This design comes from an exercise in tuning for small area, a short achievable clock period and few clock cycles per item on the open sky130 flow, not from production work.
Only simulation tests tie the RTL to the original design; equivalence was not proved.
The series may have gaps, and a smaller design here may also do less where the tests do not look.

<file path="flow/design.v">
module Multiply (a, b, result);
  input [31:0] a, b;
  output [31:0] result;
  wire [23:0] c1, c2;
  wire [47:0] temp;
  wire [31:0] re;
  assign re[31] = 0;
  assign re[30:23] = a[30:23] + b[30:23] - 126;
  assign c1[23] = 1;
  assign c1[22:0] = a[22:0];
  assign c2[23] = 1;
  assign c2[22:0] = b[22:0];
  assign temp = c1 * c2;
  assign re[22:0] = temp[46:24];
  assign result = (a == 0 || b == 0) ? 0:re;
endmodule
module Multiply_booth (a_enc, b, result);
  input [43:0] a_enc;
  input [30:0] b;
  output [30:0] result;
  wire [22:0] mant;
  wire [7:0] ex = a_enc[43:36] + b[30:23] - 8'd126;
  Mant_mul mm (.x({1'b1, b[22:0]}), .bd(a_enc[35:0]), .s(mant));
  assign result = {ex, mant};
endmodule
module Mant_mul (x, bd, s);
  input [23:0] x;
  input [35:0] bd;
  output [22:0] s;
  wire one0 = bd[0];
  wire two0 = bd[1];
  wire neg0 = bd[2];
  wire pp0_0 = neg0 ^ ((one0 & x[0]) | (two0 & 1'b0));
  wire pp0_1 = neg0 ^ ((one0 & x[1]) | (two0 & x[0]));
  wire pp0_2 = neg0 ^ ((one0 & x[2]) | (two0 & x[1]));
  wire pp0_3 = neg0 ^ ((one0 & x[3]) | (two0 & x[2]));
  wire pp0_4 = neg0 ^ ((one0 & x[4]) | (two0 & x[3]));
  wire pp0_5 = neg0 ^ ((one0 & x[5]) | (two0 & x[4]));
  wire pp0_6 = neg0 ^ ((one0 & x[6]) | (two0 & x[5]));
  wire pp0_7 = neg0 ^ ((one0 & x[7]) | (two0 & x[6]));
  wire pp0_8 = neg0 ^ ((one0 & x[8]) | (two0 & x[7]));
  wire pp0_9 = neg0 ^ ((one0 & x[9]) | (two0 & x[8]));
  wire pp0_10 = neg0 ^ ((one0 & x[10]) | (two0 & x[9]));
  wire pp0_11 = neg0 ^ ((one0 & x[11]) | (two0 & x[10]));
  wire pp0_12 = neg0 ^ ((one0 & x[12]) | (two0 & x[11]));
  wire pp0_13 = neg0 ^ ((one0 & x[13]) | (two0 & x[12]));
  wire pp0_14 = neg0 ^ ((one0 & x[14]) | (two0 & x[13]));
  wire pp0_15 = neg0 ^ ((one0 & x[15]) | (two0 & x[14]));
  wire pp0_16 = neg0 ^ ((one0 & x[16]) | (two0 & x[15]));
  wire pp0_17 = neg0 ^ ((one0 & x[17]) | (two0 & x[16]));
  wire pp0_18 = neg0 ^ ((one0 & x[18]) | (two0 & x[17]));
  wire pp0_19 = neg0 ^ ((one0 & x[19]) | (two0 & x[18]));
  wire pp0_20 = neg0 ^ ((one0 & x[20]) | (two0 & x[19]));
  wire pp0_21 = neg0 ^ ((one0 & x[21]) | (two0 & x[20]));
  wire pp0_22 = neg0 ^ ((one0 & x[22]) | (two0 & x[21]));
  wire pp0_23 = neg0 ^ ((one0 & x[23]) | (two0 & x[22]));
  wire pp0_24 = neg0 ^ ((one0 & 1'b0) | (two0 & x[23]));
  wire one1 = bd[3];
  wire two1 = bd[4];
  wire neg1 = bd[5];
  wire pp1_0 = neg1 ^ ((one1 & x[0]) | (two1 & 1'b0));
  wire pp1_1 = neg1 ^ ((one1 & x[1]) | (two1 & x[0]));
  wire pp1_2 = neg1 ^ ((one1 & x[2]) | (two1 & x[1]));
  wire pp1_3 = neg1 ^ ((one1 & x[3]) | (two1 & x[2]));
  wire pp1_4 = neg1 ^ ((one1 & x[4]) | (two1 & x[3]));
  wire pp1_5 = neg1 ^ ((one1 & x[5]) | (two1 & x[4]));
  wire pp1_6 = neg1 ^ ((one1 & x[6]) | (two1 & x[5]));
  wire pp1_7 = neg1 ^ ((one1 & x[7]) | (two1 & x[6]));
  wire pp1_8 = neg1 ^ ((one1 & x[8]) | (two1 & x[7]));
  wire pp1_9 = neg1 ^ ((one1 & x[9]) | (two1 & x[8]));
  wire pp1_10 = neg1 ^ ((one1 & x[10]) | (two1 & x[9]));
  wire pp1_11 = neg1 ^ ((one1 & x[11]) | (two1 & x[10]));
  wire pp1_12 = neg1 ^ ((one1 & x[12]) | (two1 & x[11]));
  wire pp1_13 = neg1 ^ ((one1 & x[13]) | (two1 & x[12]));
  wire pp1_14 = neg1 ^ ((one1 & x[14]) | (two1 & x[13]));
  wire pp1_15 = neg1 ^ ((one1 & x[15]) | (two1 & x[14]));
  wire pp1_16 = neg1 ^ ((one1 & x[16]) | (two1 & x[15]));
  wire pp1_17 = neg1 ^ ((one1 & x[17]) | (two1 & x[16]));
  wire pp1_18 = neg1 ^ ((one1 & x[18]) | (two1 & x[17]));
  wire pp1_19 = neg1 ^ ((one1 & x[19]) | (two1 & x[18]));
  wire pp1_20 = neg1 ^ ((one1 & x[20]) | (two1 & x[19]));
  wire pp1_21 = neg1 ^ ((one1 & x[21]) | (two1 & x[20]));
  wire pp1_22 = neg1 ^ ((one1 & x[22]) | (two1 & x[21]));
  wire pp1_23 = neg1 ^ ((one1 & x[23]) | (two1 & x[22]));
  wire pp1_24 = neg1 ^ ((one1 & 1'b0) | (two1 & x[23]));
  wire one2 = bd[6];
  wire two2 = bd[7];
  wire neg2 = bd[8];
  wire pp2_0 = neg2 ^ ((one2 & x[0]) | (two2 & 1'b0));
  wire pp2_1 = neg2 ^ ((one2 & x[1]) | (two2 & x[0]));
  wire pp2_2 = neg2 ^ ((one2 & x[2]) | (two2 & x[1]));
  wire pp2_3 = neg2 ^ ((one2 & x[3]) | (two2 & x[2]));
  wire pp2_4 = neg2 ^ ((one2 & x[4]) | (two2 & x[3]));
  wire pp2_5 = neg2 ^ ((one2 & x[5]) | (two2 & x[4]));
  wire pp2_6 = neg2 ^ ((one2 & x[6]) | (two2 & x[5]));
  wire pp2_7 = neg2 ^ ((one2 & x[7]) | (two2 & x[6]));
  wire pp2_8 = neg2 ^ ((one2 & x[8]) | (two2 & x[7]));
  wire pp2_9 = neg2 ^ ((one2 & x[9]) | (two2 & x[8]));
  wire pp2_10 = neg2 ^ ((one2 & x[10]) | (two2 & x[9]));
  wire pp2_11 = neg2 ^ ((one2 & x[11]) | (two2 & x[10]));
  wire pp2_12 = neg2 ^ ((one2 & x[12]) | (two2 & x[11]));
  wire pp2_13 = neg2 ^ ((one2 & x[13]) | (two2 & x[12]));
  wire pp2_14 = neg2 ^ ((one2 & x[14]) | (two2 & x[13]));
  wire pp2_15 = neg2 ^ ((one2 & x[15]) | (two2 & x[14]));
  wire pp2_16 = neg2 ^ ((one2 & x[16]) | (two2 & x[15]));
  wire pp2_17 = neg2 ^ ((one2 & x[17]) | (two2 & x[16]));
  wire pp2_18 = neg2 ^ ((one2 & x[18]) | (two2 & x[17]));
  wire pp2_19 = neg2 ^ ((one2 & x[19]) | (two2 & x[18]));
  wire pp2_20 = neg2 ^ ((one2 & x[20]) | (two2 & x[19]));
  wire pp2_21 = neg2 ^ ((one2 & x[21]) | (two2 & x[20]));
  wire pp2_22 = neg2 ^ ((one2 & x[22]) | (two2 & x[21]));
  wire pp2_23 = neg2 ^ ((one2 & x[23]) | (two2 & x[22]));
  wire pp2_24 = neg2 ^ ((one2 & 1'b0) | (two2 & x[23]));
  wire one3 = bd[9];
  wire two3 = bd[10];
  wire neg3 = bd[11];
  wire pp3_0 = neg3 ^ ((one3 & x[0]) | (two3 & 1'b0));
  wire pp3_1 = neg3 ^ ((one3 & x[1]) | (two3 & x[0]));
  wire pp3_2 = neg3 ^ ((one3 & x[2]) | (two3 & x[1]));
  wire pp3_3 = neg3 ^ ((one3 & x[3]) | (two3 & x[2]));
  wire pp3_4 = neg3 ^ ((one3 & x[4]) | (two3 & x[3]));
  wire pp3_5 = neg3 ^ ((one3 & x[5]) | (two3 & x[4]));
  wire pp3_6 = neg3 ^ ((one3 & x[6]) | (two3 & x[5]));
  wire pp3_7 = neg3 ^ ((one3 & x[7]) | (two3 & x[6]));
  wire pp3_8 = neg3 ^ ((one3 & x[8]) | (two3 & x[7]));
  wire pp3_9 = neg3 ^ ((one3 & x[9]) | (two3 & x[8]));
  wire pp3_10 = neg3 ^ ((one3 & x[10]) | (two3 & x[9]));
  wire pp3_11 = neg3 ^ ((one3 & x[11]) | (two3 & x[10]));
  wire pp3_12 = neg3 ^ ((one3 & x[12]) | (two3 & x[11]));
  wire pp3_13 = neg3 ^ ((one3 & x[13]) | (two3 & x[12]));
  wire pp3_14 = neg3 ^ ((one3 & x[14]) | (two3 & x[13]));
  wire pp3_15 = neg3 ^ ((one3 & x[15]) | (two3 & x[14]));
  wire pp3_16 = neg3 ^ ((one3 & x[16]) | (two3 & x[15]));
  wire pp3_17 = neg3 ^ ((one3 & x[17]) | (two3 & x[16]));
  wire pp3_18 = neg3 ^ ((one3 & x[18]) | (two3 & x[17]));
  wire pp3_19 = neg3 ^ ((one3 & x[19]) | (two3 & x[18]));
  wire pp3_20 = neg3 ^ ((one3 & x[20]) | (two3 & x[19]));
  wire pp3_21 = neg3 ^ ((one3 & x[21]) | (two3 & x[20]));
  wire pp3_22 = neg3 ^ ((one3 & x[22]) | (two3 & x[21]));
  wire pp3_23 = neg3 ^ ((one3 & x[23]) | (two3 & x[22]));
  wire pp3_24 = neg3 ^ ((one3 & 1'b0) | (two3 & x[23]));
  wire one4 = bd[12];
  wire two4 = bd[13];
  wire neg4 = bd[14];
  wire pp4_0 = neg4 ^ ((one4 & x[0]) | (two4 & 1'b0));
  wire pp4_1 = neg4 ^ ((one4 & x[1]) | (two4 & x[0]));
  wire pp4_2 = neg4 ^ ((one4 & x[2]) | (two4 & x[1]));
  wire pp4_3 = neg4 ^ ((one4 & x[3]) | (two4 & x[2]));
  wire pp4_4 = neg4 ^ ((one4 & x[4]) | (two4 & x[3]));
  wire pp4_5 = neg4 ^ ((one4 & x[5]) | (two4 & x[4]));
  wire pp4_6 = neg4 ^ ((one4 & x[6]) | (two4 & x[5]));
  wire pp4_7 = neg4 ^ ((one4 & x[7]) | (two4 & x[6]));
  wire pp4_8 = neg4 ^ ((one4 & x[8]) | (two4 & x[7]));
  wire pp4_9 = neg4 ^ ((one4 & x[9]) | (two4 & x[8]));
  wire pp4_10 = neg4 ^ ((one4 & x[10]) | (two4 & x[9]));
  wire pp4_11 = neg4 ^ ((one4 & x[11]) | (two4 & x[10]));
  wire pp4_12 = neg4 ^ ((one4 & x[12]) | (two4 & x[11]));
  wire pp4_13 = neg4 ^ ((one4 & x[13]) | (two4 & x[12]));
  wire pp4_14 = neg4 ^ ((one4 & x[14]) | (two4 & x[13]));
  wire pp4_15 = neg4 ^ ((one4 & x[15]) | (two4 & x[14]));
  wire pp4_16 = neg4 ^ ((one4 & x[16]) | (two4 & x[15]));
  wire pp4_17 = neg4 ^ ((one4 & x[17]) | (two4 & x[16]));
  wire pp4_18 = neg4 ^ ((one4 & x[18]) | (two4 & x[17]));
  wire pp4_19 = neg4 ^ ((one4 & x[19]) | (two4 & x[18]));
  wire pp4_20 = neg4 ^ ((one4 & x[20]) | (two4 & x[19]));
  wire pp4_21 = neg4 ^ ((one4 & x[21]) | (two4 & x[20]));
  wire pp4_22 = neg4 ^ ((one4 & x[22]) | (two4 & x[21]));
  wire pp4_23 = neg4 ^ ((one4 & x[23]) | (two4 & x[22]));
  wire pp4_24 = neg4 ^ ((one4 & 1'b0) | (two4 & x[23]));
  wire one5 = bd[15];
  wire two5 = bd[16];
  wire neg5 = bd[17];
  wire pp5_0 = neg5 ^ ((one5 & x[0]) | (two5 & 1'b0));
  wire pp5_1 = neg5 ^ ((one5 & x[1]) | (two5 & x[0]));
  wire pp5_2 = neg5 ^ ((one5 & x[2]) | (two5 & x[1]));
  wire pp5_3 = neg5 ^ ((one5 & x[3]) | (two5 & x[2]));
  wire pp5_4 = neg5 ^ ((one5 & x[4]) | (two5 & x[3]));
  wire pp5_5 = neg5 ^ ((one5 & x[5]) | (two5 & x[4]));
  wire pp5_6 = neg5 ^ ((one5 & x[6]) | (two5 & x[5]));
  wire pp5_7 = neg5 ^ ((one5 & x[7]) | (two5 & x[6]));
  wire pp5_8 = neg5 ^ ((one5 & x[8]) | (two5 & x[7]));
  wire pp5_9 = neg5 ^ ((one5 & x[9]) | (two5 & x[8]));
  wire pp5_10 = neg5 ^ ((one5 & x[10]) | (two5 & x[9]));
  wire pp5_11 = neg5 ^ ((one5 & x[11]) | (two5 & x[10]));
  wire pp5_12 = neg5 ^ ((one5 & x[12]) | (two5 & x[11]));
  wire pp5_13 = neg5 ^ ((one5 & x[13]) | (two5 & x[12]));
  wire pp5_14 = neg5 ^ ((one5 & x[14]) | (two5 & x[13]));
  wire pp5_15 = neg5 ^ ((one5 & x[15]) | (two5 & x[14]));
  wire pp5_16 = neg5 ^ ((one5 & x[16]) | (two5 & x[15]));
  wire pp5_17 = neg5 ^ ((one5 & x[17]) | (two5 & x[16]));
  wire pp5_18 = neg5 ^ ((one5 & x[18]) | (two5 & x[17]));
  wire pp5_19 = neg5 ^ ((one5 & x[19]) | (two5 & x[18]));
  wire pp5_20 = neg5 ^ ((one5 & x[20]) | (two5 & x[19]));
  wire pp5_21 = neg5 ^ ((one5 & x[21]) | (two5 & x[20]));
  wire pp5_22 = neg5 ^ ((one5 & x[22]) | (two5 & x[21]));
  wire pp5_23 = neg5 ^ ((one5 & x[23]) | (two5 & x[22]));
  wire pp5_24 = neg5 ^ ((one5 & 1'b0) | (two5 & x[23]));
  wire one6 = bd[18];
  wire two6 = bd[19];
  wire neg6 = bd[20];
  wire pp6_0 = neg6 ^ ((one6 & x[0]) | (two6 & 1'b0));
  wire pp6_1 = neg6 ^ ((one6 & x[1]) | (two6 & x[0]));
  wire pp6_2 = neg6 ^ ((one6 & x[2]) | (two6 & x[1]));
  wire pp6_3 = neg6 ^ ((one6 & x[3]) | (two6 & x[2]));
  wire pp6_4 = neg6 ^ ((one6 & x[4]) | (two6 & x[3]));
  wire pp6_5 = neg6 ^ ((one6 & x[5]) | (two6 & x[4]));
  wire pp6_6 = neg6 ^ ((one6 & x[6]) | (two6 & x[5]));
  wire pp6_7 = neg6 ^ ((one6 & x[7]) | (two6 & x[6]));
  wire pp6_8 = neg6 ^ ((one6 & x[8]) | (two6 & x[7]));
  wire pp6_9 = neg6 ^ ((one6 & x[9]) | (two6 & x[8]));
  wire pp6_10 = neg6 ^ ((one6 & x[10]) | (two6 & x[9]));
  wire pp6_11 = neg6 ^ ((one6 & x[11]) | (two6 & x[10]));
  wire pp6_12 = neg6 ^ ((one6 & x[12]) | (two6 & x[11]));
  wire pp6_13 = neg6 ^ ((one6 & x[13]) | (two6 & x[12]));
  wire pp6_14 = neg6 ^ ((one6 & x[14]) | (two6 & x[13]));
  wire pp6_15 = neg6 ^ ((one6 & x[15]) | (two6 & x[14]));
  wire pp6_16 = neg6 ^ ((one6 & x[16]) | (two6 & x[15]));
  wire pp6_17 = neg6 ^ ((one6 & x[17]) | (two6 & x[16]));
  wire pp6_18 = neg6 ^ ((one6 & x[18]) | (two6 & x[17]));
  wire pp6_19 = neg6 ^ ((one6 & x[19]) | (two6 & x[18]));
  wire pp6_20 = neg6 ^ ((one6 & x[20]) | (two6 & x[19]));
  wire pp6_21 = neg6 ^ ((one6 & x[21]) | (two6 & x[20]));
  wire pp6_22 = neg6 ^ ((one6 & x[22]) | (two6 & x[21]));
  wire pp6_23 = neg6 ^ ((one6 & x[23]) | (two6 & x[22]));
  wire pp6_24 = neg6 ^ ((one6 & 1'b0) | (two6 & x[23]));
  wire one7 = bd[21];
  wire two7 = bd[22];
  wire neg7 = bd[23];
  wire pp7_0 = neg7 ^ ((one7 & x[0]) | (two7 & 1'b0));
  wire pp7_1 = neg7 ^ ((one7 & x[1]) | (two7 & x[0]));
  wire pp7_2 = neg7 ^ ((one7 & x[2]) | (two7 & x[1]));
  wire pp7_3 = neg7 ^ ((one7 & x[3]) | (two7 & x[2]));
  wire pp7_4 = neg7 ^ ((one7 & x[4]) | (two7 & x[3]));
  wire pp7_5 = neg7 ^ ((one7 & x[5]) | (two7 & x[4]));
  wire pp7_6 = neg7 ^ ((one7 & x[6]) | (two7 & x[5]));
  wire pp7_7 = neg7 ^ ((one7 & x[7]) | (two7 & x[6]));
  wire pp7_8 = neg7 ^ ((one7 & x[8]) | (two7 & x[7]));
  wire pp7_9 = neg7 ^ ((one7 & x[9]) | (two7 & x[8]));
  wire pp7_10 = neg7 ^ ((one7 & x[10]) | (two7 & x[9]));
  wire pp7_11 = neg7 ^ ((one7 & x[11]) | (two7 & x[10]));
  wire pp7_12 = neg7 ^ ((one7 & x[12]) | (two7 & x[11]));
  wire pp7_13 = neg7 ^ ((one7 & x[13]) | (two7 & x[12]));
  wire pp7_14 = neg7 ^ ((one7 & x[14]) | (two7 & x[13]));
  wire pp7_15 = neg7 ^ ((one7 & x[15]) | (two7 & x[14]));
  wire pp7_16 = neg7 ^ ((one7 & x[16]) | (two7 & x[15]));
  wire pp7_17 = neg7 ^ ((one7 & x[17]) | (two7 & x[16]));
  wire pp7_18 = neg7 ^ ((one7 & x[18]) | (two7 & x[17]));
  wire pp7_19 = neg7 ^ ((one7 & x[19]) | (two7 & x[18]));
  wire pp7_20 = neg7 ^ ((one7 & x[20]) | (two7 & x[19]));
  wire pp7_21 = neg7 ^ ((one7 & x[21]) | (two7 & x[20]));
  wire pp7_22 = neg7 ^ ((one7 & x[22]) | (two7 & x[21]));
  wire pp7_23 = neg7 ^ ((one7 & x[23]) | (two7 & x[22]));
  wire pp7_24 = neg7 ^ ((one7 & 1'b0) | (two7 & x[23]));
  wire one8 = bd[24];
  wire two8 = bd[25];
  wire neg8 = bd[26];
  wire pp8_0 = neg8 ^ ((one8 & x[0]) | (two8 & 1'b0));
  wire pp8_1 = neg8 ^ ((one8 & x[1]) | (two8 & x[0]));
  wire pp8_2 = neg8 ^ ((one8 & x[2]) | (two8 & x[1]));
  wire pp8_3 = neg8 ^ ((one8 & x[3]) | (two8 & x[2]));
  wire pp8_4 = neg8 ^ ((one8 & x[4]) | (two8 & x[3]));
  wire pp8_5 = neg8 ^ ((one8 & x[5]) | (two8 & x[4]));
  wire pp8_6 = neg8 ^ ((one8 & x[6]) | (two8 & x[5]));
  wire pp8_7 = neg8 ^ ((one8 & x[7]) | (two8 & x[6]));
  wire pp8_8 = neg8 ^ ((one8 & x[8]) | (two8 & x[7]));
  wire pp8_9 = neg8 ^ ((one8 & x[9]) | (two8 & x[8]));
  wire pp8_10 = neg8 ^ ((one8 & x[10]) | (two8 & x[9]));
  wire pp8_11 = neg8 ^ ((one8 & x[11]) | (two8 & x[10]));
  wire pp8_12 = neg8 ^ ((one8 & x[12]) | (two8 & x[11]));
  wire pp8_13 = neg8 ^ ((one8 & x[13]) | (two8 & x[12]));
  wire pp8_14 = neg8 ^ ((one8 & x[14]) | (two8 & x[13]));
  wire pp8_15 = neg8 ^ ((one8 & x[15]) | (two8 & x[14]));
  wire pp8_16 = neg8 ^ ((one8 & x[16]) | (two8 & x[15]));
  wire pp8_17 = neg8 ^ ((one8 & x[17]) | (two8 & x[16]));
  wire pp8_18 = neg8 ^ ((one8 & x[18]) | (two8 & x[17]));
  wire pp8_19 = neg8 ^ ((one8 & x[19]) | (two8 & x[18]));
  wire pp8_20 = neg8 ^ ((one8 & x[20]) | (two8 & x[19]));
  wire pp8_21 = neg8 ^ ((one8 & x[21]) | (two8 & x[20]));
  wire pp8_22 = neg8 ^ ((one8 & x[22]) | (two8 & x[21]));
  wire pp8_23 = neg8 ^ ((one8 & x[23]) | (two8 & x[22]));
  wire pp8_24 = neg8 ^ ((one8 & 1'b0) | (two8 & x[23]));
  wire one9 = bd[27];
  wire two9 = bd[28];
  wire neg9 = bd[29];
  wire pp9_0 = neg9 ^ ((one9 & x[0]) | (two9 & 1'b0));
  wire pp9_1 = neg9 ^ ((one9 & x[1]) | (two9 & x[0]));
  wire pp9_2 = neg9 ^ ((one9 & x[2]) | (two9 & x[1]));
  wire pp9_3 = neg9 ^ ((one9 & x[3]) | (two9 & x[2]));
  wire pp9_4 = neg9 ^ ((one9 & x[4]) | (two9 & x[3]));
  wire pp9_5 = neg9 ^ ((one9 & x[5]) | (two9 & x[4]));
  wire pp9_6 = neg9 ^ ((one9 & x[6]) | (two9 & x[5]));
  wire pp9_7 = neg9 ^ ((one9 & x[7]) | (two9 & x[6]));
  wire pp9_8 = neg9 ^ ((one9 & x[8]) | (two9 & x[7]));
  wire pp9_9 = neg9 ^ ((one9 & x[9]) | (two9 & x[8]));
  wire pp9_10 = neg9 ^ ((one9 & x[10]) | (two9 & x[9]));
  wire pp9_11 = neg9 ^ ((one9 & x[11]) | (two9 & x[10]));
  wire pp9_12 = neg9 ^ ((one9 & x[12]) | (two9 & x[11]));
  wire pp9_13 = neg9 ^ ((one9 & x[13]) | (two9 & x[12]));
  wire pp9_14 = neg9 ^ ((one9 & x[14]) | (two9 & x[13]));
  wire pp9_15 = neg9 ^ ((one9 & x[15]) | (two9 & x[14]));
  wire pp9_16 = neg9 ^ ((one9 & x[16]) | (two9 & x[15]));
  wire pp9_17 = neg9 ^ ((one9 & x[17]) | (two9 & x[16]));
  wire pp9_18 = neg9 ^ ((one9 & x[18]) | (two9 & x[17]));
  wire pp9_19 = neg9 ^ ((one9 & x[19]) | (two9 & x[18]));
  wire pp9_20 = neg9 ^ ((one9 & x[20]) | (two9 & x[19]));
  wire pp9_21 = neg9 ^ ((one9 & x[21]) | (two9 & x[20]));
  wire pp9_22 = neg9 ^ ((one9 & x[22]) | (two9 & x[21]));
  wire pp9_23 = neg9 ^ ((one9 & x[23]) | (two9 & x[22]));
  wire pp9_24 = neg9 ^ ((one9 & 1'b0) | (two9 & x[23]));
  wire one10 = bd[30];
  wire two10 = bd[31];
  wire neg10 = bd[32];
  wire pp10_0 = neg10 ^ ((one10 & x[0]) | (two10 & 1'b0));
  wire pp10_1 = neg10 ^ ((one10 & x[1]) | (two10 & x[0]));
  wire pp10_2 = neg10 ^ ((one10 & x[2]) | (two10 & x[1]));
  wire pp10_3 = neg10 ^ ((one10 & x[3]) | (two10 & x[2]));
  wire pp10_4 = neg10 ^ ((one10 & x[4]) | (two10 & x[3]));
  wire pp10_5 = neg10 ^ ((one10 & x[5]) | (two10 & x[4]));
  wire pp10_6 = neg10 ^ ((one10 & x[6]) | (two10 & x[5]));
  wire pp10_7 = neg10 ^ ((one10 & x[7]) | (two10 & x[6]));
  wire pp10_8 = neg10 ^ ((one10 & x[8]) | (two10 & x[7]));
  wire pp10_9 = neg10 ^ ((one10 & x[9]) | (two10 & x[8]));
  wire pp10_10 = neg10 ^ ((one10 & x[10]) | (two10 & x[9]));
  wire pp10_11 = neg10 ^ ((one10 & x[11]) | (two10 & x[10]));
  wire pp10_12 = neg10 ^ ((one10 & x[12]) | (two10 & x[11]));
  wire pp10_13 = neg10 ^ ((one10 & x[13]) | (two10 & x[12]));
  wire pp10_14 = neg10 ^ ((one10 & x[14]) | (two10 & x[13]));
  wire pp10_15 = neg10 ^ ((one10 & x[15]) | (two10 & x[14]));
  wire pp10_16 = neg10 ^ ((one10 & x[16]) | (two10 & x[15]));
  wire pp10_17 = neg10 ^ ((one10 & x[17]) | (two10 & x[16]));
  wire pp10_18 = neg10 ^ ((one10 & x[18]) | (two10 & x[17]));
  wire pp10_19 = neg10 ^ ((one10 & x[19]) | (two10 & x[18]));
  wire pp10_20 = neg10 ^ ((one10 & x[20]) | (two10 & x[19]));
  wire pp10_21 = neg10 ^ ((one10 & x[21]) | (two10 & x[20]));
  wire pp10_22 = neg10 ^ ((one10 & x[22]) | (two10 & x[21]));
  wire pp10_23 = neg10 ^ ((one10 & x[23]) | (two10 & x[22]));
  wire pp10_24 = neg10 ^ ((one10 & 1'b0) | (two10 & x[23]));
  wire one11 = bd[33];
  wire two11 = bd[34];
  wire neg11 = bd[35];
  wire pp11_0 = neg11 ^ ((one11 & x[0]) | (two11 & 1'b0));
  wire pp11_1 = neg11 ^ ((one11 & x[1]) | (two11 & x[0]));
  wire pp11_2 = neg11 ^ ((one11 & x[2]) | (two11 & x[1]));
  wire pp11_3 = neg11 ^ ((one11 & x[3]) | (two11 & x[2]));
  wire pp11_4 = neg11 ^ ((one11 & x[4]) | (two11 & x[3]));
  wire pp11_5 = neg11 ^ ((one11 & x[5]) | (two11 & x[4]));
  wire pp11_6 = neg11 ^ ((one11 & x[6]) | (two11 & x[5]));
  wire pp11_7 = neg11 ^ ((one11 & x[7]) | (two11 & x[6]));
  wire pp11_8 = neg11 ^ ((one11 & x[8]) | (two11 & x[7]));
  wire pp11_9 = neg11 ^ ((one11 & x[9]) | (two11 & x[8]));
  wire pp11_10 = neg11 ^ ((one11 & x[10]) | (two11 & x[9]));
  wire pp11_11 = neg11 ^ ((one11 & x[11]) | (two11 & x[10]));
  wire pp11_12 = neg11 ^ ((one11 & x[12]) | (two11 & x[11]));
  wire pp11_13 = neg11 ^ ((one11 & x[13]) | (two11 & x[12]));
  wire pp11_14 = neg11 ^ ((one11 & x[14]) | (two11 & x[13]));
  wire pp11_15 = neg11 ^ ((one11 & x[15]) | (two11 & x[14]));
  wire pp11_16 = neg11 ^ ((one11 & x[16]) | (two11 & x[15]));
  wire pp11_17 = neg11 ^ ((one11 & x[17]) | (two11 & x[16]));
  wire pp11_18 = neg11 ^ ((one11 & x[18]) | (two11 & x[17]));
  wire pp11_19 = neg11 ^ ((one11 & x[19]) | (two11 & x[18]));
  wire pp11_20 = neg11 ^ ((one11 & x[20]) | (two11 & x[19]));
  wire pp11_21 = neg11 ^ ((one11 & x[21]) | (two11 & x[20]));
  wire pp11_22 = neg11 ^ ((one11 & x[22]) | (two11 & x[21]));
  wire pp11_23 = neg11 ^ ((one11 & x[23]) | (two11 & x[22]));
  wire pp11_24 = neg11 ^ ((one11 & 1'b0) | (two11 & x[23]));
  wire t1 = ~neg0 ^ pp1_23;
  wire t2 = ~neg0 & pp1_23;
  wire t3 = pp1_24 ^ pp2_22;
  wire t4 = pp1_24 & pp2_22;
  wire t5 = pp0_16 ^ pp1_14;
  wire t6 = pp0_16 & pp1_14;
  wire t7 = pp0_17 ^ pp1_15;
  wire t8 = pp0_17 & pp1_15;
  wire t9 = pp0_18 ^ pp1_16 ^ pp2_14;
  wire t10 = (pp0_18 & pp1_16) | (pp0_18 & pp2_14) | (pp1_16 & pp2_14);
  wire t11 = pp3_12 ^ pp4_10;
  wire t12 = pp3_12 & pp4_10;
  wire t13 = pp0_19 ^ pp1_17 ^ pp2_15;
  wire t14 = (pp0_19 & pp1_17) | (pp0_19 & pp2_15) | (pp1_17 & pp2_15);
  wire t15 = pp3_13 ^ pp4_11;
  wire t16 = pp3_13 & pp4_11;
  wire t17 = pp0_20 ^ pp1_18 ^ pp2_16;
  wire t18 = (pp0_20 & pp1_18) | (pp0_20 & pp2_16) | (pp1_18 & pp2_16);
  wire t19 = pp3_14 ^ pp4_12 ^ pp5_10;
  wire t20 = (pp3_14 & pp4_12) | (pp3_14 & pp5_10) | (pp4_12 & pp5_10);
  wire t21 = pp6_8 ^ pp7_6;
  wire t22 = pp6_8 & pp7_6;
  wire t23 = pp0_21 ^ pp1_19 ^ pp2_17;
  wire t24 = (pp0_21 & pp1_19) | (pp0_21 & pp2_17) | (pp1_19 & pp2_17);
  wire t25 = pp3_15 ^ pp4_13 ^ pp5_11;
  wire t26 = (pp3_15 & pp4_13) | (pp3_15 & pp5_11) | (pp4_13 & pp5_11);
  wire t27 = pp6_9 ^ pp7_7;
  wire t28 = pp6_9 & pp7_7;
  wire t29 = pp0_22 ^ pp1_20 ^ pp2_18;
  wire t30 = (pp0_22 & pp1_20) | (pp0_22 & pp2_18) | (pp1_20 & pp2_18);
  wire t31 = pp3_16 ^ pp4_14 ^ pp5_12;
  wire t32 = (pp3_16 & pp4_14) | (pp3_16 & pp5_12) | (pp4_14 & pp5_12);
  wire t33 = pp6_10 ^ pp7_8 ^ pp8_6;
  wire t34 = (pp6_10 & pp7_8) | (pp6_10 & pp8_6) | (pp7_8 & pp8_6);
  wire t35 = pp9_4 ^ pp10_2;
  wire t36 = pp9_4 & pp10_2;
  wire t37 = pp0_23 ^ pp1_21 ^ pp2_19;
  wire t38 = (pp0_23 & pp1_21) | (pp0_23 & pp2_19) | (pp1_21 & pp2_19);
  wire t39 = pp3_17 ^ pp4_15 ^ pp5_13;
  wire t40 = (pp3_17 & pp4_15) | (pp3_17 & pp5_13) | (pp4_15 & pp5_13);
  wire t41 = pp6_11 ^ pp7_9 ^ pp8_7;
  wire t42 = (pp6_11 & pp7_9) | (pp6_11 & pp8_7) | (pp7_9 & pp8_7);
  wire t43 = pp9_5 ^ pp10_3;
  wire t44 = pp9_5 & pp10_3;
  wire t45 = pp0_24 ^ pp1_22 ^ pp2_20;
  wire t46 = (pp0_24 & pp1_22) | (pp0_24 & pp2_20) | (pp1_22 & pp2_20);
  wire t47 = pp3_18 ^ pp4_16 ^ pp5_14;
  wire t48 = (pp3_18 & pp4_16) | (pp3_18 & pp5_14) | (pp4_16 & pp5_14);
  wire t49 = pp6_12 ^ pp7_10 ^ pp8_8;
  wire t50 = (pp6_12 & pp7_10) | (pp6_12 & pp8_8) | (pp7_10 & pp8_8);
  wire t51 = pp9_6 ^ pp10_4 ^ pp11_2;
  wire t52 = (pp9_6 & pp10_4) | (pp9_6 & pp11_2) | (pp10_4 & pp11_2);
  wire t53 = pp2_21 ^ pp3_19 ^ pp4_17;
  wire t54 = (pp2_21 & pp3_19) | (pp2_21 & pp4_17) | (pp3_19 & pp4_17);
  wire t55 = pp5_15 ^ pp6_13 ^ pp7_11;
  wire t56 = (pp5_15 & pp6_13) | (pp5_15 & pp7_11) | (pp6_13 & pp7_11);
  wire t57 = pp8_9 ^ pp9_7 ^ pp10_5;
  wire t58 = (pp8_9 & pp9_7) | (pp8_9 & pp10_5) | (pp9_7 & pp10_5);
  wire t59 = pp11_3 ^ x[1] ^ 1'b1;
  wire t60 = (pp11_3 & x[1]) | (pp11_3 & 1'b1) | (x[1] & 1'b1);
  wire t61 = pp3_20 ^ pp4_18 ^ pp5_16;
  wire t62 = (pp3_20 & pp4_18) | (pp3_20 & pp5_16) | (pp4_18 & pp5_16);
  wire t63 = pp6_14 ^ pp7_12 ^ pp8_10;
  wire t64 = (pp6_14 & pp7_12) | (pp6_14 & pp8_10) | (pp7_12 & pp8_10);
  wire t65 = pp9_8 ^ pp10_6 ^ pp11_4;
  wire t66 = (pp9_8 & pp10_6) | (pp9_8 & pp11_4) | (pp10_6 & pp11_4);
  wire t67 = x[2] ^ 1'b1 ^ t2;
  wire t68 = (x[2] & 1'b1) | (x[2] & t2) | (1'b1 & t2);
  wire t69 = ~neg1 ^ pp2_23 ^ pp3_21;
  wire t70 = (~neg1 & pp2_23) | (~neg1 & pp3_21) | (pp2_23 & pp3_21);
  wire t71 = pp4_19 ^ pp5_17 ^ pp6_15;
  wire t72 = (pp4_19 & pp5_17) | (pp4_19 & pp6_15) | (pp5_17 & pp6_15);
  wire t73 = pp7_13 ^ pp8_11 ^ pp9_9;
  wire t74 = (pp7_13 & pp8_11) | (pp7_13 & pp9_9) | (pp8_11 & pp9_9);
  wire t75 = pp10_7 ^ pp11_5 ^ x[3];
  wire t76 = (pp10_7 & pp11_5) | (pp10_7 & x[3]) | (pp11_5 & x[3]);
  wire t77 = pp2_24 ^ pp3_22 ^ pp4_20;
  wire t78 = (pp2_24 & pp3_22) | (pp2_24 & pp4_20) | (pp3_22 & pp4_20);
  wire t79 = pp5_18 ^ pp6_16 ^ pp7_14;
  wire t80 = (pp5_18 & pp6_16) | (pp5_18 & pp7_14) | (pp6_16 & pp7_14);
  wire t81 = pp8_12 ^ pp9_10 ^ pp10_8;
  wire t82 = (pp8_12 & pp9_10) | (pp8_12 & pp10_8) | (pp9_10 & pp10_8);
  wire t83 = pp11_6 ^ x[4];
  wire t84 = pp11_6 & x[4];
  wire t85 = ~neg2 ^ pp3_23 ^ pp4_21;
  wire t86 = (~neg2 & pp3_23) | (~neg2 & pp4_21) | (pp3_23 & pp4_21);
  wire t87 = pp5_19 ^ pp6_17 ^ pp7_15;
  wire t88 = (pp5_19 & pp6_17) | (pp5_19 & pp7_15) | (pp6_17 & pp7_15);
  wire t89 = pp8_13 ^ pp9_11 ^ pp10_9;
  wire t90 = (pp8_13 & pp9_11) | (pp8_13 & pp10_9) | (pp9_11 & pp10_9);
  wire t91 = pp3_24 ^ pp4_22 ^ pp5_20;
  wire t92 = (pp3_24 & pp4_22) | (pp3_24 & pp5_20) | (pp4_22 & pp5_20);
  wire t93 = pp6_18 ^ pp7_16 ^ pp8_14;
  wire t94 = (pp6_18 & pp7_16) | (pp6_18 & pp8_14) | (pp7_16 & pp8_14);
  wire t95 = pp9_12 ^ pp10_10;
  wire t96 = pp9_12 & pp10_10;
  wire t97 = ~neg3 ^ pp4_23 ^ pp5_21;
  wire t98 = (~neg3 & pp4_23) | (~neg3 & pp5_21) | (pp4_23 & pp5_21);
  wire t99 = pp6_19 ^ pp7_17 ^ pp8_15;
  wire t100 = (pp6_19 & pp7_17) | (pp6_19 & pp8_15) | (pp7_17 & pp8_15);
  wire t101 = pp4_24 ^ pp5_22 ^ pp6_20;
  wire t102 = (pp4_24 & pp5_22) | (pp4_24 & pp6_20) | (pp5_22 & pp6_20);
  wire t103 = pp7_18 ^ pp8_16;
  wire t104 = pp7_18 & pp8_16;
  wire t105 = ~neg4 ^ pp5_23 ^ pp6_21;
  wire t106 = (~neg4 & pp5_23) | (~neg4 & pp6_21) | (pp5_23 & pp6_21);
  wire t107 = pp5_24 ^ pp6_22;
  wire t108 = pp5_24 & pp6_22;
  wire t109 = pp0_10 ^ pp1_8;
  wire t110 = pp0_10 & pp1_8;
  wire t111 = pp0_11 ^ pp1_9;
  wire t112 = pp0_11 & pp1_9;
  wire t113 = pp0_12 ^ pp1_10 ^ pp2_8;
  wire t114 = (pp0_12 & pp1_10) | (pp0_12 & pp2_8) | (pp1_10 & pp2_8);
  wire t115 = pp3_6 ^ pp4_4;
  wire t116 = pp3_6 & pp4_4;
  wire t117 = pp0_13 ^ pp1_11 ^ pp2_9;
  wire t118 = (pp0_13 & pp1_11) | (pp0_13 & pp2_9) | (pp1_11 & pp2_9);
  wire t119 = pp3_7 ^ pp4_5;
  wire t120 = pp3_7 & pp4_5;
  wire t121 = pp0_14 ^ pp1_12 ^ pp2_10;
  wire t122 = (pp0_14 & pp1_12) | (pp0_14 & pp2_10) | (pp1_12 & pp2_10);
  wire t123 = pp3_8 ^ pp4_6 ^ pp5_4;
  wire t124 = (pp3_8 & pp4_6) | (pp3_8 & pp5_4) | (pp4_6 & pp5_4);
  wire t125 = pp6_2 ^ pp7_0;
  wire t126 = pp6_2 & pp7_0;
  wire t127 = pp0_15 ^ pp1_13 ^ pp2_11;
  wire t128 = (pp0_15 & pp1_13) | (pp0_15 & pp2_11) | (pp1_13 & pp2_11);
  wire t129 = pp3_9 ^ pp4_7 ^ pp5_5;
  wire t130 = (pp3_9 & pp4_7) | (pp3_9 & pp5_5) | (pp4_7 & pp5_5);
  wire t131 = pp6_3 ^ pp7_1;
  wire t132 = pp6_3 & pp7_1;
  wire t133 = pp2_12 ^ pp3_10 ^ pp4_8;
  wire t134 = (pp2_12 & pp3_10) | (pp2_12 & pp4_8) | (pp3_10 & pp4_8);
  wire t135 = pp5_6 ^ pp6_4 ^ pp7_2;
  wire t136 = (pp5_6 & pp6_4) | (pp5_6 & pp7_2) | (pp6_4 & pp7_2);
  wire t137 = pp8_0 ^ neg8 ^ t5;
  wire t138 = (pp8_0 & neg8) | (pp8_0 & t5) | (neg8 & t5);
  wire t139 = pp2_13 ^ pp3_11 ^ pp4_9;
  wire t140 = (pp2_13 & pp3_11) | (pp2_13 & pp4_9) | (pp3_11 & pp4_9);
  wire t141 = pp5_7 ^ pp6_5 ^ pp7_3;
  wire t142 = (pp5_7 & pp6_5) | (pp5_7 & pp7_3) | (pp6_5 & pp7_3);
  wire t143 = pp8_1 ^ t6 ^ t7;
  wire t144 = (pp8_1 & t6) | (pp8_1 & t7) | (t6 & t7);
  wire t145 = pp5_8 ^ pp6_6 ^ pp7_4;
  wire t146 = (pp5_8 & pp6_6) | (pp5_8 & pp7_4) | (pp6_6 & pp7_4);
  wire t147 = pp8_2 ^ pp9_0 ^ neg9;
  wire t148 = (pp8_2 & pp9_0) | (pp8_2 & neg9) | (pp9_0 & neg9);
  wire t149 = t8 ^ t9 ^ t11;
  wire t150 = (t8 & t9) | (t8 & t11) | (t9 & t11);
  wire t151 = pp5_9 ^ pp6_7 ^ pp7_5;
  wire t152 = (pp5_9 & pp6_7) | (pp5_9 & pp7_5) | (pp6_7 & pp7_5);
  wire t153 = pp8_3 ^ pp9_1 ^ t10;
  wire t154 = (pp8_3 & pp9_1) | (pp8_3 & t10) | (pp9_1 & t10);
  wire t155 = t12 ^ t13 ^ t15;
  wire t156 = (t12 & t13) | (t12 & t15) | (t13 & t15);
  wire t157 = pp8_4 ^ pp9_2 ^ pp10_0;
  wire t158 = (pp8_4 & pp9_2) | (pp8_4 & pp10_0) | (pp9_2 & pp10_0);
  wire t159 = neg10 ^ t14 ^ t16;
  wire t160 = (neg10 & t14) | (neg10 & t16) | (t14 & t16);
  wire t161 = t17 ^ t19 ^ t21;
  wire t162 = (t17 & t19) | (t17 & t21) | (t19 & t21);
  wire t163 = pp8_5 ^ pp9_3 ^ pp10_1;
  wire t164 = (pp8_5 & pp9_3) | (pp8_5 & pp10_1) | (pp9_3 & pp10_1);
  wire t165 = t18 ^ t20 ^ t22;
  wire t166 = (t18 & t20) | (t18 & t22) | (t20 & t22);
  wire t167 = t23 ^ t25 ^ t27;
  wire t168 = (t23 & t25) | (t23 & t27) | (t25 & t27);
  wire t169 = pp11_0 ^ neg11 ^ t24;
  wire t170 = (pp11_0 & neg11) | (pp11_0 & t24) | (neg11 & t24);
  wire t171 = t26 ^ t28 ^ t29;
  wire t172 = (t26 & t28) | (t26 & t29) | (t28 & t29);
  wire t173 = t31 ^ t33 ^ t35;
  wire t174 = (t31 & t33) | (t31 & t35) | (t33 & t35);
  wire t175 = pp11_1 ^ t30 ^ t32;
  wire t176 = (pp11_1 & t30) | (pp11_1 & t32) | (t30 & t32);
  wire t177 = t34 ^ t36 ^ t37;
  wire t178 = (t34 & t36) | (t34 & t37) | (t36 & t37);
  wire t179 = t39 ^ t41 ^ t43;
  wire t180 = (t39 & t41) | (t39 & t43) | (t41 & t43);
  wire t181 = x[0] ^ t38 ^ t40;
  wire t182 = (x[0] & t38) | (x[0] & t40) | (t38 & t40);
  wire t183 = t42 ^ t44 ^ t45;
  wire t184 = (t42 & t44) | (t42 & t45) | (t44 & t45);
  wire t185 = t47 ^ t49 ^ t51;
  wire t186 = (t47 & t49) | (t47 & t51) | (t49 & t51);
  wire t187 = t1 ^ t46 ^ t48;
  wire t188 = (t1 & t46) | (t1 & t48) | (t46 & t48);
  wire t189 = t50 ^ t52 ^ t53;
  wire t190 = (t50 & t52) | (t50 & t53) | (t52 & t53);
  wire t191 = t55 ^ t57 ^ t59;
  wire t192 = (t55 & t57) | (t55 & t59) | (t57 & t59);
  wire t193 = t3 ^ t54 ^ t56;
  wire t194 = (t3 & t54) | (t3 & t56) | (t54 & t56);
  wire t195 = t58 ^ t60 ^ t61;
  wire t196 = (t58 & t60) | (t58 & t61) | (t60 & t61);
  wire t197 = t63 ^ t65 ^ t67;
  wire t198 = (t63 & t65) | (t63 & t67) | (t65 & t67);
  wire t199 = t4 ^ t62 ^ t64;
  wire t200 = (t4 & t62) | (t4 & t64) | (t62 & t64);
  wire t201 = t66 ^ t68 ^ t69;
  wire t202 = (t66 & t68) | (t66 & t69) | (t68 & t69);
  wire t203 = t71 ^ t73 ^ t75;
  wire t204 = (t71 & t73) | (t71 & t75) | (t73 & t75);
  wire t205 = 1'b1 ^ t70 ^ t72;
  wire t206 = (1'b1 & t70) | (1'b1 & t72) | (t70 & t72);
  wire t207 = t74 ^ t76 ^ t77;
  wire t208 = (t74 & t76) | (t74 & t77) | (t76 & t77);
  wire t209 = t79 ^ t81 ^ t83;
  wire t210 = (t79 & t81) | (t79 & t83) | (t81 & t83);
  wire t211 = pp11_7 ^ x[5] ^ t78;
  wire t212 = (pp11_7 & x[5]) | (pp11_7 & t78) | (x[5] & t78);
  wire t213 = t80 ^ t82 ^ t84;
  wire t214 = (t80 & t82) | (t80 & t84) | (t82 & t84);
  wire t215 = t85 ^ t87 ^ t89;
  wire t216 = (t85 & t87) | (t85 & t89) | (t87 & t89);
  wire t217 = pp11_8 ^ x[6] ^ 1'b1;
  wire t218 = (pp11_8 & x[6]) | (pp11_8 & 1'b1) | (x[6] & 1'b1);
  wire t219 = t86 ^ t88 ^ t90;
  wire t220 = (t86 & t88) | (t86 & t90) | (t88 & t90);
  wire t221 = t91 ^ t93 ^ t95;
  wire t222 = (t91 & t93) | (t91 & t95) | (t93 & t95);
  wire t223 = pp9_13 ^ pp10_11 ^ pp11_9;
  wire t224 = (pp9_13 & pp10_11) | (pp9_13 & pp11_9) | (pp10_11 & pp11_9);
  wire t225 = x[7] ^ t92 ^ t94;
  wire t226 = (x[7] & t92) | (x[7] & t94) | (t92 & t94);
  wire t227 = t96 ^ t97 ^ t99;
  wire t228 = (t96 & t97) | (t96 & t99) | (t97 & t99);
  wire t229 = pp9_14 ^ pp10_12 ^ pp11_10;
  wire t230 = (pp9_14 & pp10_12) | (pp9_14 & pp11_10) | (pp10_12 & pp11_10);
  wire t231 = x[8] ^ 1'b1 ^ t98;
  wire t232 = (x[8] & 1'b1) | (x[8] & t98) | (1'b1 & t98);
  wire t233 = t100 ^ t101 ^ t103;
  wire t234 = (t100 & t101) | (t100 & t103) | (t101 & t103);
  wire t235 = pp7_19 ^ pp8_17 ^ pp9_15;
  wire t236 = (pp7_19 & pp8_17) | (pp7_19 & pp9_15) | (pp8_17 & pp9_15);
  wire t237 = pp10_13 ^ pp11_11 ^ x[9];
  wire t238 = (pp10_13 & pp11_11) | (pp10_13 & x[9]) | (pp11_11 & x[9]);
  wire t239 = t102 ^ t104 ^ t105;
  wire t240 = (t102 & t104) | (t102 & t105) | (t104 & t105);
  wire t241 = pp7_20 ^ pp8_18 ^ pp9_16;
  wire t242 = (pp7_20 & pp8_18) | (pp7_20 & pp9_16) | (pp8_18 & pp9_16);
  wire t243 = pp10_14 ^ pp11_12 ^ x[10];
  wire t244 = (pp10_14 & pp11_12) | (pp10_14 & x[10]) | (pp11_12 & x[10]);
  wire t245 = 1'b1 ^ t106 ^ t107;
  wire t246 = (1'b1 & t106) | (1'b1 & t107) | (t106 & t107);
  wire t247 = ~neg5 ^ pp6_23 ^ pp7_21;
  wire t248 = (~neg5 & pp6_23) | (~neg5 & pp7_21) | (pp6_23 & pp7_21);
  wire t249 = pp8_19 ^ pp9_17 ^ pp10_15;
  wire t250 = (pp8_19 & pp9_17) | (pp8_19 & pp10_15) | (pp9_17 & pp10_15);
  wire t251 = pp11_13 ^ x[11] ^ t108;
  wire t252 = (pp11_13 & x[11]) | (pp11_13 & t108) | (x[11] & t108);
  wire t253 = pp6_24 ^ pp7_22 ^ pp8_20;
  wire t254 = (pp6_24 & pp7_22) | (pp6_24 & pp8_20) | (pp7_22 & pp8_20);
  wire t255 = pp9_18 ^ pp10_16 ^ pp11_14;
  wire t256 = (pp9_18 & pp10_16) | (pp9_18 & pp11_14) | (pp10_16 & pp11_14);
  wire t257 = x[12] ^ 1'b1;
  wire t258 = x[12] & 1'b1;
  wire t259 = ~neg6 ^ pp7_23 ^ pp8_21;
  wire t260 = (~neg6 & pp7_23) | (~neg6 & pp8_21) | (pp7_23 & pp8_21);
  wire t261 = pp9_19 ^ pp10_17 ^ pp11_15;
  wire t262 = (pp9_19 & pp10_17) | (pp9_19 & pp11_15) | (pp10_17 & pp11_15);
  wire t263 = pp7_24 ^ pp8_22 ^ pp9_20;
  wire t264 = (pp7_24 & pp8_22) | (pp7_24 & pp9_20) | (pp8_22 & pp9_20);
  wire t265 = pp10_18 ^ pp11_16;
  wire t266 = pp10_18 & pp11_16;
  wire t267 = ~neg7 ^ pp8_23 ^ pp9_21;
  wire t268 = (~neg7 & pp8_23) | (~neg7 & pp9_21) | (pp8_23 & pp9_21);
  wire t269 = pp8_24 ^ pp9_22;
  wire t270 = pp8_24 & pp9_22;
  wire t271 = pp0_6 ^ pp1_4;
  wire t272 = pp0_6 & pp1_4;
  wire t273 = pp0_7 ^ pp1_5;
  wire t274 = pp0_7 & pp1_5;
  wire t275 = pp0_8 ^ pp1_6 ^ pp2_4;
  wire t276 = (pp0_8 & pp1_6) | (pp0_8 & pp2_4) | (pp1_6 & pp2_4);
  wire t277 = pp3_2 ^ pp4_0;
  wire t278 = pp3_2 & pp4_0;
  wire t279 = pp0_9 ^ pp1_7 ^ pp2_5;
  wire t280 = (pp0_9 & pp1_7) | (pp0_9 & pp2_5) | (pp1_7 & pp2_5);
  wire t281 = pp3_3 ^ pp4_1;
  wire t282 = pp3_3 & pp4_1;
  wire t283 = pp2_6 ^ pp3_4 ^ pp4_2;
  wire t284 = (pp2_6 & pp3_4) | (pp2_6 & pp4_2) | (pp3_4 & pp4_2);
  wire t285 = pp5_0 ^ neg5 ^ t109;
  wire t286 = (pp5_0 & neg5) | (pp5_0 & t109) | (neg5 & t109);
  wire t287 = pp2_7 ^ pp3_5 ^ pp4_3;
  wire t288 = (pp2_7 & pp3_5) | (pp2_7 & pp4_3) | (pp3_5 & pp4_3);
  wire t289 = pp5_1 ^ t110 ^ t111;
  wire t290 = (pp5_1 & t110) | (pp5_1 & t111) | (t110 & t111);
  wire t291 = pp5_2 ^ pp6_0 ^ neg6;
  wire t292 = (pp5_2 & pp6_0) | (pp5_2 & neg6) | (pp6_0 & neg6);
  wire t293 = t112 ^ t113 ^ t115;
  wire t294 = (t112 & t113) | (t112 & t115) | (t113 & t115);
  wire t295 = pp5_3 ^ pp6_1 ^ t114;
  wire t296 = (pp5_3 & pp6_1) | (pp5_3 & t114) | (pp6_1 & t114);
  wire t297 = t116 ^ t117 ^ t119;
  wire t298 = (t116 & t117) | (t116 & t119) | (t117 & t119);
  wire t299 = neg7 ^ t118 ^ t120;
  wire t300 = (neg7 & t118) | (neg7 & t120) | (t118 & t120);
  wire t301 = t121 ^ t123 ^ t125;
  wire t302 = (t121 & t123) | (t121 & t125) | (t123 & t125);
  wire t303 = t122 ^ t124 ^ t126;
  wire t304 = (t122 & t124) | (t122 & t126) | (t124 & t126);
  wire t305 = t127 ^ t129 ^ t131;
  wire t306 = (t127 & t129) | (t127 & t131) | (t129 & t131);
  wire t307 = t128 ^ t130 ^ t132;
  wire t308 = (t128 & t130) | (t128 & t132) | (t130 & t132);
  wire t309 = t133 ^ t135 ^ t137;
  wire t310 = (t133 & t135) | (t133 & t137) | (t135 & t137);
  wire t311 = t134 ^ t136 ^ t138;
  wire t312 = (t134 & t136) | (t134 & t138) | (t136 & t138);
  wire t313 = t139 ^ t141 ^ t143;
  wire t314 = (t139 & t141) | (t139 & t143) | (t141 & t143);
  wire t315 = t140 ^ t142 ^ t144;
  wire t316 = (t140 & t142) | (t140 & t144) | (t142 & t144);
  wire t317 = t145 ^ t147 ^ t149;
  wire t318 = (t145 & t147) | (t145 & t149) | (t147 & t149);
  wire t319 = t146 ^ t148 ^ t150;
  wire t320 = (t146 & t148) | (t146 & t150) | (t148 & t150);
  wire t321 = t151 ^ t153 ^ t155;
  wire t322 = (t151 & t153) | (t151 & t155) | (t153 & t155);
  wire t323 = t152 ^ t154 ^ t156;
  wire t324 = (t152 & t154) | (t152 & t156) | (t154 & t156);
  wire t325 = t157 ^ t159 ^ t161;
  wire t326 = (t157 & t159) | (t157 & t161) | (t159 & t161);
  wire t327 = t158 ^ t160 ^ t162;
  wire t328 = (t158 & t160) | (t158 & t162) | (t160 & t162);
  wire t329 = t163 ^ t165 ^ t167;
  wire t330 = (t163 & t165) | (t163 & t167) | (t165 & t167);
  wire t331 = t164 ^ t166 ^ t168;
  wire t332 = (t164 & t166) | (t164 & t168) | (t166 & t168);
  wire t333 = t169 ^ t171 ^ t173;
  wire t334 = (t169 & t171) | (t169 & t173) | (t171 & t173);
  wire t335 = t170 ^ t172 ^ t174;
  wire t336 = (t170 & t172) | (t170 & t174) | (t172 & t174);
  wire t337 = t175 ^ t177 ^ t179;
  wire t338 = (t175 & t177) | (t175 & t179) | (t177 & t179);
  wire t339 = t176 ^ t178 ^ t180;
  wire t340 = (t176 & t178) | (t176 & t180) | (t178 & t180);
  wire t341 = t181 ^ t183 ^ t185;
  wire t342 = (t181 & t183) | (t181 & t185) | (t183 & t185);
  wire t343 = t182 ^ t184 ^ t186;
  wire t344 = (t182 & t184) | (t182 & t186) | (t184 & t186);
  wire t345 = t187 ^ t189 ^ t191;
  wire t346 = (t187 & t189) | (t187 & t191) | (t189 & t191);
  wire t347 = t188 ^ t190 ^ t192;
  wire t348 = (t188 & t190) | (t188 & t192) | (t190 & t192);
  wire t349 = t193 ^ t195 ^ t197;
  wire t350 = (t193 & t195) | (t193 & t197) | (t195 & t197);
  wire t351 = t194 ^ t196 ^ t198;
  wire t352 = (t194 & t196) | (t194 & t198) | (t196 & t198);
  wire t353 = t199 ^ t201 ^ t203;
  wire t354 = (t199 & t201) | (t199 & t203) | (t201 & t203);
  wire t355 = t200 ^ t202 ^ t204;
  wire t356 = (t200 & t202) | (t200 & t204) | (t202 & t204);
  wire t357 = t205 ^ t207 ^ t209;
  wire t358 = (t205 & t207) | (t205 & t209) | (t207 & t209);
  wire t359 = t206 ^ t208 ^ t210;
  wire t360 = (t206 & t208) | (t206 & t210) | (t208 & t210);
  wire t361 = t211 ^ t213 ^ t215;
  wire t362 = (t211 & t213) | (t211 & t215) | (t213 & t215);
  wire t363 = t212 ^ t214 ^ t216;
  wire t364 = (t212 & t214) | (t212 & t216) | (t214 & t216);
  wire t365 = t217 ^ t219 ^ t221;
  wire t366 = (t217 & t219) | (t217 & t221) | (t219 & t221);
  wire t367 = t218 ^ t220 ^ t222;
  wire t368 = (t218 & t220) | (t218 & t222) | (t220 & t222);
  wire t369 = t223 ^ t225 ^ t227;
  wire t370 = (t223 & t225) | (t223 & t227) | (t225 & t227);
  wire t371 = t224 ^ t226 ^ t228;
  wire t372 = (t224 & t226) | (t224 & t228) | (t226 & t228);
  wire t373 = t229 ^ t231 ^ t233;
  wire t374 = (t229 & t231) | (t229 & t233) | (t231 & t233);
  wire t375 = t230 ^ t232 ^ t234;
  wire t376 = (t230 & t232) | (t230 & t234) | (t232 & t234);
  wire t377 = t235 ^ t237 ^ t239;
  wire t378 = (t235 & t237) | (t235 & t239) | (t237 & t239);
  wire t379 = t236 ^ t238 ^ t240;
  wire t380 = (t236 & t238) | (t236 & t240) | (t238 & t240);
  wire t381 = t241 ^ t243 ^ t245;
  wire t382 = (t241 & t243) | (t241 & t245) | (t243 & t245);
  wire t383 = t242 ^ t244 ^ t246;
  wire t384 = (t242 & t244) | (t242 & t246) | (t244 & t246);
  wire t385 = t247 ^ t249 ^ t251;
  wire t386 = (t247 & t249) | (t247 & t251) | (t249 & t251);
  wire t387 = t248 ^ t250 ^ t252;
  wire t388 = (t248 & t250) | (t248 & t252) | (t250 & t252);
  wire t389 = t253 ^ t255 ^ t257;
  wire t390 = (t253 & t255) | (t253 & t257) | (t255 & t257);
  wire t391 = x[13] ^ t254 ^ t256;
  wire t392 = (x[13] & t254) | (x[13] & t256) | (t254 & t256);
  wire t393 = t258 ^ t259 ^ t261;
  wire t394 = (t258 & t259) | (t258 & t261) | (t259 & t261);
  wire t395 = x[14] ^ 1'b1 ^ t260;
  wire t396 = (x[14] & 1'b1) | (x[14] & t260) | (1'b1 & t260);
  wire t397 = t262 ^ t263 ^ t265;
  wire t398 = (t262 & t263) | (t262 & t265) | (t263 & t265);
  wire t399 = pp10_19 ^ pp11_17 ^ x[15];
  wire t400 = (pp10_19 & pp11_17) | (pp10_19 & x[15]) | (pp11_17 & x[15]);
  wire t401 = t264 ^ t266 ^ t267;
  wire t402 = (t264 & t266) | (t264 & t267) | (t266 & t267);
  wire t403 = pp10_20 ^ pp11_18 ^ x[16];
  wire t404 = (pp10_20 & pp11_18) | (pp10_20 & x[16]) | (pp11_18 & x[16]);
  wire t405 = 1'b1 ^ t268 ^ t269;
  wire t406 = (1'b1 & t268) | (1'b1 & t269) | (t268 & t269);
  wire t407 = ~neg8 ^ pp9_23 ^ pp10_21;
  wire t408 = (~neg8 & pp9_23) | (~neg8 & pp10_21) | (pp9_23 & pp10_21);
  wire t409 = pp11_19 ^ x[17] ^ t270;
  wire t410 = (pp11_19 & x[17]) | (pp11_19 & t270) | (x[17] & t270);
  wire t411 = pp9_24 ^ pp10_22 ^ pp11_20;
  wire t412 = (pp9_24 & pp10_22) | (pp9_24 & pp11_20) | (pp10_22 & pp11_20);
  wire t413 = x[18] ^ 1'b1;
  wire t414 = x[18] & 1'b1;
  wire t415 = ~neg9 ^ pp10_23 ^ pp11_21;
  wire t416 = (~neg9 & pp10_23) | (~neg9 & pp11_21) | (pp10_23 & pp11_21);
  wire t417 = pp10_24 ^ pp11_22;
  wire t418 = pp10_24 & pp11_22;
  wire t419 = pp0_4 ^ pp1_2;
  wire t420 = pp0_4 & pp1_2;
  wire t421 = pp0_5 ^ pp1_3;
  wire t422 = pp0_5 & pp1_3;
  wire t423 = pp2_2 ^ pp3_0 ^ neg3;
  wire t424 = (pp2_2 & pp3_0) | (pp2_2 & neg3) | (pp3_0 & neg3);
  wire t425 = pp2_3 ^ pp3_1 ^ t272;
  wire t426 = (pp2_3 & pp3_1) | (pp2_3 & t272) | (pp3_1 & t272);
  wire t427 = neg4 ^ t274 ^ t275;
  wire t428 = (neg4 & t274) | (neg4 & t275) | (t274 & t275);
  wire t429 = t276 ^ t278 ^ t279;
  wire t430 = (t276 & t278) | (t276 & t279) | (t278 & t279);
  wire t431 = t280 ^ t282 ^ t283;
  wire t432 = (t280 & t282) | (t280 & t283) | (t282 & t283);
  wire t433 = t284 ^ t286 ^ t287;
  wire t434 = (t284 & t286) | (t284 & t287) | (t286 & t287);
  wire t435 = t288 ^ t290 ^ t291;
  wire t436 = (t288 & t290) | (t288 & t291) | (t290 & t291);
  wire t437 = t292 ^ t294 ^ t295;
  wire t438 = (t292 & t294) | (t292 & t295) | (t294 & t295);
  wire t439 = t296 ^ t298 ^ t299;
  wire t440 = (t296 & t298) | (t296 & t299) | (t298 & t299);
  wire t441 = t300 ^ t302 ^ t303;
  wire t442 = (t300 & t302) | (t300 & t303) | (t302 & t303);
  wire t443 = t304 ^ t306 ^ t307;
  wire t444 = (t304 & t306) | (t304 & t307) | (t306 & t307);
  wire t445 = t308 ^ t310 ^ t311;
  wire t446 = (t308 & t310) | (t308 & t311) | (t310 & t311);
  wire t447 = t312 ^ t314 ^ t315;
  wire t448 = (t312 & t314) | (t312 & t315) | (t314 & t315);
  wire t449 = t316 ^ t318 ^ t319;
  wire t450 = (t316 & t318) | (t316 & t319) | (t318 & t319);
  wire t451 = t320 ^ t322 ^ t323;
  wire t452 = (t320 & t322) | (t320 & t323) | (t322 & t323);
  wire t453 = t324 ^ t326 ^ t327;
  wire t454 = (t324 & t326) | (t324 & t327) | (t326 & t327);
  wire t455 = t328 ^ t330 ^ t331;
  wire t456 = (t328 & t330) | (t328 & t331) | (t330 & t331);
  wire t457 = t332 ^ t334 ^ t335;
  wire t458 = (t332 & t334) | (t332 & t335) | (t334 & t335);
  wire t459 = t336 ^ t338 ^ t339;
  wire t460 = (t336 & t338) | (t336 & t339) | (t338 & t339);
  wire t461 = t340 ^ t342 ^ t343;
  wire t462 = (t340 & t342) | (t340 & t343) | (t342 & t343);
  wire t463 = t344 ^ t346 ^ t347;
  wire t464 = (t344 & t346) | (t344 & t347) | (t346 & t347);
  wire t465 = t348 ^ t350 ^ t351;
  wire t466 = (t348 & t350) | (t348 & t351) | (t350 & t351);
  wire t467 = t352 ^ t354 ^ t355;
  wire t468 = (t352 & t354) | (t352 & t355) | (t354 & t355);
  wire t469 = t356 ^ t358 ^ t359;
  wire t470 = (t356 & t358) | (t356 & t359) | (t358 & t359);
  wire t471 = t360 ^ t362 ^ t363;
  wire t472 = (t360 & t362) | (t360 & t363) | (t362 & t363);
  wire t473 = t364 ^ t366 ^ t367;
  wire t474 = (t364 & t366) | (t364 & t367) | (t366 & t367);
  wire t475 = t368 ^ t370 ^ t371;
  wire t476 = (t368 & t370) | (t368 & t371) | (t370 & t371);
  wire t477 = t372 ^ t374 ^ t375;
  wire t478 = (t372 & t374) | (t372 & t375) | (t374 & t375);
  wire t479 = t376 ^ t378 ^ t379;
  wire t480 = (t376 & t378) | (t376 & t379) | (t378 & t379);
  wire t481 = t380 ^ t382 ^ t383;
  wire t482 = (t380 & t382) | (t380 & t383) | (t382 & t383);
  wire t483 = t384 ^ t386 ^ t387;
  wire t484 = (t384 & t386) | (t384 & t387) | (t386 & t387);
  wire t485 = t388 ^ t390 ^ t391;
  wire t486 = (t388 & t390) | (t388 & t391) | (t390 & t391);
  wire t487 = t392 ^ t394 ^ t395;
  wire t488 = (t392 & t394) | (t392 & t395) | (t394 & t395);
  wire t489 = t396 ^ t398 ^ t399;
  wire t490 = (t396 & t398) | (t396 & t399) | (t398 & t399);
  wire t491 = t400 ^ t402 ^ t403;
  wire t492 = (t400 & t402) | (t400 & t403) | (t402 & t403);
  wire t493 = t404 ^ t406 ^ t407;
  wire t494 = (t404 & t406) | (t404 & t407) | (t406 & t407);
  wire t495 = t408 ^ t410 ^ t411;
  wire t496 = (t408 & t410) | (t408 & t411) | (t410 & t411);
  wire t497 = x[19] ^ t412 ^ t414;
  wire t498 = (x[19] & t412) | (x[19] & t414) | (t412 & t414);
  wire t499 = x[20] ^ 1'b1 ^ t416;
  wire t500 = (x[20] & 1'b1) | (x[20] & t416) | (1'b1 & t416);
  wire t501 = ~neg10 ^ pp11_23 ^ x[21];
  wire t502 = (~neg10 & pp11_23) | (~neg10 & x[21]) | (pp11_23 & x[21]);
  wire t503 = pp11_24 ^ x[22];
  wire t504 = pp11_24 & x[22];
  wire t505 = pp0_2 ^ pp1_0;
  wire t506 = pp0_2 & pp1_0;
  wire t507 = pp0_3 ^ pp1_1;
  wire t508 = pp0_3 & pp1_1;
  wire t509 = pp2_0 ^ neg2 ^ t419;
  wire t510 = (pp2_0 & neg2) | (pp2_0 & t419) | (neg2 & t419);
  wire t511 = pp2_1 ^ t420 ^ t421;
  wire t512 = (pp2_1 & t420) | (pp2_1 & t421) | (t420 & t421);
  wire t513 = t271 ^ t422 ^ t423;
  wire t514 = (t271 & t422) | (t271 & t423) | (t422 & t423);
  wire t515 = t273 ^ t424 ^ t425;
  wire t516 = (t273 & t424) | (t273 & t425) | (t424 & t425);
  wire t517 = t277 ^ t426 ^ t427;
  wire t518 = (t277 & t426) | (t277 & t427) | (t426 & t427);
  wire t519 = t281 ^ t428 ^ t429;
  wire t520 = (t281 & t428) | (t281 & t429) | (t428 & t429);
  wire t521 = t285 ^ t430 ^ t431;
  wire t522 = (t285 & t430) | (t285 & t431) | (t430 & t431);
  wire t523 = t289 ^ t432 ^ t433;
  wire t524 = (t289 & t432) | (t289 & t433) | (t432 & t433);
  wire t525 = t293 ^ t434 ^ t435;
  wire t526 = (t293 & t434) | (t293 & t435) | (t434 & t435);
  wire t527 = t297 ^ t436 ^ t437;
  wire t528 = (t297 & t436) | (t297 & t437) | (t436 & t437);
  wire t529 = t301 ^ t438 ^ t439;
  wire t530 = (t301 & t438) | (t301 & t439) | (t438 & t439);
  wire t531 = t305 ^ t440 ^ t441;
  wire t532 = (t305 & t440) | (t305 & t441) | (t440 & t441);
  wire t533 = t309 ^ t442 ^ t443;
  wire t534 = (t309 & t442) | (t309 & t443) | (t442 & t443);
  wire t535 = t313 ^ t444 ^ t445;
  wire t536 = (t313 & t444) | (t313 & t445) | (t444 & t445);
  wire t537 = t317 ^ t446 ^ t447;
  wire t538 = (t317 & t446) | (t317 & t447) | (t446 & t447);
  wire t539 = t321 ^ t448 ^ t449;
  wire t540 = (t321 & t448) | (t321 & t449) | (t448 & t449);
  wire t541 = t325 ^ t450 ^ t451;
  wire t542 = (t325 & t450) | (t325 & t451) | (t450 & t451);
  wire t543 = t329 ^ t452 ^ t453;
  wire t544 = (t329 & t452) | (t329 & t453) | (t452 & t453);
  wire t545 = t333 ^ t454 ^ t455;
  wire t546 = (t333 & t454) | (t333 & t455) | (t454 & t455);
  wire t547 = t337 ^ t456 ^ t457;
  wire t548 = (t337 & t456) | (t337 & t457) | (t456 & t457);
  wire t549 = t341 ^ t458 ^ t459;
  wire t550 = (t341 & t458) | (t341 & t459) | (t458 & t459);
  wire t551 = t345 ^ t460 ^ t461;
  wire t552 = (t345 & t460) | (t345 & t461) | (t460 & t461);
  wire t553 = t349 ^ t462 ^ t463;
  wire t554 = (t349 & t462) | (t349 & t463) | (t462 & t463);
  wire t555 = t353 ^ t464 ^ t465;
  wire t556 = (t353 & t464) | (t353 & t465) | (t464 & t465);
  wire t557 = t357 ^ t466 ^ t467;
  wire t558 = (t357 & t466) | (t357 & t467) | (t466 & t467);
  wire t559 = t361 ^ t468 ^ t469;
  wire t560 = (t361 & t468) | (t361 & t469) | (t468 & t469);
  wire t561 = t365 ^ t470 ^ t471;
  wire t562 = (t365 & t470) | (t365 & t471) | (t470 & t471);
  wire t563 = t369 ^ t472 ^ t473;
  wire t564 = (t369 & t472) | (t369 & t473) | (t472 & t473);
  wire t565 = t373 ^ t474 ^ t475;
  wire t566 = (t373 & t474) | (t373 & t475) | (t474 & t475);
  wire t567 = t377 ^ t476 ^ t477;
  wire t568 = (t377 & t476) | (t377 & t477) | (t476 & t477);
  wire t569 = t381 ^ t478 ^ t479;
  wire t570 = (t381 & t478) | (t381 & t479) | (t478 & t479);
  wire t571 = t385 ^ t480 ^ t481;
  wire t572 = (t385 & t480) | (t385 & t481) | (t480 & t481);
  wire t573 = t389 ^ t482 ^ t483;
  wire t574 = (t389 & t482) | (t389 & t483) | (t482 & t483);
  wire t575 = t393 ^ t484 ^ t485;
  wire t576 = (t393 & t484) | (t393 & t485) | (t484 & t485);
  wire t577 = t397 ^ t486 ^ t487;
  wire t578 = (t397 & t486) | (t397 & t487) | (t486 & t487);
  wire t579 = t401 ^ t488 ^ t489;
  wire t580 = (t401 & t488) | (t401 & t489) | (t488 & t489);
  wire t581 = t405 ^ t490 ^ t491;
  wire t582 = (t405 & t490) | (t405 & t491) | (t490 & t491);
  wire t583 = t409 ^ t492 ^ t493;
  wire t584 = (t409 & t492) | (t409 & t493) | (t492 & t493);
  wire t585 = t413 ^ t494 ^ t495;
  wire t586 = (t413 & t494) | (t413 & t495) | (t494 & t495);
  wire t587 = t415 ^ t496 ^ t497;
  wire t588 = (t415 & t496) | (t415 & t497) | (t496 & t497);
  wire t589 = t417 ^ t498 ^ t499;
  wire t590 = (t417 & t498) | (t417 & t499) | (t498 & t499);
  wire t591 = t418 ^ t500 ^ t501;
  wire t592 = (t418 & t500) | (t418 & t501) | (t500 & t501);
  wire t593 = 1'b1 ^ t502 ^ t503;
  wire t594 = (1'b1 & t502) | (1'b1 & t503) | (t502 & t503);
  wire t595 = ~neg11 ^ x[23] ^ t504;
  wire t596 = (~neg11 & x[23]) | (~neg11 & t504) | (x[23] & t504);
  wire [47:0] r0 = {t594, t592, t590, t588, t586, t584, t582, t580, t578, t576, t574, t572, t570, t568, t566, t564, t562, t560, t558, t556, t554, t552, t550, t548, t546, t544, t542, t540, t538, t536, t534, t532, t530, t528, t526, t524, t522, t520, t518, t516, t514, t512, t510, t508, t506, neg1, pp0_1, pp0_0};
  wire [47:0] r1 = {t595, t593, t591, t589, t587, t585, t583, t581, t579, t577, t575, t573, t571, t569, t567, t565, t563, t561, t559, t557, t555, t553, t551, t549, t547, t545, t543, t541, t539, t537, t535, t533, t531, t529, t527, t525, t523, t521, t519, t517, t515, t513, t511, t509, t507, t505, 1'b0, neg0};
  wire [47:0] full = r0 + r1;
  assign s = full[46:24];
endmodule
module Emission_rom (word, slots);
  input [6:0] word;
  output [15:0] slots;
  wire [93:0] hit;
  assign hit[0] = (word == 7'd0);
  assign hit[1] = (word == 7'd1);
  assign hit[2] = (word == 7'd2);
  assign hit[3] = (word == 7'd3);
  assign hit[4] = (word == 7'd4);
  assign hit[5] = (word == 7'd5);
  assign hit[6] = (word == 7'd6);
  assign hit[7] = (word == 7'd7);
  assign hit[8] = (word == 7'd8);
  assign hit[9] = (word == 7'd9);
  assign hit[10] = (word == 7'd10);
  assign hit[11] = (word == 7'd11);
  assign hit[12] = (word == 7'd12);
  assign hit[13] = (word == 7'd13);
  assign hit[14] = (word == 7'd14);
  assign hit[15] = (word == 7'd15);
  assign hit[16] = (word == 7'd16);
  assign hit[17] = (word == 7'd17);
  assign hit[18] = (word == 7'd18);
  assign hit[19] = (word == 7'd19);
  assign hit[20] = (word == 7'd20);
  assign hit[21] = (word == 7'd21);
  assign hit[22] = (word == 7'd22);
  assign hit[23] = (word == 7'd23);
  assign hit[24] = (word == 7'd24);
  assign hit[25] = (word == 7'd25);
  assign hit[26] = (word == 7'd26);
  assign hit[27] = (word == 7'd27);
  assign hit[28] = (word == 7'd28);
  assign hit[29] = (word == 7'd29);
  assign hit[30] = (word == 7'd30);
  assign hit[31] = (word == 7'd31);
  assign hit[32] = (word == 7'd32);
  assign hit[33] = (word == 7'd33);
  assign hit[34] = (word == 7'd34);
  assign hit[35] = (word == 7'd35);
  assign hit[36] = (word == 7'd36);
  assign hit[37] = (word == 7'd37);
  assign hit[38] = (word == 7'd38);
  assign hit[39] = (word == 7'd39);
  assign hit[40] = (word == 7'd40);
  assign hit[41] = (word == 7'd41);
  assign hit[42] = (word == 7'd42);
  assign hit[43] = (word == 7'd43);
  assign hit[44] = (word == 7'd44);
  assign hit[45] = (word == 7'd45);
  assign hit[46] = (word == 7'd46);
  assign hit[47] = (word == 7'd47);
  assign hit[48] = (word == 7'd48);
  assign hit[49] = (word == 7'd49);
  assign hit[50] = (word == 7'd50);
  assign hit[51] = (word == 7'd51);
  assign hit[52] = (word == 7'd52);
  assign hit[53] = (word == 7'd53);
  assign hit[54] = (word == 7'd54);
  assign hit[55] = (word == 7'd55);
  assign hit[56] = (word == 7'd56);
  assign hit[57] = (word == 7'd57);
  assign hit[58] = (word == 7'd58);
  assign hit[59] = (word == 7'd59);
  assign hit[60] = (word == 7'd60);
  assign hit[61] = (word == 7'd61);
  assign hit[62] = (word == 7'd62);
  assign hit[63] = (word == 7'd63);
  assign hit[64] = (word == 7'd64);
  assign hit[65] = (word == 7'd65);
  assign hit[66] = (word == 7'd66);
  assign hit[67] = (word == 7'd67);
  assign hit[68] = (word == 7'd68);
  assign hit[69] = (word == 7'd69);
  assign hit[70] = (word == 7'd70);
  assign hit[71] = (word == 7'd71);
  assign hit[72] = (word == 7'd72);
  assign hit[73] = (word == 7'd73);
  assign hit[74] = (word == 7'd74);
  assign hit[75] = (word == 7'd75);
  assign hit[76] = (word == 7'd76);
  assign hit[77] = (word == 7'd77);
  assign hit[78] = (word == 7'd78);
  assign hit[79] = (word == 7'd79);
  assign hit[80] = (word == 7'd80);
  assign hit[81] = (word == 7'd81);
  assign hit[82] = (word == 7'd82);
  assign hit[83] = (word == 7'd83);
  assign hit[84] = (word == 7'd84);
  assign hit[85] = (word == 7'd85);
  assign hit[86] = (word == 7'd86);
  assign hit[87] = (word == 7'd87);
  assign hit[88] = (word == 7'd88);
  assign hit[89] = (word == 7'd89);
  assign hit[90] = (word == 7'd90);
  assign hit[91] = (word == 7'd91);
  assign hit[92] = (word == 7'd92);
  assign hit[93] = (word == 7'd94);
  assign slots[0] = hit[0] | hit[1] | hit[2] | hit[4] | hit[5] | hit[6] | hit[9] | hit[10] | hit[12] | hit[13] | hit[16] | hit[17] | hit[19] | hit[20] | hit[21] | hit[22] | hit[23] | hit[24] | hit[25] | hit[26] | hit[27] | hit[28] | hit[30] | hit[31] | hit[33] | hit[34] | hit[35] | hit[37] | hit[38] | hit[40] | hit[43] | hit[44] | hit[46] | hit[47] | hit[48] | hit[49] | hit[50] | hit[51] | hit[52] | hit[54] | hit[55] | hit[56] | hit[57] | hit[58] | hit[59] | hit[60] | hit[61] | hit[62] | hit[63] | hit[64] | hit[65] | hit[66] | hit[67] | hit[69] | hit[70] | hit[71] | hit[74] | hit[75] | hit[76] | hit[77] | hit[78] | hit[79] | hit[80] | hit[81] | hit[83] | hit[84] | hit[85] | hit[86] | hit[87] | hit[88] | hit[89] | hit[90] | hit[91] | hit[92];
  assign slots[1] = hit[7] | hit[8] | hit[11] | hit[13] | hit[14] | hit[15] | hit[17] | hit[18] | hit[20] | hit[29] | hit[32] | hit[36] | hit[39] | hit[41] | hit[42] | hit[45] | hit[53] | hit[54] | hit[62] | hit[65] | hit[68] | hit[72] | hit[73] | hit[82] | hit[93];
  assign slots[2] = hit[3];
  assign slots[3] = hit[0] | hit[5] | hit[7] | hit[10] | hit[12] | hit[13] | hit[17] | hit[19] | hit[20] | hit[22] | hit[25] | hit[28] | hit[29] | hit[31] | hit[32] | hit[37] | hit[39] | hit[41] | hit[42] | hit[43] | hit[44] | hit[45] | hit[51] | hit[52] | hit[53] | hit[54] | hit[56] | hit[58] | hit[60] | hit[62] | hit[64] | hit[66] | hit[68] | hit[69] | hit[70] | hit[72] | hit[73] | hit[74] | hit[75] | hit[77] | hit[80] | hit[81] | hit[82] | hit[84] | hit[89] | hit[93];
  assign slots[4] = hit[1] | hit[2] | hit[3] | hit[6] | hit[7] | hit[9] | hit[15] | hit[16] | hit[20] | hit[21] | hit[22] | hit[23] | hit[24] | hit[25] | hit[27] | hit[30] | hit[31] | hit[32] | hit[34] | hit[35] | hit[36] | hit[38] | hit[39] | hit[40] | hit[41] | hit[45] | hit[46] | hit[47] | hit[48] | hit[49] | hit[50] | hit[52] | hit[53] | hit[57] | hit[58] | hit[59] | hit[61] | hit[63] | hit[65] | hit[68] | hit[73] | hit[76] | hit[78] | hit[80] | hit[83] | hit[85] | hit[87] | hit[88] | hit[90] | hit[92] | hit[93];
  assign slots[5] = hit[4] | hit[5] | hit[6] | hit[7] | hit[8] | hit[9] | hit[10] | hit[16] | hit[19] | hit[24] | hit[28] | hit[32] | hit[35] | hit[37] | hit[38] | hit[41] | hit[42] | hit[43] | hit[44] | hit[45] | hit[46] | hit[48] | hit[53] | hit[54] | hit[56] | hit[57] | hit[58] | hit[60] | hit[61] | hit[63] | hit[64] | hit[66] | hit[68] | hit[69] | hit[70] | hit[73] | hit[74] | hit[75] | hit[77] | hit[81] | hit[82] | hit[84] | hit[87] | hit[88] | hit[89] | hit[93];
  assign slots[6] = hit[2] | hit[11] | hit[12] | hit[14] | hit[17] | hit[18] | hit[26] | hit[33] | hit[55] | hit[62] | hit[67] | hit[71] | hit[72] | hit[79] | hit[86] | hit[91];
  assign slots[7] = hit[0] | hit[1] | hit[2] | hit[3] | hit[4] | hit[5] | hit[6] | hit[7] | hit[8] | hit[9] | hit[10] | hit[11] | hit[12] | hit[13] | hit[14] | hit[15] | hit[16] | hit[17] | hit[18] | hit[19] | hit[20] | hit[21] | hit[22] | hit[23] | hit[24] | hit[25] | hit[26] | hit[27] | hit[28] | hit[29] | hit[30] | hit[31] | hit[32] | hit[33] | hit[34] | hit[35] | hit[36] | hit[37] | hit[38] | hit[39] | hit[40] | hit[41] | hit[42] | hit[43] | hit[44] | hit[45] | hit[46] | hit[47] | hit[48] | hit[49] | hit[50] | hit[51] | hit[52] | hit[53] | hit[54] | hit[55] | hit[56] | hit[57] | hit[58] | hit[59] | hit[60] | hit[61] | hit[62] | hit[63] | hit[64] | hit[65] | hit[66] | hit[67] | hit[68] | hit[69] | hit[70] | hit[71] | hit[72] | hit[73] | hit[74] | hit[75] | hit[76] | hit[77] | hit[78] | hit[79] | hit[80] | hit[81] | hit[82] | hit[83] | hit[84] | hit[85] | hit[86] | hit[87] | hit[88] | hit[89] | hit[90] | hit[91] | hit[92] | hit[93];
  assign slots[8] = hit[1] | hit[21] | hit[30] | hit[49];
  assign slots[9] = 1'b0;
  assign slots[10] = 1'b0;
  assign slots[11] = hit[1] | hit[21] | hit[30] | hit[49];
  assign slots[12] = 1'b0;
  assign slots[13] = hit[1] | hit[21] | hit[30] | hit[49];
  assign slots[14] = 1'b0;
  assign slots[15] = hit[1] | hit[21] | hit[30] | hit[49];
endmodule
module Transition_nz (ji, nz);
  input [7:0] ji;
  output [0:0] nz;
  wire [54:0] hit;
  assign hit[0] = (ji == 8'd1);
  assign hit[1] = (ji == 8'd5);
  assign hit[2] = (ji == 8'd6);
  assign hit[3] = (ji == 8'd7);
  assign hit[4] = (ji == 8'd8);
  assign hit[5] = (ji == 8'd18);
  assign hit[6] = (ji == 8'd19);
  assign hit[7] = (ji == 8'd24);
  assign hit[8] = (ji == 8'd33);
  assign hit[9] = (ji == 8'd35);
  assign hit[10] = (ji == 8'd36);
  assign hit[11] = (ji == 8'd37);
  assign hit[12] = (ji == 8'd38);
  assign hit[13] = (ji == 8'd39);
  assign hit[14] = (ji == 8'd40);
  assign hit[15] = (ji == 8'd41);
  assign hit[16] = (ji == 8'd42);
  assign hit[17] = (ji == 8'd49);
  assign hit[18] = (ji == 8'd50);
  assign hit[19] = (ji == 8'd53);
  assign hit[20] = (ji == 8'd55);
  assign hit[21] = (ji == 8'd69);
  assign hit[22] = (ji == 8'd70);
  assign hit[23] = (ji == 8'd81);
  assign hit[24] = (ji == 8'd82);
  assign hit[25] = (ji == 8'd83);
  assign hit[26] = (ji == 8'd85);
  assign hit[27] = (ji == 8'd86);
  assign hit[28] = (ji == 8'd87);
  assign hit[29] = (ji == 8'd88);
  assign hit[30] = (ji == 8'd89);
  assign hit[31] = (ji == 8'd97);
  assign hit[32] = (ji == 8'd99);
  assign hit[33] = (ji == 8'd101);
  assign hit[34] = (ji == 8'd103);
  assign hit[35] = (ji == 8'd105);
  assign hit[36] = (ji == 8'd113);
  assign hit[37] = (ji == 8'd114);
  assign hit[38] = (ji == 8'd115);
  assign hit[39] = (ji == 8'd116);
  assign hit[40] = (ji == 8'd117);
  assign hit[41] = (ji == 8'd118);
  assign hit[42] = (ji == 8'd120);
  assign hit[43] = (ji == 8'd129);
  assign hit[44] = (ji == 8'd130);
  assign hit[45] = (ji == 8'd131);
  assign hit[46] = (ji == 8'd133);
  assign hit[47] = (ji == 8'd134);
  assign hit[48] = (ji == 8'd136);
  assign hit[49] = (ji == 8'd137);
  assign hit[50] = (ji == 8'd145);
  assign hit[51] = (ji == 8'd149);
  assign hit[52] = (ji == 8'd150);
  assign hit[53] = (ji == 8'd151);
  assign hit[54] = (ji == 8'd162);
  assign nz[0] = hit[0] | hit[1] | hit[2] | hit[3] | hit[4] | hit[5] | hit[6] | hit[7] | hit[8] | hit[9] | hit[10] | hit[11] | hit[12] | hit[13] | hit[14] | hit[15] | hit[16] | hit[17] | hit[18] | hit[19] | hit[20] | hit[21] | hit[22] | hit[23] | hit[24] | hit[25] | hit[26] | hit[27] | hit[28] | hit[29] | hit[30] | hit[31] | hit[32] | hit[33] | hit[34] | hit[35] | hit[36] | hit[37] | hit[38] | hit[39] | hit[40] | hit[41] | hit[42] | hit[43] | hit[44] | hit[45] | hit[46] | hit[47] | hit[48] | hit[49] | hit[50] | hit[51] | hit[52] | hit[53] | hit[54];
endmodule
module Transition_rom (idx, pet);
  input [10:0] idx;
  output [43:0] pet;
  wire [140:0] hit;
  assign hit[0] = (idx == 11'd9);
  assign hit[1] = (idx == 11'd10);
  assign hit[2] = (idx == 11'd11);
  assign hit[3] = (idx == 11'd41);
  assign hit[4] = (idx == 11'd42);
  assign hit[5] = (idx == 11'd43);
  assign hit[6] = (idx == 11'd49);
  assign hit[7] = (idx == 11'd57);
  assign hit[8] = (idx == 11'd58);
  assign hit[9] = (idx == 11'd65);
  assign hit[10] = (idx == 11'd66);
  assign hit[11] = (idx == 11'd145);
  assign hit[12] = (idx == 11'd146);
  assign hit[13] = (idx == 11'd147);
  assign hit[14] = (idx == 11'd148);
  assign hit[15] = (idx == 11'd153);
  assign hit[16] = (idx == 11'd154);
  assign hit[17] = (idx == 11'd155);
  assign hit[18] = (idx == 11'd193);
  assign hit[19] = (idx == 11'd194);
  assign hit[20] = (idx == 11'd265);
  assign hit[21] = (idx == 11'd266);
  assign hit[22] = (idx == 11'd267);
  assign hit[23] = (idx == 11'd281);
  assign hit[24] = (idx == 11'd282);
  assign hit[25] = (idx == 11'd283);
  assign hit[26] = (idx == 11'd289);
  assign hit[27] = (idx == 11'd290);
  assign hit[28] = (idx == 11'd297);
  assign hit[29] = (idx == 11'd298);
  assign hit[30] = (idx == 11'd299);
  assign hit[31] = (idx == 11'd305);
  assign hit[32] = (idx == 11'd313);
  assign hit[33] = (idx == 11'd314);
  assign hit[34] = (idx == 11'd321);
  assign hit[35] = (idx == 11'd322);
  assign hit[36] = (idx == 11'd329);
  assign hit[37] = (idx == 11'd330);
  assign hit[38] = (idx == 11'd331);
  assign hit[39] = (idx == 11'd337);
  assign hit[40] = (idx == 11'd393);
  assign hit[41] = (idx == 11'd394);
  assign hit[42] = (idx == 11'd395);
  assign hit[43] = (idx == 11'd401);
  assign hit[44] = (idx == 11'd402);
  assign hit[45] = (idx == 11'd403);
  assign hit[46] = (idx == 11'd404);
  assign hit[47] = (idx == 11'd425);
  assign hit[48] = (idx == 11'd426);
  assign hit[49] = (idx == 11'd427);
  assign hit[50] = (idx == 11'd441);
  assign hit[51] = (idx == 11'd442);
  assign hit[52] = (idx == 11'd553);
  assign hit[53] = (idx == 11'd554);
  assign hit[54] = (idx == 11'd555);
  assign hit[55] = (idx == 11'd561);
  assign hit[56] = (idx == 11'd649);
  assign hit[57] = (idx == 11'd650);
  assign hit[58] = (idx == 11'd651);
  assign hit[59] = (idx == 11'd657);
  assign hit[60] = (idx == 11'd658);
  assign hit[61] = (idx == 11'd659);
  assign hit[62] = (idx == 11'd660);
  assign hit[63] = (idx == 11'd665);
  assign hit[64] = (idx == 11'd666);
  assign hit[65] = (idx == 11'd667);
  assign hit[66] = (idx == 11'd681);
  assign hit[67] = (idx == 11'd682);
  assign hit[68] = (idx == 11'd683);
  assign hit[69] = (idx == 11'd689);
  assign hit[70] = (idx == 11'd697);
  assign hit[71] = (idx == 11'd698);
  assign hit[72] = (idx == 11'd705);
  assign hit[73] = (idx == 11'd706);
  assign hit[74] = (idx == 11'd713);
  assign hit[75] = (idx == 11'd714);
  assign hit[76] = (idx == 11'd715);
  assign hit[77] = (idx == 11'd777);
  assign hit[78] = (idx == 11'd778);
  assign hit[79] = (idx == 11'd779);
  assign hit[80] = (idx == 11'd793);
  assign hit[81] = (idx == 11'd794);
  assign hit[82] = (idx == 11'd795);
  assign hit[83] = (idx == 11'd809);
  assign hit[84] = (idx == 11'd810);
  assign hit[85] = (idx == 11'd811);
  assign hit[86] = (idx == 11'd825);
  assign hit[87] = (idx == 11'd826);
  assign hit[88] = (idx == 11'd841);
  assign hit[89] = (idx == 11'd842);
  assign hit[90] = (idx == 11'd843);
  assign hit[91] = (idx == 11'd905);
  assign hit[92] = (idx == 11'd906);
  assign hit[93] = (idx == 11'd907);
  assign hit[94] = (idx == 11'd913);
  assign hit[95] = (idx == 11'd914);
  assign hit[96] = (idx == 11'd915);
  assign hit[97] = (idx == 11'd916);
  assign hit[98] = (idx == 11'd921);
  assign hit[99] = (idx == 11'd922);
  assign hit[100] = (idx == 11'd923);
  assign hit[101] = (idx == 11'd929);
  assign hit[102] = (idx == 11'd930);
  assign hit[103] = (idx == 11'd937);
  assign hit[104] = (idx == 11'd938);
  assign hit[105] = (idx == 11'd939);
  assign hit[106] = (idx == 11'd945);
  assign hit[107] = (idx == 11'd961);
  assign hit[108] = (idx == 11'd962);
  assign hit[109] = (idx == 11'd1033);
  assign hit[110] = (idx == 11'd1034);
  assign hit[111] = (idx == 11'd1035);
  assign hit[112] = (idx == 11'd1041);
  assign hit[113] = (idx == 11'd1042);
  assign hit[114] = (idx == 11'd1043);
  assign hit[115] = (idx == 11'd1044);
  assign hit[116] = (idx == 11'd1049);
  assign hit[117] = (idx == 11'd1050);
  assign hit[118] = (idx == 11'd1051);
  assign hit[119] = (idx == 11'd1065);
  assign hit[120] = (idx == 11'd1066);
  assign hit[121] = (idx == 11'd1067);
  assign hit[122] = (idx == 11'd1073);
  assign hit[123] = (idx == 11'd1089);
  assign hit[124] = (idx == 11'd1090);
  assign hit[125] = (idx == 11'd1097);
  assign hit[126] = (idx == 11'd1098);
  assign hit[127] = (idx == 11'd1099);
  assign hit[128] = (idx == 11'd1161);
  assign hit[129] = (idx == 11'd1162);
  assign hit[130] = (idx == 11'd1163);
  assign hit[131] = (idx == 11'd1193);
  assign hit[132] = (idx == 11'd1194);
  assign hit[133] = (idx == 11'd1195);
  assign hit[134] = (idx == 11'd1201);
  assign hit[135] = (idx == 11'd1209);
  assign hit[136] = (idx == 11'd1210);
  assign hit[137] = (idx == 11'd1297);
  assign hit[138] = (idx == 11'd1298);
  assign hit[139] = (idx == 11'd1299);
  assign hit[140] = (idx == 11'd1300);
  assign pet[0] = hit[1] | hit[5] | hit[6] | hit[9] | hit[11] | hit[12] | hit[14] | hit[18] | hit[19] | hit[20] | hit[21] | hit[23] | hit[24] | hit[26] | hit[29] | hit[30] | hit[31] | hit[35] | hit[39] | hit[41] | hit[45] | hit[48] | hit[50] | hit[51] | hit[53] | hit[57] | hit[59] | hit[61] | hit[72] | hit[76] | hit[80] | hit[84] | hit[88] | hit[89] | hit[90] | hit[91] | hit[94] | hit[95] | hit[96] | hit[97] | hit[98] | hit[99] | hit[101] | hit[103] | hit[104] | hit[105] | hit[107] | hit[111] | hit[112] | hit[114] | hit[116] | hit[118] | hit[119] | hit[121] | hit[129] | hit[133] | hit[134] | hit[138];
  assign pet[1] = hit[2] | hit[3] | hit[7] | hit[8] | hit[9] | hit[13] | hit[15] | hit[16] | hit[25] | hit[28] | hit[32] | hit[33] | hit[34] | hit[36] | hit[37] | hit[42] | hit[43] | hit[44] | hit[49] | hit[54] | hit[60] | hit[62] | hit[63] | hit[64] | hit[66] | hit[67] | hit[68] | hit[69] | hit[70] | hit[71] | hit[78] | hit[81] | hit[82] | hit[86] | hit[87] | hit[92] | hit[93] | hit[106] | hit[109] | hit[110] | hit[113] | hit[115] | hit[117] | hit[122] | hit[123] | hit[125] | hit[126] | hit[130] | hit[131] | hit[135] | hit[136] | hit[137];
  assign pet[2] = hit[0] | hit[1] | hit[2] | hit[3] | hit[4] | hit[7] | hit[8] | hit[9] | hit[12] | hit[13] | hit[15] | hit[16] | hit[23] | hit[25] | hit[28] | hit[31] | hit[32] | hit[33] | hit[34] | hit[36] | hit[37] | hit[42] | hit[43] | hit[44] | hit[45] | hit[48] | hit[49] | hit[50] | hit[51] | hit[53] | hit[54] | hit[60] | hit[62] | hit[63] | hit[64] | hit[66] | hit[67] | hit[68] | hit[69] | hit[70] | hit[71] | hit[76] | hit[78] | hit[80] | hit[81] | hit[82] | hit[86] | hit[87] | hit[88] | hit[89] | hit[92] | hit[93] | hit[94] | hit[95] | hit[97] | hit[98] | hit[101] | hit[103] | hit[106] | hit[109] | hit[110] | hit[111] | hit[113] | hit[114] | hit[115] | hit[116] | hit[117] | hit[119] | hit[121] | hit[122] | hit[123] | hit[125] | hit[126] | hit[130] | hit[131] | hit[134] | hit[135] | hit[136] | hit[137];
  assign pet[3] = hit[1] | hit[5] | hit[6] | hit[7] | hit[8] | hit[9] | hit[10] | hit[11] | hit[12] | hit[13] | hit[14] | hit[16] | hit[18] | hit[19] | hit[20] | hit[22] | hit[23] | hit[25] | hit[30] | hit[32] | hit[33] | hit[36] | hit[37] | hit[40] | hit[41] | hit[43] | hit[47] | hit[48] | hit[52] | hit[53] | hit[56] | hit[59] | hit[62] | hit[67] | hit[68] | hit[73] | hit[74] | hit[75] | hit[76] | hit[77] | hit[83] | hit[84] | hit[85] | hit[86] | hit[87] | hit[93] | hit[94] | hit[95] | hit[98] | hit[100] | hit[102] | hit[104] | hit[105] | hit[106] | hit[111] | hit[113] | hit[114] | hit[115] | hit[116] | hit[118] | hit[122] | hit[127] | hit[128] | hit[129] | hit[132] | hit[140];
  assign pet[4] = hit[0] | hit[1] | hit[2] | hit[7] | hit[8] | hit[10] | hit[15] | hit[26] | hit[27] | hit[28] | hit[31] | hit[34] | hit[35] | hit[38] | hit[42] | hit[45] | hit[49] | hit[54] | hit[55] | hit[57] | hit[61] | hit[63] | hit[64] | hit[69] | hit[72] | hit[78] | hit[79] | hit[81] | hit[88] | hit[89] | hit[90] | hit[91] | hit[99] | hit[103] | hit[108] | hit[109] | hit[110] | hit[117] | hit[119] | hit[120] | hit[125] | hit[126] | hit[130] | hit[131] | hit[133] | hit[134] | hit[138] | hit[139];
  assign pet[5] = hit[1] | hit[3] | hit[7] | hit[8] | hit[11] | hit[12] | hit[13] | hit[16] | hit[18] | hit[19] | hit[22] | hit[26] | hit[27] | hit[30] | hit[35] | hit[36] | hit[37] | hit[38] | hit[41] | hit[47] | hit[52] | hit[55] | hit[57] | hit[61] | hit[67] | hit[72] | hit[73] | hit[79] | hit[85] | hit[90] | hit[91] | hit[93] | hit[94] | hit[98] | hit[99] | hit[102] | hit[108] | hit[114] | hit[115] | hit[116] | hit[120] | hit[122] | hit[129] | hit[133] | hit[138] | hit[139] | hit[140];
  assign pet[6] = hit[1] | hit[2] | hit[3] | hit[4] | hit[5] | hit[7] | hit[8] | hit[9] | hit[12] | hit[13] | hit[14] | hit[15] | hit[16] | hit[20] | hit[21] | hit[24] | hit[26] | hit[27] | hit[28] | hit[29] | hit[32] | hit[33] | hit[34] | hit[36] | hit[37] | hit[39] | hit[40] | hit[42] | hit[43] | hit[44] | hit[45] | hit[46] | hit[47] | hit[48] | hit[49] | hit[50] | hit[51] | hit[52] | hit[53] | hit[54] | hit[55] | hit[56] | hit[57] | hit[58] | hit[59] | hit[60] | hit[61] | hit[65] | hit[66] | hit[67] | hit[69] | hit[73] | hit[76] | hit[78] | hit[81] | hit[84] | hit[86] | hit[87] | hit[88] | hit[89] | hit[90] | hit[91] | hit[93] | hit[96] | hit[97] | hit[98] | hit[99] | hit[100] | hit[105] | hit[106] | hit[109] | hit[112] | hit[114] | hit[117] | hit[120] | hit[121] | hit[122] | hit[123] | hit[124] | hit[127] | hit[128] | hit[130] | hit[133] | hit[134] | hit[139] | hit[140];
  assign pet[7] = hit[0] | hit[2] | hit[4] | hit[6] | hit[7] | hit[8] | hit[18] | hit[19] | hit[35] | hit[62] | hit[63] | hit[64] | hit[68] | hit[77] | hit[79] | hit[80] | hit[82] | hit[94] | hit[102] | hit[104] | hit[107] | hit[108] | hit[110] | hit[113] | hit[118] | hit[131] | hit[137];
  assign pet[8] = hit[0] | hit[1] | hit[2] | hit[9] | hit[12] | hit[14] | hit[20] | hit[21] | hit[27] | hit[28] | hit[32] | hit[33] | hit[34] | hit[39] | hit[45] | hit[49] | hit[50] | hit[51] | hit[54] | hit[55] | hit[56] | hit[58] | hit[59] | hit[61] | hit[62] | hit[63] | hit[64] | hit[67] | hit[68] | hit[77] | hit[81] | hit[84] | hit[86] | hit[87] | hit[88] | hit[89] | hit[98] | hit[104] | hit[106] | hit[107] | hit[110] | hit[113] | hit[118] | hit[120] | hit[121] | hit[122] | hit[131] | hit[134] | hit[139];
  assign pet[9] = hit[1] | hit[3] | hit[4] | hit[5] | hit[6] | hit[9] | hit[11] | hit[12] | hit[13] | hit[15] | hit[20] | hit[22] | hit[23] | hit[24] | hit[25] | hit[28] | hit[35] | hit[36] | hit[37] | hit[38] | hit[42] | hit[43] | hit[44] | hit[46] | hit[47] | hit[49] | hit[52] | hit[54] | hit[58] | hit[59] | hit[61] | hit[62] | hit[63] | hit[65] | hit[66] | hit[67] | hit[68] | hit[72] | hit[73] | hit[74] | hit[75] | hit[77] | hit[81] | hit[84] | hit[85] | hit[88] | hit[89] | hit[91] | hit[93] | hit[98] | hit[99] | hit[100] | hit[101] | hit[108] | hit[109] | hit[110] | hit[112] | hit[113] | hit[114] | hit[116] | hit[117] | hit[119] | hit[120] | hit[123] | hit[124] | hit[125] | hit[126] | hit[130] | hit[132] | hit[133] | hit[134] | hit[137] | hit[138] | hit[140];
  assign pet[10] = hit[0] | hit[1] | hit[2] | hit[6] | hit[9] | hit[17] | hit[19] | hit[26] | hit[29] | hit[32] | hit[33] | hit[34] | hit[40] | hit[41] | hit[50] | hit[51] | hit[56] | hit[57] | hit[64] | hit[79] | hit[80] | hit[82] | hit[86] | hit[87] | hit[90] | hit[96] | hit[97] | hit[102] | hit[104] | hit[105] | hit[106] | hit[115] | hit[121] | hit[122] | hit[127] | hit[128] | hit[129] | hit[131] | hit[139];
  assign pet[11] = hit[1] | hit[5] | hit[7] | hit[8] | hit[9] | hit[10] | hit[12] | hit[15] | hit[17] | hit[19] | hit[20] | hit[23] | hit[25] | hit[26] | hit[29] | hit[35] | hit[40] | hit[42] | hit[46] | hit[47] | hit[49] | hit[52] | hit[54] | hit[57] | hit[58] | hit[61] | hit[62] | hit[63] | hit[66] | hit[67] | hit[68] | hit[74] | hit[75] | hit[79] | hit[80] | hit[82] | hit[85] | hit[88] | hit[89] | hit[90] | hit[91] | hit[96] | hit[97] | hit[99] | hit[100] | hit[101] | hit[102] | hit[105] | hit[109] | hit[110] | hit[113] | hit[117] | hit[124] | hit[125] | hit[126] | hit[127] | hit[128] | hit[130] | hit[132] | hit[134];
  assign pet[12] = hit[1] | hit[4] | hit[5] | hit[7] | hit[8] | hit[9] | hit[11] | hit[12] | hit[13] | hit[16] | hit[17] | hit[18] | hit[19] | hit[20] | hit[21] | hit[22] | hit[24] | hit[26] | hit[27] | hit[28] | hit[29] | hit[30] | hit[32] | hit[33] | hit[38] | hit[39] | hit[41] | hit[43] | hit[45] | hit[46] | hit[55] | hit[59] | hit[65] | hit[66] | hit[67] | hit[68] | hit[69] | hit[70] | hit[71] | hit[73] | hit[74] | hit[75] | hit[78] | hit[82] | hit[83] | hit[84] | hit[85] | hit[86] | hit[87] | hit[88] | hit[89] | hit[90] | hit[91] | hit[92] | hit[94] | hit[97] | hit[99] | hit[100] | hit[101] | hit[102] | hit[103] | hit[105] | hit[106] | hit[108] | hit[112] | hit[118] | hit[121] | hit[124] | hit[125] | hit[126] | hit[129] | hit[132] | hit[134] | hit[135] | hit[136] | hit[139] | hit[140];
  assign pet[13] = hit[0] | hit[1] | hit[15] | hit[23] | hit[25] | hit[40] | hit[42] | hit[47] | hit[48] | hit[52] | hit[53] | hit[56] | hit[57] | hit[58] | hit[61] | hit[64] | hit[76] | hit[80] | hit[93] | hit[95] | hit[96] | hit[104] | hit[109] | hit[117] | hit[119] | hit[122] | hit[127] | hit[128] | hit[130] | hit[131] | hit[133] | hit[137];
  assign pet[14] = hit[0] | hit[2] | hit[5] | hit[12] | hit[13] | hit[16] | hit[21] | hit[22] | hit[26] | hit[27] | hit[28] | hit[29] | hit[30] | hit[38] | hit[39] | hit[41] | hit[48] | hit[53] | hit[55] | hit[56] | hit[59] | hit[64] | hit[67] | hit[73] | hit[74] | hit[75] | hit[76] | hit[82] | hit[83] | hit[90] | hit[93] | hit[94] | hit[95] | hit[97] | hit[100] | hit[101] | hit[104] | hit[105] | hit[108] | hit[119] | hit[121] | hit[122] | hit[129] | hit[131] | hit[132] | hit[133] | hit[137] | hit[140];
  assign pet[15] = hit[2] | hit[3] | hit[4] | hit[5] | hit[7] | hit[8] | hit[13] | hit[14] | hit[15] | hit[20] | hit[21] | hit[22] | hit[29] | hit[31] | hit[32] | hit[33] | hit[36] | hit[37] | hit[38] | hit[39] | hit[40] | hit[42] | hit[45] | hit[46] | hit[49] | hit[50] | hit[51] | hit[54] | hit[56] | hit[59] | hit[60] | hit[61] | hit[63] | hit[65] | hit[70] | hit[71] | hit[72] | hit[74] | hit[75] | hit[79] | hit[81] | hit[83] | hit[86] | hit[87] | hit[91] | hit[92] | hit[93] | hit[96] | hit[99] | hit[101] | hit[104] | hit[105] | hit[106] | hit[107] | hit[108] | hit[109] | hit[110] | hit[114] | hit[115] | hit[116] | hit[117] | hit[124] | hit[125] | hit[126] | hit[127] | hit[128] | hit[130] | hit[131] | hit[132] | hit[133] | hit[137] | hit[138];
  assign pet[16] = hit[1] | hit[2] | hit[3] | hit[5] | hit[6] | hit[9] | hit[11] | hit[16] | hit[17] | hit[18] | hit[24] | hit[26] | hit[30] | hit[34] | hit[35] | hit[43] | hit[64] | hit[66] | hit[67] | hit[69] | hit[73] | hit[77] | hit[78] | hit[80] | hit[84] | hit[88] | hit[89] | hit[90] | hit[97] | hit[98] | hit[100] | hit[103] | hit[111] | hit[112] | hit[118] | hit[120] | hit[122] | hit[134] | hit[135] | hit[136] | hit[140];
  assign pet[17] = hit[4] | hit[7] | hit[8] | hit[10] | hit[11] | hit[13] | hit[14] | hit[17] | hit[18] | hit[22] | hit[24] | hit[29] | hit[32] | hit[33] | hit[34] | hit[38] | hit[43] | hit[46] | hit[50] | hit[51] | hit[60] | hit[61] | hit[63] | hit[65] | hit[66] | hit[69] | hit[77] | hit[78] | hit[79] | hit[80] | hit[81] | hit[83] | hit[84] | hit[86] | hit[87] | hit[88] | hit[89] | hit[93] | hit[98] | hit[103] | hit[104] | hit[105] | hit[106] | hit[108] | hit[110] | hit[111] | hit[112] | hit[114] | hit[116] | hit[118] | hit[120] | hit[124] | hit[125] | hit[126] | hit[133] | hit[134] | hit[135] | hit[136] | hit[137];
  assign pet[18] = hit[1] | hit[2] | hit[5] | hit[7] | hit[8] | hit[16] | hit[17] | hit[18] | hit[21] | hit[24] | hit[27] | hit[28] | hit[34] | hit[39] | hit[43] | hit[44] | hit[45] | hit[48] | hit[50] | hit[51] | hit[53] | hit[55] | hit[65] | hit[70] | hit[71] | hit[72] | hit[73] | hit[74] | hit[75] | hit[76] | hit[77] | hit[80] | hit[82] | hit[83] | hit[88] | hit[89] | hit[91] | hit[92] | hit[93] | hit[94] | hit[97] | hit[98] | hit[99] | hit[100] | hit[101] | hit[102] | hit[104] | hit[113] | hit[114] | hit[116] | hit[118] | hit[120] | hit[123] | hit[132] | hit[134] | hit[138] | hit[139] | hit[140];
  assign pet[19] = hit[0] | hit[2] | hit[5] | hit[6] | hit[14] | hit[22] | hit[23] | hit[25] | hit[30] | hit[31] | hit[32] | hit[33] | hit[36] | hit[37] | hit[38] | hit[40] | hit[47] | hit[49] | hit[52] | hit[54] | hit[58] | hit[62] | hit[63] | hit[64] | hit[68] | hit[69] | hit[78] | hit[84] | hit[86] | hit[87] | hit[95] | hit[106] | hit[110] | hit[119] | hit[121] | hit[125] | hit[126] | hit[127] | hit[128] | hit[133] | hit[135] | hit[136];
  assign pet[20] = hit[1] | hit[2] | hit[4] | hit[7] | hit[8] | hit[23] | hit[25] | hit[27] | hit[28] | hit[30] | hit[31] | hit[34] | hit[36] | hit[37] | hit[40] | hit[44] | hit[45] | hit[47] | hit[48] | hit[49] | hit[52] | hit[53] | hit[54] | hit[55] | hit[58] | hit[64] | hit[68] | hit[72] | hit[73] | hit[76] | hit[77] | hit[82] | hit[93] | hit[100] | hit[101] | hit[102] | hit[114] | hit[118] | hit[120] | hit[123] | hit[127] | hit[128] | hit[138] | hit[140];
  assign pet[21] = hit[3] | hit[4] | hit[6] | hit[12] | hit[14] | hit[15] | hit[16] | hit[17] | hit[18] | hit[21] | hit[24] | hit[25] | hit[27] | hit[31] | hit[32] | hit[33] | hit[36] | hit[37] | hit[38] | hit[39] | hit[41] | hit[42] | hit[47] | hit[52] | hit[55] | hit[57] | hit[60] | hit[61] | hit[62] | hit[68] | hit[69] | hit[70] | hit[71] | hit[72] | hit[73] | hit[77] | hit[78] | hit[79] | hit[80] | hit[81] | hit[84] | hit[86] | hit[87] | hit[91] | hit[92] | hit[94] | hit[95] | hit[96] | hit[99] | hit[100] | hit[102] | hit[103] | hit[106] | hit[107] | hit[108] | hit[109] | hit[112] | hit[113] | hit[114] | hit[115] | hit[117] | hit[118] | hit[120] | hit[125] | hit[126] | hit[129] | hit[130] | hit[133] | hit[137] | hit[138] | hit[140];
  assign pet[22] = hit[1] | hit[2] | hit[3] | hit[4] | hit[6] | hit[7] | hit[8] | hit[11] | hit[13] | hit[19] | hit[20] | hit[22] | hit[23] | hit[28] | hit[29] | hit[30] | hit[34] | hit[40] | hit[45] | hit[46] | hit[49] | hit[54] | hit[63] | hit[64] | hit[65] | hit[74] | hit[75] | hit[83] | hit[98] | hit[104] | hit[105] | hit[110] | hit[111] | hit[116] | hit[121] | hit[122] | hit[124] | hit[127] | hit[128] | hit[131] | hit[132] | hit[135] | hit[136] | hit[139];
  assign pet[23] = hit[0] | hit[2] | hit[5] | hit[7] | hit[10] | hit[14] | hit[15] | hit[16] | hit[18] | hit[19] | hit[20] | hit[21] | hit[22] | hit[25] | hit[32] | hit[33] | hit[38] | hit[39] | hit[42] | hit[60] | hit[61] | hit[63] | hit[65] | hit[69] | hit[70] | hit[71] | hit[72] | hit[74] | hit[75] | hit[78] | hit[79] | hit[80] | hit[83] | hit[86] | hit[87] | hit[92] | hit[94] | hit[98] | hit[100] | hit[104] | hit[106] | hit[109] | hit[110] | hit[112] | hit[113] | hit[114] | hit[115] | hit[116] | hit[117] | hit[121] | hit[122] | hit[125] | hit[126] | hit[130] | hit[131] | hit[132] | hit[133] | hit[135] | hit[136] | hit[137] | hit[138] | hit[139];
  assign pet[24] = hit[3] | hit[6] | hit[7] | hit[12] | hit[13] | hit[17] | hit[19] | hit[20] | hit[23] | hit[24] | hit[26] | hit[27] | hit[29] | hit[31] | hit[32] | hit[33] | hit[35] | hit[36] | hit[37] | hit[38] | hit[41] | hit[43] | hit[45] | hit[47] | hit[50] | hit[51] | hit[52] | hit[55] | hit[60] | hit[61] | hit[62] | hit[63] | hit[66] | hit[67] | hit[69] | hit[70] | hit[71] | hit[72] | hit[73] | hit[74] | hit[75] | hit[78] | hit[79] | hit[80] | hit[81] | hit[82] | hit[84] | hit[85] | hit[86] | hit[87] | hit[90] | hit[91] | hit[92] | hit[93] | hit[97] | hit[99] | hit[101] | hit[102] | hit[103] | hit[106] | hit[107] | hit[110] | hit[111] | hit[114] | hit[115] | hit[120] | hit[122] | hit[129] | hit[132] | hit[135] | hit[136] | hit[138] | hit[140];
  assign pet[25] = hit[1] | hit[2] | hit[3] | hit[7] | hit[15] | hit[18] | hit[21] | hit[22] | hit[30] | hit[39] | hit[42] | hit[44] | hit[46] | hit[48] | hit[49] | hit[53] | hit[54] | hit[56] | hit[58] | hit[64] | hit[76] | hit[77] | hit[95] | hit[96] | hit[98] | hit[100] | hit[104] | hit[105] | hit[108] | hit[109] | hit[112] | hit[116] | hit[117] | hit[121] | hit[123] | hit[124] | hit[125] | hit[126] | hit[130] | hit[131] | hit[133] | hit[137] | hit[139];
  assign pet[26] = hit[0] | hit[1] | hit[2] | hit[4] | hit[5] | hit[6] | hit[8] | hit[9] | hit[10] | hit[12] | hit[13] | hit[17] | hit[19] | hit[29] | hit[30] | hit[43] | hit[46] | hit[49] | hit[54] | hit[56] | hit[60] | hit[62] | hit[64] | hit[66] | hit[69] | hit[74] | hit[75] | hit[77] | hit[78] | hit[79] | hit[80] | hit[84] | hit[85] | hit[95] | hit[96] | hit[97] | hit[103] | hit[105] | hit[108] | hit[111] | hit[124] | hit[132] | hit[135] | hit[136];
  assign pet[27] = hit[0] | hit[1] | hit[2] | hit[3] | hit[4] | hit[5] | hit[6] | hit[7] | hit[8] | hit[9] | hit[10] | hit[13] | hit[15] | hit[16] | hit[18] | hit[20] | hit[21] | hit[22] | hit[24] | hit[28] | hit[30] | hit[32] | hit[33] | hit[38] | hit[39] | hit[41] | hit[42] | hit[44] | hit[45] | hit[48] | hit[49] | hit[53] | hit[54] | hit[56] | hit[59] | hit[60] | hit[62] | hit[63] | hit[74] | hit[75] | hit[76] | hit[81] | hit[82] | hit[83] | hit[84] | hit[85] | hit[86] | hit[87] | hit[88] | hit[89] | hit[93] | hit[96] | hit[106] | hit[108] | hit[109] | hit[110] | hit[111] | hit[114] | hit[117] | hit[120] | hit[121] | hit[122] | hit[123] | hit[125] | hit[126] | hit[129] | hit[130] | hit[132] | hit[133] | hit[134] | hit[139];
  assign pet[28] = hit[0] | hit[1] | hit[2] | hit[3] | hit[4] | hit[5] | hit[6] | hit[7] | hit[8] | hit[9] | hit[10] | hit[11] | hit[12] | hit[14] | hit[19] | hit[23] | hit[25] | hit[26] | hit[27] | hit[34] | hit[35] | hit[40] | hit[47] | hit[52] | hit[55] | hit[58] | hit[61] | hit[64] | hit[65] | hit[68] | hit[70] | hit[71] | hit[72] | hit[73] | hit[79] | hit[90] | hit[92] | hit[94] | hit[95] | hit[97] | hit[104] | hit[105] | hit[107] | hit[112] | hit[113] | hit[115] | hit[116] | hit[119] | hit[127] | hit[128] | hit[135] | hit[136] | hit[137] | hit[138] | hit[140];
  assign pet[29] = hit[0] | hit[1] | hit[2] | hit[3] | hit[4] | hit[5] | hit[6] | hit[7] | hit[8] | hit[9] | hit[10] | hit[11] | hit[15] | hit[20] | hit[21] | hit[23] | hit[24] | hit[26] | hit[27] | hit[28] | hit[34] | hit[35] | hit[38] | hit[39] | hit[40] | hit[42] | hit[44] | hit[47] | hit[49] | hit[52] | hit[54] | hit[55] | hit[56] | hit[58] | hit[59] | hit[60] | hit[61] | hit[62] | hit[68] | hit[70] | hit[71] | hit[72] | hit[73] | hit[81] | hit[82] | hit[85] | hit[88] | hit[89] | hit[90] | hit[92] | hit[96] | hit[104] | hit[107] | hit[108] | hit[109] | hit[111] | hit[112] | hit[114] | hit[115] | hit[116] | hit[117] | hit[119] | hit[123] | hit[127] | hit[128] | hit[130] | hit[133] | hit[134] | hit[137] | hit[138] | hit[139] | hit[140];
  assign pet[30] = hit[12] | hit[14] | hit[15] | hit[21] | hit[22] | hit[23] | hit[25] | hit[26] | hit[27] | hit[29] | hit[32] | hit[33] | hit[36] | hit[37] | hit[39] | hit[40] | hit[41] | hit[43] | hit[44] | hit[45] | hit[46] | hit[47] | hit[48] | hit[49] | hit[52] | hit[53] | hit[54] | hit[55] | hit[58] | hit[61] | hit[65] | hit[69] | hit[72] | hit[73] | hit[74] | hit[75] | hit[76] | hit[78] | hit[79] | hit[86] | hit[87] | hit[88] | hit[89] | hit[90] | hit[103] | hit[105] | hit[106] | hit[107] | hit[108] | hit[109] | hit[111] | hit[112] | hit[114] | hit[115] | hit[116] | hit[117] | hit[119] | hit[121] | hit[122] | hit[123] | hit[124] | hit[125] | hit[126] | hit[127] | hit[128] | hit[129] | hit[132] | hit[133] | hit[134] | hit[135] | hit[136] | hit[137] | hit[138] | hit[139] | hit[140];
  assign pet[31] = hit[11] | hit[16] | hit[18] | hit[19] | hit[24] | hit[28] | hit[30] | hit[31] | hit[34] | hit[35] | hit[38] | hit[42] | hit[56] | hit[57] | hit[59] | hit[60] | hit[62] | hit[64] | hit[67] | hit[82] | hit[84] | hit[94] | hit[95] | hit[96] | hit[97] | hit[100] | hit[101] | hit[102] | hit[130] | hit[131];
  assign pet[32] = hit[15] | hit[16] | hit[18] | hit[19] | hit[23] | hit[25] | hit[26] | hit[27] | hit[30] | hit[31] | hit[45] | hit[47] | hit[49] | hit[52] | hit[54] | hit[55] | hit[57] | hit[58] | hit[64] | hit[65] | hit[67] | hit[74] | hit[75] | hit[84] | hit[90] | hit[94] | hit[95] | hit[97] | hit[100] | hit[101] | hit[102] | hit[103] | hit[109] | hit[117] | hit[125] | hit[126] | hit[131] | hit[132] | hit[139];
  assign pet[33] = hit[11] | hit[12] | hit[14] | hit[16] | hit[17] | hit[21] | hit[22] | hit[25] | hit[29] | hit[34] | hit[35] | hit[36] | hit[37] | hit[39] | hit[41] | hit[42] | hit[43] | hit[44] | hit[46] | hit[47] | hit[48] | hit[52] | hit[53] | hit[59] | hit[60] | hit[62] | hit[63] | hit[66] | hit[69] | hit[72] | hit[73] | hit[76] | hit[78] | hit[79] | hit[81] | hit[82] | hit[83] | hit[91] | hit[99] | hit[101] | hit[102] | hit[110] | hit[111] | hit[114] | hit[116] | hit[120] | hit[121] | hit[122] | hit[123] | hit[124] | hit[125] | hit[126] | hit[129] | hit[130] | hit[135] | hit[136] | hit[137] | hit[138] | hit[140];
  assign pet[34] = hit[13] | hit[24] | hit[28] | hit[32] | hit[33] | hit[38] | hit[40] | hit[50] | hit[51] | hit[56] | hit[61] | hit[86] | hit[87] | hit[88] | hit[89] | hit[93] | hit[96] | hit[98] | hit[105] | hit[106] | hit[107] | hit[108] | hit[112] | hit[113] | hit[115] | hit[118] | hit[119] | hit[127] | hit[128] | hit[133] | hit[134];
  assign pet[35] = hit[11] | hit[12] | hit[13] | hit[14] | hit[16] | hit[17] | hit[21] | hit[22] | hit[24] | hit[25] | hit[28] | hit[29] | hit[32] | hit[33] | hit[34] | hit[35] | hit[36] | hit[37] | hit[38] | hit[39] | hit[40] | hit[41] | hit[42] | hit[43] | hit[44] | hit[46] | hit[47] | hit[48] | hit[50] | hit[51] | hit[52] | hit[53] | hit[56] | hit[59] | hit[60] | hit[61] | hit[62] | hit[63] | hit[66] | hit[69] | hit[72] | hit[73] | hit[76] | hit[78] | hit[79] | hit[81] | hit[82] | hit[83] | hit[86] | hit[87] | hit[88] | hit[89] | hit[91] | hit[93] | hit[96] | hit[98] | hit[99] | hit[101] | hit[102] | hit[105] | hit[106] | hit[107] | hit[108] | hit[110] | hit[111] | hit[112] | hit[113] | hit[114] | hit[115] | hit[116] | hit[118] | hit[119] | hit[120] | hit[121] | hit[122] | hit[123] | hit[124] | hit[125] | hit[126] | hit[127] | hit[128] | hit[129] | hit[130] | hit[133] | hit[134] | hit[135] | hit[136] | hit[137] | hit[138] | hit[140];
  assign pet[36] = hit[12] | hit[13] | hit[15] | hit[17] | hit[19] | hit[21] | hit[23] | hit[25] | hit[27] | hit[30] | hit[31] | hit[32] | hit[34] | hit[37] | hit[39] | hit[40] | hit[42] | hit[43] | hit[46] | hit[49] | hit[50] | hit[54] | hit[55] | hit[57] | hit[60] | hit[61] | hit[63] | hit[65] | hit[68] | hit[69] | hit[71] | hit[72] | hit[75] | hit[78] | hit[80] | hit[82] | hit[85] | hit[87] | hit[89] | hit[91] | hit[93] | hit[95] | hit[96] | hit[98] | hit[100] | hit[101] | hit[105] | hit[106] | hit[107] | hit[109] | hit[111] | hit[112] | hit[115] | hit[117] | hit[121] | hit[124] | hit[125] | hit[127] | hit[128] | hit[130] | hit[133] | hit[135] | hit[137] | hit[140];
  assign pet[37] = hit[11] | hit[12] | hit[13] | hit[15] | hit[18] | hit[19] | hit[20] | hit[22] | hit[24] | hit[25] | hit[26] | hit[27] | hit[29] | hit[30] | hit[32] | hit[34] | hit[38] | hit[39] | hit[43] | hit[48] | hit[49] | hit[51] | hit[53] | hit[54] | hit[55] | hit[57] | hit[62] | hit[64] | hit[65] | hit[66] | hit[73] | hit[76] | hit[78] | hit[81] | hit[82] | hit[84] | hit[85] | hit[90] | hit[91] | hit[92] | hit[93] | hit[97] | hit[98] | hit[102] | hit[104] | hit[105] | hit[106] | hit[107] | hit[109] | hit[110] | hit[111] | hit[113] | hit[114] | hit[115] | hit[118] | hit[119] | hit[126] | hit[127] | hit[131] | hit[136] | hit[137];
  assign pet[38] = hit[14] | hit[15] | hit[20] | hit[32] | hit[34] | hit[41] | hit[42] | hit[43] | hit[58] | hit[66] | hit[79] | hit[91] | hit[98] | hit[106] | hit[107] | hit[109] | hit[119] | hit[129] | hit[130] | hit[131] | hit[138] | hit[139] | hit[140];
  assign pet[39] = hit[11] | hit[12] | hit[13] | hit[14] | hit[16] | hit[17] | hit[18] | hit[19] | hit[21] | hit[22] | hit[23] | hit[24] | hit[25] | hit[26] | hit[27] | hit[28] | hit[29] | hit[30] | hit[31] | hit[33] | hit[35] | hit[36] | hit[37] | hit[38] | hit[39] | hit[40] | hit[41] | hit[42] | hit[44] | hit[45] | hit[46] | hit[47] | hit[48] | hit[49] | hit[50] | hit[51] | hit[52] | hit[53] | hit[54] | hit[55] | hit[56] | hit[57] | hit[58] | hit[59] | hit[60] | hit[61] | hit[62] | hit[63] | hit[64] | hit[65] | hit[67] | hit[68] | hit[69] | hit[70] | hit[71] | hit[72] | hit[73] | hit[74] | hit[75] | hit[76] | hit[77] | hit[78] | hit[79] | hit[80] | hit[81] | hit[82] | hit[83] | hit[84] | hit[85] | hit[86] | hit[87] | hit[88] | hit[89] | hit[90] | hit[92] | hit[93] | hit[94] | hit[95] | hit[96] | hit[97] | hit[99] | hit[100] | hit[101] | hit[102] | hit[103] | hit[104] | hit[105] | hit[108] | hit[110] | hit[111] | hit[112] | hit[113] | hit[114] | hit[115] | hit[116] | hit[117] | hit[118] | hit[120] | hit[121] | hit[122] | hit[123] | hit[124] | hit[125] | hit[126] | hit[127] | hit[128] | hit[129] | hit[130] | hit[132] | hit[133] | hit[134] | hit[135] | hit[136] | hit[137] | hit[138] | hit[139] | hit[140];
  assign pet[40] = hit[11] | hit[12] | hit[13] | hit[14] | hit[15] | hit[16] | hit[17] | hit[18] | hit[19] | hit[20] | hit[21] | hit[22] | hit[23] | hit[24] | hit[25] | hit[26] | hit[27] | hit[28] | hit[29] | hit[30] | hit[31] | hit[32] | hit[33] | hit[34] | hit[35] | hit[36] | hit[37] | hit[38] | hit[39] | hit[40] | hit[41] | hit[42] | hit[43] | hit[44] | hit[45] | hit[46] | hit[47] | hit[48] | hit[49] | hit[50] | hit[51] | hit[52] | hit[53] | hit[54] | hit[55] | hit[56] | hit[57] | hit[58] | hit[59] | hit[60] | hit[61] | hit[62] | hit[63] | hit[64] | hit[65] | hit[66] | hit[67] | hit[68] | hit[69] | hit[70] | hit[71] | hit[72] | hit[73] | hit[74] | hit[75] | hit[76] | hit[77] | hit[78] | hit[79] | hit[80] | hit[81] | hit[82] | hit[83] | hit[84] | hit[85] | hit[86] | hit[87] | hit[88] | hit[89] | hit[90] | hit[91] | hit[92] | hit[93] | hit[94] | hit[95] | hit[96] | hit[97] | hit[98] | hit[99] | hit[100] | hit[101] | hit[102] | hit[103] | hit[104] | hit[105] | hit[106] | hit[107] | hit[108] | hit[109] | hit[110] | hit[111] | hit[112] | hit[113] | hit[114] | hit[115] | hit[116] | hit[117] | hit[118] | hit[119] | hit[120] | hit[121] | hit[122] | hit[123] | hit[124] | hit[125] | hit[126] | hit[127] | hit[128] | hit[129] | hit[130] | hit[131] | hit[132] | hit[133] | hit[134] | hit[135] | hit[136] | hit[137] | hit[138] | hit[139] | hit[140];
  assign pet[41] = hit[11] | hit[12] | hit[13] | hit[14] | hit[15] | hit[16] | hit[17] | hit[18] | hit[19] | hit[20] | hit[21] | hit[22] | hit[23] | hit[24] | hit[25] | hit[26] | hit[27] | hit[28] | hit[29] | hit[30] | hit[31] | hit[32] | hit[33] | hit[34] | hit[35] | hit[36] | hit[37] | hit[38] | hit[39] | hit[40] | hit[41] | hit[42] | hit[43] | hit[44] | hit[45] | hit[46] | hit[47] | hit[48] | hit[49] | hit[50] | hit[51] | hit[52] | hit[53] | hit[54] | hit[55] | hit[56] | hit[57] | hit[58] | hit[59] | hit[60] | hit[61] | hit[62] | hit[63] | hit[64] | hit[65] | hit[66] | hit[67] | hit[68] | hit[69] | hit[70] | hit[71] | hit[72] | hit[73] | hit[74] | hit[75] | hit[76] | hit[77] | hit[78] | hit[79] | hit[80] | hit[81] | hit[82] | hit[83] | hit[84] | hit[85] | hit[86] | hit[87] | hit[88] | hit[89] | hit[90] | hit[91] | hit[92] | hit[93] | hit[94] | hit[95] | hit[96] | hit[97] | hit[98] | hit[99] | hit[100] | hit[101] | hit[102] | hit[103] | hit[104] | hit[105] | hit[106] | hit[107] | hit[108] | hit[109] | hit[110] | hit[111] | hit[112] | hit[113] | hit[114] | hit[115] | hit[116] | hit[117] | hit[118] | hit[119] | hit[120] | hit[121] | hit[122] | hit[123] | hit[124] | hit[125] | hit[126] | hit[127] | hit[128] | hit[129] | hit[130] | hit[131] | hit[132] | hit[133] | hit[134] | hit[135] | hit[136] | hit[137] | hit[138] | hit[139] | hit[140];
  assign pet[42] = hit[11] | hit[12] | hit[13] | hit[14] | hit[15] | hit[16] | hit[17] | hit[18] | hit[19] | hit[20] | hit[21] | hit[22] | hit[23] | hit[24] | hit[25] | hit[26] | hit[27] | hit[28] | hit[29] | hit[30] | hit[31] | hit[32] | hit[33] | hit[34] | hit[35] | hit[36] | hit[37] | hit[38] | hit[39] | hit[40] | hit[41] | hit[42] | hit[43] | hit[44] | hit[45] | hit[46] | hit[47] | hit[48] | hit[49] | hit[50] | hit[51] | hit[52] | hit[53] | hit[54] | hit[55] | hit[56] | hit[57] | hit[58] | hit[59] | hit[60] | hit[61] | hit[62] | hit[63] | hit[64] | hit[65] | hit[66] | hit[67] | hit[68] | hit[69] | hit[70] | hit[71] | hit[72] | hit[73] | hit[74] | hit[75] | hit[76] | hit[77] | hit[78] | hit[79] | hit[80] | hit[81] | hit[82] | hit[83] | hit[84] | hit[85] | hit[86] | hit[87] | hit[88] | hit[89] | hit[90] | hit[91] | hit[92] | hit[93] | hit[94] | hit[95] | hit[96] | hit[97] | hit[98] | hit[99] | hit[100] | hit[101] | hit[102] | hit[103] | hit[104] | hit[105] | hit[106] | hit[107] | hit[108] | hit[109] | hit[110] | hit[111] | hit[112] | hit[113] | hit[114] | hit[115] | hit[116] | hit[117] | hit[118] | hit[119] | hit[120] | hit[121] | hit[122] | hit[123] | hit[124] | hit[125] | hit[126] | hit[127] | hit[128] | hit[129] | hit[130] | hit[131] | hit[132] | hit[133] | hit[134] | hit[135] | hit[136] | hit[137] | hit[138] | hit[139] | hit[140];
  assign pet[43] = 1'b0;
endmodule
module Viterbi (clk, reset, in_valid, in_word, in_ready,
                out_valid, out_tag, out_last, error);
    input clk, reset;
    input in_valid;
    input [7:0] in_word;
    output in_ready;
    output reg out_valid;
    output reg [3:0] out_tag;
    output reg out_last;
    output reg error;
reg hv, sv;
reg [7:0] hw, sw;
reg rdy;                       
wire pop;
assign in_ready = rdy;
wire in_acc = in_valid & rdy;
wire sv_next = sv ? ~pop : (hv & ~pop & in_acc);
always @(posedge clk) begin
    if (!reset) begin
        hv <= 1'b0;
        sv <= 1'b0;
        rdy <= 1'b1;
    end else begin
        rdy <= ~sv_next;
        sv <= sv_next;
        if (sv) begin
            if (pop) hw <= sw;
        end else if (hv) begin
            if (pop) begin
                hv <= in_acc;
                if (in_acc) hw <= in_word;
            end else if (in_acc)
                sw <= in_word;
        end else if (in_acc) begin
            hw <= in_word; hv <= 1'b1;
        end
    end
end
reg [4:0] wcnt;                
reg [1:0] live;                
reg [3:0] b0;                  
localparam [3:0] A1 = 4'd5;   
reg [1:0] pos;                 
reg tok_started;
reg prev_k;
wire is_ff = (hw == 8'hff);
wire is_word = (hw < 8'd95);
wire mode_err = hv & ((is_word & (wcnt == 5'd16)) | (is_ff & (wcnt == 5'd0)) | (~is_ff & ~is_word));
wire mode_init = hv & is_word & (wcnt == 5'd0);
wire mode_norm = hv & is_word & (wcnt != 5'd0) & (wcnt != 5'd16);
wire mode_fin = hv & is_ff & (wcnt != 5'd0);
wire [15:0] slots;
Emission_rom erom (.word(hw[6:0]), .slots(slots));
wire v0 = slots[7], v1 = slots[15];
wire [3:0] a0 = slots[6:3];
wire [2:0] e0 = slots[2:0], e1 = slots[10:8];
wire [3:0] j0 = mode_init ? 4'd0 : b0;
wire nz00, nz01, nz10, nz11;
Transition_nz tz00 (.ji({j0, a0}), .nz(nz00));
Transition_nz tz01 (.ji({A1, a0}), .nz(nz01));
Transition_nz tz10 (.ji({j0, A1}), .nz(nz10));
Transition_nz tz11 (.ji({A1, A1}), .nz(nz11));
wire l0 = mode_init | live[0];
wire l1 = ~mode_init & live[1];
wire [3:0] mask = {(mode_init | mode_norm) & v1 & l1 & nz11,
                   (mode_init | mode_norm) & v1 & l0 & nz10,
                   (mode_init | mode_norm) & v0 & l1 & nz01,
                   (mode_init | mode_norm) & v0 & l0 & nz00};
wire [3:0] thr = mask & (4'hf << pos);
wire [3:0] thr_low = thr & (~thr + 1'b1);
wire any = |thr;
wire more = |(thr ^ thr_low);
wire sel_k = thr_low[2] | thr_low[3];
wire sel_m = thr_low[1] | thr_low[3];
wire [1:0] newlive = {mask[2] | mask[3], mask[0] | mask[1]};
wire sel_kend = sel_k | ~(thr_low[0] & thr[1]);
wire [3:0] sel_j = sel_m ? A1 : j0;
wire [3:0] sel_i = sel_k ? A1 : a0;
wire [2:0] sel_e = sel_k ? e1 : e0;
reg r_v;
reg [1:0] r_op;                
reg r_first, r_kend, r_wend, r_k, r_m;
reg [10:0] r_idx;              
reg [4:0] r_n;                 
reg [3:0] r_a0;                
reg [1:0] r_live;              
reg p0_v;
reg [1:0] p0_op;
reg p0_first, p0_kend, p0_wend, p0_k, p0_m;
reg [43:0] p0_pet;             
reg [30:0] p0_dval;            
reg [4:0] p0_n;
reg [3:0] p0_a0;
reg [1:0] p0_live;            
reg [30:0] d0, d1;             
reg [30:0] acc;                
reg bj, hbp;                   
reg fx;                        
wire [30:0] mval;              
wire mz = (p0_dval == 31'd0);  
wire cmp_gt;
wire s1m = p0_v & (p0_op == 2'd0);        
wire wb_v = fx | (p0_v & ~p0_op[1] & p0_first);
wire wbm = ~fx & s1m;                     
wire [30:0] wbv_nm = fx ? (cmp_gt ? p0_dval : acc) : p0_dval;    
wire [30:0] wb_val = (wbm & ~mz) ? mval : (wbm ? 31'd0 : wbv_nm);
wire wb_bj = fx ? (cmp_gt ? p0_m : bj) : p0_m;
wire wb_k = p0_k;
wire wb_kend = p0_kend;
wire wb_wend = p0_wend;
wire wb_fwd = wb_v & wb_wend;          
wire fwd0 = wb_fwd & ~wb_k;
wire fwd1 = wb_fwd & wb_k;
wire [30:0] d0_fn = fwd0 ? wbv_nm : d0;   
wire [30:0] d1_fn = fwd1 ? wbv_nm : d1;
wire use0 = fwd0 & wbm;
wire use1 = fwd1 & wbm;
reg [1:0] q_cnt;
reg q_rd, q_wr;
reg [3:0] em_idx;
reg [3:0] eb_len [0:1];
reg eb_err [0:1];
wire em_busy = (q_cnt != 2'd0);
wire em_last = em_busy & (em_idx == 4'd0);
wire p0_mk = p0_v & p0_op[1];
wire r_mk = r_v & r_op[1];
wire em_ends = em_busy & (em_idx <= 4'd2);
wire marker_ok = ({1'b0, q_cnt} + {2'b0, p0_mk} + {2'b0, r_mk} - {2'b0, em_ends}) <= 3'd1;
wire bub = p0_v & ~p0_op[1] & ~p0_first;
wire hold_a = bub & r_v;
reg issue, popr, iss_first;
reg [1:0] iss_op;
always @(*) begin
    issue = 1'b0; iss_op = 2'd0; popr = 1'b0;
    iss_first = ~tok_started | (sel_k != prev_k);
    if (hold_a) begin
    end else if (mode_err) begin
        if (marker_ok) begin issue = 1'b1; iss_op = 2'd3; popr = 1'b1; end
    end else if (mode_init | mode_norm) begin
        if (any) begin issue = 1'b1; iss_op = {1'b0, mode_init}; popr = ~more; end
        else popr = 1'b1;
    end else if (mode_fin) begin
        if (marker_ok) begin issue = 1'b1; iss_op = 2'd2; popr = 1'b1; end
    end
end
assign pop = popr;
always @(posedge clk) begin
    if (!reset) begin
        wcnt <= 5'd0;
        pos <= 2'd0;
        tok_started <= 1'b0;
        r_v <= 1'b0;
    end else begin
        if (!hold_a) r_v <= issue;
        if (popr) begin
            pos <= 2'd0;
            tok_started <= 1'b0;
            if (mode_err | mode_fin) wcnt <= 5'd0;
            else wcnt <= wcnt + 5'd1;
        end else if (issue) begin
            pos <= {sel_k, sel_m} + 2'd1;
            tok_started <= 1'b1;
        end
    end
end
always @(posedge clk) begin
    if (issue) begin
        r_op <= iss_op;
        r_first <= iss_first;
        r_kend <= sel_kend;
        r_wend <= ~more;
        r_k <= sel_k;
        r_m <= sel_m;
        r_idx <= {sel_j, sel_i, sel_e};
        r_n <= wcnt;
        r_a0 <= a0;
        r_live <= live;
    end
    if (popr & ~mode_err & ~mode_fin) begin
        live <= newlive;
        b0 <= a0;
    end
    if (~popr & issue) prev_k <= sel_k;
end
wire [43:0] r_pet;
Transition_rom prom (.idx(r_idx), .pet(r_pet));
wire du_m = bub ? 1'b1 : (r_op != 2'd0) ? 1'b0 : (r_m ? use1 : use0);
wire [30:0] du_rest = bub ? 31'd0 : (r_op != 2'd0) ? r_pet[30:0] : (r_m ? d1_fn : d0_fn);
wire [43:0] p0_pet_d = r_pet;
wire [30:0] p0_dval_d = (du_m & ~mz) ? mval : (du_m ? 31'd0 : du_rest);
always @(posedge clk) begin
    if (!reset) p0_v <= 1'b0;
    else p0_v <= ~bub & r_v;
end
always @(posedge clk) begin
    begin
        if (!bub) begin
            p0_op <= r_op;
            p0_first <= r_first;
            p0_kend <= r_kend;
            p0_wend <= r_wend;
            p0_k <= r_k;
            p0_m <= r_m;
            p0_n <= r_n;
            p0_a0 <= r_a0;
            p0_live <= r_live;
            p0_pet <= p0_pet_d;
        end
        p0_dval <= p0_dval_d;
    end
end
Multiply_booth mul (.a_enc(p0_pet), .b(p0_dval), .result(mval));
wire [30:0] d0m = p0_live[0] ? d0 : 31'd0;
wire [30:0] d1m = p0_live[1] ? d1 : 31'd0;
wire [30:0] cmp_a = fx ? p0_dval : d1m;
wire [30:0] cmp_b = fx ? acc : d0m;
assign cmp_gt = cmp_a > cmp_b;
wire fin1 = cmp_gt;
wire fin0 = ~cmp_gt & (d0m != 31'd0);
reg [3:0] sa0 [0:15];
reg [15:0] sb0, sb1;
reg [3:0] eb0 [0:15];
reg [3:0] eb1 [0:15];
wire bp0 = wb_k ? hbp : wb_bj;
wire bp1 = wb_bj;
wire [15:0] fbits = fin1 ? sb1 : sb0;
integer u;
always @(posedge clk) begin
    if (!reset) fx <= 1'b0;
    else fx <= bub;
    if (wb_v) begin
        acc <= wb_val;
        bj <= wb_bj;
        if (wb_kend) begin
            if (wb_k) d1 <= wb_val;
            else begin d0 <= wb_val; hbp <= wb_bj; end
        end
        if (wb_wend) begin
            sa0[0] <= p0_a0;
            for (u = 1; u < 16; u = u + 1) sa0[u] <= sa0[u-1];
            sb0 <= {(bp0 ? sb1[14:0] : sb0[14:0]), 1'b0};
            sb1 <= {(bp1 ? sb1[14:0] : sb0[14:0]), 1'b1};
        end
    end
    if (p0_v && p0_op == 2'd2) begin
        for (u = 0; u < 16; u = u + 1) begin
            if (q_wr) eb1[u] <= (fin1 | fin0) ? (fbits[u] ? A1 : sa0[u]) : 4'd0;
            else eb0[u] <= (fin1 | fin0) ? (fbits[u] ? A1 : sa0[u]) : 4'd0;
        end
    end
end
wire [3:0] ld_len = p0_op[0] ? 4'd0 : (p0_n[3:0] - 4'd1);
always @(posedge clk) begin
    out_valid <= 1'b0;
    out_last <= 1'b0;
    error <= 1'b0;
    if (!reset) begin
        q_cnt <= 2'd0;
        q_rd <= 1'b0;
        q_wr <= 1'b0;
    end else begin
        q_cnt <= q_cnt + {1'b0, p0_mk} - {1'b0, em_last};
        if (p0_mk) begin
            eb_len[q_wr] <= ld_len;
            eb_err[q_wr] <= p0_op[0];
            q_wr <= ~q_wr;
        end
        if (!em_busy || em_last) begin
            if (em_last) q_rd <= ~q_rd;
            if (em_last && q_cnt == 2'd2) em_idx <= eb_len[~q_rd];
            else em_idx <= ld_len;           
        end else
            em_idx <= em_idx - 4'd1;
        if (em_busy) begin
            out_valid <= ~eb_err[q_rd];
            error <= eb_err[q_rd];
            out_tag <= q_rd ? eb1[em_idx] : eb0[em_idx];
            out_last <= em_last;
        end
    end
end
endmodule
</file>
<file path="flow/flow/run.sh">
#!/bin/bash
# Own layout flow: the standard ORFS layout (standard.sh), with the timing
# repair steps (after floorplan, CTS and global route) aiming for a larger setup
# slack than 0 at the design's own clock period and constraints. If the
# finished layout comes within 3% of a max-slew or max-capacitance limit, the
# layout is made again with the next, smaller margin. Each attempt's make output
# is in flow_make_m<margin>.log and its ORFS logs and reports under
# orfs_m<margin>/ (the last attempt's stay in orfs/).
set -uo pipefail
MARGINS="16 15"
fits() {
  local r=orfs/reports/sky130hd/Viterbi/base/6_finish.rpt
  [[ -f $r && -f out/final.def ]] || return 1
  awk '
    /finish max_slew_check_slack_limit/ {getline; getline; s=$1}
    /finish max_capacitance_check_slack_limit/ {getline; getline; c=$1}
    END { exit !(s != "" && c != "" && s+0 >= 0.03 && c+0 >= 0.03) }' "$r"
}
last=""
for m in $MARGINS; do
  if [[ -n $last ]]; then
    mv orfs "orfs_m$last"
    rm -f out/final.def
  fi
  last=$m
  if bash standard.sh "SETUP_SLACK_MARGIN=$m" finish > "flow_make_m$m.log" 2>&1 && fits; then
    exit 0
  fi
done
[[ -f out/final.def ]]
</file>
<file path="flow/standard.sh">
#!/bin/bash
# synth_recipe.tcl (not shown) runs the flow's synth.tcl, then flattens the netlist and writes it again
# the make line also repeats each setting of config.mk as NAME=value (left out here)
make -C /OpenROAD-flow-scripts/flow DESIGN_CONFIG=/design/flow/config.mk WORK_HOME=/design/flow/orfs CLKGATE_MAP_FILE= SYNTH_SCRIPT=/design/flow/synth_recipe.tcl "${@:-finish}"
</file>
<file path="flow/config.mk">
export PLATFORM = sky130hd
export DESIGN_NAME = Viterbi
export DESIGN_NICKNAME = Viterbi
export VERILOG_FILES = /design/flow/design.v
export SDC_FILE = /design/flow/constraint.sdc
export NUM_CORES = 4
export LEC_CHECK = 0
export CAP_MARGIN = 20
export CORE_MARGIN = 2
export CORE_UTILIZATION = 40
export PLACE_DENSITY = 0.6
export SLEW_MARGIN = 20
export SYNTH_MEMORY_MAX_BITS = 16384
</file>
<file path="flow/constraint.sdc">
create_clock -name core_clock -period 22.0 [get_ports {clk}]
set_input_delay 4.4000 -clock core_clock [delete_from_list [all_inputs] [get_ports {clk}]]
set_output_delay 4.4000 -clock core_clock [all_outputs]
set_load 0.01 [all_outputs]
</file>
run_1/util_map.png
Scale bar: 100 um. 33 x 33 tiles, from black (low) to pale yellow (high), 0 to 100% covered.
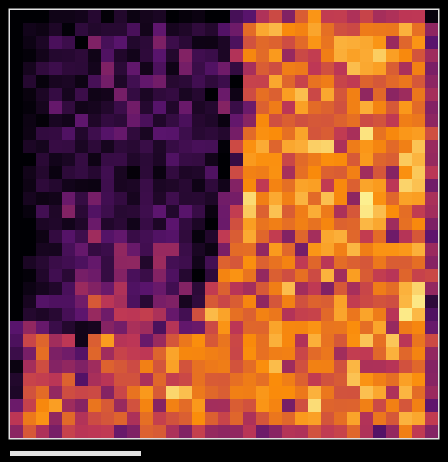
emptiest ninth of the die: upper left
fullest tile: 96%
mean over tiles: 43%
tiles over 75% full: 13%
Core Util, Final: 46.2%
Core Box Area: 0.103 mm^2

run_1/port_trees.png
Scale bar: 100 um.
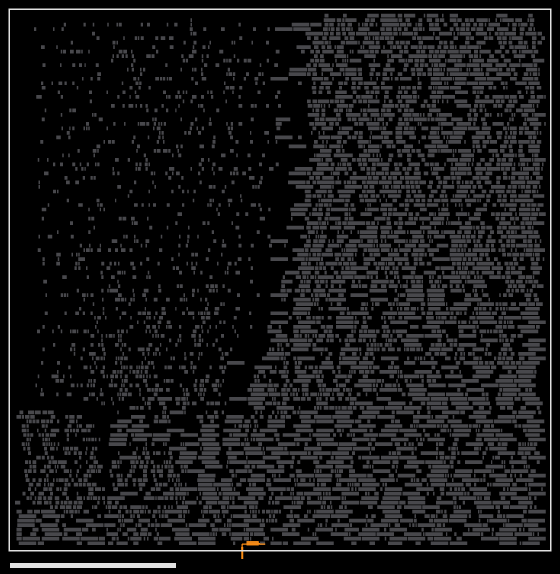
| port | color | bits | direction | end cells | buffers | wire |
|---|---|---|---|---|---|---|
| error | orange | 1 | output | 1 | 1 | 18.6 um |
port bufs: 18
IO Pins: 19

run_1/top_view.png
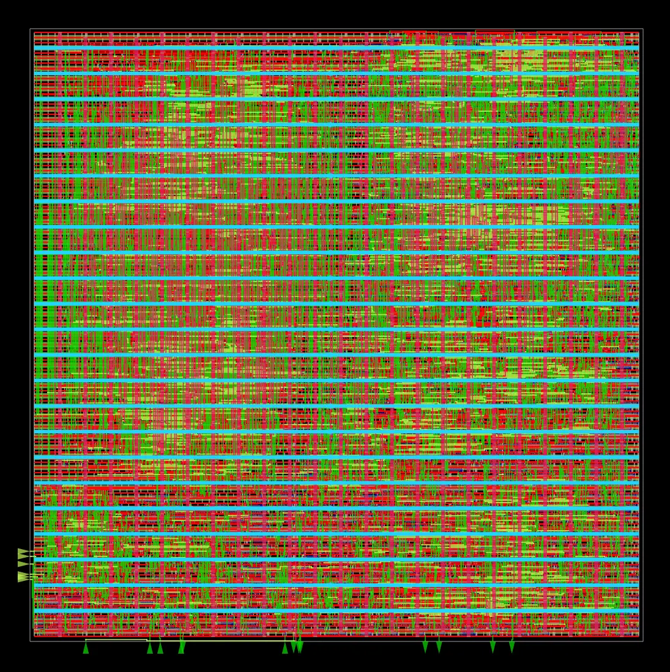
chip width: 326 um
DRT Wirelength: 210,000 um
die area: 0.106 mm^2

run_1/layers.png
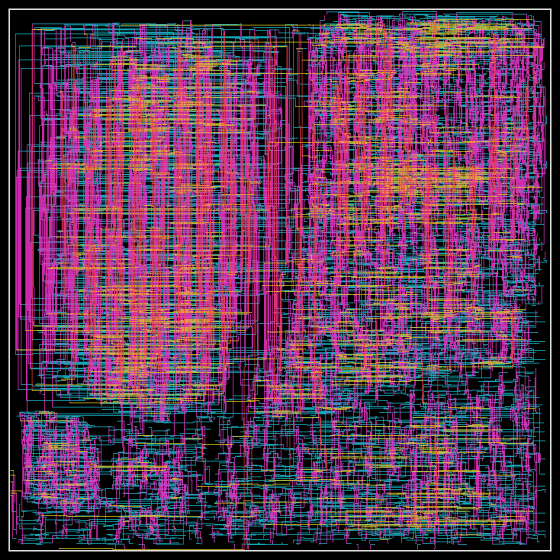
| layer | color | wire length |
|---|---|---|
| M3 | yellow | 19,600 um |
| M2 | magenta | 92.7 mm |
| M4 | red | 17,500 um |
| M1 | cyan | 80.1 mm |
Total GRT Usage: 38.6%
DR WL/cell: 36.4 um

==> summary.txt, run 1 <==
Minimum clock period = 6410 ps
Post-synthesis adder-cell area fraction = 16.2%
Hold WC Path Type = flop to flop
Worst path bufs/invs = 4
Clk pin slew, worst setup/hold paths = 60 ps
Most common library cell in the layout ignoring fill and taps = edfxtp_1
M1 GR Usage = 50.1%
Most frequent cell after synthesis = edfxtp_1
DR vias/cell = 6.59
Critical Path End = acc[22]
Clk sinks = 497
Req. time, crit path = 22,390 ps
R2R depth = 24
Flop2flop setup slack = 15,590 ps
Fraction of area in registers = 30.3%
Post-cts gate resize count = 198
Register area = 0.0144 mm^2
Clock Tree Buf Depth = 3
Non-clk bufs = 279
Post-route cell area = 0.0476 mm^2
Clk Latency, worst-skew pair = 690 ps
GR Util met3 = 6.92%
Initial DRT Pass Iterations = 7
Final setup vio count = 0
Diode count = 3
Share of layout cells above drive strength 1 = 14.3%
WL met1 = 80,100 um
Synth-to-layout area growth = 15.0%
Slowest-stage cell, CP = fa_1
Synthesized area = 0.0414 mm^2
Final Hold Fails = 0
Mapped Nets = 4,710
Sum Neg Setup Slack = 0 ps
Final Instance Count excl. Fillers = 5,767
Synth top area share = 32.2%
YS warnings = 4
Multi-input gate share of the layout cell area = 53.5%
CTS Hold Bufs = 0
Number of buffers created by CTS = 56
Fin. max-slew vios = 0
Top delay family on crit path = adder cells
Crit-path max FO = 26
DP HPWL = 150,000 um
F_max = 156 MHz
Reg-to-Reg End = acc[22]
Root Buffer = clkbuf_16
EDFF count, synth = 444
CP max stage delay = 600 ps
Number of remaining DRC errors = 0
Dominant cells by area after synthesis = edfxtp_1 (32%), fa_1 (12%), a22oi_1 (5.7%)
Max_cap viols = 0
Global routing usage on met2 = 59.5%
H-tree Lvls = 2
Critical path type = flop to flop
Hold Slack = 410 ps
Commonest cells in the netlist = edfxtp_1 (444), nand2_1 (368), inv_1 (330), a22oi_1 (312), xnor2_1 (261)
Filler cells = 9,871
Status = finished clean
Setup slack at placement = 14,190 ps
Post-synthesis simple-gate area fraction = 15.5%
CP dominant cell by count = fa_1
Largest area contributor in the netlist = edfxtp_1
Post-synthesis async set-or-reset flop share = 0%
Congestion Overflow GR = 0
Top FF cell, synth = edfxtp_1
# Post-CTS Setup Buffers = 51
Tcrit/Tclk final = 29.1%
Initial DRC count = 5,113
Tapcells = 1,380
Seq cells post-synth = 497
Setup WS post-layout = 15,590 ps
CP Launch Type = flop
Rows = 118
GPL Wtd Cong = 1.06
Clock network area share = 3.92%
Register area share after synthesis = 34.8%
Syn_area_per_cell = 9.60 um^2
Crit path DAT = 6800 ps
# clk buffers = 63
Met2 WL post-DR = 92,700 um
FF+latch count = 497
Syn Inst Count = 4,312
Crit. Startpoint = p0_dval[2]
Vias in the first global route = 36,565
GRT Max-Usage Layer = met2
Slew headroom = 14.3%
Starting Density = 40.2%
Hold Path Origin = sa0[5][3]
TritonCTS clock tree = done
Hold path depth = 0
Signal buffers share of area = 5.89%
Placed standard-cell area = 0.0436 mm^2
Most frequent cells in the layout = edfxtp_1 (444), nand2_1 (366), inv_1 (308)
Crit. End Element = flop
Cell Chain, Critical Path = buf_4 -> a22oi_1 -> xnor2_1 -> ha_1 -> fa_2 -> inv_2 -> fa_1 -> inv_1 -> fa_1 -> fa_1 -> ha_4 -> buf_4 -> a21o_1 -> a21o_1 -> a21oi_2 -> o21ai_2 -> a41o_1 -> nor2_2 -> o31a_1 -> o21ai_2 -> a211oi_2 -> o21bai_1 -> xnor2_1 -> o22ai_1
Worst Hold Endpoint = sa0[6][3]
Largest net degree at the start of global routing = 65
Unrepaired setup endpoints after global routing = yes
DR WL met3 = 19,600 um
Pin slew with the least headroom to its limit = 1270 ps
Count of multi-input gates = 3,161
Initial antenna violation count = 4
Nets@finish = 4,734
Worst clock skew = 63.5 ps
Number of stages on the worst setup path = 24
Antenna violation net count after detailed routing = 0
Area occupied by multi-input gates = 0.0255 mm^2
Worst reg2reg startpoint = p0_dval[2]
Post-synthesis mux area share = 2.88%
Biggest Area Class = multi-input combinational cells
Top Layer Used = met4
Netlist cell types = 96
Via count = 38,003
DP Cell Count = 5,568
First-pass GRT wire length = 291,000 um
Synth Area in Compound Gates = 17.3%
Top Registers = eb0 x64, eb1 x64, sa0 x64
XOR/XNOR share of the synthesized area = 7.26%
Largest family of logic cells by synthesized area = compound AO/OA/AOI/OAI gates
Logic inverters = 341
Testbench counts for the RTL of run 1, summed over its fixed seeds: cycles 4,834, words 3,918.
--- run 2: outline of the changes from run 1 ---
flow/design.v: 1614 -> 1656 lines; modules unchanged: 4
  Multiply_booth: edited, 9 -> 11 lines
  Mant_mul: edited, 941 -> 977 lines
  Viterbi: edited, 282 -> 286 lines
==> module Multiply_booth as of run 2 <==
module Multiply_booth (a_enc, b, bdn, xn, result);
  input [43:0] a_enc;
  input [30:0] b;
  input [35:0] bdn;
  input [22:0] xn;
  output [30:0] result;
  wire [22:0] mant;
  wire [7:0] ex = a_enc[43:36] + b[30:23] - 8'd126;
  Mant_mul mm (.x({1'b1, b[22:0]}), .bd(a_enc[35:0]), .xn({1'b0, xn}), .bdn(bdn), .s(mant));
  assign result = {ex, mant};
endmodule
==> module Viterbi as of run 2 <==
module Viterbi (clk, reset, in_valid, in_word, in_ready,
                out_valid, out_tag, out_last, error);
    input clk, reset;
    input in_valid;
    input [7:0] in_word;
    output in_ready;
    output reg out_valid;
    output reg [3:0] out_tag;
    output reg out_last;
    output reg error;
reg hv, sv;
reg [7:0] hw, sw;
reg rdy;                       
wire pop;
assign in_ready = rdy;
wire in_acc = in_valid & rdy;
wire sv_next = sv ? ~pop : (hv & ~pop & in_acc);
always @(posedge clk) begin
    if (!reset) begin
        hv <= 1'b0;
        sv <= 1'b0;
        rdy <= 1'b1;
    end else begin
        rdy <= ~sv_next;
        sv <= sv_next;
        if (sv) begin
            if (pop) hw <= sw;
        end else if (hv) begin
            if (pop) begin
                hv <= in_acc;
                if (in_acc) hw <= in_word;
            end else if (in_acc)
                sw <= in_word;
        end else if (in_acc) begin
            hw <= in_word; hv <= 1'b1;
        end
    end
end
reg [4:0] wcnt;                
reg [1:0] live;                
reg [3:0] b0;                  
localparam [3:0] A1 = 4'd5;   
reg [1:0] pos;                 
reg tok_started;
reg prev_k;
wire is_ff = (hw == 8'hff);
wire is_word = (hw < 8'd95);
wire mode_err = hv & ((is_word & (wcnt == 5'd16)) | (is_ff & (wcnt == 5'd0)) | (~is_ff & ~is_word));
wire mode_init = hv & is_word & (wcnt == 5'd0);
wire mode_norm = hv & is_word & (wcnt != 5'd0) & (wcnt != 5'd16);
wire mode_fin = hv & is_ff & (wcnt != 5'd0);
wire [15:0] slots;
Emission_rom erom (.word(hw[6:0]), .slots(slots));
wire v0 = slots[7], v1 = slots[15];
wire [3:0] a0 = slots[6:3];
wire [2:0] e0 = slots[2:0], e1 = slots[10:8];
wire [3:0] j0 = mode_init ? 4'd0 : b0;
wire nz00, nz01, nz10, nz11;
Transition_nz tz00 (.ji({j0, a0}), .nz(nz00));
Transition_nz tz01 (.ji({A1, a0}), .nz(nz01));
Transition_nz tz10 (.ji({j0, A1}), .nz(nz10));
Transition_nz tz11 (.ji({A1, A1}), .nz(nz11));
wire l0 = mode_init | live[0];
wire l1 = ~mode_init & live[1];
wire [3:0] mask = {(mode_init | mode_norm) & v1 & l1 & nz11,
                   (mode_init | mode_norm) & v1 & l0 & nz10,
                   (mode_init | mode_norm) & v0 & l1 & nz01,
                   (mode_init | mode_norm) & v0 & l0 & nz00};
wire [3:0] thr = mask & (4'hf << pos);
wire [3:0] thr_low = thr & (~thr + 1'b1);
wire any = |thr;
wire more = |(thr ^ thr_low);
wire sel_k = thr_low[2] | thr_low[3];
wire sel_m = thr_low[1] | thr_low[3];
wire [1:0] newlive = {mask[2] | mask[3], mask[0] | mask[1]};
wire sel_kend = sel_k | ~(thr_low[0] & thr[1]);
wire [3:0] sel_j = sel_m ? A1 : j0;
wire [3:0] sel_i = sel_k ? A1 : a0;
wire [2:0] sel_e = sel_k ? e1 : e0;
reg r_v;
reg [1:0] r_op;                
reg r_first, r_kend, r_wend, r_k, r_m;
reg [10:0] r_idx;              
reg [4:0] r_n;                 
reg [3:0] r_a0;                
reg [1:0] r_live;              
reg p0_v;
reg [1:0] p0_op;
reg p0_first, p0_kend, p0_wend, p0_k, p0_m;
reg [43:0] p0_pet;             
reg [30:0] p0_dval;            
reg [35:0] p0_bdn;
reg [22:0] p0_xn;
reg [4:0] p0_n;
reg [3:0] p0_a0;
reg [30:0] d0, d1;             
reg [30:0] acc;                
reg bj, hbp;                   
reg fx;                        
wire [30:0] mval;              
wire mz = (p0_dval == 31'd0);  
wire cmp_gt;
wire s1m = p0_v & (p0_op == 2'd0);        
wire wb_v = fx | (p0_v & ~p0_op[1] & p0_first);
wire wbm = ~fx & s1m;                     
wire [30:0] wbv_nm = fx ? (cmp_gt ? p0_dval : acc) : p0_dval;    
wire [30:0] wb_val = (wbm & ~mz) ? mval : (wbm ? 31'd0 : wbv_nm);
wire wb_bj = fx ? (cmp_gt ? p0_m : bj) : p0_m;
wire wb_k = p0_k;
wire wb_kend = p0_kend;
wire wb_wend = p0_wend;
wire wb_fwd = wb_v & wb_wend;          
wire fwd0 = wb_fwd & ~wb_k;
wire fwd1 = wb_fwd & wb_k;
wire [30:0] d0_fn = fwd0 ? wbv_nm : d0;   
wire [30:0] d1_fn = fwd1 ? wbv_nm : d1;
wire use0 = fwd0 & wbm;
wire use1 = fwd1 & wbm;
reg [1:0] q_cnt;
reg q_rd, q_wr;
reg [3:0] em_idx;
reg [3:0] eb_len [0:1];
reg eb_err [0:1];
wire em_busy = (q_cnt != 2'd0);
wire em_last = em_busy & (em_idx == 4'd0);
wire p0_mk = p0_v & p0_op[1];
wire r_mk = r_v & r_op[1];
wire em_ends = em_busy & (em_idx <= 4'd2);
wire marker_ok = ({1'b0, q_cnt} + {2'b0, p0_mk} + {2'b0, r_mk} - {2'b0, em_ends}) <= 3'd1;
wire bub = p0_v & ~p0_op[1] & ~p0_first;
wire hold_a = bub & r_v;
reg issue, popr, iss_first;
reg [1:0] iss_op;
always @(*) begin
    issue = 1'b0; iss_op = 2'd0; popr = 1'b0;
    iss_first = ~tok_started | (sel_k != prev_k);
    if (hold_a) begin
    end else if (mode_err) begin
        if (marker_ok) begin issue = 1'b1; iss_op = 2'd3; popr = 1'b1; end
    end else if (mode_init | mode_norm) begin
        if (any) begin issue = 1'b1; iss_op = {1'b0, mode_init}; popr = ~more; end
        else popr = 1'b1;
    end else if (mode_fin) begin
        if (marker_ok) begin issue = 1'b1; iss_op = 2'd2; popr = 1'b1; end
    end
end
assign pop = popr;
always @(posedge clk) begin
    if (!reset) begin
        wcnt <= 5'd0;
        pos <= 2'd0;
        tok_started <= 1'b0;
        r_v <= 1'b0;
    end else begin
        if (!hold_a) r_v <= issue;
        if (popr) begin
            pos <= 2'd0;
            tok_started <= 1'b0;
            if (mode_err | mode_fin) wcnt <= 5'd0;
            else wcnt <= wcnt + 5'd1;
        end else if (issue) begin
            pos <= {sel_k, sel_m} + 2'd1;
            tok_started <= 1'b1;
        end
    end
end
always @(posedge clk) begin
    if (issue) begin
        r_op <= iss_op;
        r_first <= iss_first;
        r_kend <= sel_kend;
        r_wend <= ~more;
        r_k <= sel_k;
        r_m <= sel_m;
        r_idx <= {sel_j, sel_i, sel_e};
        r_n <= wcnt;
        r_a0 <= a0;
        r_live <= live;
    end
    if (popr & ~mode_err & ~mode_fin) begin
        live <= newlive;
        b0 <= a0;
    end
    if (~popr & issue) prev_k <= sel_k;
end
wire [43:0] r_pet;
Transition_rom prom (.idx(r_idx), .pet(r_pet));
wire r_fin = (r_op == 2'd2);
wire du_m = bub ? 1'b1 : r_fin ? (r_live[1] & use1) : (r_op == 2'd1) ? 1'b0 : (r_m ? use1 : use0);
wire [30:0] du_rest = bub ? 31'd0 : r_fin ? (r_live[1] ? d1_fn : 31'd0) : (r_op == 2'd1) ? r_pet[30:0]
                    : (r_m ? d1_fn : d0_fn);
wire pu_m = r_live[0] & use0;
wire [30:0] pu_rest = r_live[0] ? d0_fn : 31'd0;
wire [43:0] p0_pet_d = r_fin ? {13'd0, ((pu_m & ~mz) ? mval : (pu_m ? 31'd0 : pu_rest))} : r_pet;
wire [30:0] p0_dval_d = (du_m & ~mz) ? mval : (du_m ? 31'd0 : du_rest);
always @(posedge clk) begin
    if (!reset) p0_v <= 1'b0;
    else p0_v <= ~bub & r_v;
end
always @(posedge clk) begin
    begin
        if (!bub) begin
            p0_op <= r_op;
            p0_first <= r_first;
            p0_kend <= r_kend;
            p0_wend <= r_wend;
            p0_k <= r_k;
            p0_m <= r_m;
            p0_n <= r_n;
            p0_a0 <= r_a0;
            p0_pet <= p0_pet_d;
            p0_bdn <= ~p0_pet_d[35:0];
        end
        p0_dval <= p0_dval_d;
        p0_xn <= ~p0_dval_d[22:0];
    end
end
Multiply_booth mul (.a_enc(p0_pet), .b(p0_dval), .bdn(p0_bdn), .xn(p0_xn), .result(mval));
wire [30:0] cmp_a = p0_dval;
wire [30:0] cmp_b = fx ? acc : p0_pet[30:0];
assign cmp_gt = cmp_a > cmp_b;
wire fin1 = cmp_gt;
wire fin0 = ~cmp_gt & (p0_pet[30:0] != 31'd0);
reg [3:0] sa0 [0:15];
reg [15:0] sb0, sb1;
reg [3:0] eb0 [0:15];
reg [3:0] eb1 [0:15];
wire bp0 = wb_k ? hbp : wb_bj;
wire bp1 = wb_bj;
wire [15:0] fbits = fin1 ? sb1 : sb0;
integer u;
always @(posedge clk) begin
    if (!reset) fx <= 1'b0;
    else fx <= bub;
    if (wb_v) begin
        acc <= wb_val;
        bj <= wb_bj;
        if (wb_kend) begin
            if (wb_k) d1 <= wb_val;
            else begin d0 <= wb_val; hbp <= wb_bj; end
        end
        if (wb_wend) begin
            sa0[0] <= p0_a0;
            for (u = 1; u < 16; u = u + 1) sa0[u] <= sa0[u-1];
            sb0 <= {(bp0 ? sb1[14:0] : sb0[14:0]), 1'b0};
            sb1 <= {(bp1 ? sb1[14:0] : sb0[14:0]), 1'b1};
        end
    end
    if (p0_v && p0_op == 2'd2) begin
        for (u = 0; u < 16; u = u + 1) begin
            if (q_wr) eb1[u] <= (fin1 | fin0) ? (fbits[u] ? A1 : sa0[u]) : 4'd0;
            else eb0[u] <= (fin1 | fin0) ? (fbits[u] ? A1 : sa0[u]) : 4'd0;
        end
    end
end
wire [3:0] ld_len = p0_op[0] ? 4'd0 : (p0_n[3:0] - 4'd1);
always @(posedge clk) begin
    out_valid <= 1'b0;
    out_last <= 1'b0;
    error <= 1'b0;
    if (!reset) begin
        q_cnt <= 2'd0;
        q_rd <= 1'b0;
        q_wr <= 1'b0;
    end else begin
        q_cnt <= q_cnt + {1'b0, p0_mk} - {1'b0, em_last};
        if (p0_mk) begin
            eb_len[q_wr] <= ld_len;
            eb_err[q_wr] <= p0_op[0];
            q_wr <= ~q_wr;
        end
        if (!em_busy || em_last) begin
            if (em_last) q_rd <= ~q_rd;
            if (em_last && q_cnt == 2'd2) em_idx <= eb_len[~q_rd];
            else em_idx <= ld_len;           
        end else
            em_idx <= em_idx - 4'd1;
        if (em_busy) begin
            out_valid <= ~eb_err[q_rd];
            error <= eb_err[q_rd];
            out_tag <= q_rd ? eb1[em_idx] : eb0[em_idx];
            out_last <= em_last;
        end
    end
end
endmodule
==> flow/run.sh (new file) <==
#!/bin/bash
# synth_recipe.tcl (not shown) runs the flow's synth.tcl, then flattens the netlist and writes it again
# the make line also repeats each setting of config.mk as NAME=value (left out here)
make -C /OpenROAD-flow-scripts/flow DESIGN_CONFIG=/design/flow/config.mk WORK_HOME=/design/flow/orfs CLKGATE_MAP_FILE= SYNTH_SCRIPT=/design/flow/synth_recipe.tcl finish
removed: flow/flow/run.sh
removed: flow/standard.sh
==> run 2 against run 1 <==
Cell count is 6.2% higher. Setup slack worse by 1300 ps. Final area is 1.9% higher. Sequential share of layout area is 2.0 points higher. Non-clock buffer count is 100 lower. Register-to-register slack worse by 1300 ps. Wire length is 4.9% higher. Global-route usage hardly changed. Utilization is 1.8 points lower. Critical endpoint is now p0_bdn[11]. Highest routed layer is now met5.
==> summary.txt, run 2 <==
Status = finished clean
Synthesized area = 0.0442 mm^2 (+6.8%)
# Post-CTS Setup Buffers = 0 (-100%)
DR vias/cell = 6.55 (-0.63%)
Non-clk bufs = 179 (-36%)
Post-synthesis adder-cell area fraction = 15.2% (-1.0 points)
XOR/XNOR share of the synthesized area = 6.82% (-0.44 points)
Multi-input gate share of the layout cell area = 53.5% (about the same)
Critical path type = flop to flop
Post-synthesis mux area share = 3.54% (+0.67 points)
Rows = 121 (+2.5%)
Top Registers = eb0 x64, eb1 x64, sa0 x64
Max_cap viols = 0 (unchanged)
Area occupied by multi-input gates = 0.0259 mm^2 (+1.9%)
Largest area contributor in the netlist = edfxtp_1
WL met1 = 86,600 um (+8.1%)
Count of multi-input gates = 3,387 (+7.1%)
Dominant cells by area after synthesis = edfxtp_1 (32%), fa_1 (11%), ha_1 (3.9%)
Worst clock skew = 22.0 ps (-41.6 ps)
Signal buffers share of area = 2.86% (-3.0 points)
First-pass GRT wire length = 307,000 um (+5.5%)
CP max stage delay = 1110 ps (+510 ps)
Clk sinks = 542 (+9.1%)
Starting Density = 40.5% (+0.32 points)
Reg-to-Reg End = p0_bdn[11]
Sum Neg Setup Slack = 0 ps (unchanged)
Number of remaining DRC errors = 0 (unchanged)
Minimum clock period = 7660 ps (+1250 ps)
Crit path DAT = 8050 ps (+1250 ps)
Initial antenna violation count = 12 (+8)
IO Pins = 19 (unchanged)
Initial DRT Pass Iterations = 6 (-1)
Most common library cell in the layout ignoring fill and taps = edfxtp_1
Largest net degree at the start of global routing = 65 (unchanged)
GRT Max-Usage Layer = met2
GPL Wtd Cong = 1.10 (+3.5%)
Worst path bufs/invs = 2 (-2)
Chip width = 336 um (+3.3%)
Congestion Overflow GR = 0 (unchanged)
Setup WS post-layout = 14,340 ps (-1250 ps)
Clock Tree Buf Depth = 3 (unchanged)
Root Buffer = clkbuf_16
Number of stages on the worst setup path = 20 (-17%)
CTS Hold Bufs = 0 (unchanged)
Core Util, Final = 44.4% (-1.8 points)
Share of layout cells above drive strength 1 = 9.29% (-5.0 points)
Crit. End Element = flop
Syn Inst Count = 4,686 (+8.7%)
R2R depth = 20 (-17%)
Synth top area share = 32.5% (+0.27 points)
F_max = 131 MHz (-16%)
Netlist cell types = 96 (unchanged)
Initial DRC count = 5,974 (+17%)
Crit-path max FO = 25 (-3.8%)
CP dominant cell by count = fa_1
Most frequent cells in the layout = edfxtp_1 (478), inv_1 (404), nor2_1 (336)
Worst reg2reg startpoint = p0_xn[13]
Number of buffers created by CTS = 61 (+8.9%)
Die area = 0.113 mm^2 (+6.7%)
Nets@finish = 4,986 (+5.3%)
Synth Area in Compound Gates = 16.5% (-0.77 points)
Tapcells = 1,476 (+7.0%)
YS warnings = 4 (unchanged)
Top FF cell, synth = edfxtp_1
Hold path depth = 0 (unchanged)
Req. time, crit path = 22,390 ps (about the same)
Most frequent cell after synthesis = edfxtp_1
Biggest Area Class = multi-input combinational cells
M1 GR Usage = 50.4% (+0.34 points)
Slowest-stage cell, CP = dfxtp_1
FF+latch count = 542 (+9.1%)
H-tree Lvls = 2 (unchanged)
Post-synthesis async set-or-reset flop share = 0% (unchanged)
Critical Path End = p0_bdn[11]
EDFF count, synth = 478 (+7.7%)
Clock network area share = 4.32% (+0.40 points)
GR Util met3 = 7.20% (+0.28 points)
Seq cells post-synth = 542 (+9.1%)
Core Box Area = 0.109 mm^2 (+5.9%)
Unrepaired setup endpoints after global routing = no
Clk pin slew, worst setup/hold paths = 60 ps (about the same)
Port bufs = 18 (unchanged)
Fin. max-slew vios = 0 (unchanged)
Final setup vio count = 0 (unchanged)
Pin slew with the least headroom to its limit = 1310 ps (+35.5 ps)
Testbench counts for the RTL of run 2, summed over its fixed seeds: cycles 4,834, words 3,918.
run_2/port_trees.png
Scale bar: 100 um.
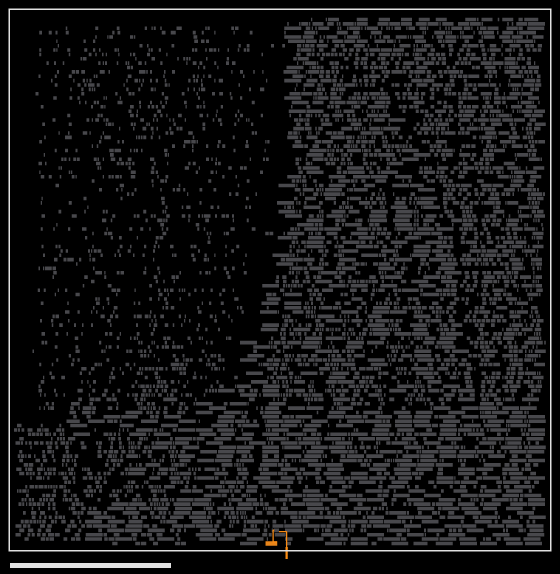
| port | color | bits | direction | end cells | buffers | wire |
|---|---|---|---|---|---|---|
| error | orange | 1 | output | 1 | 1 | 25.9 um |

run_2/layers.png
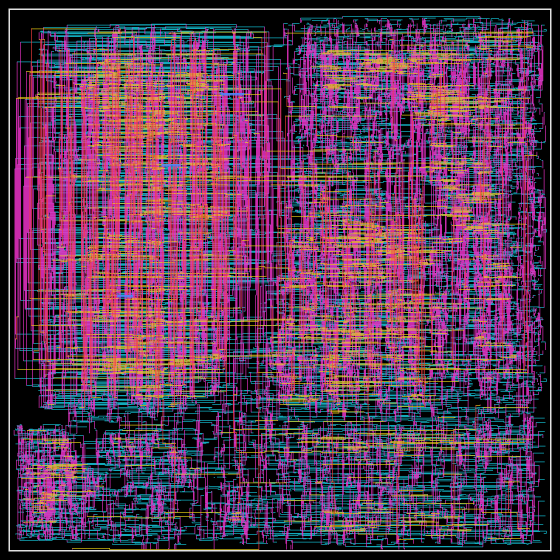
| layer | color | wire length |
|---|---|---|
| M4 | red | 17,400 um |
| M3 | yellow | 20.5 mm |
| M1 | cyan | 86.6 mm |
| M5 | blue | 31.3 um |
| M2 | magenta | 95.7 mm |
Total GRT Usage: 38.5%
DRT Wirelength: 220,000 um
via count: 40,089
DR WL/cell: 36.0 um

==> run 2 -> run 3 <==
==> flow/flow/run.sh (new file) <==
#!/bin/bash
# The standard ORFS layout (standard.sh, which logs each step under
# orfs/logs/), with the timing repair steps (floorplan, post-CTS, post-route)
# aiming for a setup slack of 16 ns at the design's clock period and
# constraints, instead of 0. The make output goes to flow_make.log.
set -euo pipefail
bash standard.sh SETUP_SLACK_MARGIN=16 finish > flow_make.log 2>&1
==> flow/standard.sh (new file) <==
#!/bin/bash
# synth_recipe.tcl (not shown) runs the flow's synth.tcl, then flattens the netlist and writes it again
# the make line also repeats each setting of config.mk as NAME=value (left out here)
make -C /OpenROAD-flow-scripts/flow DESIGN_CONFIG=/design/flow/config.mk WORK_HOME=/design/flow/orfs CLKGATE_MAP_FILE= SYNTH_SCRIPT=/design/flow/synth_recipe.tcl "${@:-finish}"
removed: flow/run.sh
==> run 3 against run 2 <==
Now fails the layout checks on capacitance limit, slew limit. Worst hold slack worse by 2.4 ps. Clock skew up 30 ps. Non-clock buffer count is 143 higher. Count of clock-buffer cells in the layout up 13. Global-route usage down 0.99 points. Critical path depth up 4. Register-to-register slack better by 1300 ps. Wire length fell by 2.2%. First-iteration DRC count decreased by 7.9%. Area after synthesis did not move.
==> summary.txt, run 3 <==
Netlist cell types = 96 (unchanged)
Post-synthesis simple-gate area fraction = 16.0%
WL met1 = 82,500 um (-4.8%)
DP HPWL = 154,000 um
CP max stage delay = 550 ps (-560 ps)
Most frequent cell after synthesis = edfxtp_1
Hold Path Origin = r_a0[2]
Pin slew with the least headroom to its limit = 1540 ps (+234 ps)
H-tree Lvls = 2 (unchanged)
IO Pins = 19 (unchanged)
Logic inverters = 417
Req. time, crit path = 22,350 ps (-40 ps)
Final setup vio count = 0 (unchanged)
DP Cell Count = 5,992
Clock Tree Buf Depth = 3 (unchanged)
Initial antenna violation count = 14 (+2)
Slew headroom = -3.02%
Die area = 0.113 mm^2 (unchanged)
Number of remaining DRC errors = 0 (unchanged)
Seq cells post-synth = 542 (unchanged)
Diode count = 0
Hold path depth = 0 (unchanged)
Nets@finish = 5,127 (+2.8%)
Synth top area share = 32.5% (unchanged)
Congestion Overflow GR = 0 (unchanged)
Number of buffers created by CTS = 59 (-3.3%)
Crit-path max FO = 28 (+12%)
Fin. max-slew vios = 19 (+19)
Synthesized area = 0.0442 mm^2 (unchanged)
Clock network area share = 3.87% (-0.45 points)
Top Layer Used = met5
Clk sinks = 542 (unchanged)
Crit. End Element = flop
DR vias/cell = 6.51 (-0.53%)
Share of layout cells above drive strength 1 = 14.6% (+5.3 points)
Most frequent cells in the layout = edfxtp_1 (478), inv_1 (398), nor2_1 (333)
Initial DRC count = 5,502 (-7.9%)
Post-synthesis mux area share = 3.54% (unchanged)
CTS Hold Bufs = 0 (unchanged)
Port bufs = 18 (unchanged)
GRT Max-Usage Layer = met2
Unrepaired setup endpoints after global routing = yes
Most common library cell in the layout ignoring fill and taps = edfxtp_1
F_max = 158 MHz (+21%)
Multi-input gate share of the layout cell area = 52.9% (-0.63 points)
Post-synthesis async set-or-reset flop share = 0% (unchanged)
Non-clk bufs = 322 (+80%)
XOR/XNOR share of the synthesized area = 6.82% (unchanged)
FF+latch count = 542 (unchanged)
Tapcells = 1,476 (unchanged)
Critical Path End = p0_pet[16]
Dominant cells by area after synthesis = edfxtp_1 (32%), fa_1 (11%), ha_1 (3.9%)
YS warnings = 4 (unchanged)
Post-cts gate resize count = 147
R2R depth = 24 (+20%)
Top Registers = eb0 x64, eb1 x64, sa0 x64
Worst reg2reg startpoint = p0_dval[10]
Syn_area_per_cell = 9.43 um^2
Sum Neg Setup Slack = 0 ps (unchanged)
Signal buffers share of area = 5.76% (+2.9 points)
# clk buffers = 84
Crit. Startpoint = p0_dval[10]
Largest area contributor in the netlist = edfxtp_1
Top FF cell, synth = edfxtp_1
Minimum clock period = 6330 ps (-1330 ps)
Number of stages on the worst setup path = 24 (+20%)
Syn Inst Count = 4,686 (unchanged)
Worst clock skew = 52.2 ps (+30.3 ps)
Largest net degree at the start of global routing = 65 (unchanged)
Placed standard-cell area = 0.0463 mm^2
Status = finished with violations
Worst path bufs/invs = 4 (+2)
CP Launch Type = flop
Post-route cell area = 0.0509 mm^2
EDFF count, synth = 478 (unchanged)
First-pass GRT wire length = 302,000 um (-1.4%)
Initial DRT Pass Iterations = 6 (unchanged)
Post-synthesis adder-cell area fraction = 15.2% (unchanged)
Synth Area in Compound Gates = 16.5% (unchanged)
Clk pin slew, worst setup/hold paths = 60 ps (about the same)
GPL Wtd Cong = 1.12 (+2.1%)
Chip width = 336 um (unchanged)
SO Faults = capacitance limit, slew limit
Max_cap viols = 1 (+1)
# Post-CTS Setup Buffers = 112 (+112)
M1 GR Usage = 47.7% (-2.7 points)
Cell Chain, Critical Path = buf_8 -> a22oi_2 -> xor2_2 -> fa_1 -> inv_1 -> fa_1 -> fa_1 -> fa_1 -> fa_1 -> ha_4 -> nand3_2 -> nor3_2 -> o2111ai_1 -> o211ai_1 -> a21oi_2 -> buf_6 -> o21a_4 -> or2_4 -> o21ai_4 -> buf_6 -> xnor2_4 -> nor2_2 -> a211oi_2 -> a21oi_1
Root Buffer = clkbuf_16
Count of multi-input gates = 3,387 (unchanged)
TritonCTS clock tree = done
Crit path DAT = 6670 ps (-1380 ps)
Hold Slack = 418 ps
Critical path type = flop to flop
GR Util met3 = 8.23% (+1.0 points)
Setup WS post-layout = 15,670 ps (+1330 ps)
Reg-to-Reg End = p0_pet[16]
Slowest-stage cell, CP = fa_1
CP dominant cell by count = fa_1
Biggest Area Class = multi-input combinational cells
Commonest cells in the netlist = edfxtp_1 (478), inv_1 (405), nor2_1 (353), nand2_1 (336), clkbuf_1 (260)
Rows = 121 (unchanged)
Area occupied by multi-input gates = 0.0269 mm^2 (+3.8%)
run_3/util_map.png
Scale bar: 100 um. 34 x 34 tiles, from black (low) to pale yellow (high), 0 to 100% covered.
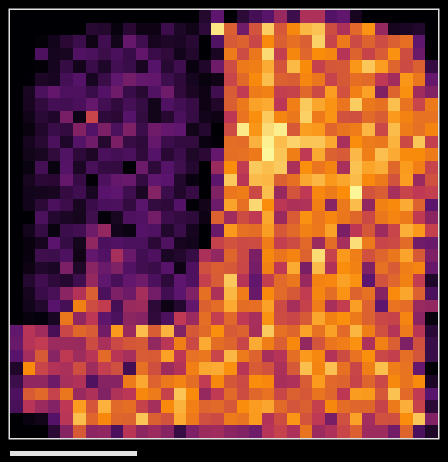
nearly empty tiles: 7.0%
tiles over 75% full: 13%
mean over tiles: 43%
fullest tile: 98%
densest ninth of the die: middle right
Core Util, Final: 46.7%
Core Box Area: 0.109 mm^2
Starting Density: 40.5%

run_3/layers.png
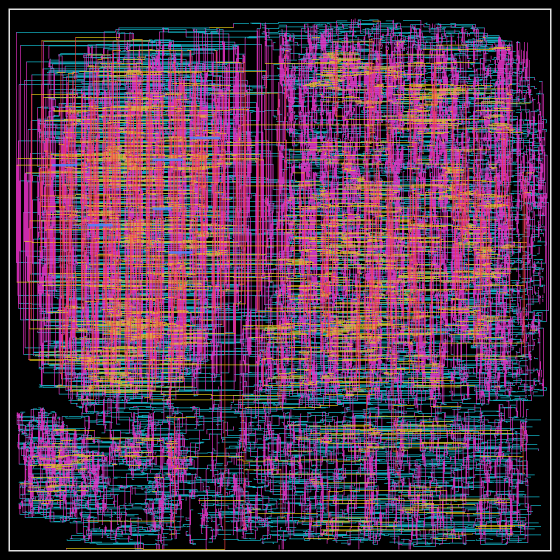
| layer | color | wire length |
|---|---|---|
| M5 | blue | 85.6 um |
| M2 | magenta | 94.4 mm |
| M3 | yellow | 21.1 mm |
| M1 | cyan | 82.5 mm |
| M4 | red | 17,300 um |
DRT Wirelength: 215,000 um
via count: 40,742
DR WL/cell: 34.4 um
Total GRT Usage: 37.5%

==> run 3 -> run 4 <==
==> flow/flow/run.sh (replaced) <==
#!/bin/bash
# The standard ORFS layout (standard.sh, which logs each step under
# orfs/logs/), with the timing repair steps (floorplan, post-CTS, post-route)
# aiming for a setup slack of 15 ns at the design's clock period and
# constraints, instead of 0. The make output goes to flow_make.log.
set -euo pipefail
bash standard.sh SETUP_SLACK_MARGIN=15 finish > flow_make.log 2>&1
==> run 4 against run 3 <==
The run now finishes clean. Utilization fell by 1.8 points. Sequential share of layout area up 1.2 points. Via count fell by 1.3%. Synthesized cell count unchanged. Non-clock buffer count is 101 lower. Cell count fell by 1.4%. Critical path type unchanged. Critical endpoint is now p0_bdn[2].
==> summary.txt, run 4 <==
TritonCTS clock tree = done
Clk pin slew, worst setup/hold paths = 60 ps (about the same)
Syn Inst Count = 4,686 (unchanged)
YS warnings = 4 (unchanged)
Post-synthesis mux area share = 3.54% (unchanged)
CP max stage delay = 820 ps (+270 ps)
Crit path DAT = 7220 ps (+550 ps)
IO Pins = 19 (unchanged)
Nets@finish = 5,028 (-1.9%)
Syn_area_per_cell = 9.43 um^2 (unchanged)
Status = finished clean
Seq cells post-synth = 542 (unchanged)
WL met1 = 87,000 um (+5.5%)
Top Registers = eb0 x64, eb1 x64, sa0 x64
Starting Density = 40.5% (unchanged)
Clock network area share = 4.28% (+0.41 points)
GR Util met3 = 7.38% (-0.85 points)
GPL Wtd Cong = 1.10 (-2.1%)
Slew headroom = 10.4% (+13 points)
Post-synthesis simple-gate area fraction = 16.0% (unchanged)
Root Buffer = clkbuf_16
CP dominant cell by count = fa_1
Hold Path Origin = r_n[1]
XOR/XNOR share of the synthesized area = 6.82% (unchanged)
Port bufs = 18 (unchanged)
Crit. Startpoint = p0_xn[14]
Most frequent cells in the layout = edfxtp_1 (478), inv_1 (404), nor2_1 (336)
Synth Area in Compound Gates = 16.5% (unchanged)
Minimum clock period = 6820 ps (+493 ps)
Tapcells = 1,476 (unchanged)
Dominant cells by area after synthesis = edfxtp_1 (32%), fa_1 (11%), ha_1 (3.9%)
Diode count = 7 (+7)
Share of layout cells above drive strength 1 = 10.3% (-4.3 points)
Largest net degree at the start of global routing = 65 (unchanged)
Core Box Area = 0.109 mm^2 (unchanged)
Cell Chain, Critical Path = o22ai_1 -> xor2_1 -> fa_1 -> inv_1 -> fa_1 -> fa_1 -> fa_1 -> fa_1 -> ha_1 -> nand3_1 -> nor3_1 -> o2111ai_1 -> o211ai_1 -> buf_4 -> buf_4 -> a21oi_1 -> o21bai_1 -> xor2_1 -> a21oi_1 -> a21o_1
Sum Neg Setup Slack = 0 ps (unchanged)
CTS Hold Bufs = 0 (unchanged)
Initial DRT Pass Iterations = 6 (unchanged)
Worst path bufs/invs = 3 (-1)
DP HPWL = 164,000 um (+6.1%)
DP Cell Count = 6,001 (+0.15%)
Post-cts gate resize count = 7 (-95%)
Top Layer Used = met5
# Post-CTS Setup Buffers = 19 (-83%)
Post-synthesis adder-cell area fraction = 15.2% (unchanged)
R2R depth = 20 (-17%)
Setup WS post-layout = 15,180 ps (-493 ps)
Congestion Overflow GR = 0 (unchanged)
Critical path type = flop to flop
Signal buffers share of area = 3.69% (-2.1 points)
Unrepaired setup endpoints after global routing = no
CP Launch Type = flop
Number of buffers created by CTS = 61 (+3.4%)
FF+latch count = 542 (unchanged)
Crit-path max FO = 25 (-11%)
Top FF cell, synth = edfxtp_1
Final setup vio count = 0 (unchanged)
M1 GR Usage = 50.4% (+2.8 points)
Largest area contributor in the netlist = edfxtp_1
Placed standard-cell area = 0.0464 mm^2 (+0.21%)
DR vias/cell = 6.52 (+0.17%)
# clk buffers = 71 (-15%)
Max_cap viols = 0 (-1)
Count of multi-input gates = 3,387 (unchanged)
Multi-input gate share of the layout cell area = 53.1% (+0.21 points)
Hold path depth = 0 (unchanged)
Die area = 0.113 mm^2 (unchanged)
Hold Slack = 420 ps (+2.14 ps)
Synthesized area = 0.0442 mm^2 (unchanged)
Most common library cell in the layout ignoring fill and taps = edfxtp_1
Initial DRC count = 5,848 (+6.3%)
Worst clock skew = 25.6 ps (-26.6 ps)
run_4/util_map.png
Scale bar: 100 um. 34 x 34 tiles, from black (low) to pale yellow (high), 0 to 100% covered.
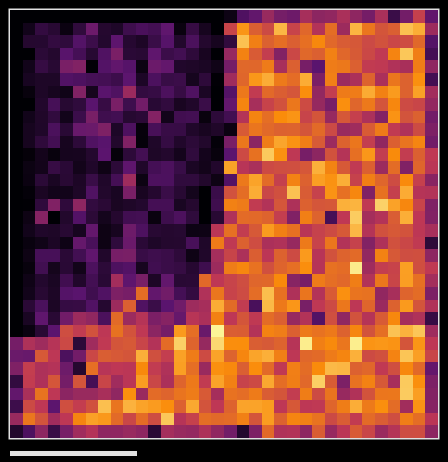
tiles over 75% full: 9.1%
fullest tile: 98%
mean over tiles: 42%
nearly empty tiles: 5.3%
Core Util, Final: 44.9%

run_4/sizing.png
Scale bar: 100 um.
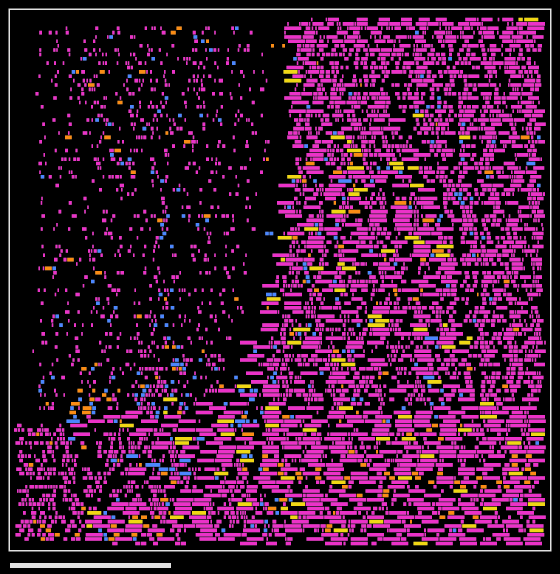
| size | color | cells |
|---|---|---|
| x1 and smaller | magenta | 4,198 |
| x6 and larger | yellow | 89 |
| x3 and x4 | blue | 225 |
| x2 | orange | 170 |
post-route cell area: 0.0490 mm^2
synth-to-layout area growth: 10.8%
Non-clk bufs: 221

==> run 4 -> run 5 <==
--- a/flow/design.v
+++ b/flow/design.v
@@ -1465,2 +1465,3 @@
 reg [3:0] p0_a0;
+reg [1:0] p0_live;            
 reg [30:0] d0, d1;             
@@ -1557,9 +1558,5 @@
 Transition_rom prom (.idx(r_idx), .pet(r_pet));
-wire r_fin = (r_op == 2'd2);
-wire du_m = bub ? 1'b1 : r_fin ? (r_live[1] & use1) : (r_op == 2'd1) ? 1'b0 : (r_m ? use1 : use0);
-wire [30:0] du_rest = bub ? 31'd0 : r_fin ? (r_live[1] ? d1_fn : 31'd0) : (r_op == 2'd1) ? r_pet[30:0]
-                    : (r_m ? d1_fn : d0_fn);
-wire pu_m = r_live[0] & use0;
-wire [30:0] pu_rest = r_live[0] ? d0_fn : 31'd0;
-wire [43:0] p0_pet_d = r_fin ? {13'd0, ((pu_m & ~mz) ? mval : (pu_m ? 31'd0 : pu_rest))} : r_pet;
+wire du_m = bub ? 1'b1 : (r_op != 2'd0) ? 1'b0 : (r_m ? use1 : use0);
+wire [30:0] du_rest = bub ? 31'd0 : (r_op != 2'd0) ? r_pet[30:0] : (r_m ? d1_fn : d0_fn);
+wire [43:0] p0_pet_d = r_pet;
 wire [30:0] p0_dval_d = (du_m & ~mz) ? mval : (du_m ? 31'd0 : du_rest);
@@ -1580,2 +1577,3 @@
             p0_a0 <= r_a0;
+            p0_live <= r_live;
             p0_pet <= p0_pet_d;
@@ -1588,7 +1586,9 @@
 Multiply_booth mul (.a_enc(p0_pet), .b(p0_dval), .bdn(p0_bdn), .xn(p0_xn), .result(mval));
-wire [30:0] cmp_a = p0_dval;
-wire [30:0] cmp_b = fx ? acc : p0_pet[30:0];
+wire [30:0] d0m = p0_live[0] ? d0 : 31'd0;
+wire [30:0] d1m = p0_live[1] ? d1 : 31'd0;
+wire [30:0] cmp_a = fx ? p0_dval : d1m;
+wire [30:0] cmp_b = fx ? acc : d0m;
 assign cmp_gt = cmp_a > cmp_b;
 wire fin1 = cmp_gt;
-wire fin0 = ~cmp_gt & (p0_pet[30:0] != 31'd0);
+wire fin0 = ~cmp_gt & (d0m != 31'd0);
 reg [3:0] sa0 [0:15];
==> flow/run.sh (new file) <==
#!/bin/bash
# synth_recipe.tcl (not shown) runs the flow's synth.tcl, then flattens the netlist and writes it again
# the make line also repeats each setting of config.mk as NAME=value (left out here)
make -C /OpenROAD-flow-scripts/flow DESIGN_CONFIG=/design/flow/config.mk WORK_HOME=/design/flow/orfs CLKGATE_MAP_FILE= SYNTH_SCRIPT=/design/flow/synth_recipe.tcl finish
removed: flow/flow/run.sh
removed: flow/standard.sh
==> run 5 against run 4 <==
Die area fell by 2.9%. Non-clock buffer count fell by 59. Maximum frequency fell by 8.7%. Critical endpoint is now d0[22]. Largest cell class unchanged.
==> summary.txt, run 5 <==
Largest area contributor in the netlist = edfxtp_1
Antenna violation net count after detailed routing = 0
GR Util met3 = 6.31% (-1.1 points)
Dominant cells by area after synthesis = edfxtp_1 (34%), fa_1 (12%), ha_1 (4.0%)
Final Hold Fails = 0
Total GRT Usage = 36.3%
Crit. Startpoint = p0_xn[15]
Slowest-stage cell, CP = a221oi_1
Filler cells = 10,374
Clk pin slew, worst setup/hold paths = 60 ps (about the same)
Unrepaired setup endpoints after global routing = no
Port bufs = 18 (unchanged)
Final setup vio count = 0 (unchanged)
Critical Path End = d0[22]
Status = finished clean
H-tree Lvls = 2
Minimum clock period = 7470 ps (+647 ps)
Synth top area share = 33.6%
Register area = 0.0157 mm^2
Pin slew with the least headroom to its limit = 1270 ps
First-pass GRT wire length = 284,000 um
Flop2flop setup slack = 14,530 ps
Crit path DAT = 7800 ps (+580 ps)
IO Pins = 19 (unchanged)
Non-clk bufs = 162 (-27%)
R2R depth = 21 (+5.0%)
EDFF count, synth = 480
Post-cts gate resize count = 0 (-7)
Seq cells post-synth = 544 (+0.37%)
Post-synthesis async set-or-reset flop share = 0%
Post-synthesis mux area share = 2.88% (-0.66 points)
Count of multi-input gates = 3,161 (-6.7%)
DR vias/cell = 6.45 (-1.1%)
Top Layer Used = met5
Clk Latency, worst-skew pair = 670 ps
Reg-to-Reg End = d0[22]
Vias in the first global route = 36,472
Setup WS post-layout = 14,530 ps (-647 ps)
TritonCTS clock tree = done
YS warnings = 4 (unchanged)
Fraction of area in registers = 33.6%
Crit-path max FO = 25 (unchanged)
Hold Slack = 414 ps (-5.75 ps)
Worst clock skew = 47.5 ps (+21.9 ps)
Netlist cell types = 101
Number of buffers created by CTS = 59 (-3.3%)
Syn_area_per_cell = 9.78 um^2 (+3.8%)
DP HPWL = 155,000 um (-5.2%)
Most common library cell in the layout ignoring fill and taps = edfxtp_1
Most frequent cell after synthesis = edfxtp_1
Max_cap viols = 0 (unchanged)
Multi-input gate share of the layout cell area = 52.9% (-0.12 points)
M1 GR Usage = 45.6% (-4.8 points)
Top Registers = eb0 x64, eb1 x64, sa0 x64
Share of layout cells above drive strength 1 = 8.66% (-1.7 points)
Sum Neg Setup Slack = 0 ps (unchanged)
Die area = 0.110 mm^2 (-2.9%)
F_max = 134 MHz
Critical path type = flop to flop
# clk buffers = 76 (+7.0%)
Initial antenna violation count = 7
Synthesized area = 0.0429 mm^2 (-2.9%)
Setup slack at placement = 14,740 ps
Top FF cell, synth = edfxtp_1
Hold Path Origin = p0_a0[3]
Initial DRC count = 4,783 (-18%)
Number of remaining DRC errors = 0
Clk sinks = 544
Syn Inst Count = 4,384 (-6.4%)
Clock network area share = 4.07% (-0.21 points)
Number of stages on the worst setup path = 21
Post-synthesis adder-cell area fraction = 15.6% (+0.44 points)
Largest net degree at the start of global routing = 82 (+26%)
Congestion Overflow GR = 0 (unchanged)
Crit. End Element = flop
DP Cell Count = 5,633 (-6.1%)
Hold path depth = 0 (unchanged)
Global routing usage on met2 = 57.8%
Slew headroom = 14.6% (+4.1 points)
Fin. max-slew vios = 0
Signal buffers share of area = 2.70% (-1.0 points)
Worst path bufs/invs = 2 (-1)
Worst reg2reg startpoint = p0_xn[15]
DR WL/cell = 35.3 um
Diode count = 4 (-3)
Initial DRT Pass Iterations = 6 (unchanged)
Cell Chain, Critical Path = buf_4 -> o22ai_1 -> xor2_1 -> fa_1 -> inv_1 -> fa_1 -> fa_1 -> fa_1 -> fa_1 -> ha_1 -> and3_1 -> and2_1 -> a221o_1 -> a221oi_1 -> a21oi_1 -> o21ai_0 -> a21oi_1 -> a41oi_1 -> a21oi_1 -> xnor2_1 -> o22ai_1
Biggest Area Class = multi-input combinational cells
Mapped Nets = 4,782
Synth-to-layout area growth = 8.96%
Post-synthesis simple-gate area fraction = 15.9% (-0.10 points)
Clock Tree Buf Depth = 3
DR WL met3 = 15,400 um
FF+latch count = 544 (+0.37%)
WL met1 = 79,200 um (-9.0%)
Synth Area in Compound Gates = 15.7% (-0.78 points)
Met2 WL post-DR = 92,100 um
Most frequent cells in the layout = edfxtp_1 (480), inv_1 (352), nand2_1 (298)
Largest family of logic cells by synthesized area = simple AND/OR/NAND/NOR gates
Via count = 37,088
# Post-CTS Setup Buffers = 0 (-19)
CP dominant cell by count = fa_1
Hold WC Path Type = flop to flop
CTS Hold Bufs = 0 (unchanged)
Tapcells = 1,403 (-4.9%)
Req. time, crit path = 22,330 ps
GRT Max-Usage Layer = met2
XOR/XNOR share of the synthesized area = 7.00% (+0.19 points)
Top delay family on crit path = compound AO/OA/AOI/OAI gates
Placed standard-cell area = 0.0448 mm^2 (-3.4%)
GPL Wtd Cong = 1.08 (-1.8%)
Register area share after synthesis = 36.6%
Chip width = 331 um
Root Buffer = clkbuf_16
CP Launch Type = flop
Nets@finish = 4,690 (-6.7%)
Area occupied by multi-input gates = 0.0247 mm^2
CP max stage delay = 620 ps (-200 ps)
Testbench counts for the RTL of run 5, summed over its fixed seeds: cycles 4,834, words 3,918.
run_5/util_map.png
Scale bar: 100 um. 33 x 33 tiles, from black (low) to pale yellow (high), 0 to 100% covered.
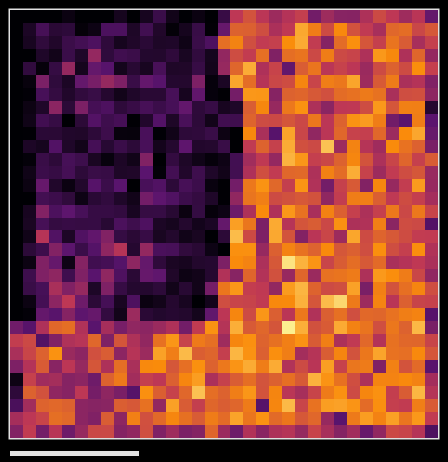
fullest tile: 97%
nearly empty tiles: 5.7%
emptiest ninth of the die: upper left
mean over tiles: 41%
tiles over 75% full: 8.3%
Starting Density: 40.2%
Core Util, Final: 43.8%
Core Box Area: 0.107 mm^2

run_5/top_view.png
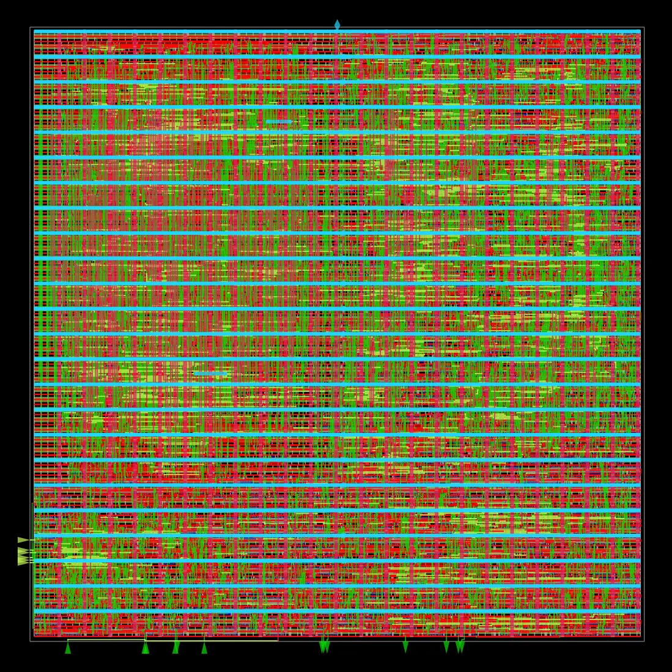
chip height: 331 um
post-route cell area: 0.0467 mm^2
Rows: 120
Final Instance Count excl. Fillers: 5,748

==> run 5 -> run 6 <==
--- a/flow/config.mk
+++ b/flow/config.mk
@@ -7,3 +7,3 @@
 export LEC_CHECK = 0
-export CAP_MARGIN = 20
+export CAP_MARGIN = 50
 export CORE_MARGIN = 2
@@ -11,3 +11,3 @@
 export PLACE_DENSITY = 0.6
-export SLEW_MARGIN = 20
+export SLEW_MARGIN = 75
 export SYNTH_MEMORY_MAX_BITS = 16384
==> run 6 against run 5 <==
Via count increased by 3.9%. Maximum frequency increased by 7.1%. Sequential share of layout area decreased by 3.4 points. Cell count increased by 6.8%. Register-to-register slack improved by 490 ps. Critical path depth increased by 1.
==> summary.txt, run 6 <==
Clock Tree Buf Depth = 3 (unchanged)
Post-synthesis mux area share = 2.88% (unchanged)
DR vias/cell = 6.28 (-2.7%)
Register area = 0.0157 mm^2 (+0.22%)
GRT Max-Usage Layer = met2
Top Layer Used = met5
FF+latch count = 544 (unchanged)
Biggest Area Class = multi-input combinational cells
Final setup vio count = 0 (unchanged)
Die area = 0.110 mm^2 (unchanged)
CP Launch Type = flop
Clk sinks = 544 (unchanged)
Req. time, crit path = 22,420 ps (+90 ps)
Flop2flop setup slack = 15,030 ps (+490 ps)
Hold path depth = 0 (unchanged)
Nets@finish = 5,077 (+8.3%)
Setup WS post-layout = 15,030 ps (+494 ps)
F_max = 143 MHz (+7.1%)
YS warnings = 4 (unchanged)
Vias in the first global route = 38,435 (+5.4%)
Multi-input gate share of the layout cell area = 52.4% (-0.55 points)
Synth Area in Compound Gates = 15.7% (unchanged)
Final Instance Count excl. Fillers = 6,137 (+6.8%)
Initial DRT Pass Iterations = 8 (+2)
Pin slew with the least headroom to its limit = 423 ps (-852 ps)
GPL Wtd Cong = 1.08 (unchanged)
Largest family of logic cells by synthesized area = simple AND/OR/NAND/NOR gates
Dominant cells by area after synthesis = edfxtp_1 (34%), fa_1 (12%), ha_1 (4.0%)
Hold WC Path Type = flop to flop
Mapped Nets = 4,782 (unchanged)
CP dominant cell by count = fa_1
Critical path type = flop to flop
DP HPWL = 161,000 um (+3.8%)
Minimum clock period = 6970 ps (-494 ps)
Max_cap viols = 0 (unchanged)
Worst clock skew = 66.5 ps (+19.0 ps)
Antenna violation net count after detailed routing = 0 (unchanged)
Tapcells = 1,403 (unchanged)
Slowest-stage cell, CP = fa_1
Filler cells = 9,927 (-4.3%)
WL met1 = 79,800 um (+0.80%)
Final Hold Fails = 0 (unchanged)
Post-synthesis async set-or-reset flop share = 0% (unchanged)
Post-synthesis adder-cell area fraction = 15.6% (unchanged)
Top delay family on crit path = adder cells
Number of remaining DRC errors = 0 (unchanged)
Core Box Area = 0.107 mm^2 (unchanged)
Rows = 120 (unchanged)
Hold Path Origin = r_a0[3]
Fin. max-slew vios = 0 (unchanged)
Hold Slack = 417 ps (+2.59 ps)
Synth top area share = 33.6% (unchanged)
XOR/XNOR share of the synthesized area = 7.00% (unchanged)
Reg-to-Reg End = acc[8]
Signal buffers share of area = 7.25% (+4.6 points)
# Post-CTS Setup Buffers = 0 (unchanged)
Status = finished clean
Setup slack at placement = 15,250 ps (+515 ps)
Largest net degree at the start of global routing = 55 (-33%)
# clk buffers = 74 (-2.6%)
Crit. Startpoint = p0_xn[17]
Share of layout cells above drive strength 1 = 22.9% (+14 points)
Post-route cell area = 0.0520 mm^2 (+11%)
M1 GR Usage = 47.0% (+1.3 points)
Clock network area share = 4.08% (+0.0090 points)
Diode count = 3 (-1)
EDFF count, synth = 480 (unchanged)
run_6/util_map.png
Scale bar: 100 um. 33 x 33 tiles, from black (low) to pale yellow (high), 0 to 100% covered.
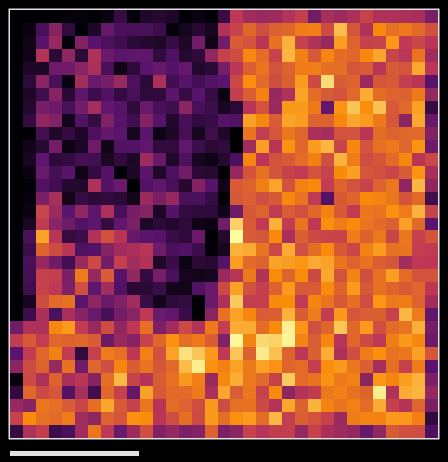
fullest tile: 100%
tiles over 75% full: 11%
emptiest ninth of the die: upper left
mean over tiles: 46%
nearly empty tiles: 4.6%
Core Util, Final: 48.7%

run_6/layers.png
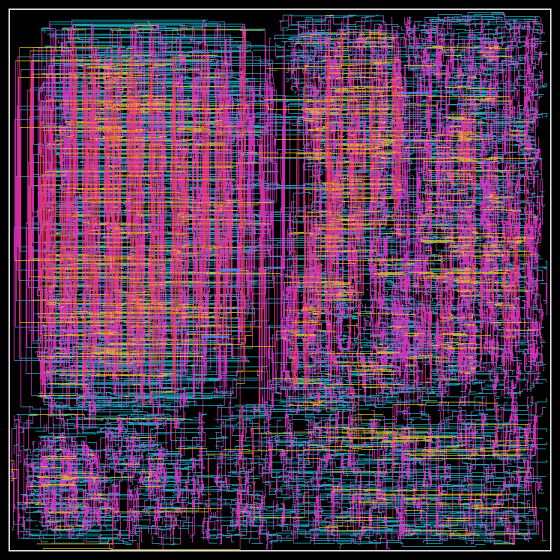
| layer | color | wire length |
|---|---|---|
| M4 | red | 17,000 um |
| M5 | blue | 41.2 um |
| M3 | yellow | 16,100 um |
| M2 | magenta | 93.0 mm |
| M1 | cyan | 79.8 mm |
via count: 38,535
DR WL/cell: 33.6 um
Total GRT Usage: 37.1%

==> run 6 -> run 7 <==
==> flow/flow/run.sh (new file) <==
#!/bin/bash
# Own layout flow: the standard ORFS layout (standard.sh), with the timing
# repair steps (after floorplan, CTS and global route) aiming for a larger setup
# slack than 0 at the design's own clock period and constraints. If the
# finished layout comes within 3% of a max-slew or max-capacitance limit, the
# layout is made again with the next, smaller margin. Each attempt's make output
# is in flow_make_m<margin>.log and its ORFS logs and reports under
# orfs_m<margin>/ (the last attempt's stay in orfs/).
set -uo pipefail
MARGINS="16 15"
fits() {
  local r=orfs/reports/sky130hd/Viterbi/base/6_finish.rpt
  [[ -f $r && -f out/final.def ]] || return 1
  awk '
    /finish max_slew_check_slack_limit/ {getline; getline; s=$1}
    /finish max_capacitance_check_slack_limit/ {getline; getline; c=$1}
    END { exit !(s != "" && c != "" && s+0 >= 0.03 && c+0 >= 0.03) }' "$r"
}
last=""
for m in $MARGINS; do
  if [[ -n $last ]]; then
    mv orfs "orfs_m$last"
    rm -f out/final.def
  fi
  last=$m
  if bash standard.sh "SETUP_SLACK_MARGIN=$m" finish > "flow_make_m$m.log" 2>&1 && fits; then
    exit 0
  fi
done
[[ -f out/final.def ]]
==> flow/standard.sh (new file) <==
#!/bin/bash
# synth_recipe.tcl (not shown) runs the flow's synth.tcl, then flattens the netlist and writes it again
# the make line also repeats each setting of config.mk as NAME=value (left out here)
make -C /OpenROAD-flow-scripts/flow DESIGN_CONFIG=/design/flow/config.mk WORK_HOME=/design/flow/orfs CLKGATE_MAP_FILE= SYNTH_SCRIPT=/design/flow/synth_recipe.tcl "${@:-finish}"
--- a/flow/config.mk
+++ b/flow/config.mk
@@ -7,3 +7,3 @@
 export LEC_CHECK = 0
-export CAP_MARGIN = 50
+export CAP_MARGIN = 20
 export CORE_MARGIN = 2
@@ -11,3 +11,3 @@
 export PLACE_DENSITY = 0.6
-export SLEW_MARGIN = 75
+export SLEW_MARGIN = 20
 export SYNTH_MEMORY_MAX_BITS = 16384
removed: flow/run.sh
==> run 7 against run 6 <==
Highest routed layer unchanged. Critical path depth shrank 1. Area after synthesis is the same. Sequential share of layout area grew 1.5 points. Setup slack gained 880 ps. First-iteration DRC count shrank 0.23%. Still clean on timing, DRC and antenna. Critical endpoint is now acc[6].
==> summary.txt, run 7 <==
DP Cell Count = 5,639
Setup slack at placement = 14,930 ps (-318 ps)
Final setup vio count = 0 (unchanged)
Largest family of logic cells by synthesized area = simple AND/OR/NAND/NOR gates
Top delay family on crit path = adder cells
# clk buffers = 67 (-9.5%)
Crit. Startpoint = p0_bdn[7]
Core Box Area = 0.107 mm^2 (unchanged)
Minimum clock period = 6090 ps (-882 ps)
Flop2flop setup slack = 15,910 ps (+880 ps)
Critical path type = flop to flop
Register area share after synthesis = 36.6%
WL met1 = 80,900 um (+1.3%)
Register area = 0.0157 mm^2 (about the same)
Logic inverters = 364
Nets@finish = 4,855 (-4.4%)
GPL Wtd Cong = 1.06 (-1.8%)
Netlist cell types = 101
Clk sinks = 544 (unchanged)
Post-synthesis adder-cell area fraction = 15.6% (unchanged)
EDFF count, synth = 480 (unchanged)
Hold Slack = 398 ps (-19.1 ps)
Root Buffer = clkbuf_16
Synth top area share = 33.6% (unchanged)
Share of layout cells above drive strength 1 = 14.9% (-8.0 points)
Most frequent cells in the layout = edfxtp_1 (480), inv_1 (347), nand2_1 (296)
Clk pin slew, worst setup/hold paths = 70 ps
Hold Path Origin = p0_a0[0]
Syn Inst Count = 4,384
Worst reg2reg startpoint = p0_bdn[7]
Seq cells post-synth = 544
Vias in the first global route = 37,744 (-1.8%)
Post-synthesis async set-or-reset flop share = 0% (unchanged)
Cell Chain, Critical Path = buf_4 -> o22ai_2 -> xnor2_1 -> fa_1 -> inv_2 -> fa_2 -> fa_2 -> fa_1 -> fa_1 -> ha_4 -> and3_4 -> and2_4 -> a221o_1 -> a221oi_4 -> buf_6 -> nand2_2 -> a21boi_2 -> o21bai_1 -> xor2_2 -> nand2_1 -> mux2i_1
Mapped Nets = 4,782 (unchanged)
Hold path depth = 0 (unchanged)
IO Pins = 19
Port bufs = 18
DP HPWL = 155,000 um (-3.7%)
Top Layer Used = met5
Filler cells = 10,006 (+0.80%)
FF+latch count = 544 (unchanged)
Largest net degree at the start of global routing = 69 (+25%)
Worst clock skew = 75.3 ps (+8.78 ps)
Number of remaining DRC errors = 0 (unchanged)
Most common library cell in the layout ignoring fill and taps = edfxtp_1
R2R depth = 21
Max_cap viols = 0 (unchanged)
Rows = 120 (unchanged)
Non-clk bufs = 327
CP dominant cell by count = fa_1
First-pass GRT wire length = 294,000 um
Final Hold Fails = 0 (unchanged)
Synth Area in Compound Gates = 15.7% (unchanged)
Hold WC Path Type = flop to flop
Number of stages on the worst setup path = 21
Top Registers = eb0 x64, eb1 x64, sa0 x64
Crit-path max FO = 3
Fraction of area in registers = 31.8%
Synth-to-layout area growth = 15.4%
Fin. max-slew vios = 0 (unchanged)
YS warnings = 4 (unchanged)
F_max = 164 MHz (+14%)
Dominant cells by area after synthesis = edfxtp_1 (34%), fa_1 (12%), ha_1 (4.0%)
Pin slew with the least headroom to its limit = 1320 ps (+894 ps)
Crit path DAT = 6560 ps
Largest area contributor in the netlist = edfxtp_1
Clock network area share = 4.15% (+0.079 points)
Post-cts gate resize count = 130
Post-synthesis mux area share = 2.88% (unchanged)
Global routing usage on met2 = 58.9%
CP max stage delay = 530 ps
TritonCTS clock tree = done
Starting Density = 40.2%
GRT Max-Usage Layer = met2
Worst path bufs/invs = 3
Initial DRT Pass Iterations = 7 (-1)
Diode count = 3 (unchanged)
Status = finished clean
Met2 WL post-DR = 93,900 um
DR vias/cell = 6.50 (+3.6%)
Slowest-stage cell, CP = fa_1
Post-synthesis simple-gate area fraction = 15.9%
Reg-to-Reg End = acc[6]
XOR/XNOR share of the synthesized area = 7.00% (unchanged)
Synthesized area = 0.0429 mm^2
Commonest cells in the netlist = edfxtp_1 (480), inv_1 (353), nand2_1 (299), nor2_1 (284), fa_1 (249)
DR WL/cell = 35.7 um (+6.4%)
CP Launch Type = flop
Initial antenna violation count = 12
Syn_area_per_cell = 9.78 um^2
Unrepaired setup endpoints after global routing = yes
Req. time, crit path = 22,470 ps (+50 ps)
Clock Tree Buf Depth = 3 (unchanged)
Most frequent cell after synthesis = edfxtp_1
Clk Latency, worst-skew pair = 690 ps
CTS Hold Bufs = 0
Antenna violation net count after detailed routing = 0 (unchanged)
GR Util met3 = 6.00%
Multi-input gate share of the layout cell area = 51.6% (-0.79 points)
Top FF cell, synth = edfxtp_1
Tapcells = 1,403 (unchanged)
Biggest Area Class = multi-input combinational cells
Count of multi-input gates = 3,161
Crit. End Element = flop
Total GRT Usage = 37.7% (+0.60 points)
# Post-CTS Setup Buffers = 114 (+114)
M1 GR Usage = 47.6% (+0.68 points)
Sum Neg Setup Slack = 0 ps
Via count = 38,446 (-0.23%)
Signal buffers share of area = 6.15% (-1.1 points)
Setup WS post-layout = 15,910 ps (+882 ps)
Critical Path End = acc[6]
DR WL met3 = 17,100 um
run_7/util_map.png
Scale bar: 100 um. 33 x 33 tiles, from black (low) to pale yellow (high), 0 to 100% covered.
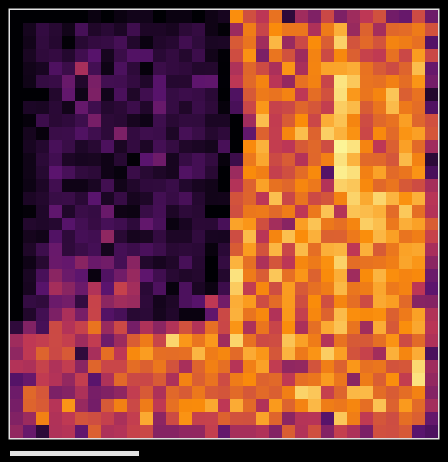
fullest tile: 98%
tiles over 75% full: 14%
nearly empty tiles: 5.0%
emptiest ninth of the die: upper left
Core Util, Final: 46.4%

run_7/top_view.png
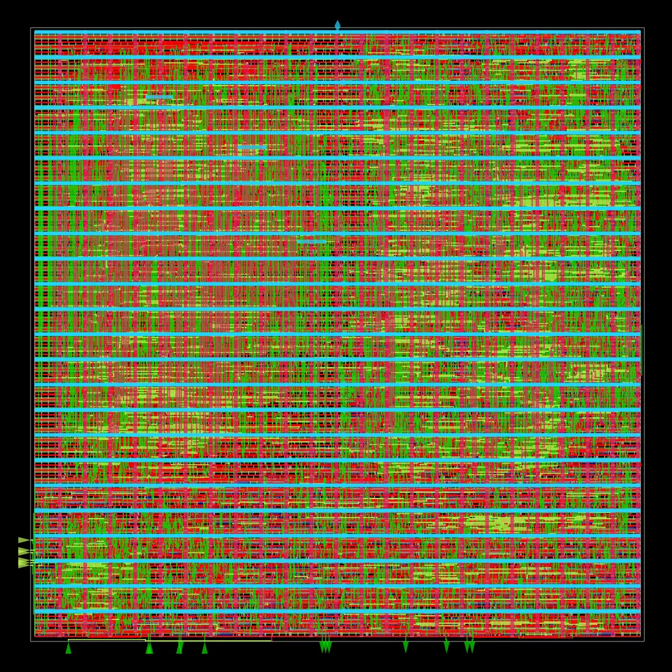
post-route cell area: 0.0495 mm^2
DRT Wirelength: 211,000 um
chip width: 331 um
Final Instance Count excl. Fillers: 5,912
die area: 0.110 mm^2

==> run 7 -> run 8 <==
--- a/flow/config.mk
+++ b/flow/config.mk
@@ -7,3 +7,3 @@
 export LEC_CHECK = 0
-export CAP_MARGIN = 20
+export CAP_MARGIN = 50
 export CORE_MARGIN = 2
@@ -11,3 +11,3 @@
 export PLACE_DENSITY = 0.6
-export SLEW_MARGIN = 20
+export SLEW_MARGIN = 75
 export SYNTH_MEMORY_MAX_BITS = 16384
==> run 8 against run 7 <==
Final area rose by 7.8%. Clock skew rose by 4.9 ps.
==> summary.txt, run 8 <==
Mapped Nets = 4,782 (unchanged)
Core Box Area = 0.107 mm^2 (unchanged)
Chip width = 331 um (unchanged)
Critical path type = flop to flop
# clk buffers = 69 (+3.0%)
Crit. Startpoint = p0_bdn[4]
# Post-CTS Setup Buffers = 47 (-59%)
Global routing usage on met2 = 59.6% (+0.66 points)
WL met1 = 80,700 um (-0.21%)
Port bufs = 18 (unchanged)
Number of stages on the worst setup path = 23 (+9.5%)
Cell Chain, Critical Path = buf_6 -> o22ai_2 -> xnor2_1 -> ha_1 -> fa_1 -> fa_1 -> fa_1 -> fa_1 -> ha_1 -> a21o_1 -> a21o_1 -> a221o_1 -> a221oi_4 -> buf_6 -> a21oi_4 -> o21ai_4 -> a21oi_4 -> buf_12 -> buf_4 -> a21oi_4 -> nor2b_2 -> o31ai_4 -> o22ai_2
DR vias/cell = 6.35 (-2.4%)
Most frequent cells in the layout = edfxtp_1 (480), inv_1 (345), nand2_1 (246)
M1 GR Usage = 46.8% (-0.88 points)
F_max = 160 MHz (-2.6%)
Clk Latency, worst-skew pair = 690 ps (about the same)
Final Hold Fails = 0 (unchanged)
Hold Slack = 402 ps (+4.31 ps)
Sum Neg Setup Slack = 0 ps (unchanged)
Crit path DAT = 6670 ps (+110 ps)
Initial DRT Pass Iterations = 6 (-1)
DP Cell Count = 5,981 (+6.1%)
EDFF count, synth = 480 (unchanged)
Die area = 0.110 mm^2 (unchanged)
Vias in the first global route = 38,899 (+3.1%)
Final Instance Count excl. Fillers = 6,171 (+4.4%)
GRT Max-Usage Layer = met2
XOR/XNOR share of the synthesized area = 7.00% (unchanged)
Post-synthesis adder-cell area fraction = 15.6% (unchanged)
Critical Path End = d1[15]
Worst reg2reg startpoint = p0_bdn[4]
Unrepaired setup endpoints after global routing = yes
Worst path bufs/invs = 4 (+1)
Share of layout cells above drive strength 1 = 26.7% (+12 points)
Status = finished clean
Top delay family on crit path = adder cells
Seq cells post-synth = 544 (unchanged)
Signal buffers share of area = 8.31% (+2.2 points)
Clk sinks = 544 (unchanged)
Synthesized area = 0.0429 mm^2 (unchanged)
Post-synthesis async set-or-reset flop share = 0% (unchanged)
Worst clock skew = 80.2 ps (+4.86 ps)
CP dominant cell by count = fa_1
Starting Density = 40.2% (unchanged)
Post-synthesis simple-gate area fraction = 15.9% (unchanged)
Largest area contributor in the netlist = edfxtp_1
Largest net degree at the start of global routing = 55 (-20%)
Number of remaining DRC errors = 0 (unchanged)
IO Pins = 19 (unchanged)
DP HPWL = 161,000 um (+4.1%)
Syn Inst Count = 4,384 (unchanged)
Pin slew with the least headroom to its limit = 409 ps (-907 ps)
Commonest cells in the netlist = edfxtp_1 (480), inv_1 (353), nand2_1 (299), nor2_1 (284), fa_1 (249)
Diode count = 7 (+4)
Top Layer Used = met5
run_8/layers.png
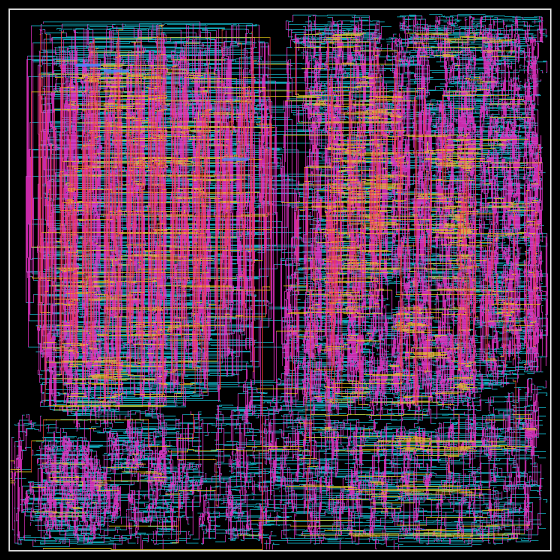
| layer | color | wire length |
|---|---|---|
| M5 | blue | 42.3 um |
| M2 | magenta | 94.4 mm |
| M4 | red | 18,600 um |
| M3 | yellow | 15,700 um |
| M1 | cyan | 80.7 mm |
DRT Wirelength: 209,000 um
DR WL/cell: 33.9 um
Total GRT Usage: 37.4%
via count: 39,164

run_8/sizing.png
Scale bar: 100 um.
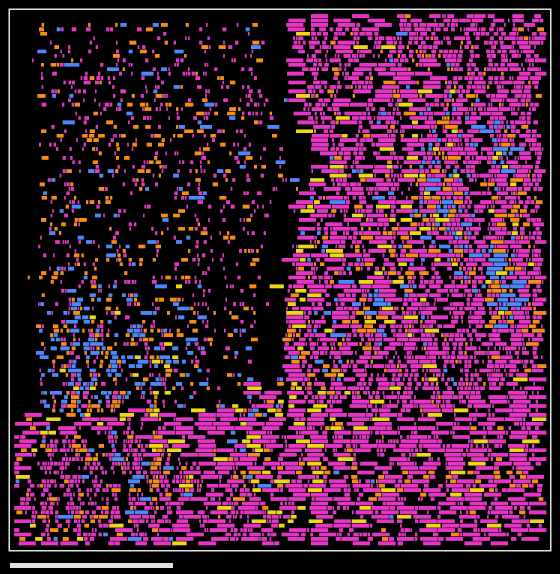
| size | color | cells |
|---|---|---|
| x1 and smaller | magenta | 3,490 |
| x3 and x4 | blue | 379 |
| x2 | orange | 708 |
| x6 and larger | yellow | 184 |
Setup WS post-layout: 15,750 ps
post-route cell area: 0.0534 mm^2
Non-clk bufs: 580
synth-to-layout area growth: 24.5%

==> run 8 -> run 9 <==
==> flow/flow/run.sh (replaced) <==
#!/bin/bash
# Own layout flow: the standard ORFS layout (standard.sh) at the design's
# own clock period and constraints, with two changes in how it is made:
#  - the port buffers that buffer_ports inserts on every input and output are
#    sky130_fd_sc_hd__buf_4 instead of the library's delay buffer, and
#  - the timing repair steps (after floorplan, CTS and global route) aim for a
#    setup slack larger than 0.
# If the finished layout comes within 3% of a max-slew or max-capacitance
# limit, it is made again with the next, smaller repair margin. Each attempt's
# make output is in flow_make_m<margin>.log, and its ORFS logs and reports are
# under orfs_m<margin>/ (the last attempt's stay in orfs/).
set -uo pipefail
MARGINS="16.3 16 15"
PORTBUF="BUFFER_PORTS_ARGS=-buffer_cell sky130_fd_sc_hd__buf_4"
fits() {
  local r=orfs/reports/sky130hd/Viterbi/base/6_finish.rpt
  [[ -f $r && -f out/final.def ]] || return 1
  awk '
    /finish max_slew_check_slack_limit/ {getline; getline; s=$1}
    /finish max_capacitance_check_slack_limit/ {getline; getline; c=$1}
    END { exit !(s != "" && c != "" && s+0 >= 0.03 && c+0 >= 0.03) }' "$r"
}
last=""
for m in $MARGINS; do
  if [[ -n $last ]]; then
    mv orfs "orfs_m$last"
    rm -f out/final.def
  fi
  last=$m
  if bash standard.sh "$PORTBUF" "SETUP_SLACK_MARGIN=$m" finish > "flow_make_m$m.log" 2>&1 && fits; then
    exit 0
  fi
done
[[ -f out/final.def ]]
--- a/flow/config.mk
+++ b/flow/config.mk
@@ -7,3 +7,3 @@
 export LEC_CHECK = 0
-export CAP_MARGIN = 50
+export CAP_MARGIN = 20
 export CORE_MARGIN = 2
@@ -11,3 +11,3 @@
 export PLACE_DENSITY = 0.6
-export SLEW_MARGIN = 75
+export SLEW_MARGIN = 20
 export SYNTH_MEMORY_MAX_BITS = 16384
==> run 9 against run 8 <==
Area after synthesis unchanged. Wire length increased by 0.37%. Count of clock-buffer cells in the layout increased by 8. Synthesized cell count unchanged. Worst hold slack improved by 14 ps. Global-route usage increased by 0.18 points. Still clean. Utilization decreased by 4.0 points. Final area decreased by 8.0%.
==> summary.txt, run 9 <==
Congestion Overflow GR = 0
Largest net degree at the start of global routing = 67 (+22%)
Register area = 0.0157 mm^2
Count of multi-input gates = 3,161
Status = finished clean
Fraction of area in registers = 32.0%
Final setup vio count = 0
Signal buffers share of area = 5.79% (-2.5 points)
Global routing usage on met2 = 58.8% (-0.76 points)
Cell Chain, Critical Path = buf_6 -> o22ai_4 -> xor2_2 -> fa_2 -> inv_2 -> fa_2 -> fa_2 -> fa_1 -> fa_1 -> ha_4 -> and3_4 -> and2_4 -> a221o_1 -> a221oi_4 -> a21oi_4 -> o21ai_4 -> a21oi_4 -> a41oi_2 -> a21oi_2 -> xnor2_2 -> o22ai_2
Diode count = 9 (+2)
Clk pin slew, worst setup/hold paths = 60 ps
Synthesized area = 0.0429 mm^2 (unchanged)
Crit. Startpoint = p0_bdn[4]
GRT Max-Usage Layer = met2
First-pass GRT wire length = 294,000 um
Multi-input gate share of the layout cell area = 52.0%
Hold Slack = 416 ps (+14.0 ps)
Number of stages on the worst setup path = 21 (-8.7%)
GPL Wtd Cong = 1.08
Largest family of logic cells by synthesized area = simple AND/OR/NAND/NOR gates
Logic inverters = 364
Critical path type = flop to flop
Post-synthesis mux area share = 2.88%
# Post-CTS Setup Buffers = 110 (+130%)
CTS Hold Bufs = 0
Fin. max-slew vios = 0
Vias in the first global route = 37,429 (-3.8%)
YS warnings = 4
Top delay family on crit path = adder cells
Dominant cells by area after synthesis = edfxtp_1 (34%), fa_1 (12%), ha_1 (4.0%)
Clock network area share = 3.77%
Biggest Area Class = multi-input combinational cells
Unrepaired setup endpoints after global routing = yes
Reg-to-Reg End = acc[22]
Worst Hold Endpoint = p0_n[0]
Register area share after synthesis = 36.6%
Top Layer Used = met5
Synth Area in Compound Gates = 15.7%
Number of buffers created by CTS = 60
Clk Latency, worst-skew pair = 690 ps (about the same)
Mapped Nets = 4,782 (unchanged)
TritonCTS clock tree = done
Die area = 0.110 mm^2 (unchanged)
Rows = 120
Most frequent cell after synthesis = edfxtp_1
Share of layout cells above drive strength 1 = 15.1% (-12 points)
Final Hold Fails = 0 (unchanged)
Max_cap viols = 0
DR WL met3 = 17,500 um
Req. time, crit path = 22,320 ps
CP Launch Type = flop
R2R depth = 21
Met2 WL post-DR = 94,000 um
M1 GR Usage = 47.8% (+1.0 points)
Critical Path End = acc[22]
Syn_area_per_cell = 9.78 um^2
Tapcells = 1,403
Synth top area share = 33.6%
Port bufs = 18 (unchanged)
Filler cells = 10,130
IO Pins = 19 (unchanged)
Pin slew with the least headroom to its limit = 1220 ps (+810 ps)
Crit-path max FO = 5
Final Instance Count excl. Fillers = 5,909 (-4.2%)
Post-synthesis adder-cell area fraction = 15.6% (unchanged)
Hold Path Origin = r_n[0]
Clk sinks = 544 (unchanged)
Post-cts gate resize count = 127
EDFF count, synth = 480 (unchanged)
Via count = 38,228 (-2.4%)
Number of remaining DRC errors = 0 (unchanged)
Top Registers = eb0 x64, eb1 x64, sa0 x64
Top FF cell, synth = edfxtp_1
Antenna violation net count after detailed routing = 0
Initial antenna violation count = 11
Area occupied by multi-input gates = 0.0255 mm^2
Root Buffer = clkbuf_16
Clock Tree Buf Depth = 3
Crit path DAT = 6600 ps (-70 ps)
Crit. End Element = flop
FF+latch count = 544
Starting Density = 40.2% (unchanged)
XOR/XNOR share of the synthesized area = 7.00% (unchanged)
Worst reg2reg startpoint = p0_bdn[4]
WL met1 = 81,800 um (+1.3%)
Hold WC Path Type = flop to flop
Netlist cell types = 101
Setup slack at placement = 15,190 ps
Most common library cell in the layout ignoring fill and taps = edfxtp_1
Most frequent cells in the layout = edfxtp_1 (480), inv_1 (347), nand2_1 (294)
Worst path bufs/invs = 2 (-2)
DR WL/cell = 35.6 um (+4.8%)
Chip width = 331 um (unchanged)
CP max stage delay = 530 ps
Post-synthesis async set-or-reset flop share = 0% (unchanged)
Nets@finish = 4,850
Initial DRC count = 5,108
Commonest cells in the netlist = edfxtp_1 (480), inv_1 (353), nand2_1 (299), nor2_1 (284), fa_1 (249)
Tcrit/Tclk final = 28.5%
Hold path depth = 0
Core Box Area = 0.107 mm^2 (unchanged)
Syn Inst Count = 4,384 (unchanged)
DRT Wirelength = 210,000 um (+0.37%)
Chip height = 331 um
CP dominant cell by count = fa_2
GR Util met3 = 7.09%
Slew headroom = 18.0%
DP HPWL = 156,000 um (-3.1%)
Slowest-stage cell, CP = fa_1
DP Cell Count = 5,632 (-5.8%)
Placed standard-cell area = 0.0448 mm^2
Initial DRT Pass Iterations = 10 (+4)
DR vias/cell = 6.47 (+1.9%)
Worst clock skew = 80.6 ps (+0.401 ps)
F_max = 159 MHz (-0.27%)
H-tree Lvls = 2
Sum Neg Setup Slack = 0 ps (unchanged)
Flop2flop setup slack = 15,730 ps
Seq cells post-synth = 544 (unchanged)
Largest area contributor in the netlist = edfxtp_1
Minimum clock period = 6270 ps
Post-synthesis simple-gate area fraction = 15.9% (unchanged)
Total GRT Usage = 37.6% (+0.18 points)
# clk buffers = 77 (+12%)
run_9/sizing.png
Scale bar: 100 um.
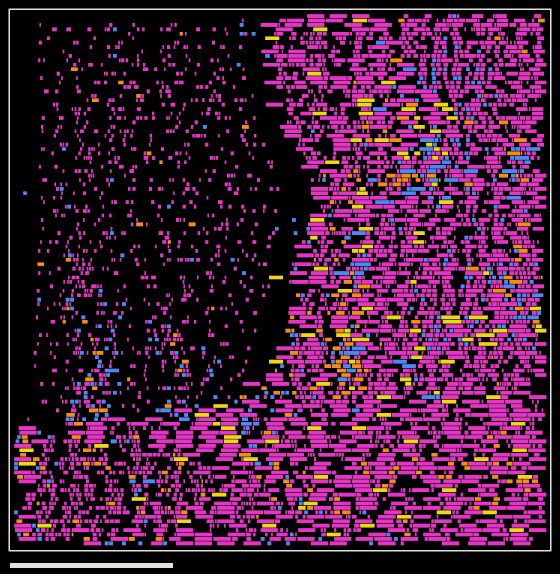
| size | color | cells |
|---|---|---|
| x3 and x4 | blue | 341 |
| x2 | orange | 228 |
| x1 and smaller | magenta | 3,818 |
| x6 and larger | yellow | 110 |
synth-to-layout area growth: 14.5%
post-route cell area: 0.0491 mm^2
Setup WS post-layout: 15,730 ps
Non-clk bufs: 321

run_9/util_map.png
Scale bar: 100 um. 33 x 33 tiles, from black (low) to pale yellow (high), 0 to 100% covered.
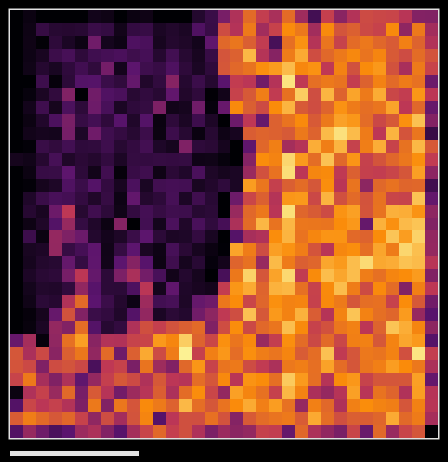
mean over tiles: 43%
emptiest ninth of the die: upper left
tiles over 75% full: 12%
Core Util, Final: 46.0%

==> run 9 -> run 10 <==
--- a/flow/flow/run.sh
+++ b/flow/flow/run.sh
@@ -12,3 +12,3 @@
 set -uo pipefail
-MARGINS="16.3 16 15"
+MARGINS="16 15"
 PORTBUF="BUFFER_PORTS_ARGS=-buffer_cell sky130_fd_sc_hd__buf_4"
--- a/flow/config.mk
+++ b/flow/config.mk
@@ -9,4 +9,4 @@
 export CORE_MARGIN = 2
-export CORE_UTILIZATION = 40
-export PLACE_DENSITY = 0.6
+export CORE_UTILIZATION = 50
+export PLACE_DENSITY = 0.7
 export SLEW_MARGIN = 20
==> run 10 against run 9 <==
Synthesized cell count stayed put. Largest cell class unchanged. Count of clock-buffer cells in the layout is 5 lower. Final area is 0.64% lower. Sequential share of layout area is 0.22 points higher. Highest routed layer unchanged. Die area is 20% lower.
==> summary.txt, run 10 <==
WL met1 = 68,800 um (-16%)
Initial DRC count = 6,301 (+23%)
Seq cells post-synth = 544 (unchanged)
Post-route cell area = 0.0488 mm^2 (-0.64%)
Fraction of area in registers = 32.3% (+0.22 points)
# Post-CTS Setup Buffers = 116 (+5.5%)
DR vias/cell = 7.08 (+9.5%)
CTS Hold Bufs = 0 (unchanged)
Tapcells = 1,144 (-18%)
Crit-path max FO = 25 (+20)
Worst clock skew = 46.1 ps (-34.5 ps)
Hold WC Path Type = flop to flop
M1 GR Usage = 53.2% (+5.5 points)
Netlist cell types = 101 (unchanged)
Placed standard-cell area = 0.0443 mm^2 (-1.2%)
H-tree Lvls = 2 (unchanged)
Crit. End Element = flop
Top delay family on crit path = adder cells
Worst Hold Endpoint = p0_a0[0]
Post-synthesis async set-or-reset flop share = 0% (unchanged)
Flop2flop setup slack = 15,450 ps (-270 ps)
Antenna violation net count after detailed routing = 0 (unchanged)
DP Cell Count = 5,355 (-4.9%)
Slew headroom = 16.3% (-1.7 points)
Tcrit/Tclk final = 29.8% (+1.2 points)
CP max stage delay = 560 ps (+30 ps)
Final Hold Fails = 0 (unchanged)
F_max = 153 MHz (-4.2%)
Root Buffer = clkbuf_16
Crit path DAT = 7000 ps (+400 ps)
# clk buffers = 72 (-6.5%)
Top FF cell, synth = edfxtp_1
Minimum clock period = 6550 ps (+273 ps)
Post-synthesis mux area share = 2.88% (unchanged)
Cell Chain, Critical Path = o21ai_0 -> xnor2_1 -> ha_1 -> inv_1 -> ha_1 -> inv_1 -> fa_1 -> fa_1 -> fa_1 -> fa_2 -> ha_4 -> nand4_1 -> or3_1 -> a21oi_2 -> o21ai_2 -> a21oi_4 -> a41oi_4 -> a21oi_2 -> xor2_2 -> o2bb2ai_2
Req. time, crit path = 22,450 ps (+130 ps)
Fin. max-slew vios = 0 (unchanged)
CP dominant cell by count = fa_1
Crit. Startpoint = p0_xn[22]
Die area = 0.0882 mm^2 (-20%)
Status = finished clean
Most common library cell in the layout ignoring fill and taps = edfxtp_1
Mapped Nets = 4,782 (unchanged)
Chip width = 297 um (-10%)
Hold Slack = 418 ps (+2.00 ps)
GPL Wtd Cong = 1.15 (+6.2%)
Reg-to-Reg End = d0[21]
Port bufs = 18 (unchanged)
Clk sinks = 544 (unchanged)
Final setup vio count = 0 (unchanged)
Largest area contributor in the netlist = edfxtp_1
GRT Max-Usage Layer = met2
Filler cells = 7,070 (-30%)
Critical path type = flop to flop
Clk pin slew, worst setup/hold paths = 60 ps (about the same)
Unrepaired setup endpoints after global routing = yes
Pin slew with the least headroom to its limit = 1250 ps (+26.6 ps)
Core Box Area = 0.0851 mm^2 (-20%)
Multi-input gate share of the layout cell area = 52.2% (+0.26 points)
Logic inverters = 364 (unchanged)
Sum Neg Setup Slack = 0 ps (unchanged)
Share of layout cells above drive strength 1 = 15.0% (-0.13 points)
Count of multi-input gates = 3,162 (+0.032%)
Synthesized area = 0.0429 mm^2 (unchanged)
Slowest-stage cell, CP = xnor2_1
Nets@finish = 4,834 (-0.33%)
Area occupied by multi-input gates = 0.0255 mm^2 (-0.15%)
Clk Latency, worst-skew pair = 650 ps (-40 ps)
Post-synthesis simple-gate area fraction = 15.9% (unchanged)
Worst reg2reg startpoint = p0_xn[22]
Number of buffers created by CTS = 56 (-6.7%)
Setup WS post-layout = 15,450 ps (-273 ps)
DP HPWL = 139,000 um (-11%)
Biggest Area Class = multi-input combinational cells
Top Registers = eb0 x64, eb1 x64, sa0 x64
Congestion Overflow GR = 0 (unchanged)
Syn_area_per_cell = 9.78 um^2 (unchanged)
Largest family of logic cells by synthesized area = simple AND/OR/NAND/NOR gates
YS warnings = 4 (unchanged)
Global routing usage on met2 = 66.0% (+7.2 points)
Initial antenna violation count = 18 (+7)
Post-synthesis adder-cell area fraction = 15.6% (unchanged)
Commonest cells in the netlist = edfxtp_1 (480), inv_1 (353), nand2_1 (299), nor2_1 (284), fa_1 (249)
Syn Inst Count = 4,384 (unchanged)
Clock network area share = 4.03% (+0.26 points)
Hold Path Origin = r_a0[0]
Setup slack at placement = 14,880 ps (-308 ps)
TritonCTS clock tree = done
XOR/XNOR share of the synthesized area = 7.00% (unchanged)
Synth top area share = 33.6% (unchanged)
Hold path depth = 0 (unchanged)
Core Util, Final = 57.3% (+11 points)
Synth-to-layout area growth = 13.8%
Worst path bufs/invs = 2 (unchanged)
R2R depth = 20 (-4.8%)
Signal buffers share of area = 5.66% (-0.13 points)
Initial DRT Pass Iterations = 7 (-3)
Top Layer Used = met5
Met2 WL post-DR = 85,100 um (-9.4%)
Largest net degree at the start of global routing = 70 (+4.5%)
Synth Area in Compound Gates = 15.7% (unchanged)
Number of remaining DRC errors = 0 (unchanged)
Clock Tree Buf Depth = 3 (unchanged)
Number of stages on the worst setup path = 20 (-4.8%)
Vias in the first global route = 38,386 (+2.6%)
FF+latch count = 544 (unchanged)
First-pass GRT wire length = 278,000 um (-5.5%)
Max_cap viols = 0 (unchanged)
Most frequent cells in the layout = edfxtp_1 (480), inv_1 (347), nand2_1 (297)
Register area share after synthesis = 36.6% (unchanged)
CP Launch Type = flop
Starting Density = 50.4% (+10 points)
Post-cts gate resize count = 101 (-20%)
IO Pins = 19 (unchanged)
Chip height = 297 um (-10%)
DR WL met3 = 23,600 um (+35%)
GR Util met3 = 11.8% (+4.7 points)
Diode count = 11 (+2)
Total GRT Usage = 43.4% (+5.9 points)
Register area = 0.0157 mm^2 (about the same)
Non-clk bufs = 308 (-4.0%)
EDFF count, synth = 480 (unchanged)
Critical Path End = d0[21]
Dominant cells by area after synthesis = edfxtp_1 (34%), fa_1 (12%), ha_1 (4.0%)
Most frequent cell after synthesis = edfxtp_1
run_10/top_view.png
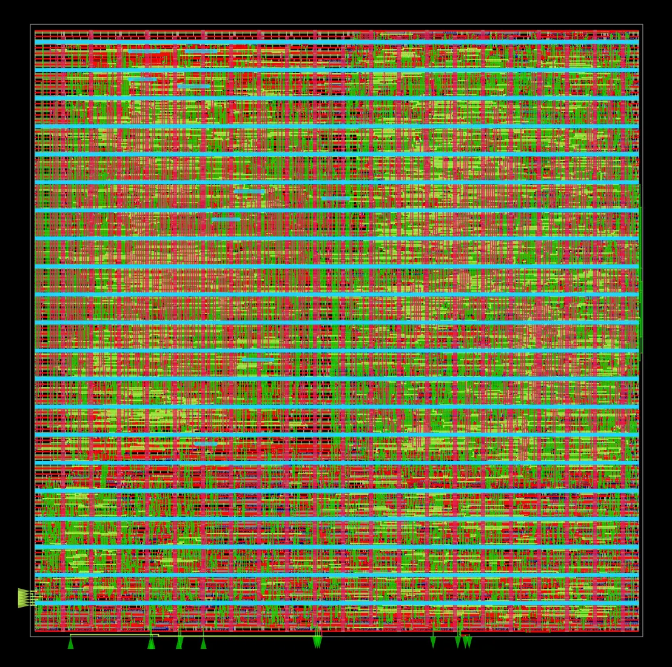
Final Instance Count excl. Fillers: 5,638
Rows: 107

run_10/layers.png
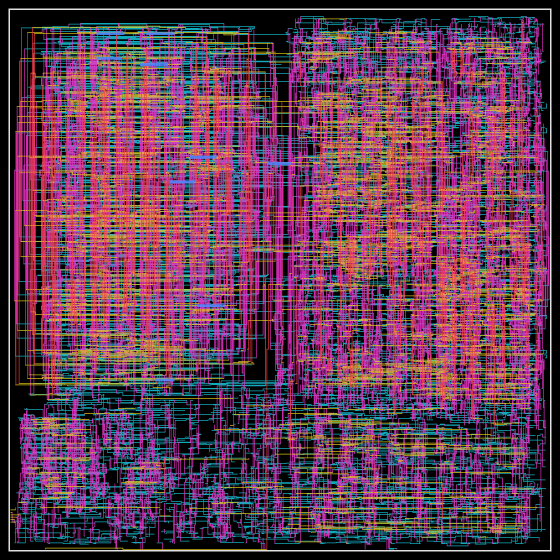
| layer | color | wire length |
|---|---|---|
| M3 | yellow | 23.6 mm |
| M1 | cyan | 68.8 mm |
| M4 | red | 19,900 um |
| M5 | blue | 113 um |
| M2 | magenta | 85.1 mm |
DRT Wirelength: 197,000 um
via count: 39,940
DR WL/cell: 35.0 um

## Run 11: large edit since run 10, in outline
flow/design.v: 1656 -> 1650 lines; modules unchanged: 6
  Mant_mul: edited, 977 -> 971 lines
==> flow/flow/run.sh (replaced) <==
#!/bin/bash
# Own layout flow: the standard ORFS layout (standard.sh), with the timing
# repair steps (after floorplan, CTS and global route) aiming for a larger setup
# slack than 0 at the design's own clock period and constraints. If the
# finished layout comes within 3% of a max-slew or max-capacitance limit, the
# layout is made again with the next, smaller margin. Each attempt's make output
# is in flow_make_m<margin>.log and its ORFS logs and reports under
# orfs_m<margin>/ (the last attempt's stay in orfs/).
set -uo pipefail
MARGINS="16 15"
fits() {
  local r=orfs/reports/sky130hd/Viterbi/base/6_finish.rpt
  [[ -f $r && -f out/final.def ]] || return 1
  awk '
    /finish max_slew_check_slack_limit/ {getline; getline; s=$1}
    /finish max_capacitance_check_slack_limit/ {getline; getline; c=$1}
    END { exit !(s != "" && c != "" && s+0 >= 0.03 && c+0 >= 0.03) }' "$r"
}
last=""
for m in $MARGINS; do
  if [[ -n $last ]]; then
    mv orfs "orfs_m$last"
    rm -f out/final.def
  fi
  last=$m
  if bash standard.sh "SETUP_SLACK_MARGIN=$m" finish > "flow_make_m$m.log" 2>&1 && fits; then
    exit 0
  fi
done
[[ -f out/final.def ]]
--- a/flow/config.mk
+++ b/flow/config.mk
@@ -8,6 +8,6 @@
 export CAP_MARGIN = 20
 export CORE_MARGIN = 2
-export CORE_UTILIZATION = 50
-export PLACE_DENSITY = 0.7
+export CORE_UTILIZATION = 40
+export PLACE_DENSITY = 0.6
 export SLEW_MARGIN = 20
 export SYNTH_MEMORY_MAX_BITS = 16384
==> run 11 against run 10 <==
Still clean on timing, DRC and antenna. Critical path depth rose by 2. Area after synthesis rose by 0.13%. Sequential cell count did not move. Cell count rose by 5.3%. Final area rose by 0.98%. Wire length rose by 6.9%. Largest cell class unchanged. Via count fell by 4.3%. Die area rose by 25%.
==> summary.txt, run 11 <==
Status = finished clean
Req. time, crit path = 22,360 ps (-90 ps)
Chip width = 332 um (+12%)
Pin slew with the least headroom to its limit = 1240 ps (-2.34 ps)
Clk pin slew, worst setup/hold paths = 60 ps (about the same)
Worst path bufs/invs = 3 (+1)
Count of multi-input gates = 3,202 (+1.3%)
GR Util met3 = 6.61% (-5.2 points)
CTS Hold Bufs = 0 (unchanged)
Top FF cell, synth = edfxtp_1
Post-synthesis simple-gate area fraction = 15.0% (-0.82 points)
Most frequent cell after synthesis = edfxtp_1
Post-synthesis async set-or-reset flop share = 0% (unchanged)
First-pass GRT wire length = 295,000 um (+5.9%)
Worst reg2reg startpoint = mul.a_enc[28]
Register area = 0.0157 mm^2 (about the same)
Max_cap viols = 0 (unchanged)
Port bufs = 18 (unchanged)
Filler cells = 10,133 (+43%)
Setup WS post-layout = 15,410 ps (-41.3 ps)
Hold WC Path Type = flop to flop
Met2 WL post-DR = 95,100 um (+12%)
Number of stages on the worst setup path = 22 (+10%)
Initial DRT Pass Iterations = 8 (+1)
Post-synthesis mux area share = 3.15% (+0.26 points)
Final Instance Count excl. Fillers = 5,937 (+5.3%)
GRT Max-Usage Layer = met2
CP max stage delay = 560 ps (about the same)
DR WL met3 = 16,300 um (-31%)
Diode count = 4 (-7)
Mapped Nets = 4,813 (+0.65%)
H-tree Lvls = 2 (unchanged)
DR vias/cell = 6.44 (-9.1%)
CP Launch Type = flop
YS warnings = 4 (unchanged)
Congestion Overflow GR = 0 (unchanged)
Register area share after synthesis = 36.5% (-0.049 points)
Non-clk bufs = 308 (unchanged)
Worst clock skew = 45.8 ps (-0.252 ps)
WL met1 = 79,900 um (+16%)
TritonCTS clock tree = done
Chip height = 332 um (+12%)
Initial antenna violation count = 6 (-12)
Top Registers = eb0 x64, eb1 x64, sa0 x64
Syn_area_per_cell = 9.72 um^2 (-0.61%)
Area occupied by multi-input gates = 0.0255 mm^2 (+0.13%)
Initial DRC count = 4,883 (-23%)
Root Buffer = clkbuf_16
M1 GR Usage = 46.2% (-7.1 points)
Post-synthesis adder-cell area fraction = 15.6% (-0.044 points)
Slew headroom = 16.5% (+0.21 points)
Rows = 120 (+12%)
Final Hold Fails = 0 (unchanged)
GPL Wtd Cong = 1.09 (-5.3%)
Core Box Area = 0.107 mm^2 (+25%)
CP dominant cell by count = fa_1
Biggest Area Class = multi-input combinational cells
Logic inverters = 360 (-1.1%)
Unrepaired setup endpoints after global routing = yes
Critical Path End = acc[19]
Global routing usage on met2 = 59.7% (-6.3 points)
Worst Hold Endpoint = sa0[0][2]
Share of layout cells above drive strength 1 = 14.3% (-0.66 points)
DP HPWL = 159,000 um (+14%)
Largest area contributor in the netlist = edfxtp_1
Commonest cells in the netlist = edfxtp_1 (480), inv_1 (347), nand2_1 (303), nor2_1 (291), fa_1 (251)
IO Pins = 19 (unchanged)
Hold Slack = 414 ps (-3.83 ps)
Slowest-stage cell, CP = edfxtp_1
Setup slack at placement = 14,890 ps (+7.50 ps)
Post-route cell area = 0.0493 mm^2 (+0.98%)
EDFF count, synth = 480 (unchanged)
Most common library cell in the layout ignoring fill and taps = edfxtp_1
Largest net degree at the start of global routing = 69 (-1.4%)
Netlist cell types = 96 (-5.0%)
Synth top area share = 33.6% (-0.045 points)
DP Cell Count = 5,681 (+6.1%)
Syn Inst Count = 4,417 (+0.75%)
Multi-input gate share of the layout cell area = 51.8% (-0.44 points)
Flop2flop setup slack = 15,410 ps (-40 ps)
Synth Area in Compound Gates = 16.6% (+0.85 points)
Synth-to-layout area growth = 14.8%
Tcrit/Tclk final = 29.9% (+0.19 points)
Die area = 0.110 mm^2 (+25%)
Hold Path Origin = p0_a0[2]
Final setup vio count = 0 (unchanged)
F_max = 152 MHz (-0.63%)
Clk sinks = 544 (unchanged)
Fraction of area in registers = 31.9% (-0.33 points)
Placed standard-cell area = 0.0450 mm^2 (+1.7%)
# clk buffers = 75 (+4.2%)
Dominant cells by area after synthesis = edfxtp_1 (34%), fa_1 (12%), xnor2_1 (3.9%)
Signal buffers share of area = 5.39% (-0.27 points)
Seq cells post-synth = 544 (unchanged)
Critical path type = flop to flop
Sum Neg Setup Slack = 0 ps (unchanged)
Crit path DAT = 6950 ps (-50 ps)
Crit. End Element = flop
XOR/XNOR share of the synthesized area = 6.95% (-0.050 points)
Synthesized area = 0.0430 mm^2 (+0.13%)
Clk Latency, worst-skew pair = 680 ps (+30 ps)
Nets@finish = 4,873 (+0.81%)
Crit. Startpoint = mul.a_enc[28]
Reg-to-Reg End = acc[19]
Fin. max-slew vios = 0 (unchanged)
Tapcells = 1,403 (+23%)
Crit-path max FO = 4 (-84%)
Largest family of logic cells by synthesized area = compound AO/OA/AOI/OAI gates
Number of buffers created by CTS = 61 (+8.9%)
Clock network area share = 4.53% (+0.50 points)
Antenna violation net count after detailed routing = 0 (unchanged)
Top Layer Used = met5
FF+latch count = 544 (unchanged)
Most frequent cells in the layout = edfxtp_1 (480), inv_1 (341), nand2_1 (298)
Vias in the first global route = 38,169 (-0.57%)
Hold path depth = 0 (unchanged)
Post-cts gate resize count = 149 (+48%)
Cell Chain, Critical Path = buf_6 -> a22oi_1 -> xor2_1 -> fa_1 -> fa_1 -> inv_1 -> fa_1 -> fa_1 -> fa_1 -> ha_4 -> a21o_1 -> a21o_1 -> a21o_1 -> a221o_1 -> o21ai_2 -> a21oi_2 -> or4b_4 -> and2_4 -> buf_12 -> xor2_4 -> a21oi_2 -> a21oi_2
Testbench counts for the RTL of run 11, summed over its fixed seeds: cycles 4,834, words 3,918.
run_11/util_map.png
Scale bar: 100 um. 33 x 33 tiles, from black (low) to pale yellow (high), 0 to 100% covered.
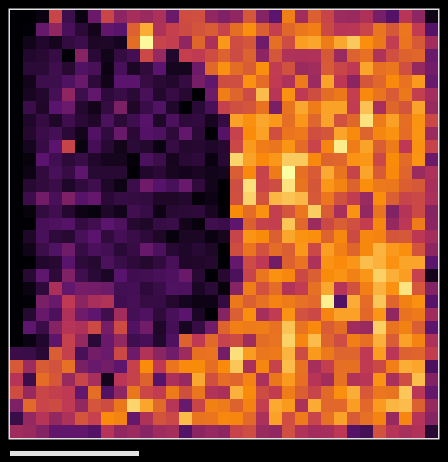
tiles over 75% full: 12%
nearly empty tiles: 4.3%
emptiest ninth of the die: middle left
mean over tiles: 43%
fullest tile: 100%
Core Util, Final: 46.2%
Starting Density: 40.2%

run_11/layers.png
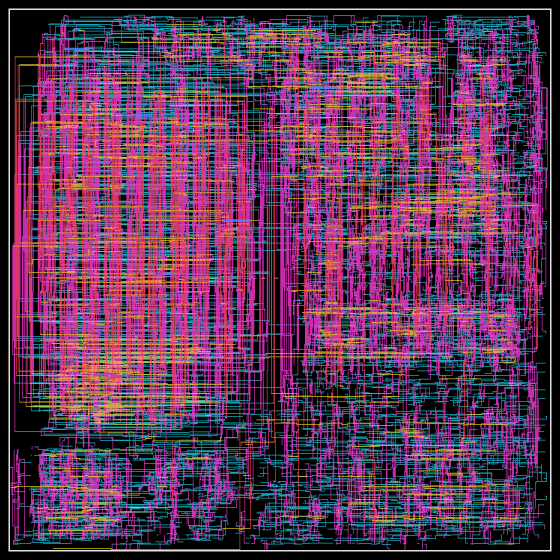
| layer | color | wire length |
|---|---|---|
| M1 | cyan | 79.9 mm |
| M2 | magenta | 95.1 mm |
| M3 | yellow | 16,300 um |
| M5 | blue | 54.3 um |
| M4 | red | 19,700 um |
DRT Wirelength: 211,000 um
via count: 38,238
DR WL/cell: 35.6 um
Total GRT Usage: 37.7%

==> run 11 -> run 12 <==
==> flow/run.sh (new file) <==
#!/bin/bash
# synth_recipe.tcl (not shown) runs the flow's synth.tcl, then flattens the netlist and writes it again
# the make line also repeats each setting of config.mk as NAME=value (left out here)
make -C /OpenROAD-flow-scripts/flow DESIGN_CONFIG=/design/flow/config.mk WORK_HOME=/design/flow/orfs CLKGATE_MAP_FILE= SYNTH_SCRIPT=/design/flow/synth_recipe.tcl finish
removed: flow/flow/run.sh
removed: flow/standard.sh
==> run 12 against run 11 <==
Still clean on timing, DRC and antenna. Setup slack lost 880 ps. Register-to-register slack lost 880 ps. Via count shrank 1.8%. Worst hold slack lost 22 ps. Clock skew grew 23 ps. Critical path type unchanged.
==> summary.txt, run 12 <==
Setup slack at placement = 14,300 ps (-581 ps)
Slew headroom = 11.4% (-5.0 points)
First-pass GRT wire length = 289,000 um (-1.7%)
GRT Max-Usage Layer = met2
Clk pin slew, worst setup/hold paths = 60 ps (about the same)
Chip height = 332 um (unchanged)
Port bufs = 18 (unchanged)
Vias in the first global route = 36,948 (-3.2%)
Largest family of logic cells by synthesized area = compound AO/OA/AOI/OAI gates
Commonest cells in the netlist = edfxtp_1 (480), inv_1 (347), nand2_1 (303), nor2_1 (291), fa_1 (251)
XOR/XNOR share of the synthesized area = 6.95% (unchanged)
Non-clk bufs = 165 (-46%)
Post-cts gate resize count = 0 (-100%)
Logic inverters = 360 (unchanged)
Synth Area in Compound Gates = 16.6% (unchanged)
Tcrit/Tclk final = 33.9% (+4.0 points)
Root Buffer = clkbuf_16
F_max = 134 MHz (-12%)
Synthesized area = 0.0430 mm^2 (unchanged)
GPL Wtd Cong = 1.09 (-0.33%)
Number of stages on the worst setup path = 22 (unchanged)
Final Instance Count excl. Fillers = 5,787 (-2.5%)
DR WL met3 = 15,000 um (-8.0%)
Post-synthesis adder-cell area fraction = 15.6% (unchanged)
Fin. max-slew vios = 0 (unchanged)
Max_cap viols = 0 (unchanged)
Area occupied by multi-input gates = 0.0249 mm^2 (-2.7%)
Initial antenna violation count = 4 (-2)
Clk Latency, worst-skew pair = 680 ps (about the same)
Crit path DAT = 7810 ps (+860 ps)
DP HPWL = 158,000 um (-1.0%)
Critical Path End = d0[22]
Mapped Nets = 4,813 (unchanged)
CP Launch Type = flop
Biggest Area Class = multi-input combinational cells
Met2 WL post-DR = 94,400 um (-0.71%)
Setup WS post-layout = 14,530 ps (-880 ps)
Post-synthesis mux area share = 3.15% (unchanged)
TritonCTS clock tree = done
Cell Chain, Critical Path = buf_4 -> a22oi_1 -> xor2_1 -> fa_1 -> fa_1 -> inv_1 -> fa_1 -> fa_1 -> fa_1 -> ha_1 -> a21o_1 -> a21o_1 -> a21o_1 -> a21o_1 -> a221o_1 -> o21ai_0 -> a21oi_1 -> or4b_2 -> and2_1 -> a211oi_1 -> xnor2_1 -> o22ai_1
Final setup vio count = 0 (unchanged)
M1 GR Usage = 46.4% (+0.18 points)
Pin slew with the least headroom to its limit = 1320 ps (+80.3 ps)
Die area = 0.110 mm^2 (unchanged)
Placed standard-cell area = 0.0449 mm^2 (-0.25%)
Register area = 0.0157 mm^2 (-0.25%)
Top FF cell, synth = edfxtp_1
EDFF count, synth = 480 (unchanged)
FF+latch count = 544 (unchanged)
Initial DRC count = 4,808 (-1.5%)
Critical path type = flop to flop
Hold Slack = 392 ps (-22.1 ps)
WL met1 = 80,000 um (+0.19%)
Worst path bufs/invs = 2 (-1)
Register area share after synthesis = 36.5% (unchanged)
Signal buffers share of area = 2.75% (-2.6 points)
Slowest-stage cell, CP = or4b_2
Initial DRT Pass Iterations = 6 (-2)
Clock network area share = 4.30% (-0.22 points)
Rows = 120 (unchanged)
Post-synthesis simple-gate area fraction = 15.0% (unchanged)
Hold WC Path Type = flop to flop
Worst reg2reg startpoint = p0_dval[6]
Most common library cell in the layout ignoring fill and taps = edfxtp_1
Sum Neg Setup Slack = 0 ps (unchanged)
Crit. Startpoint = p0_dval[6]
Hold path depth = 0 (unchanged)
YS warnings = 4 (unchanged)
Diode count = 4 (unchanged)
Core Util, Final = 44.0% (-2.2 points)
Multi-input gate share of the layout cell area = 52.9% (+1.1 points)
Congestion Overflow GR = 0 (unchanged)
Worst Hold Endpoint = sa0[4][1]
Top Layer Used = met5
Syn_area_per_cell = 9.72 um^2 (unchanged)
Netlist cell types = 96 (unchanged)
Clk sinks = 544 (unchanged)
Final Hold Fails = 0 (unchanged)
DP Cell Count = 5,673 (-0.14%)
DR WL/cell = 35.7 um (+0.41%)
Filler cells = 10,325 (+1.9%)
# clk buffers = 76 (+1.3%)
Req. time, crit path = 22,340 ps (-20 ps)
Crit-path max FO = 19 (+15)
Unrepaired setup endpoints after global routing = no
Status = finished clean
CP dominant cell by count = fa_1
DR vias/cell = 6.49 (+0.76%)
Global routing usage on met2 = 59.1% (-0.55 points)
Most frequent cell after synthesis = edfxtp_1
Chip width = 332 um (unchanged)
Syn Inst Count = 4,417 (unchanged)
Flop2flop setup slack = 14,530 ps (-880 ps)
Number of buffers created by CTS = 59 (-3.3%)
Nets@finish = 4,728 (-3.0%)
Largest area contributor in the netlist = edfxtp_1
Largest net degree at the start of global routing = 69 (unchanged)
Synth top area share = 33.6% (unchanged)
Top Registers = eb0 x64, eb1 x64, sa0 x64
GR Util met3 = 5.50% (-1.1 points)
H-tree Lvls = 2 (unchanged)
Post-synthesis async set-or-reset flop share = 0% (unchanged)
Antenna violation net count after detailed routing = 0 (unchanged)
Starting Density = 40.2% (unchanged)
run_12/layers.png
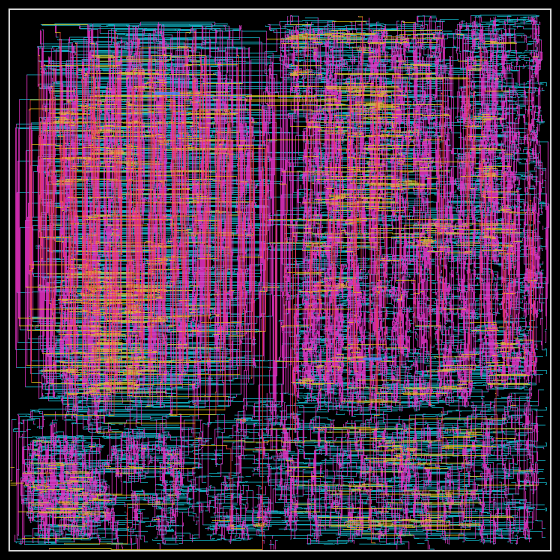
| layer | color | wire length |
|---|---|---|
| M1 | cyan | 80.0 mm |
| M3 | yellow | 15,000 um |
| M4 | red | 17,100 um |
| M5 | blue | 23.9 um |
| M2 | magenta | 94.4 mm |
Total GRT Usage: 37.0%
via count: 37,557
DRT Wirelength: 207,000 um

run_12/port_trees.png
Scale bar: 100 um.
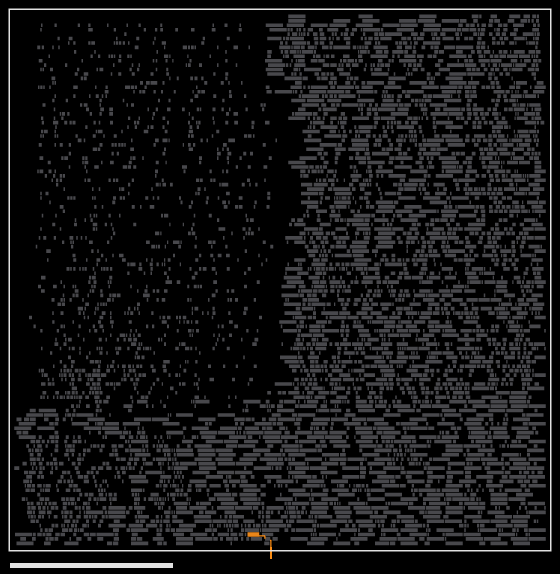
| port | color | bits | direction | end cells | buffers | wire |
|---|---|---|---|---|---|---|
| error | orange | 1 | output | 1 | 1 | 11.4 um |

==> static timing again, ports no longer ideal <==
The flow's constraints put no driver on any port. The routed layouts listed below were extracted and timed again, unchanged, in two steps.
Step 1 assumes that a clkbuf_16 drives the clock port and a buf_2 every other input.
Step 2 times the ports against the registers' clock, not the clock port: input delays grow and output delays shrink by t, the midpoint of the rising clock arrivals with the driver on.
a / b / c = no drivers / after step 1 / after step 2; a / b = the first two.
| run | shift t [ns] | slack for setup (ns) | worst setup path after step 2 | clock arrival spread, ns | worst data-port slew with drivers (ns) |
|---|---|---|---|---|---|
| run 1 | 0.720 | 15.594 / 15.594 / 15.594 | register to register | 0.064 / 0.063 | 0.05 |
| run 2 | 0.718 | 14.340 / 14.340 / 14.340 | register to register | 0.024 / 0.025 | 0.04 |
| run 3 | 0.704 | 15.674 / 15.674 / 15.674 | register to register | 0.052 / 0.052 | 0.05 |
| run 4 | 0.723 | 15.181 / 15.181 / 15.181 | register to register | 0.027 / 0.026 | 0.04 |
| run 5 | 0.711 | 14.534 / 14.534 / 14.534 | register to register | 0.047 / 0.048 | 0.05 |
| run 6 | 0.701 | 15.028 / 15.028 / 15.028 | register to register | 0.067 / 0.067 | 0.05 |
| run 7 | 0.716 | 15.910 / 15.910 / 15.474 | input to register | 0.076 / 0.076 | 0.04 |
| run 8 | 0.718 | 15.745 / 15.745 / 15.738 | input to register | 0.080 / 0.080 | 0.04 |
| run 9 | 0.717 | 15.728 / 15.728 / 15.728 | register to register | 0.081 / 0.080 | 0.05 |
| run 10 | 0.690 | 15.455 / 15.455 / 15.455 | register to register | 0.047 / 0.047 | 0.04 |
| run 11 | 0.716 | 15.413 / 15.413 / 15.413 | register to register | 0.047 / 0.046 | 0.04 |
| run 12 | 0.715 | 14.534 / 14.534 / 14.534 | register to register | 0.069 / 0.069 | 0.05 |
For run 7, which loses most, drivers alone change the setup slack by 0.000 ns; drivers and shift together by -0.436 ns.
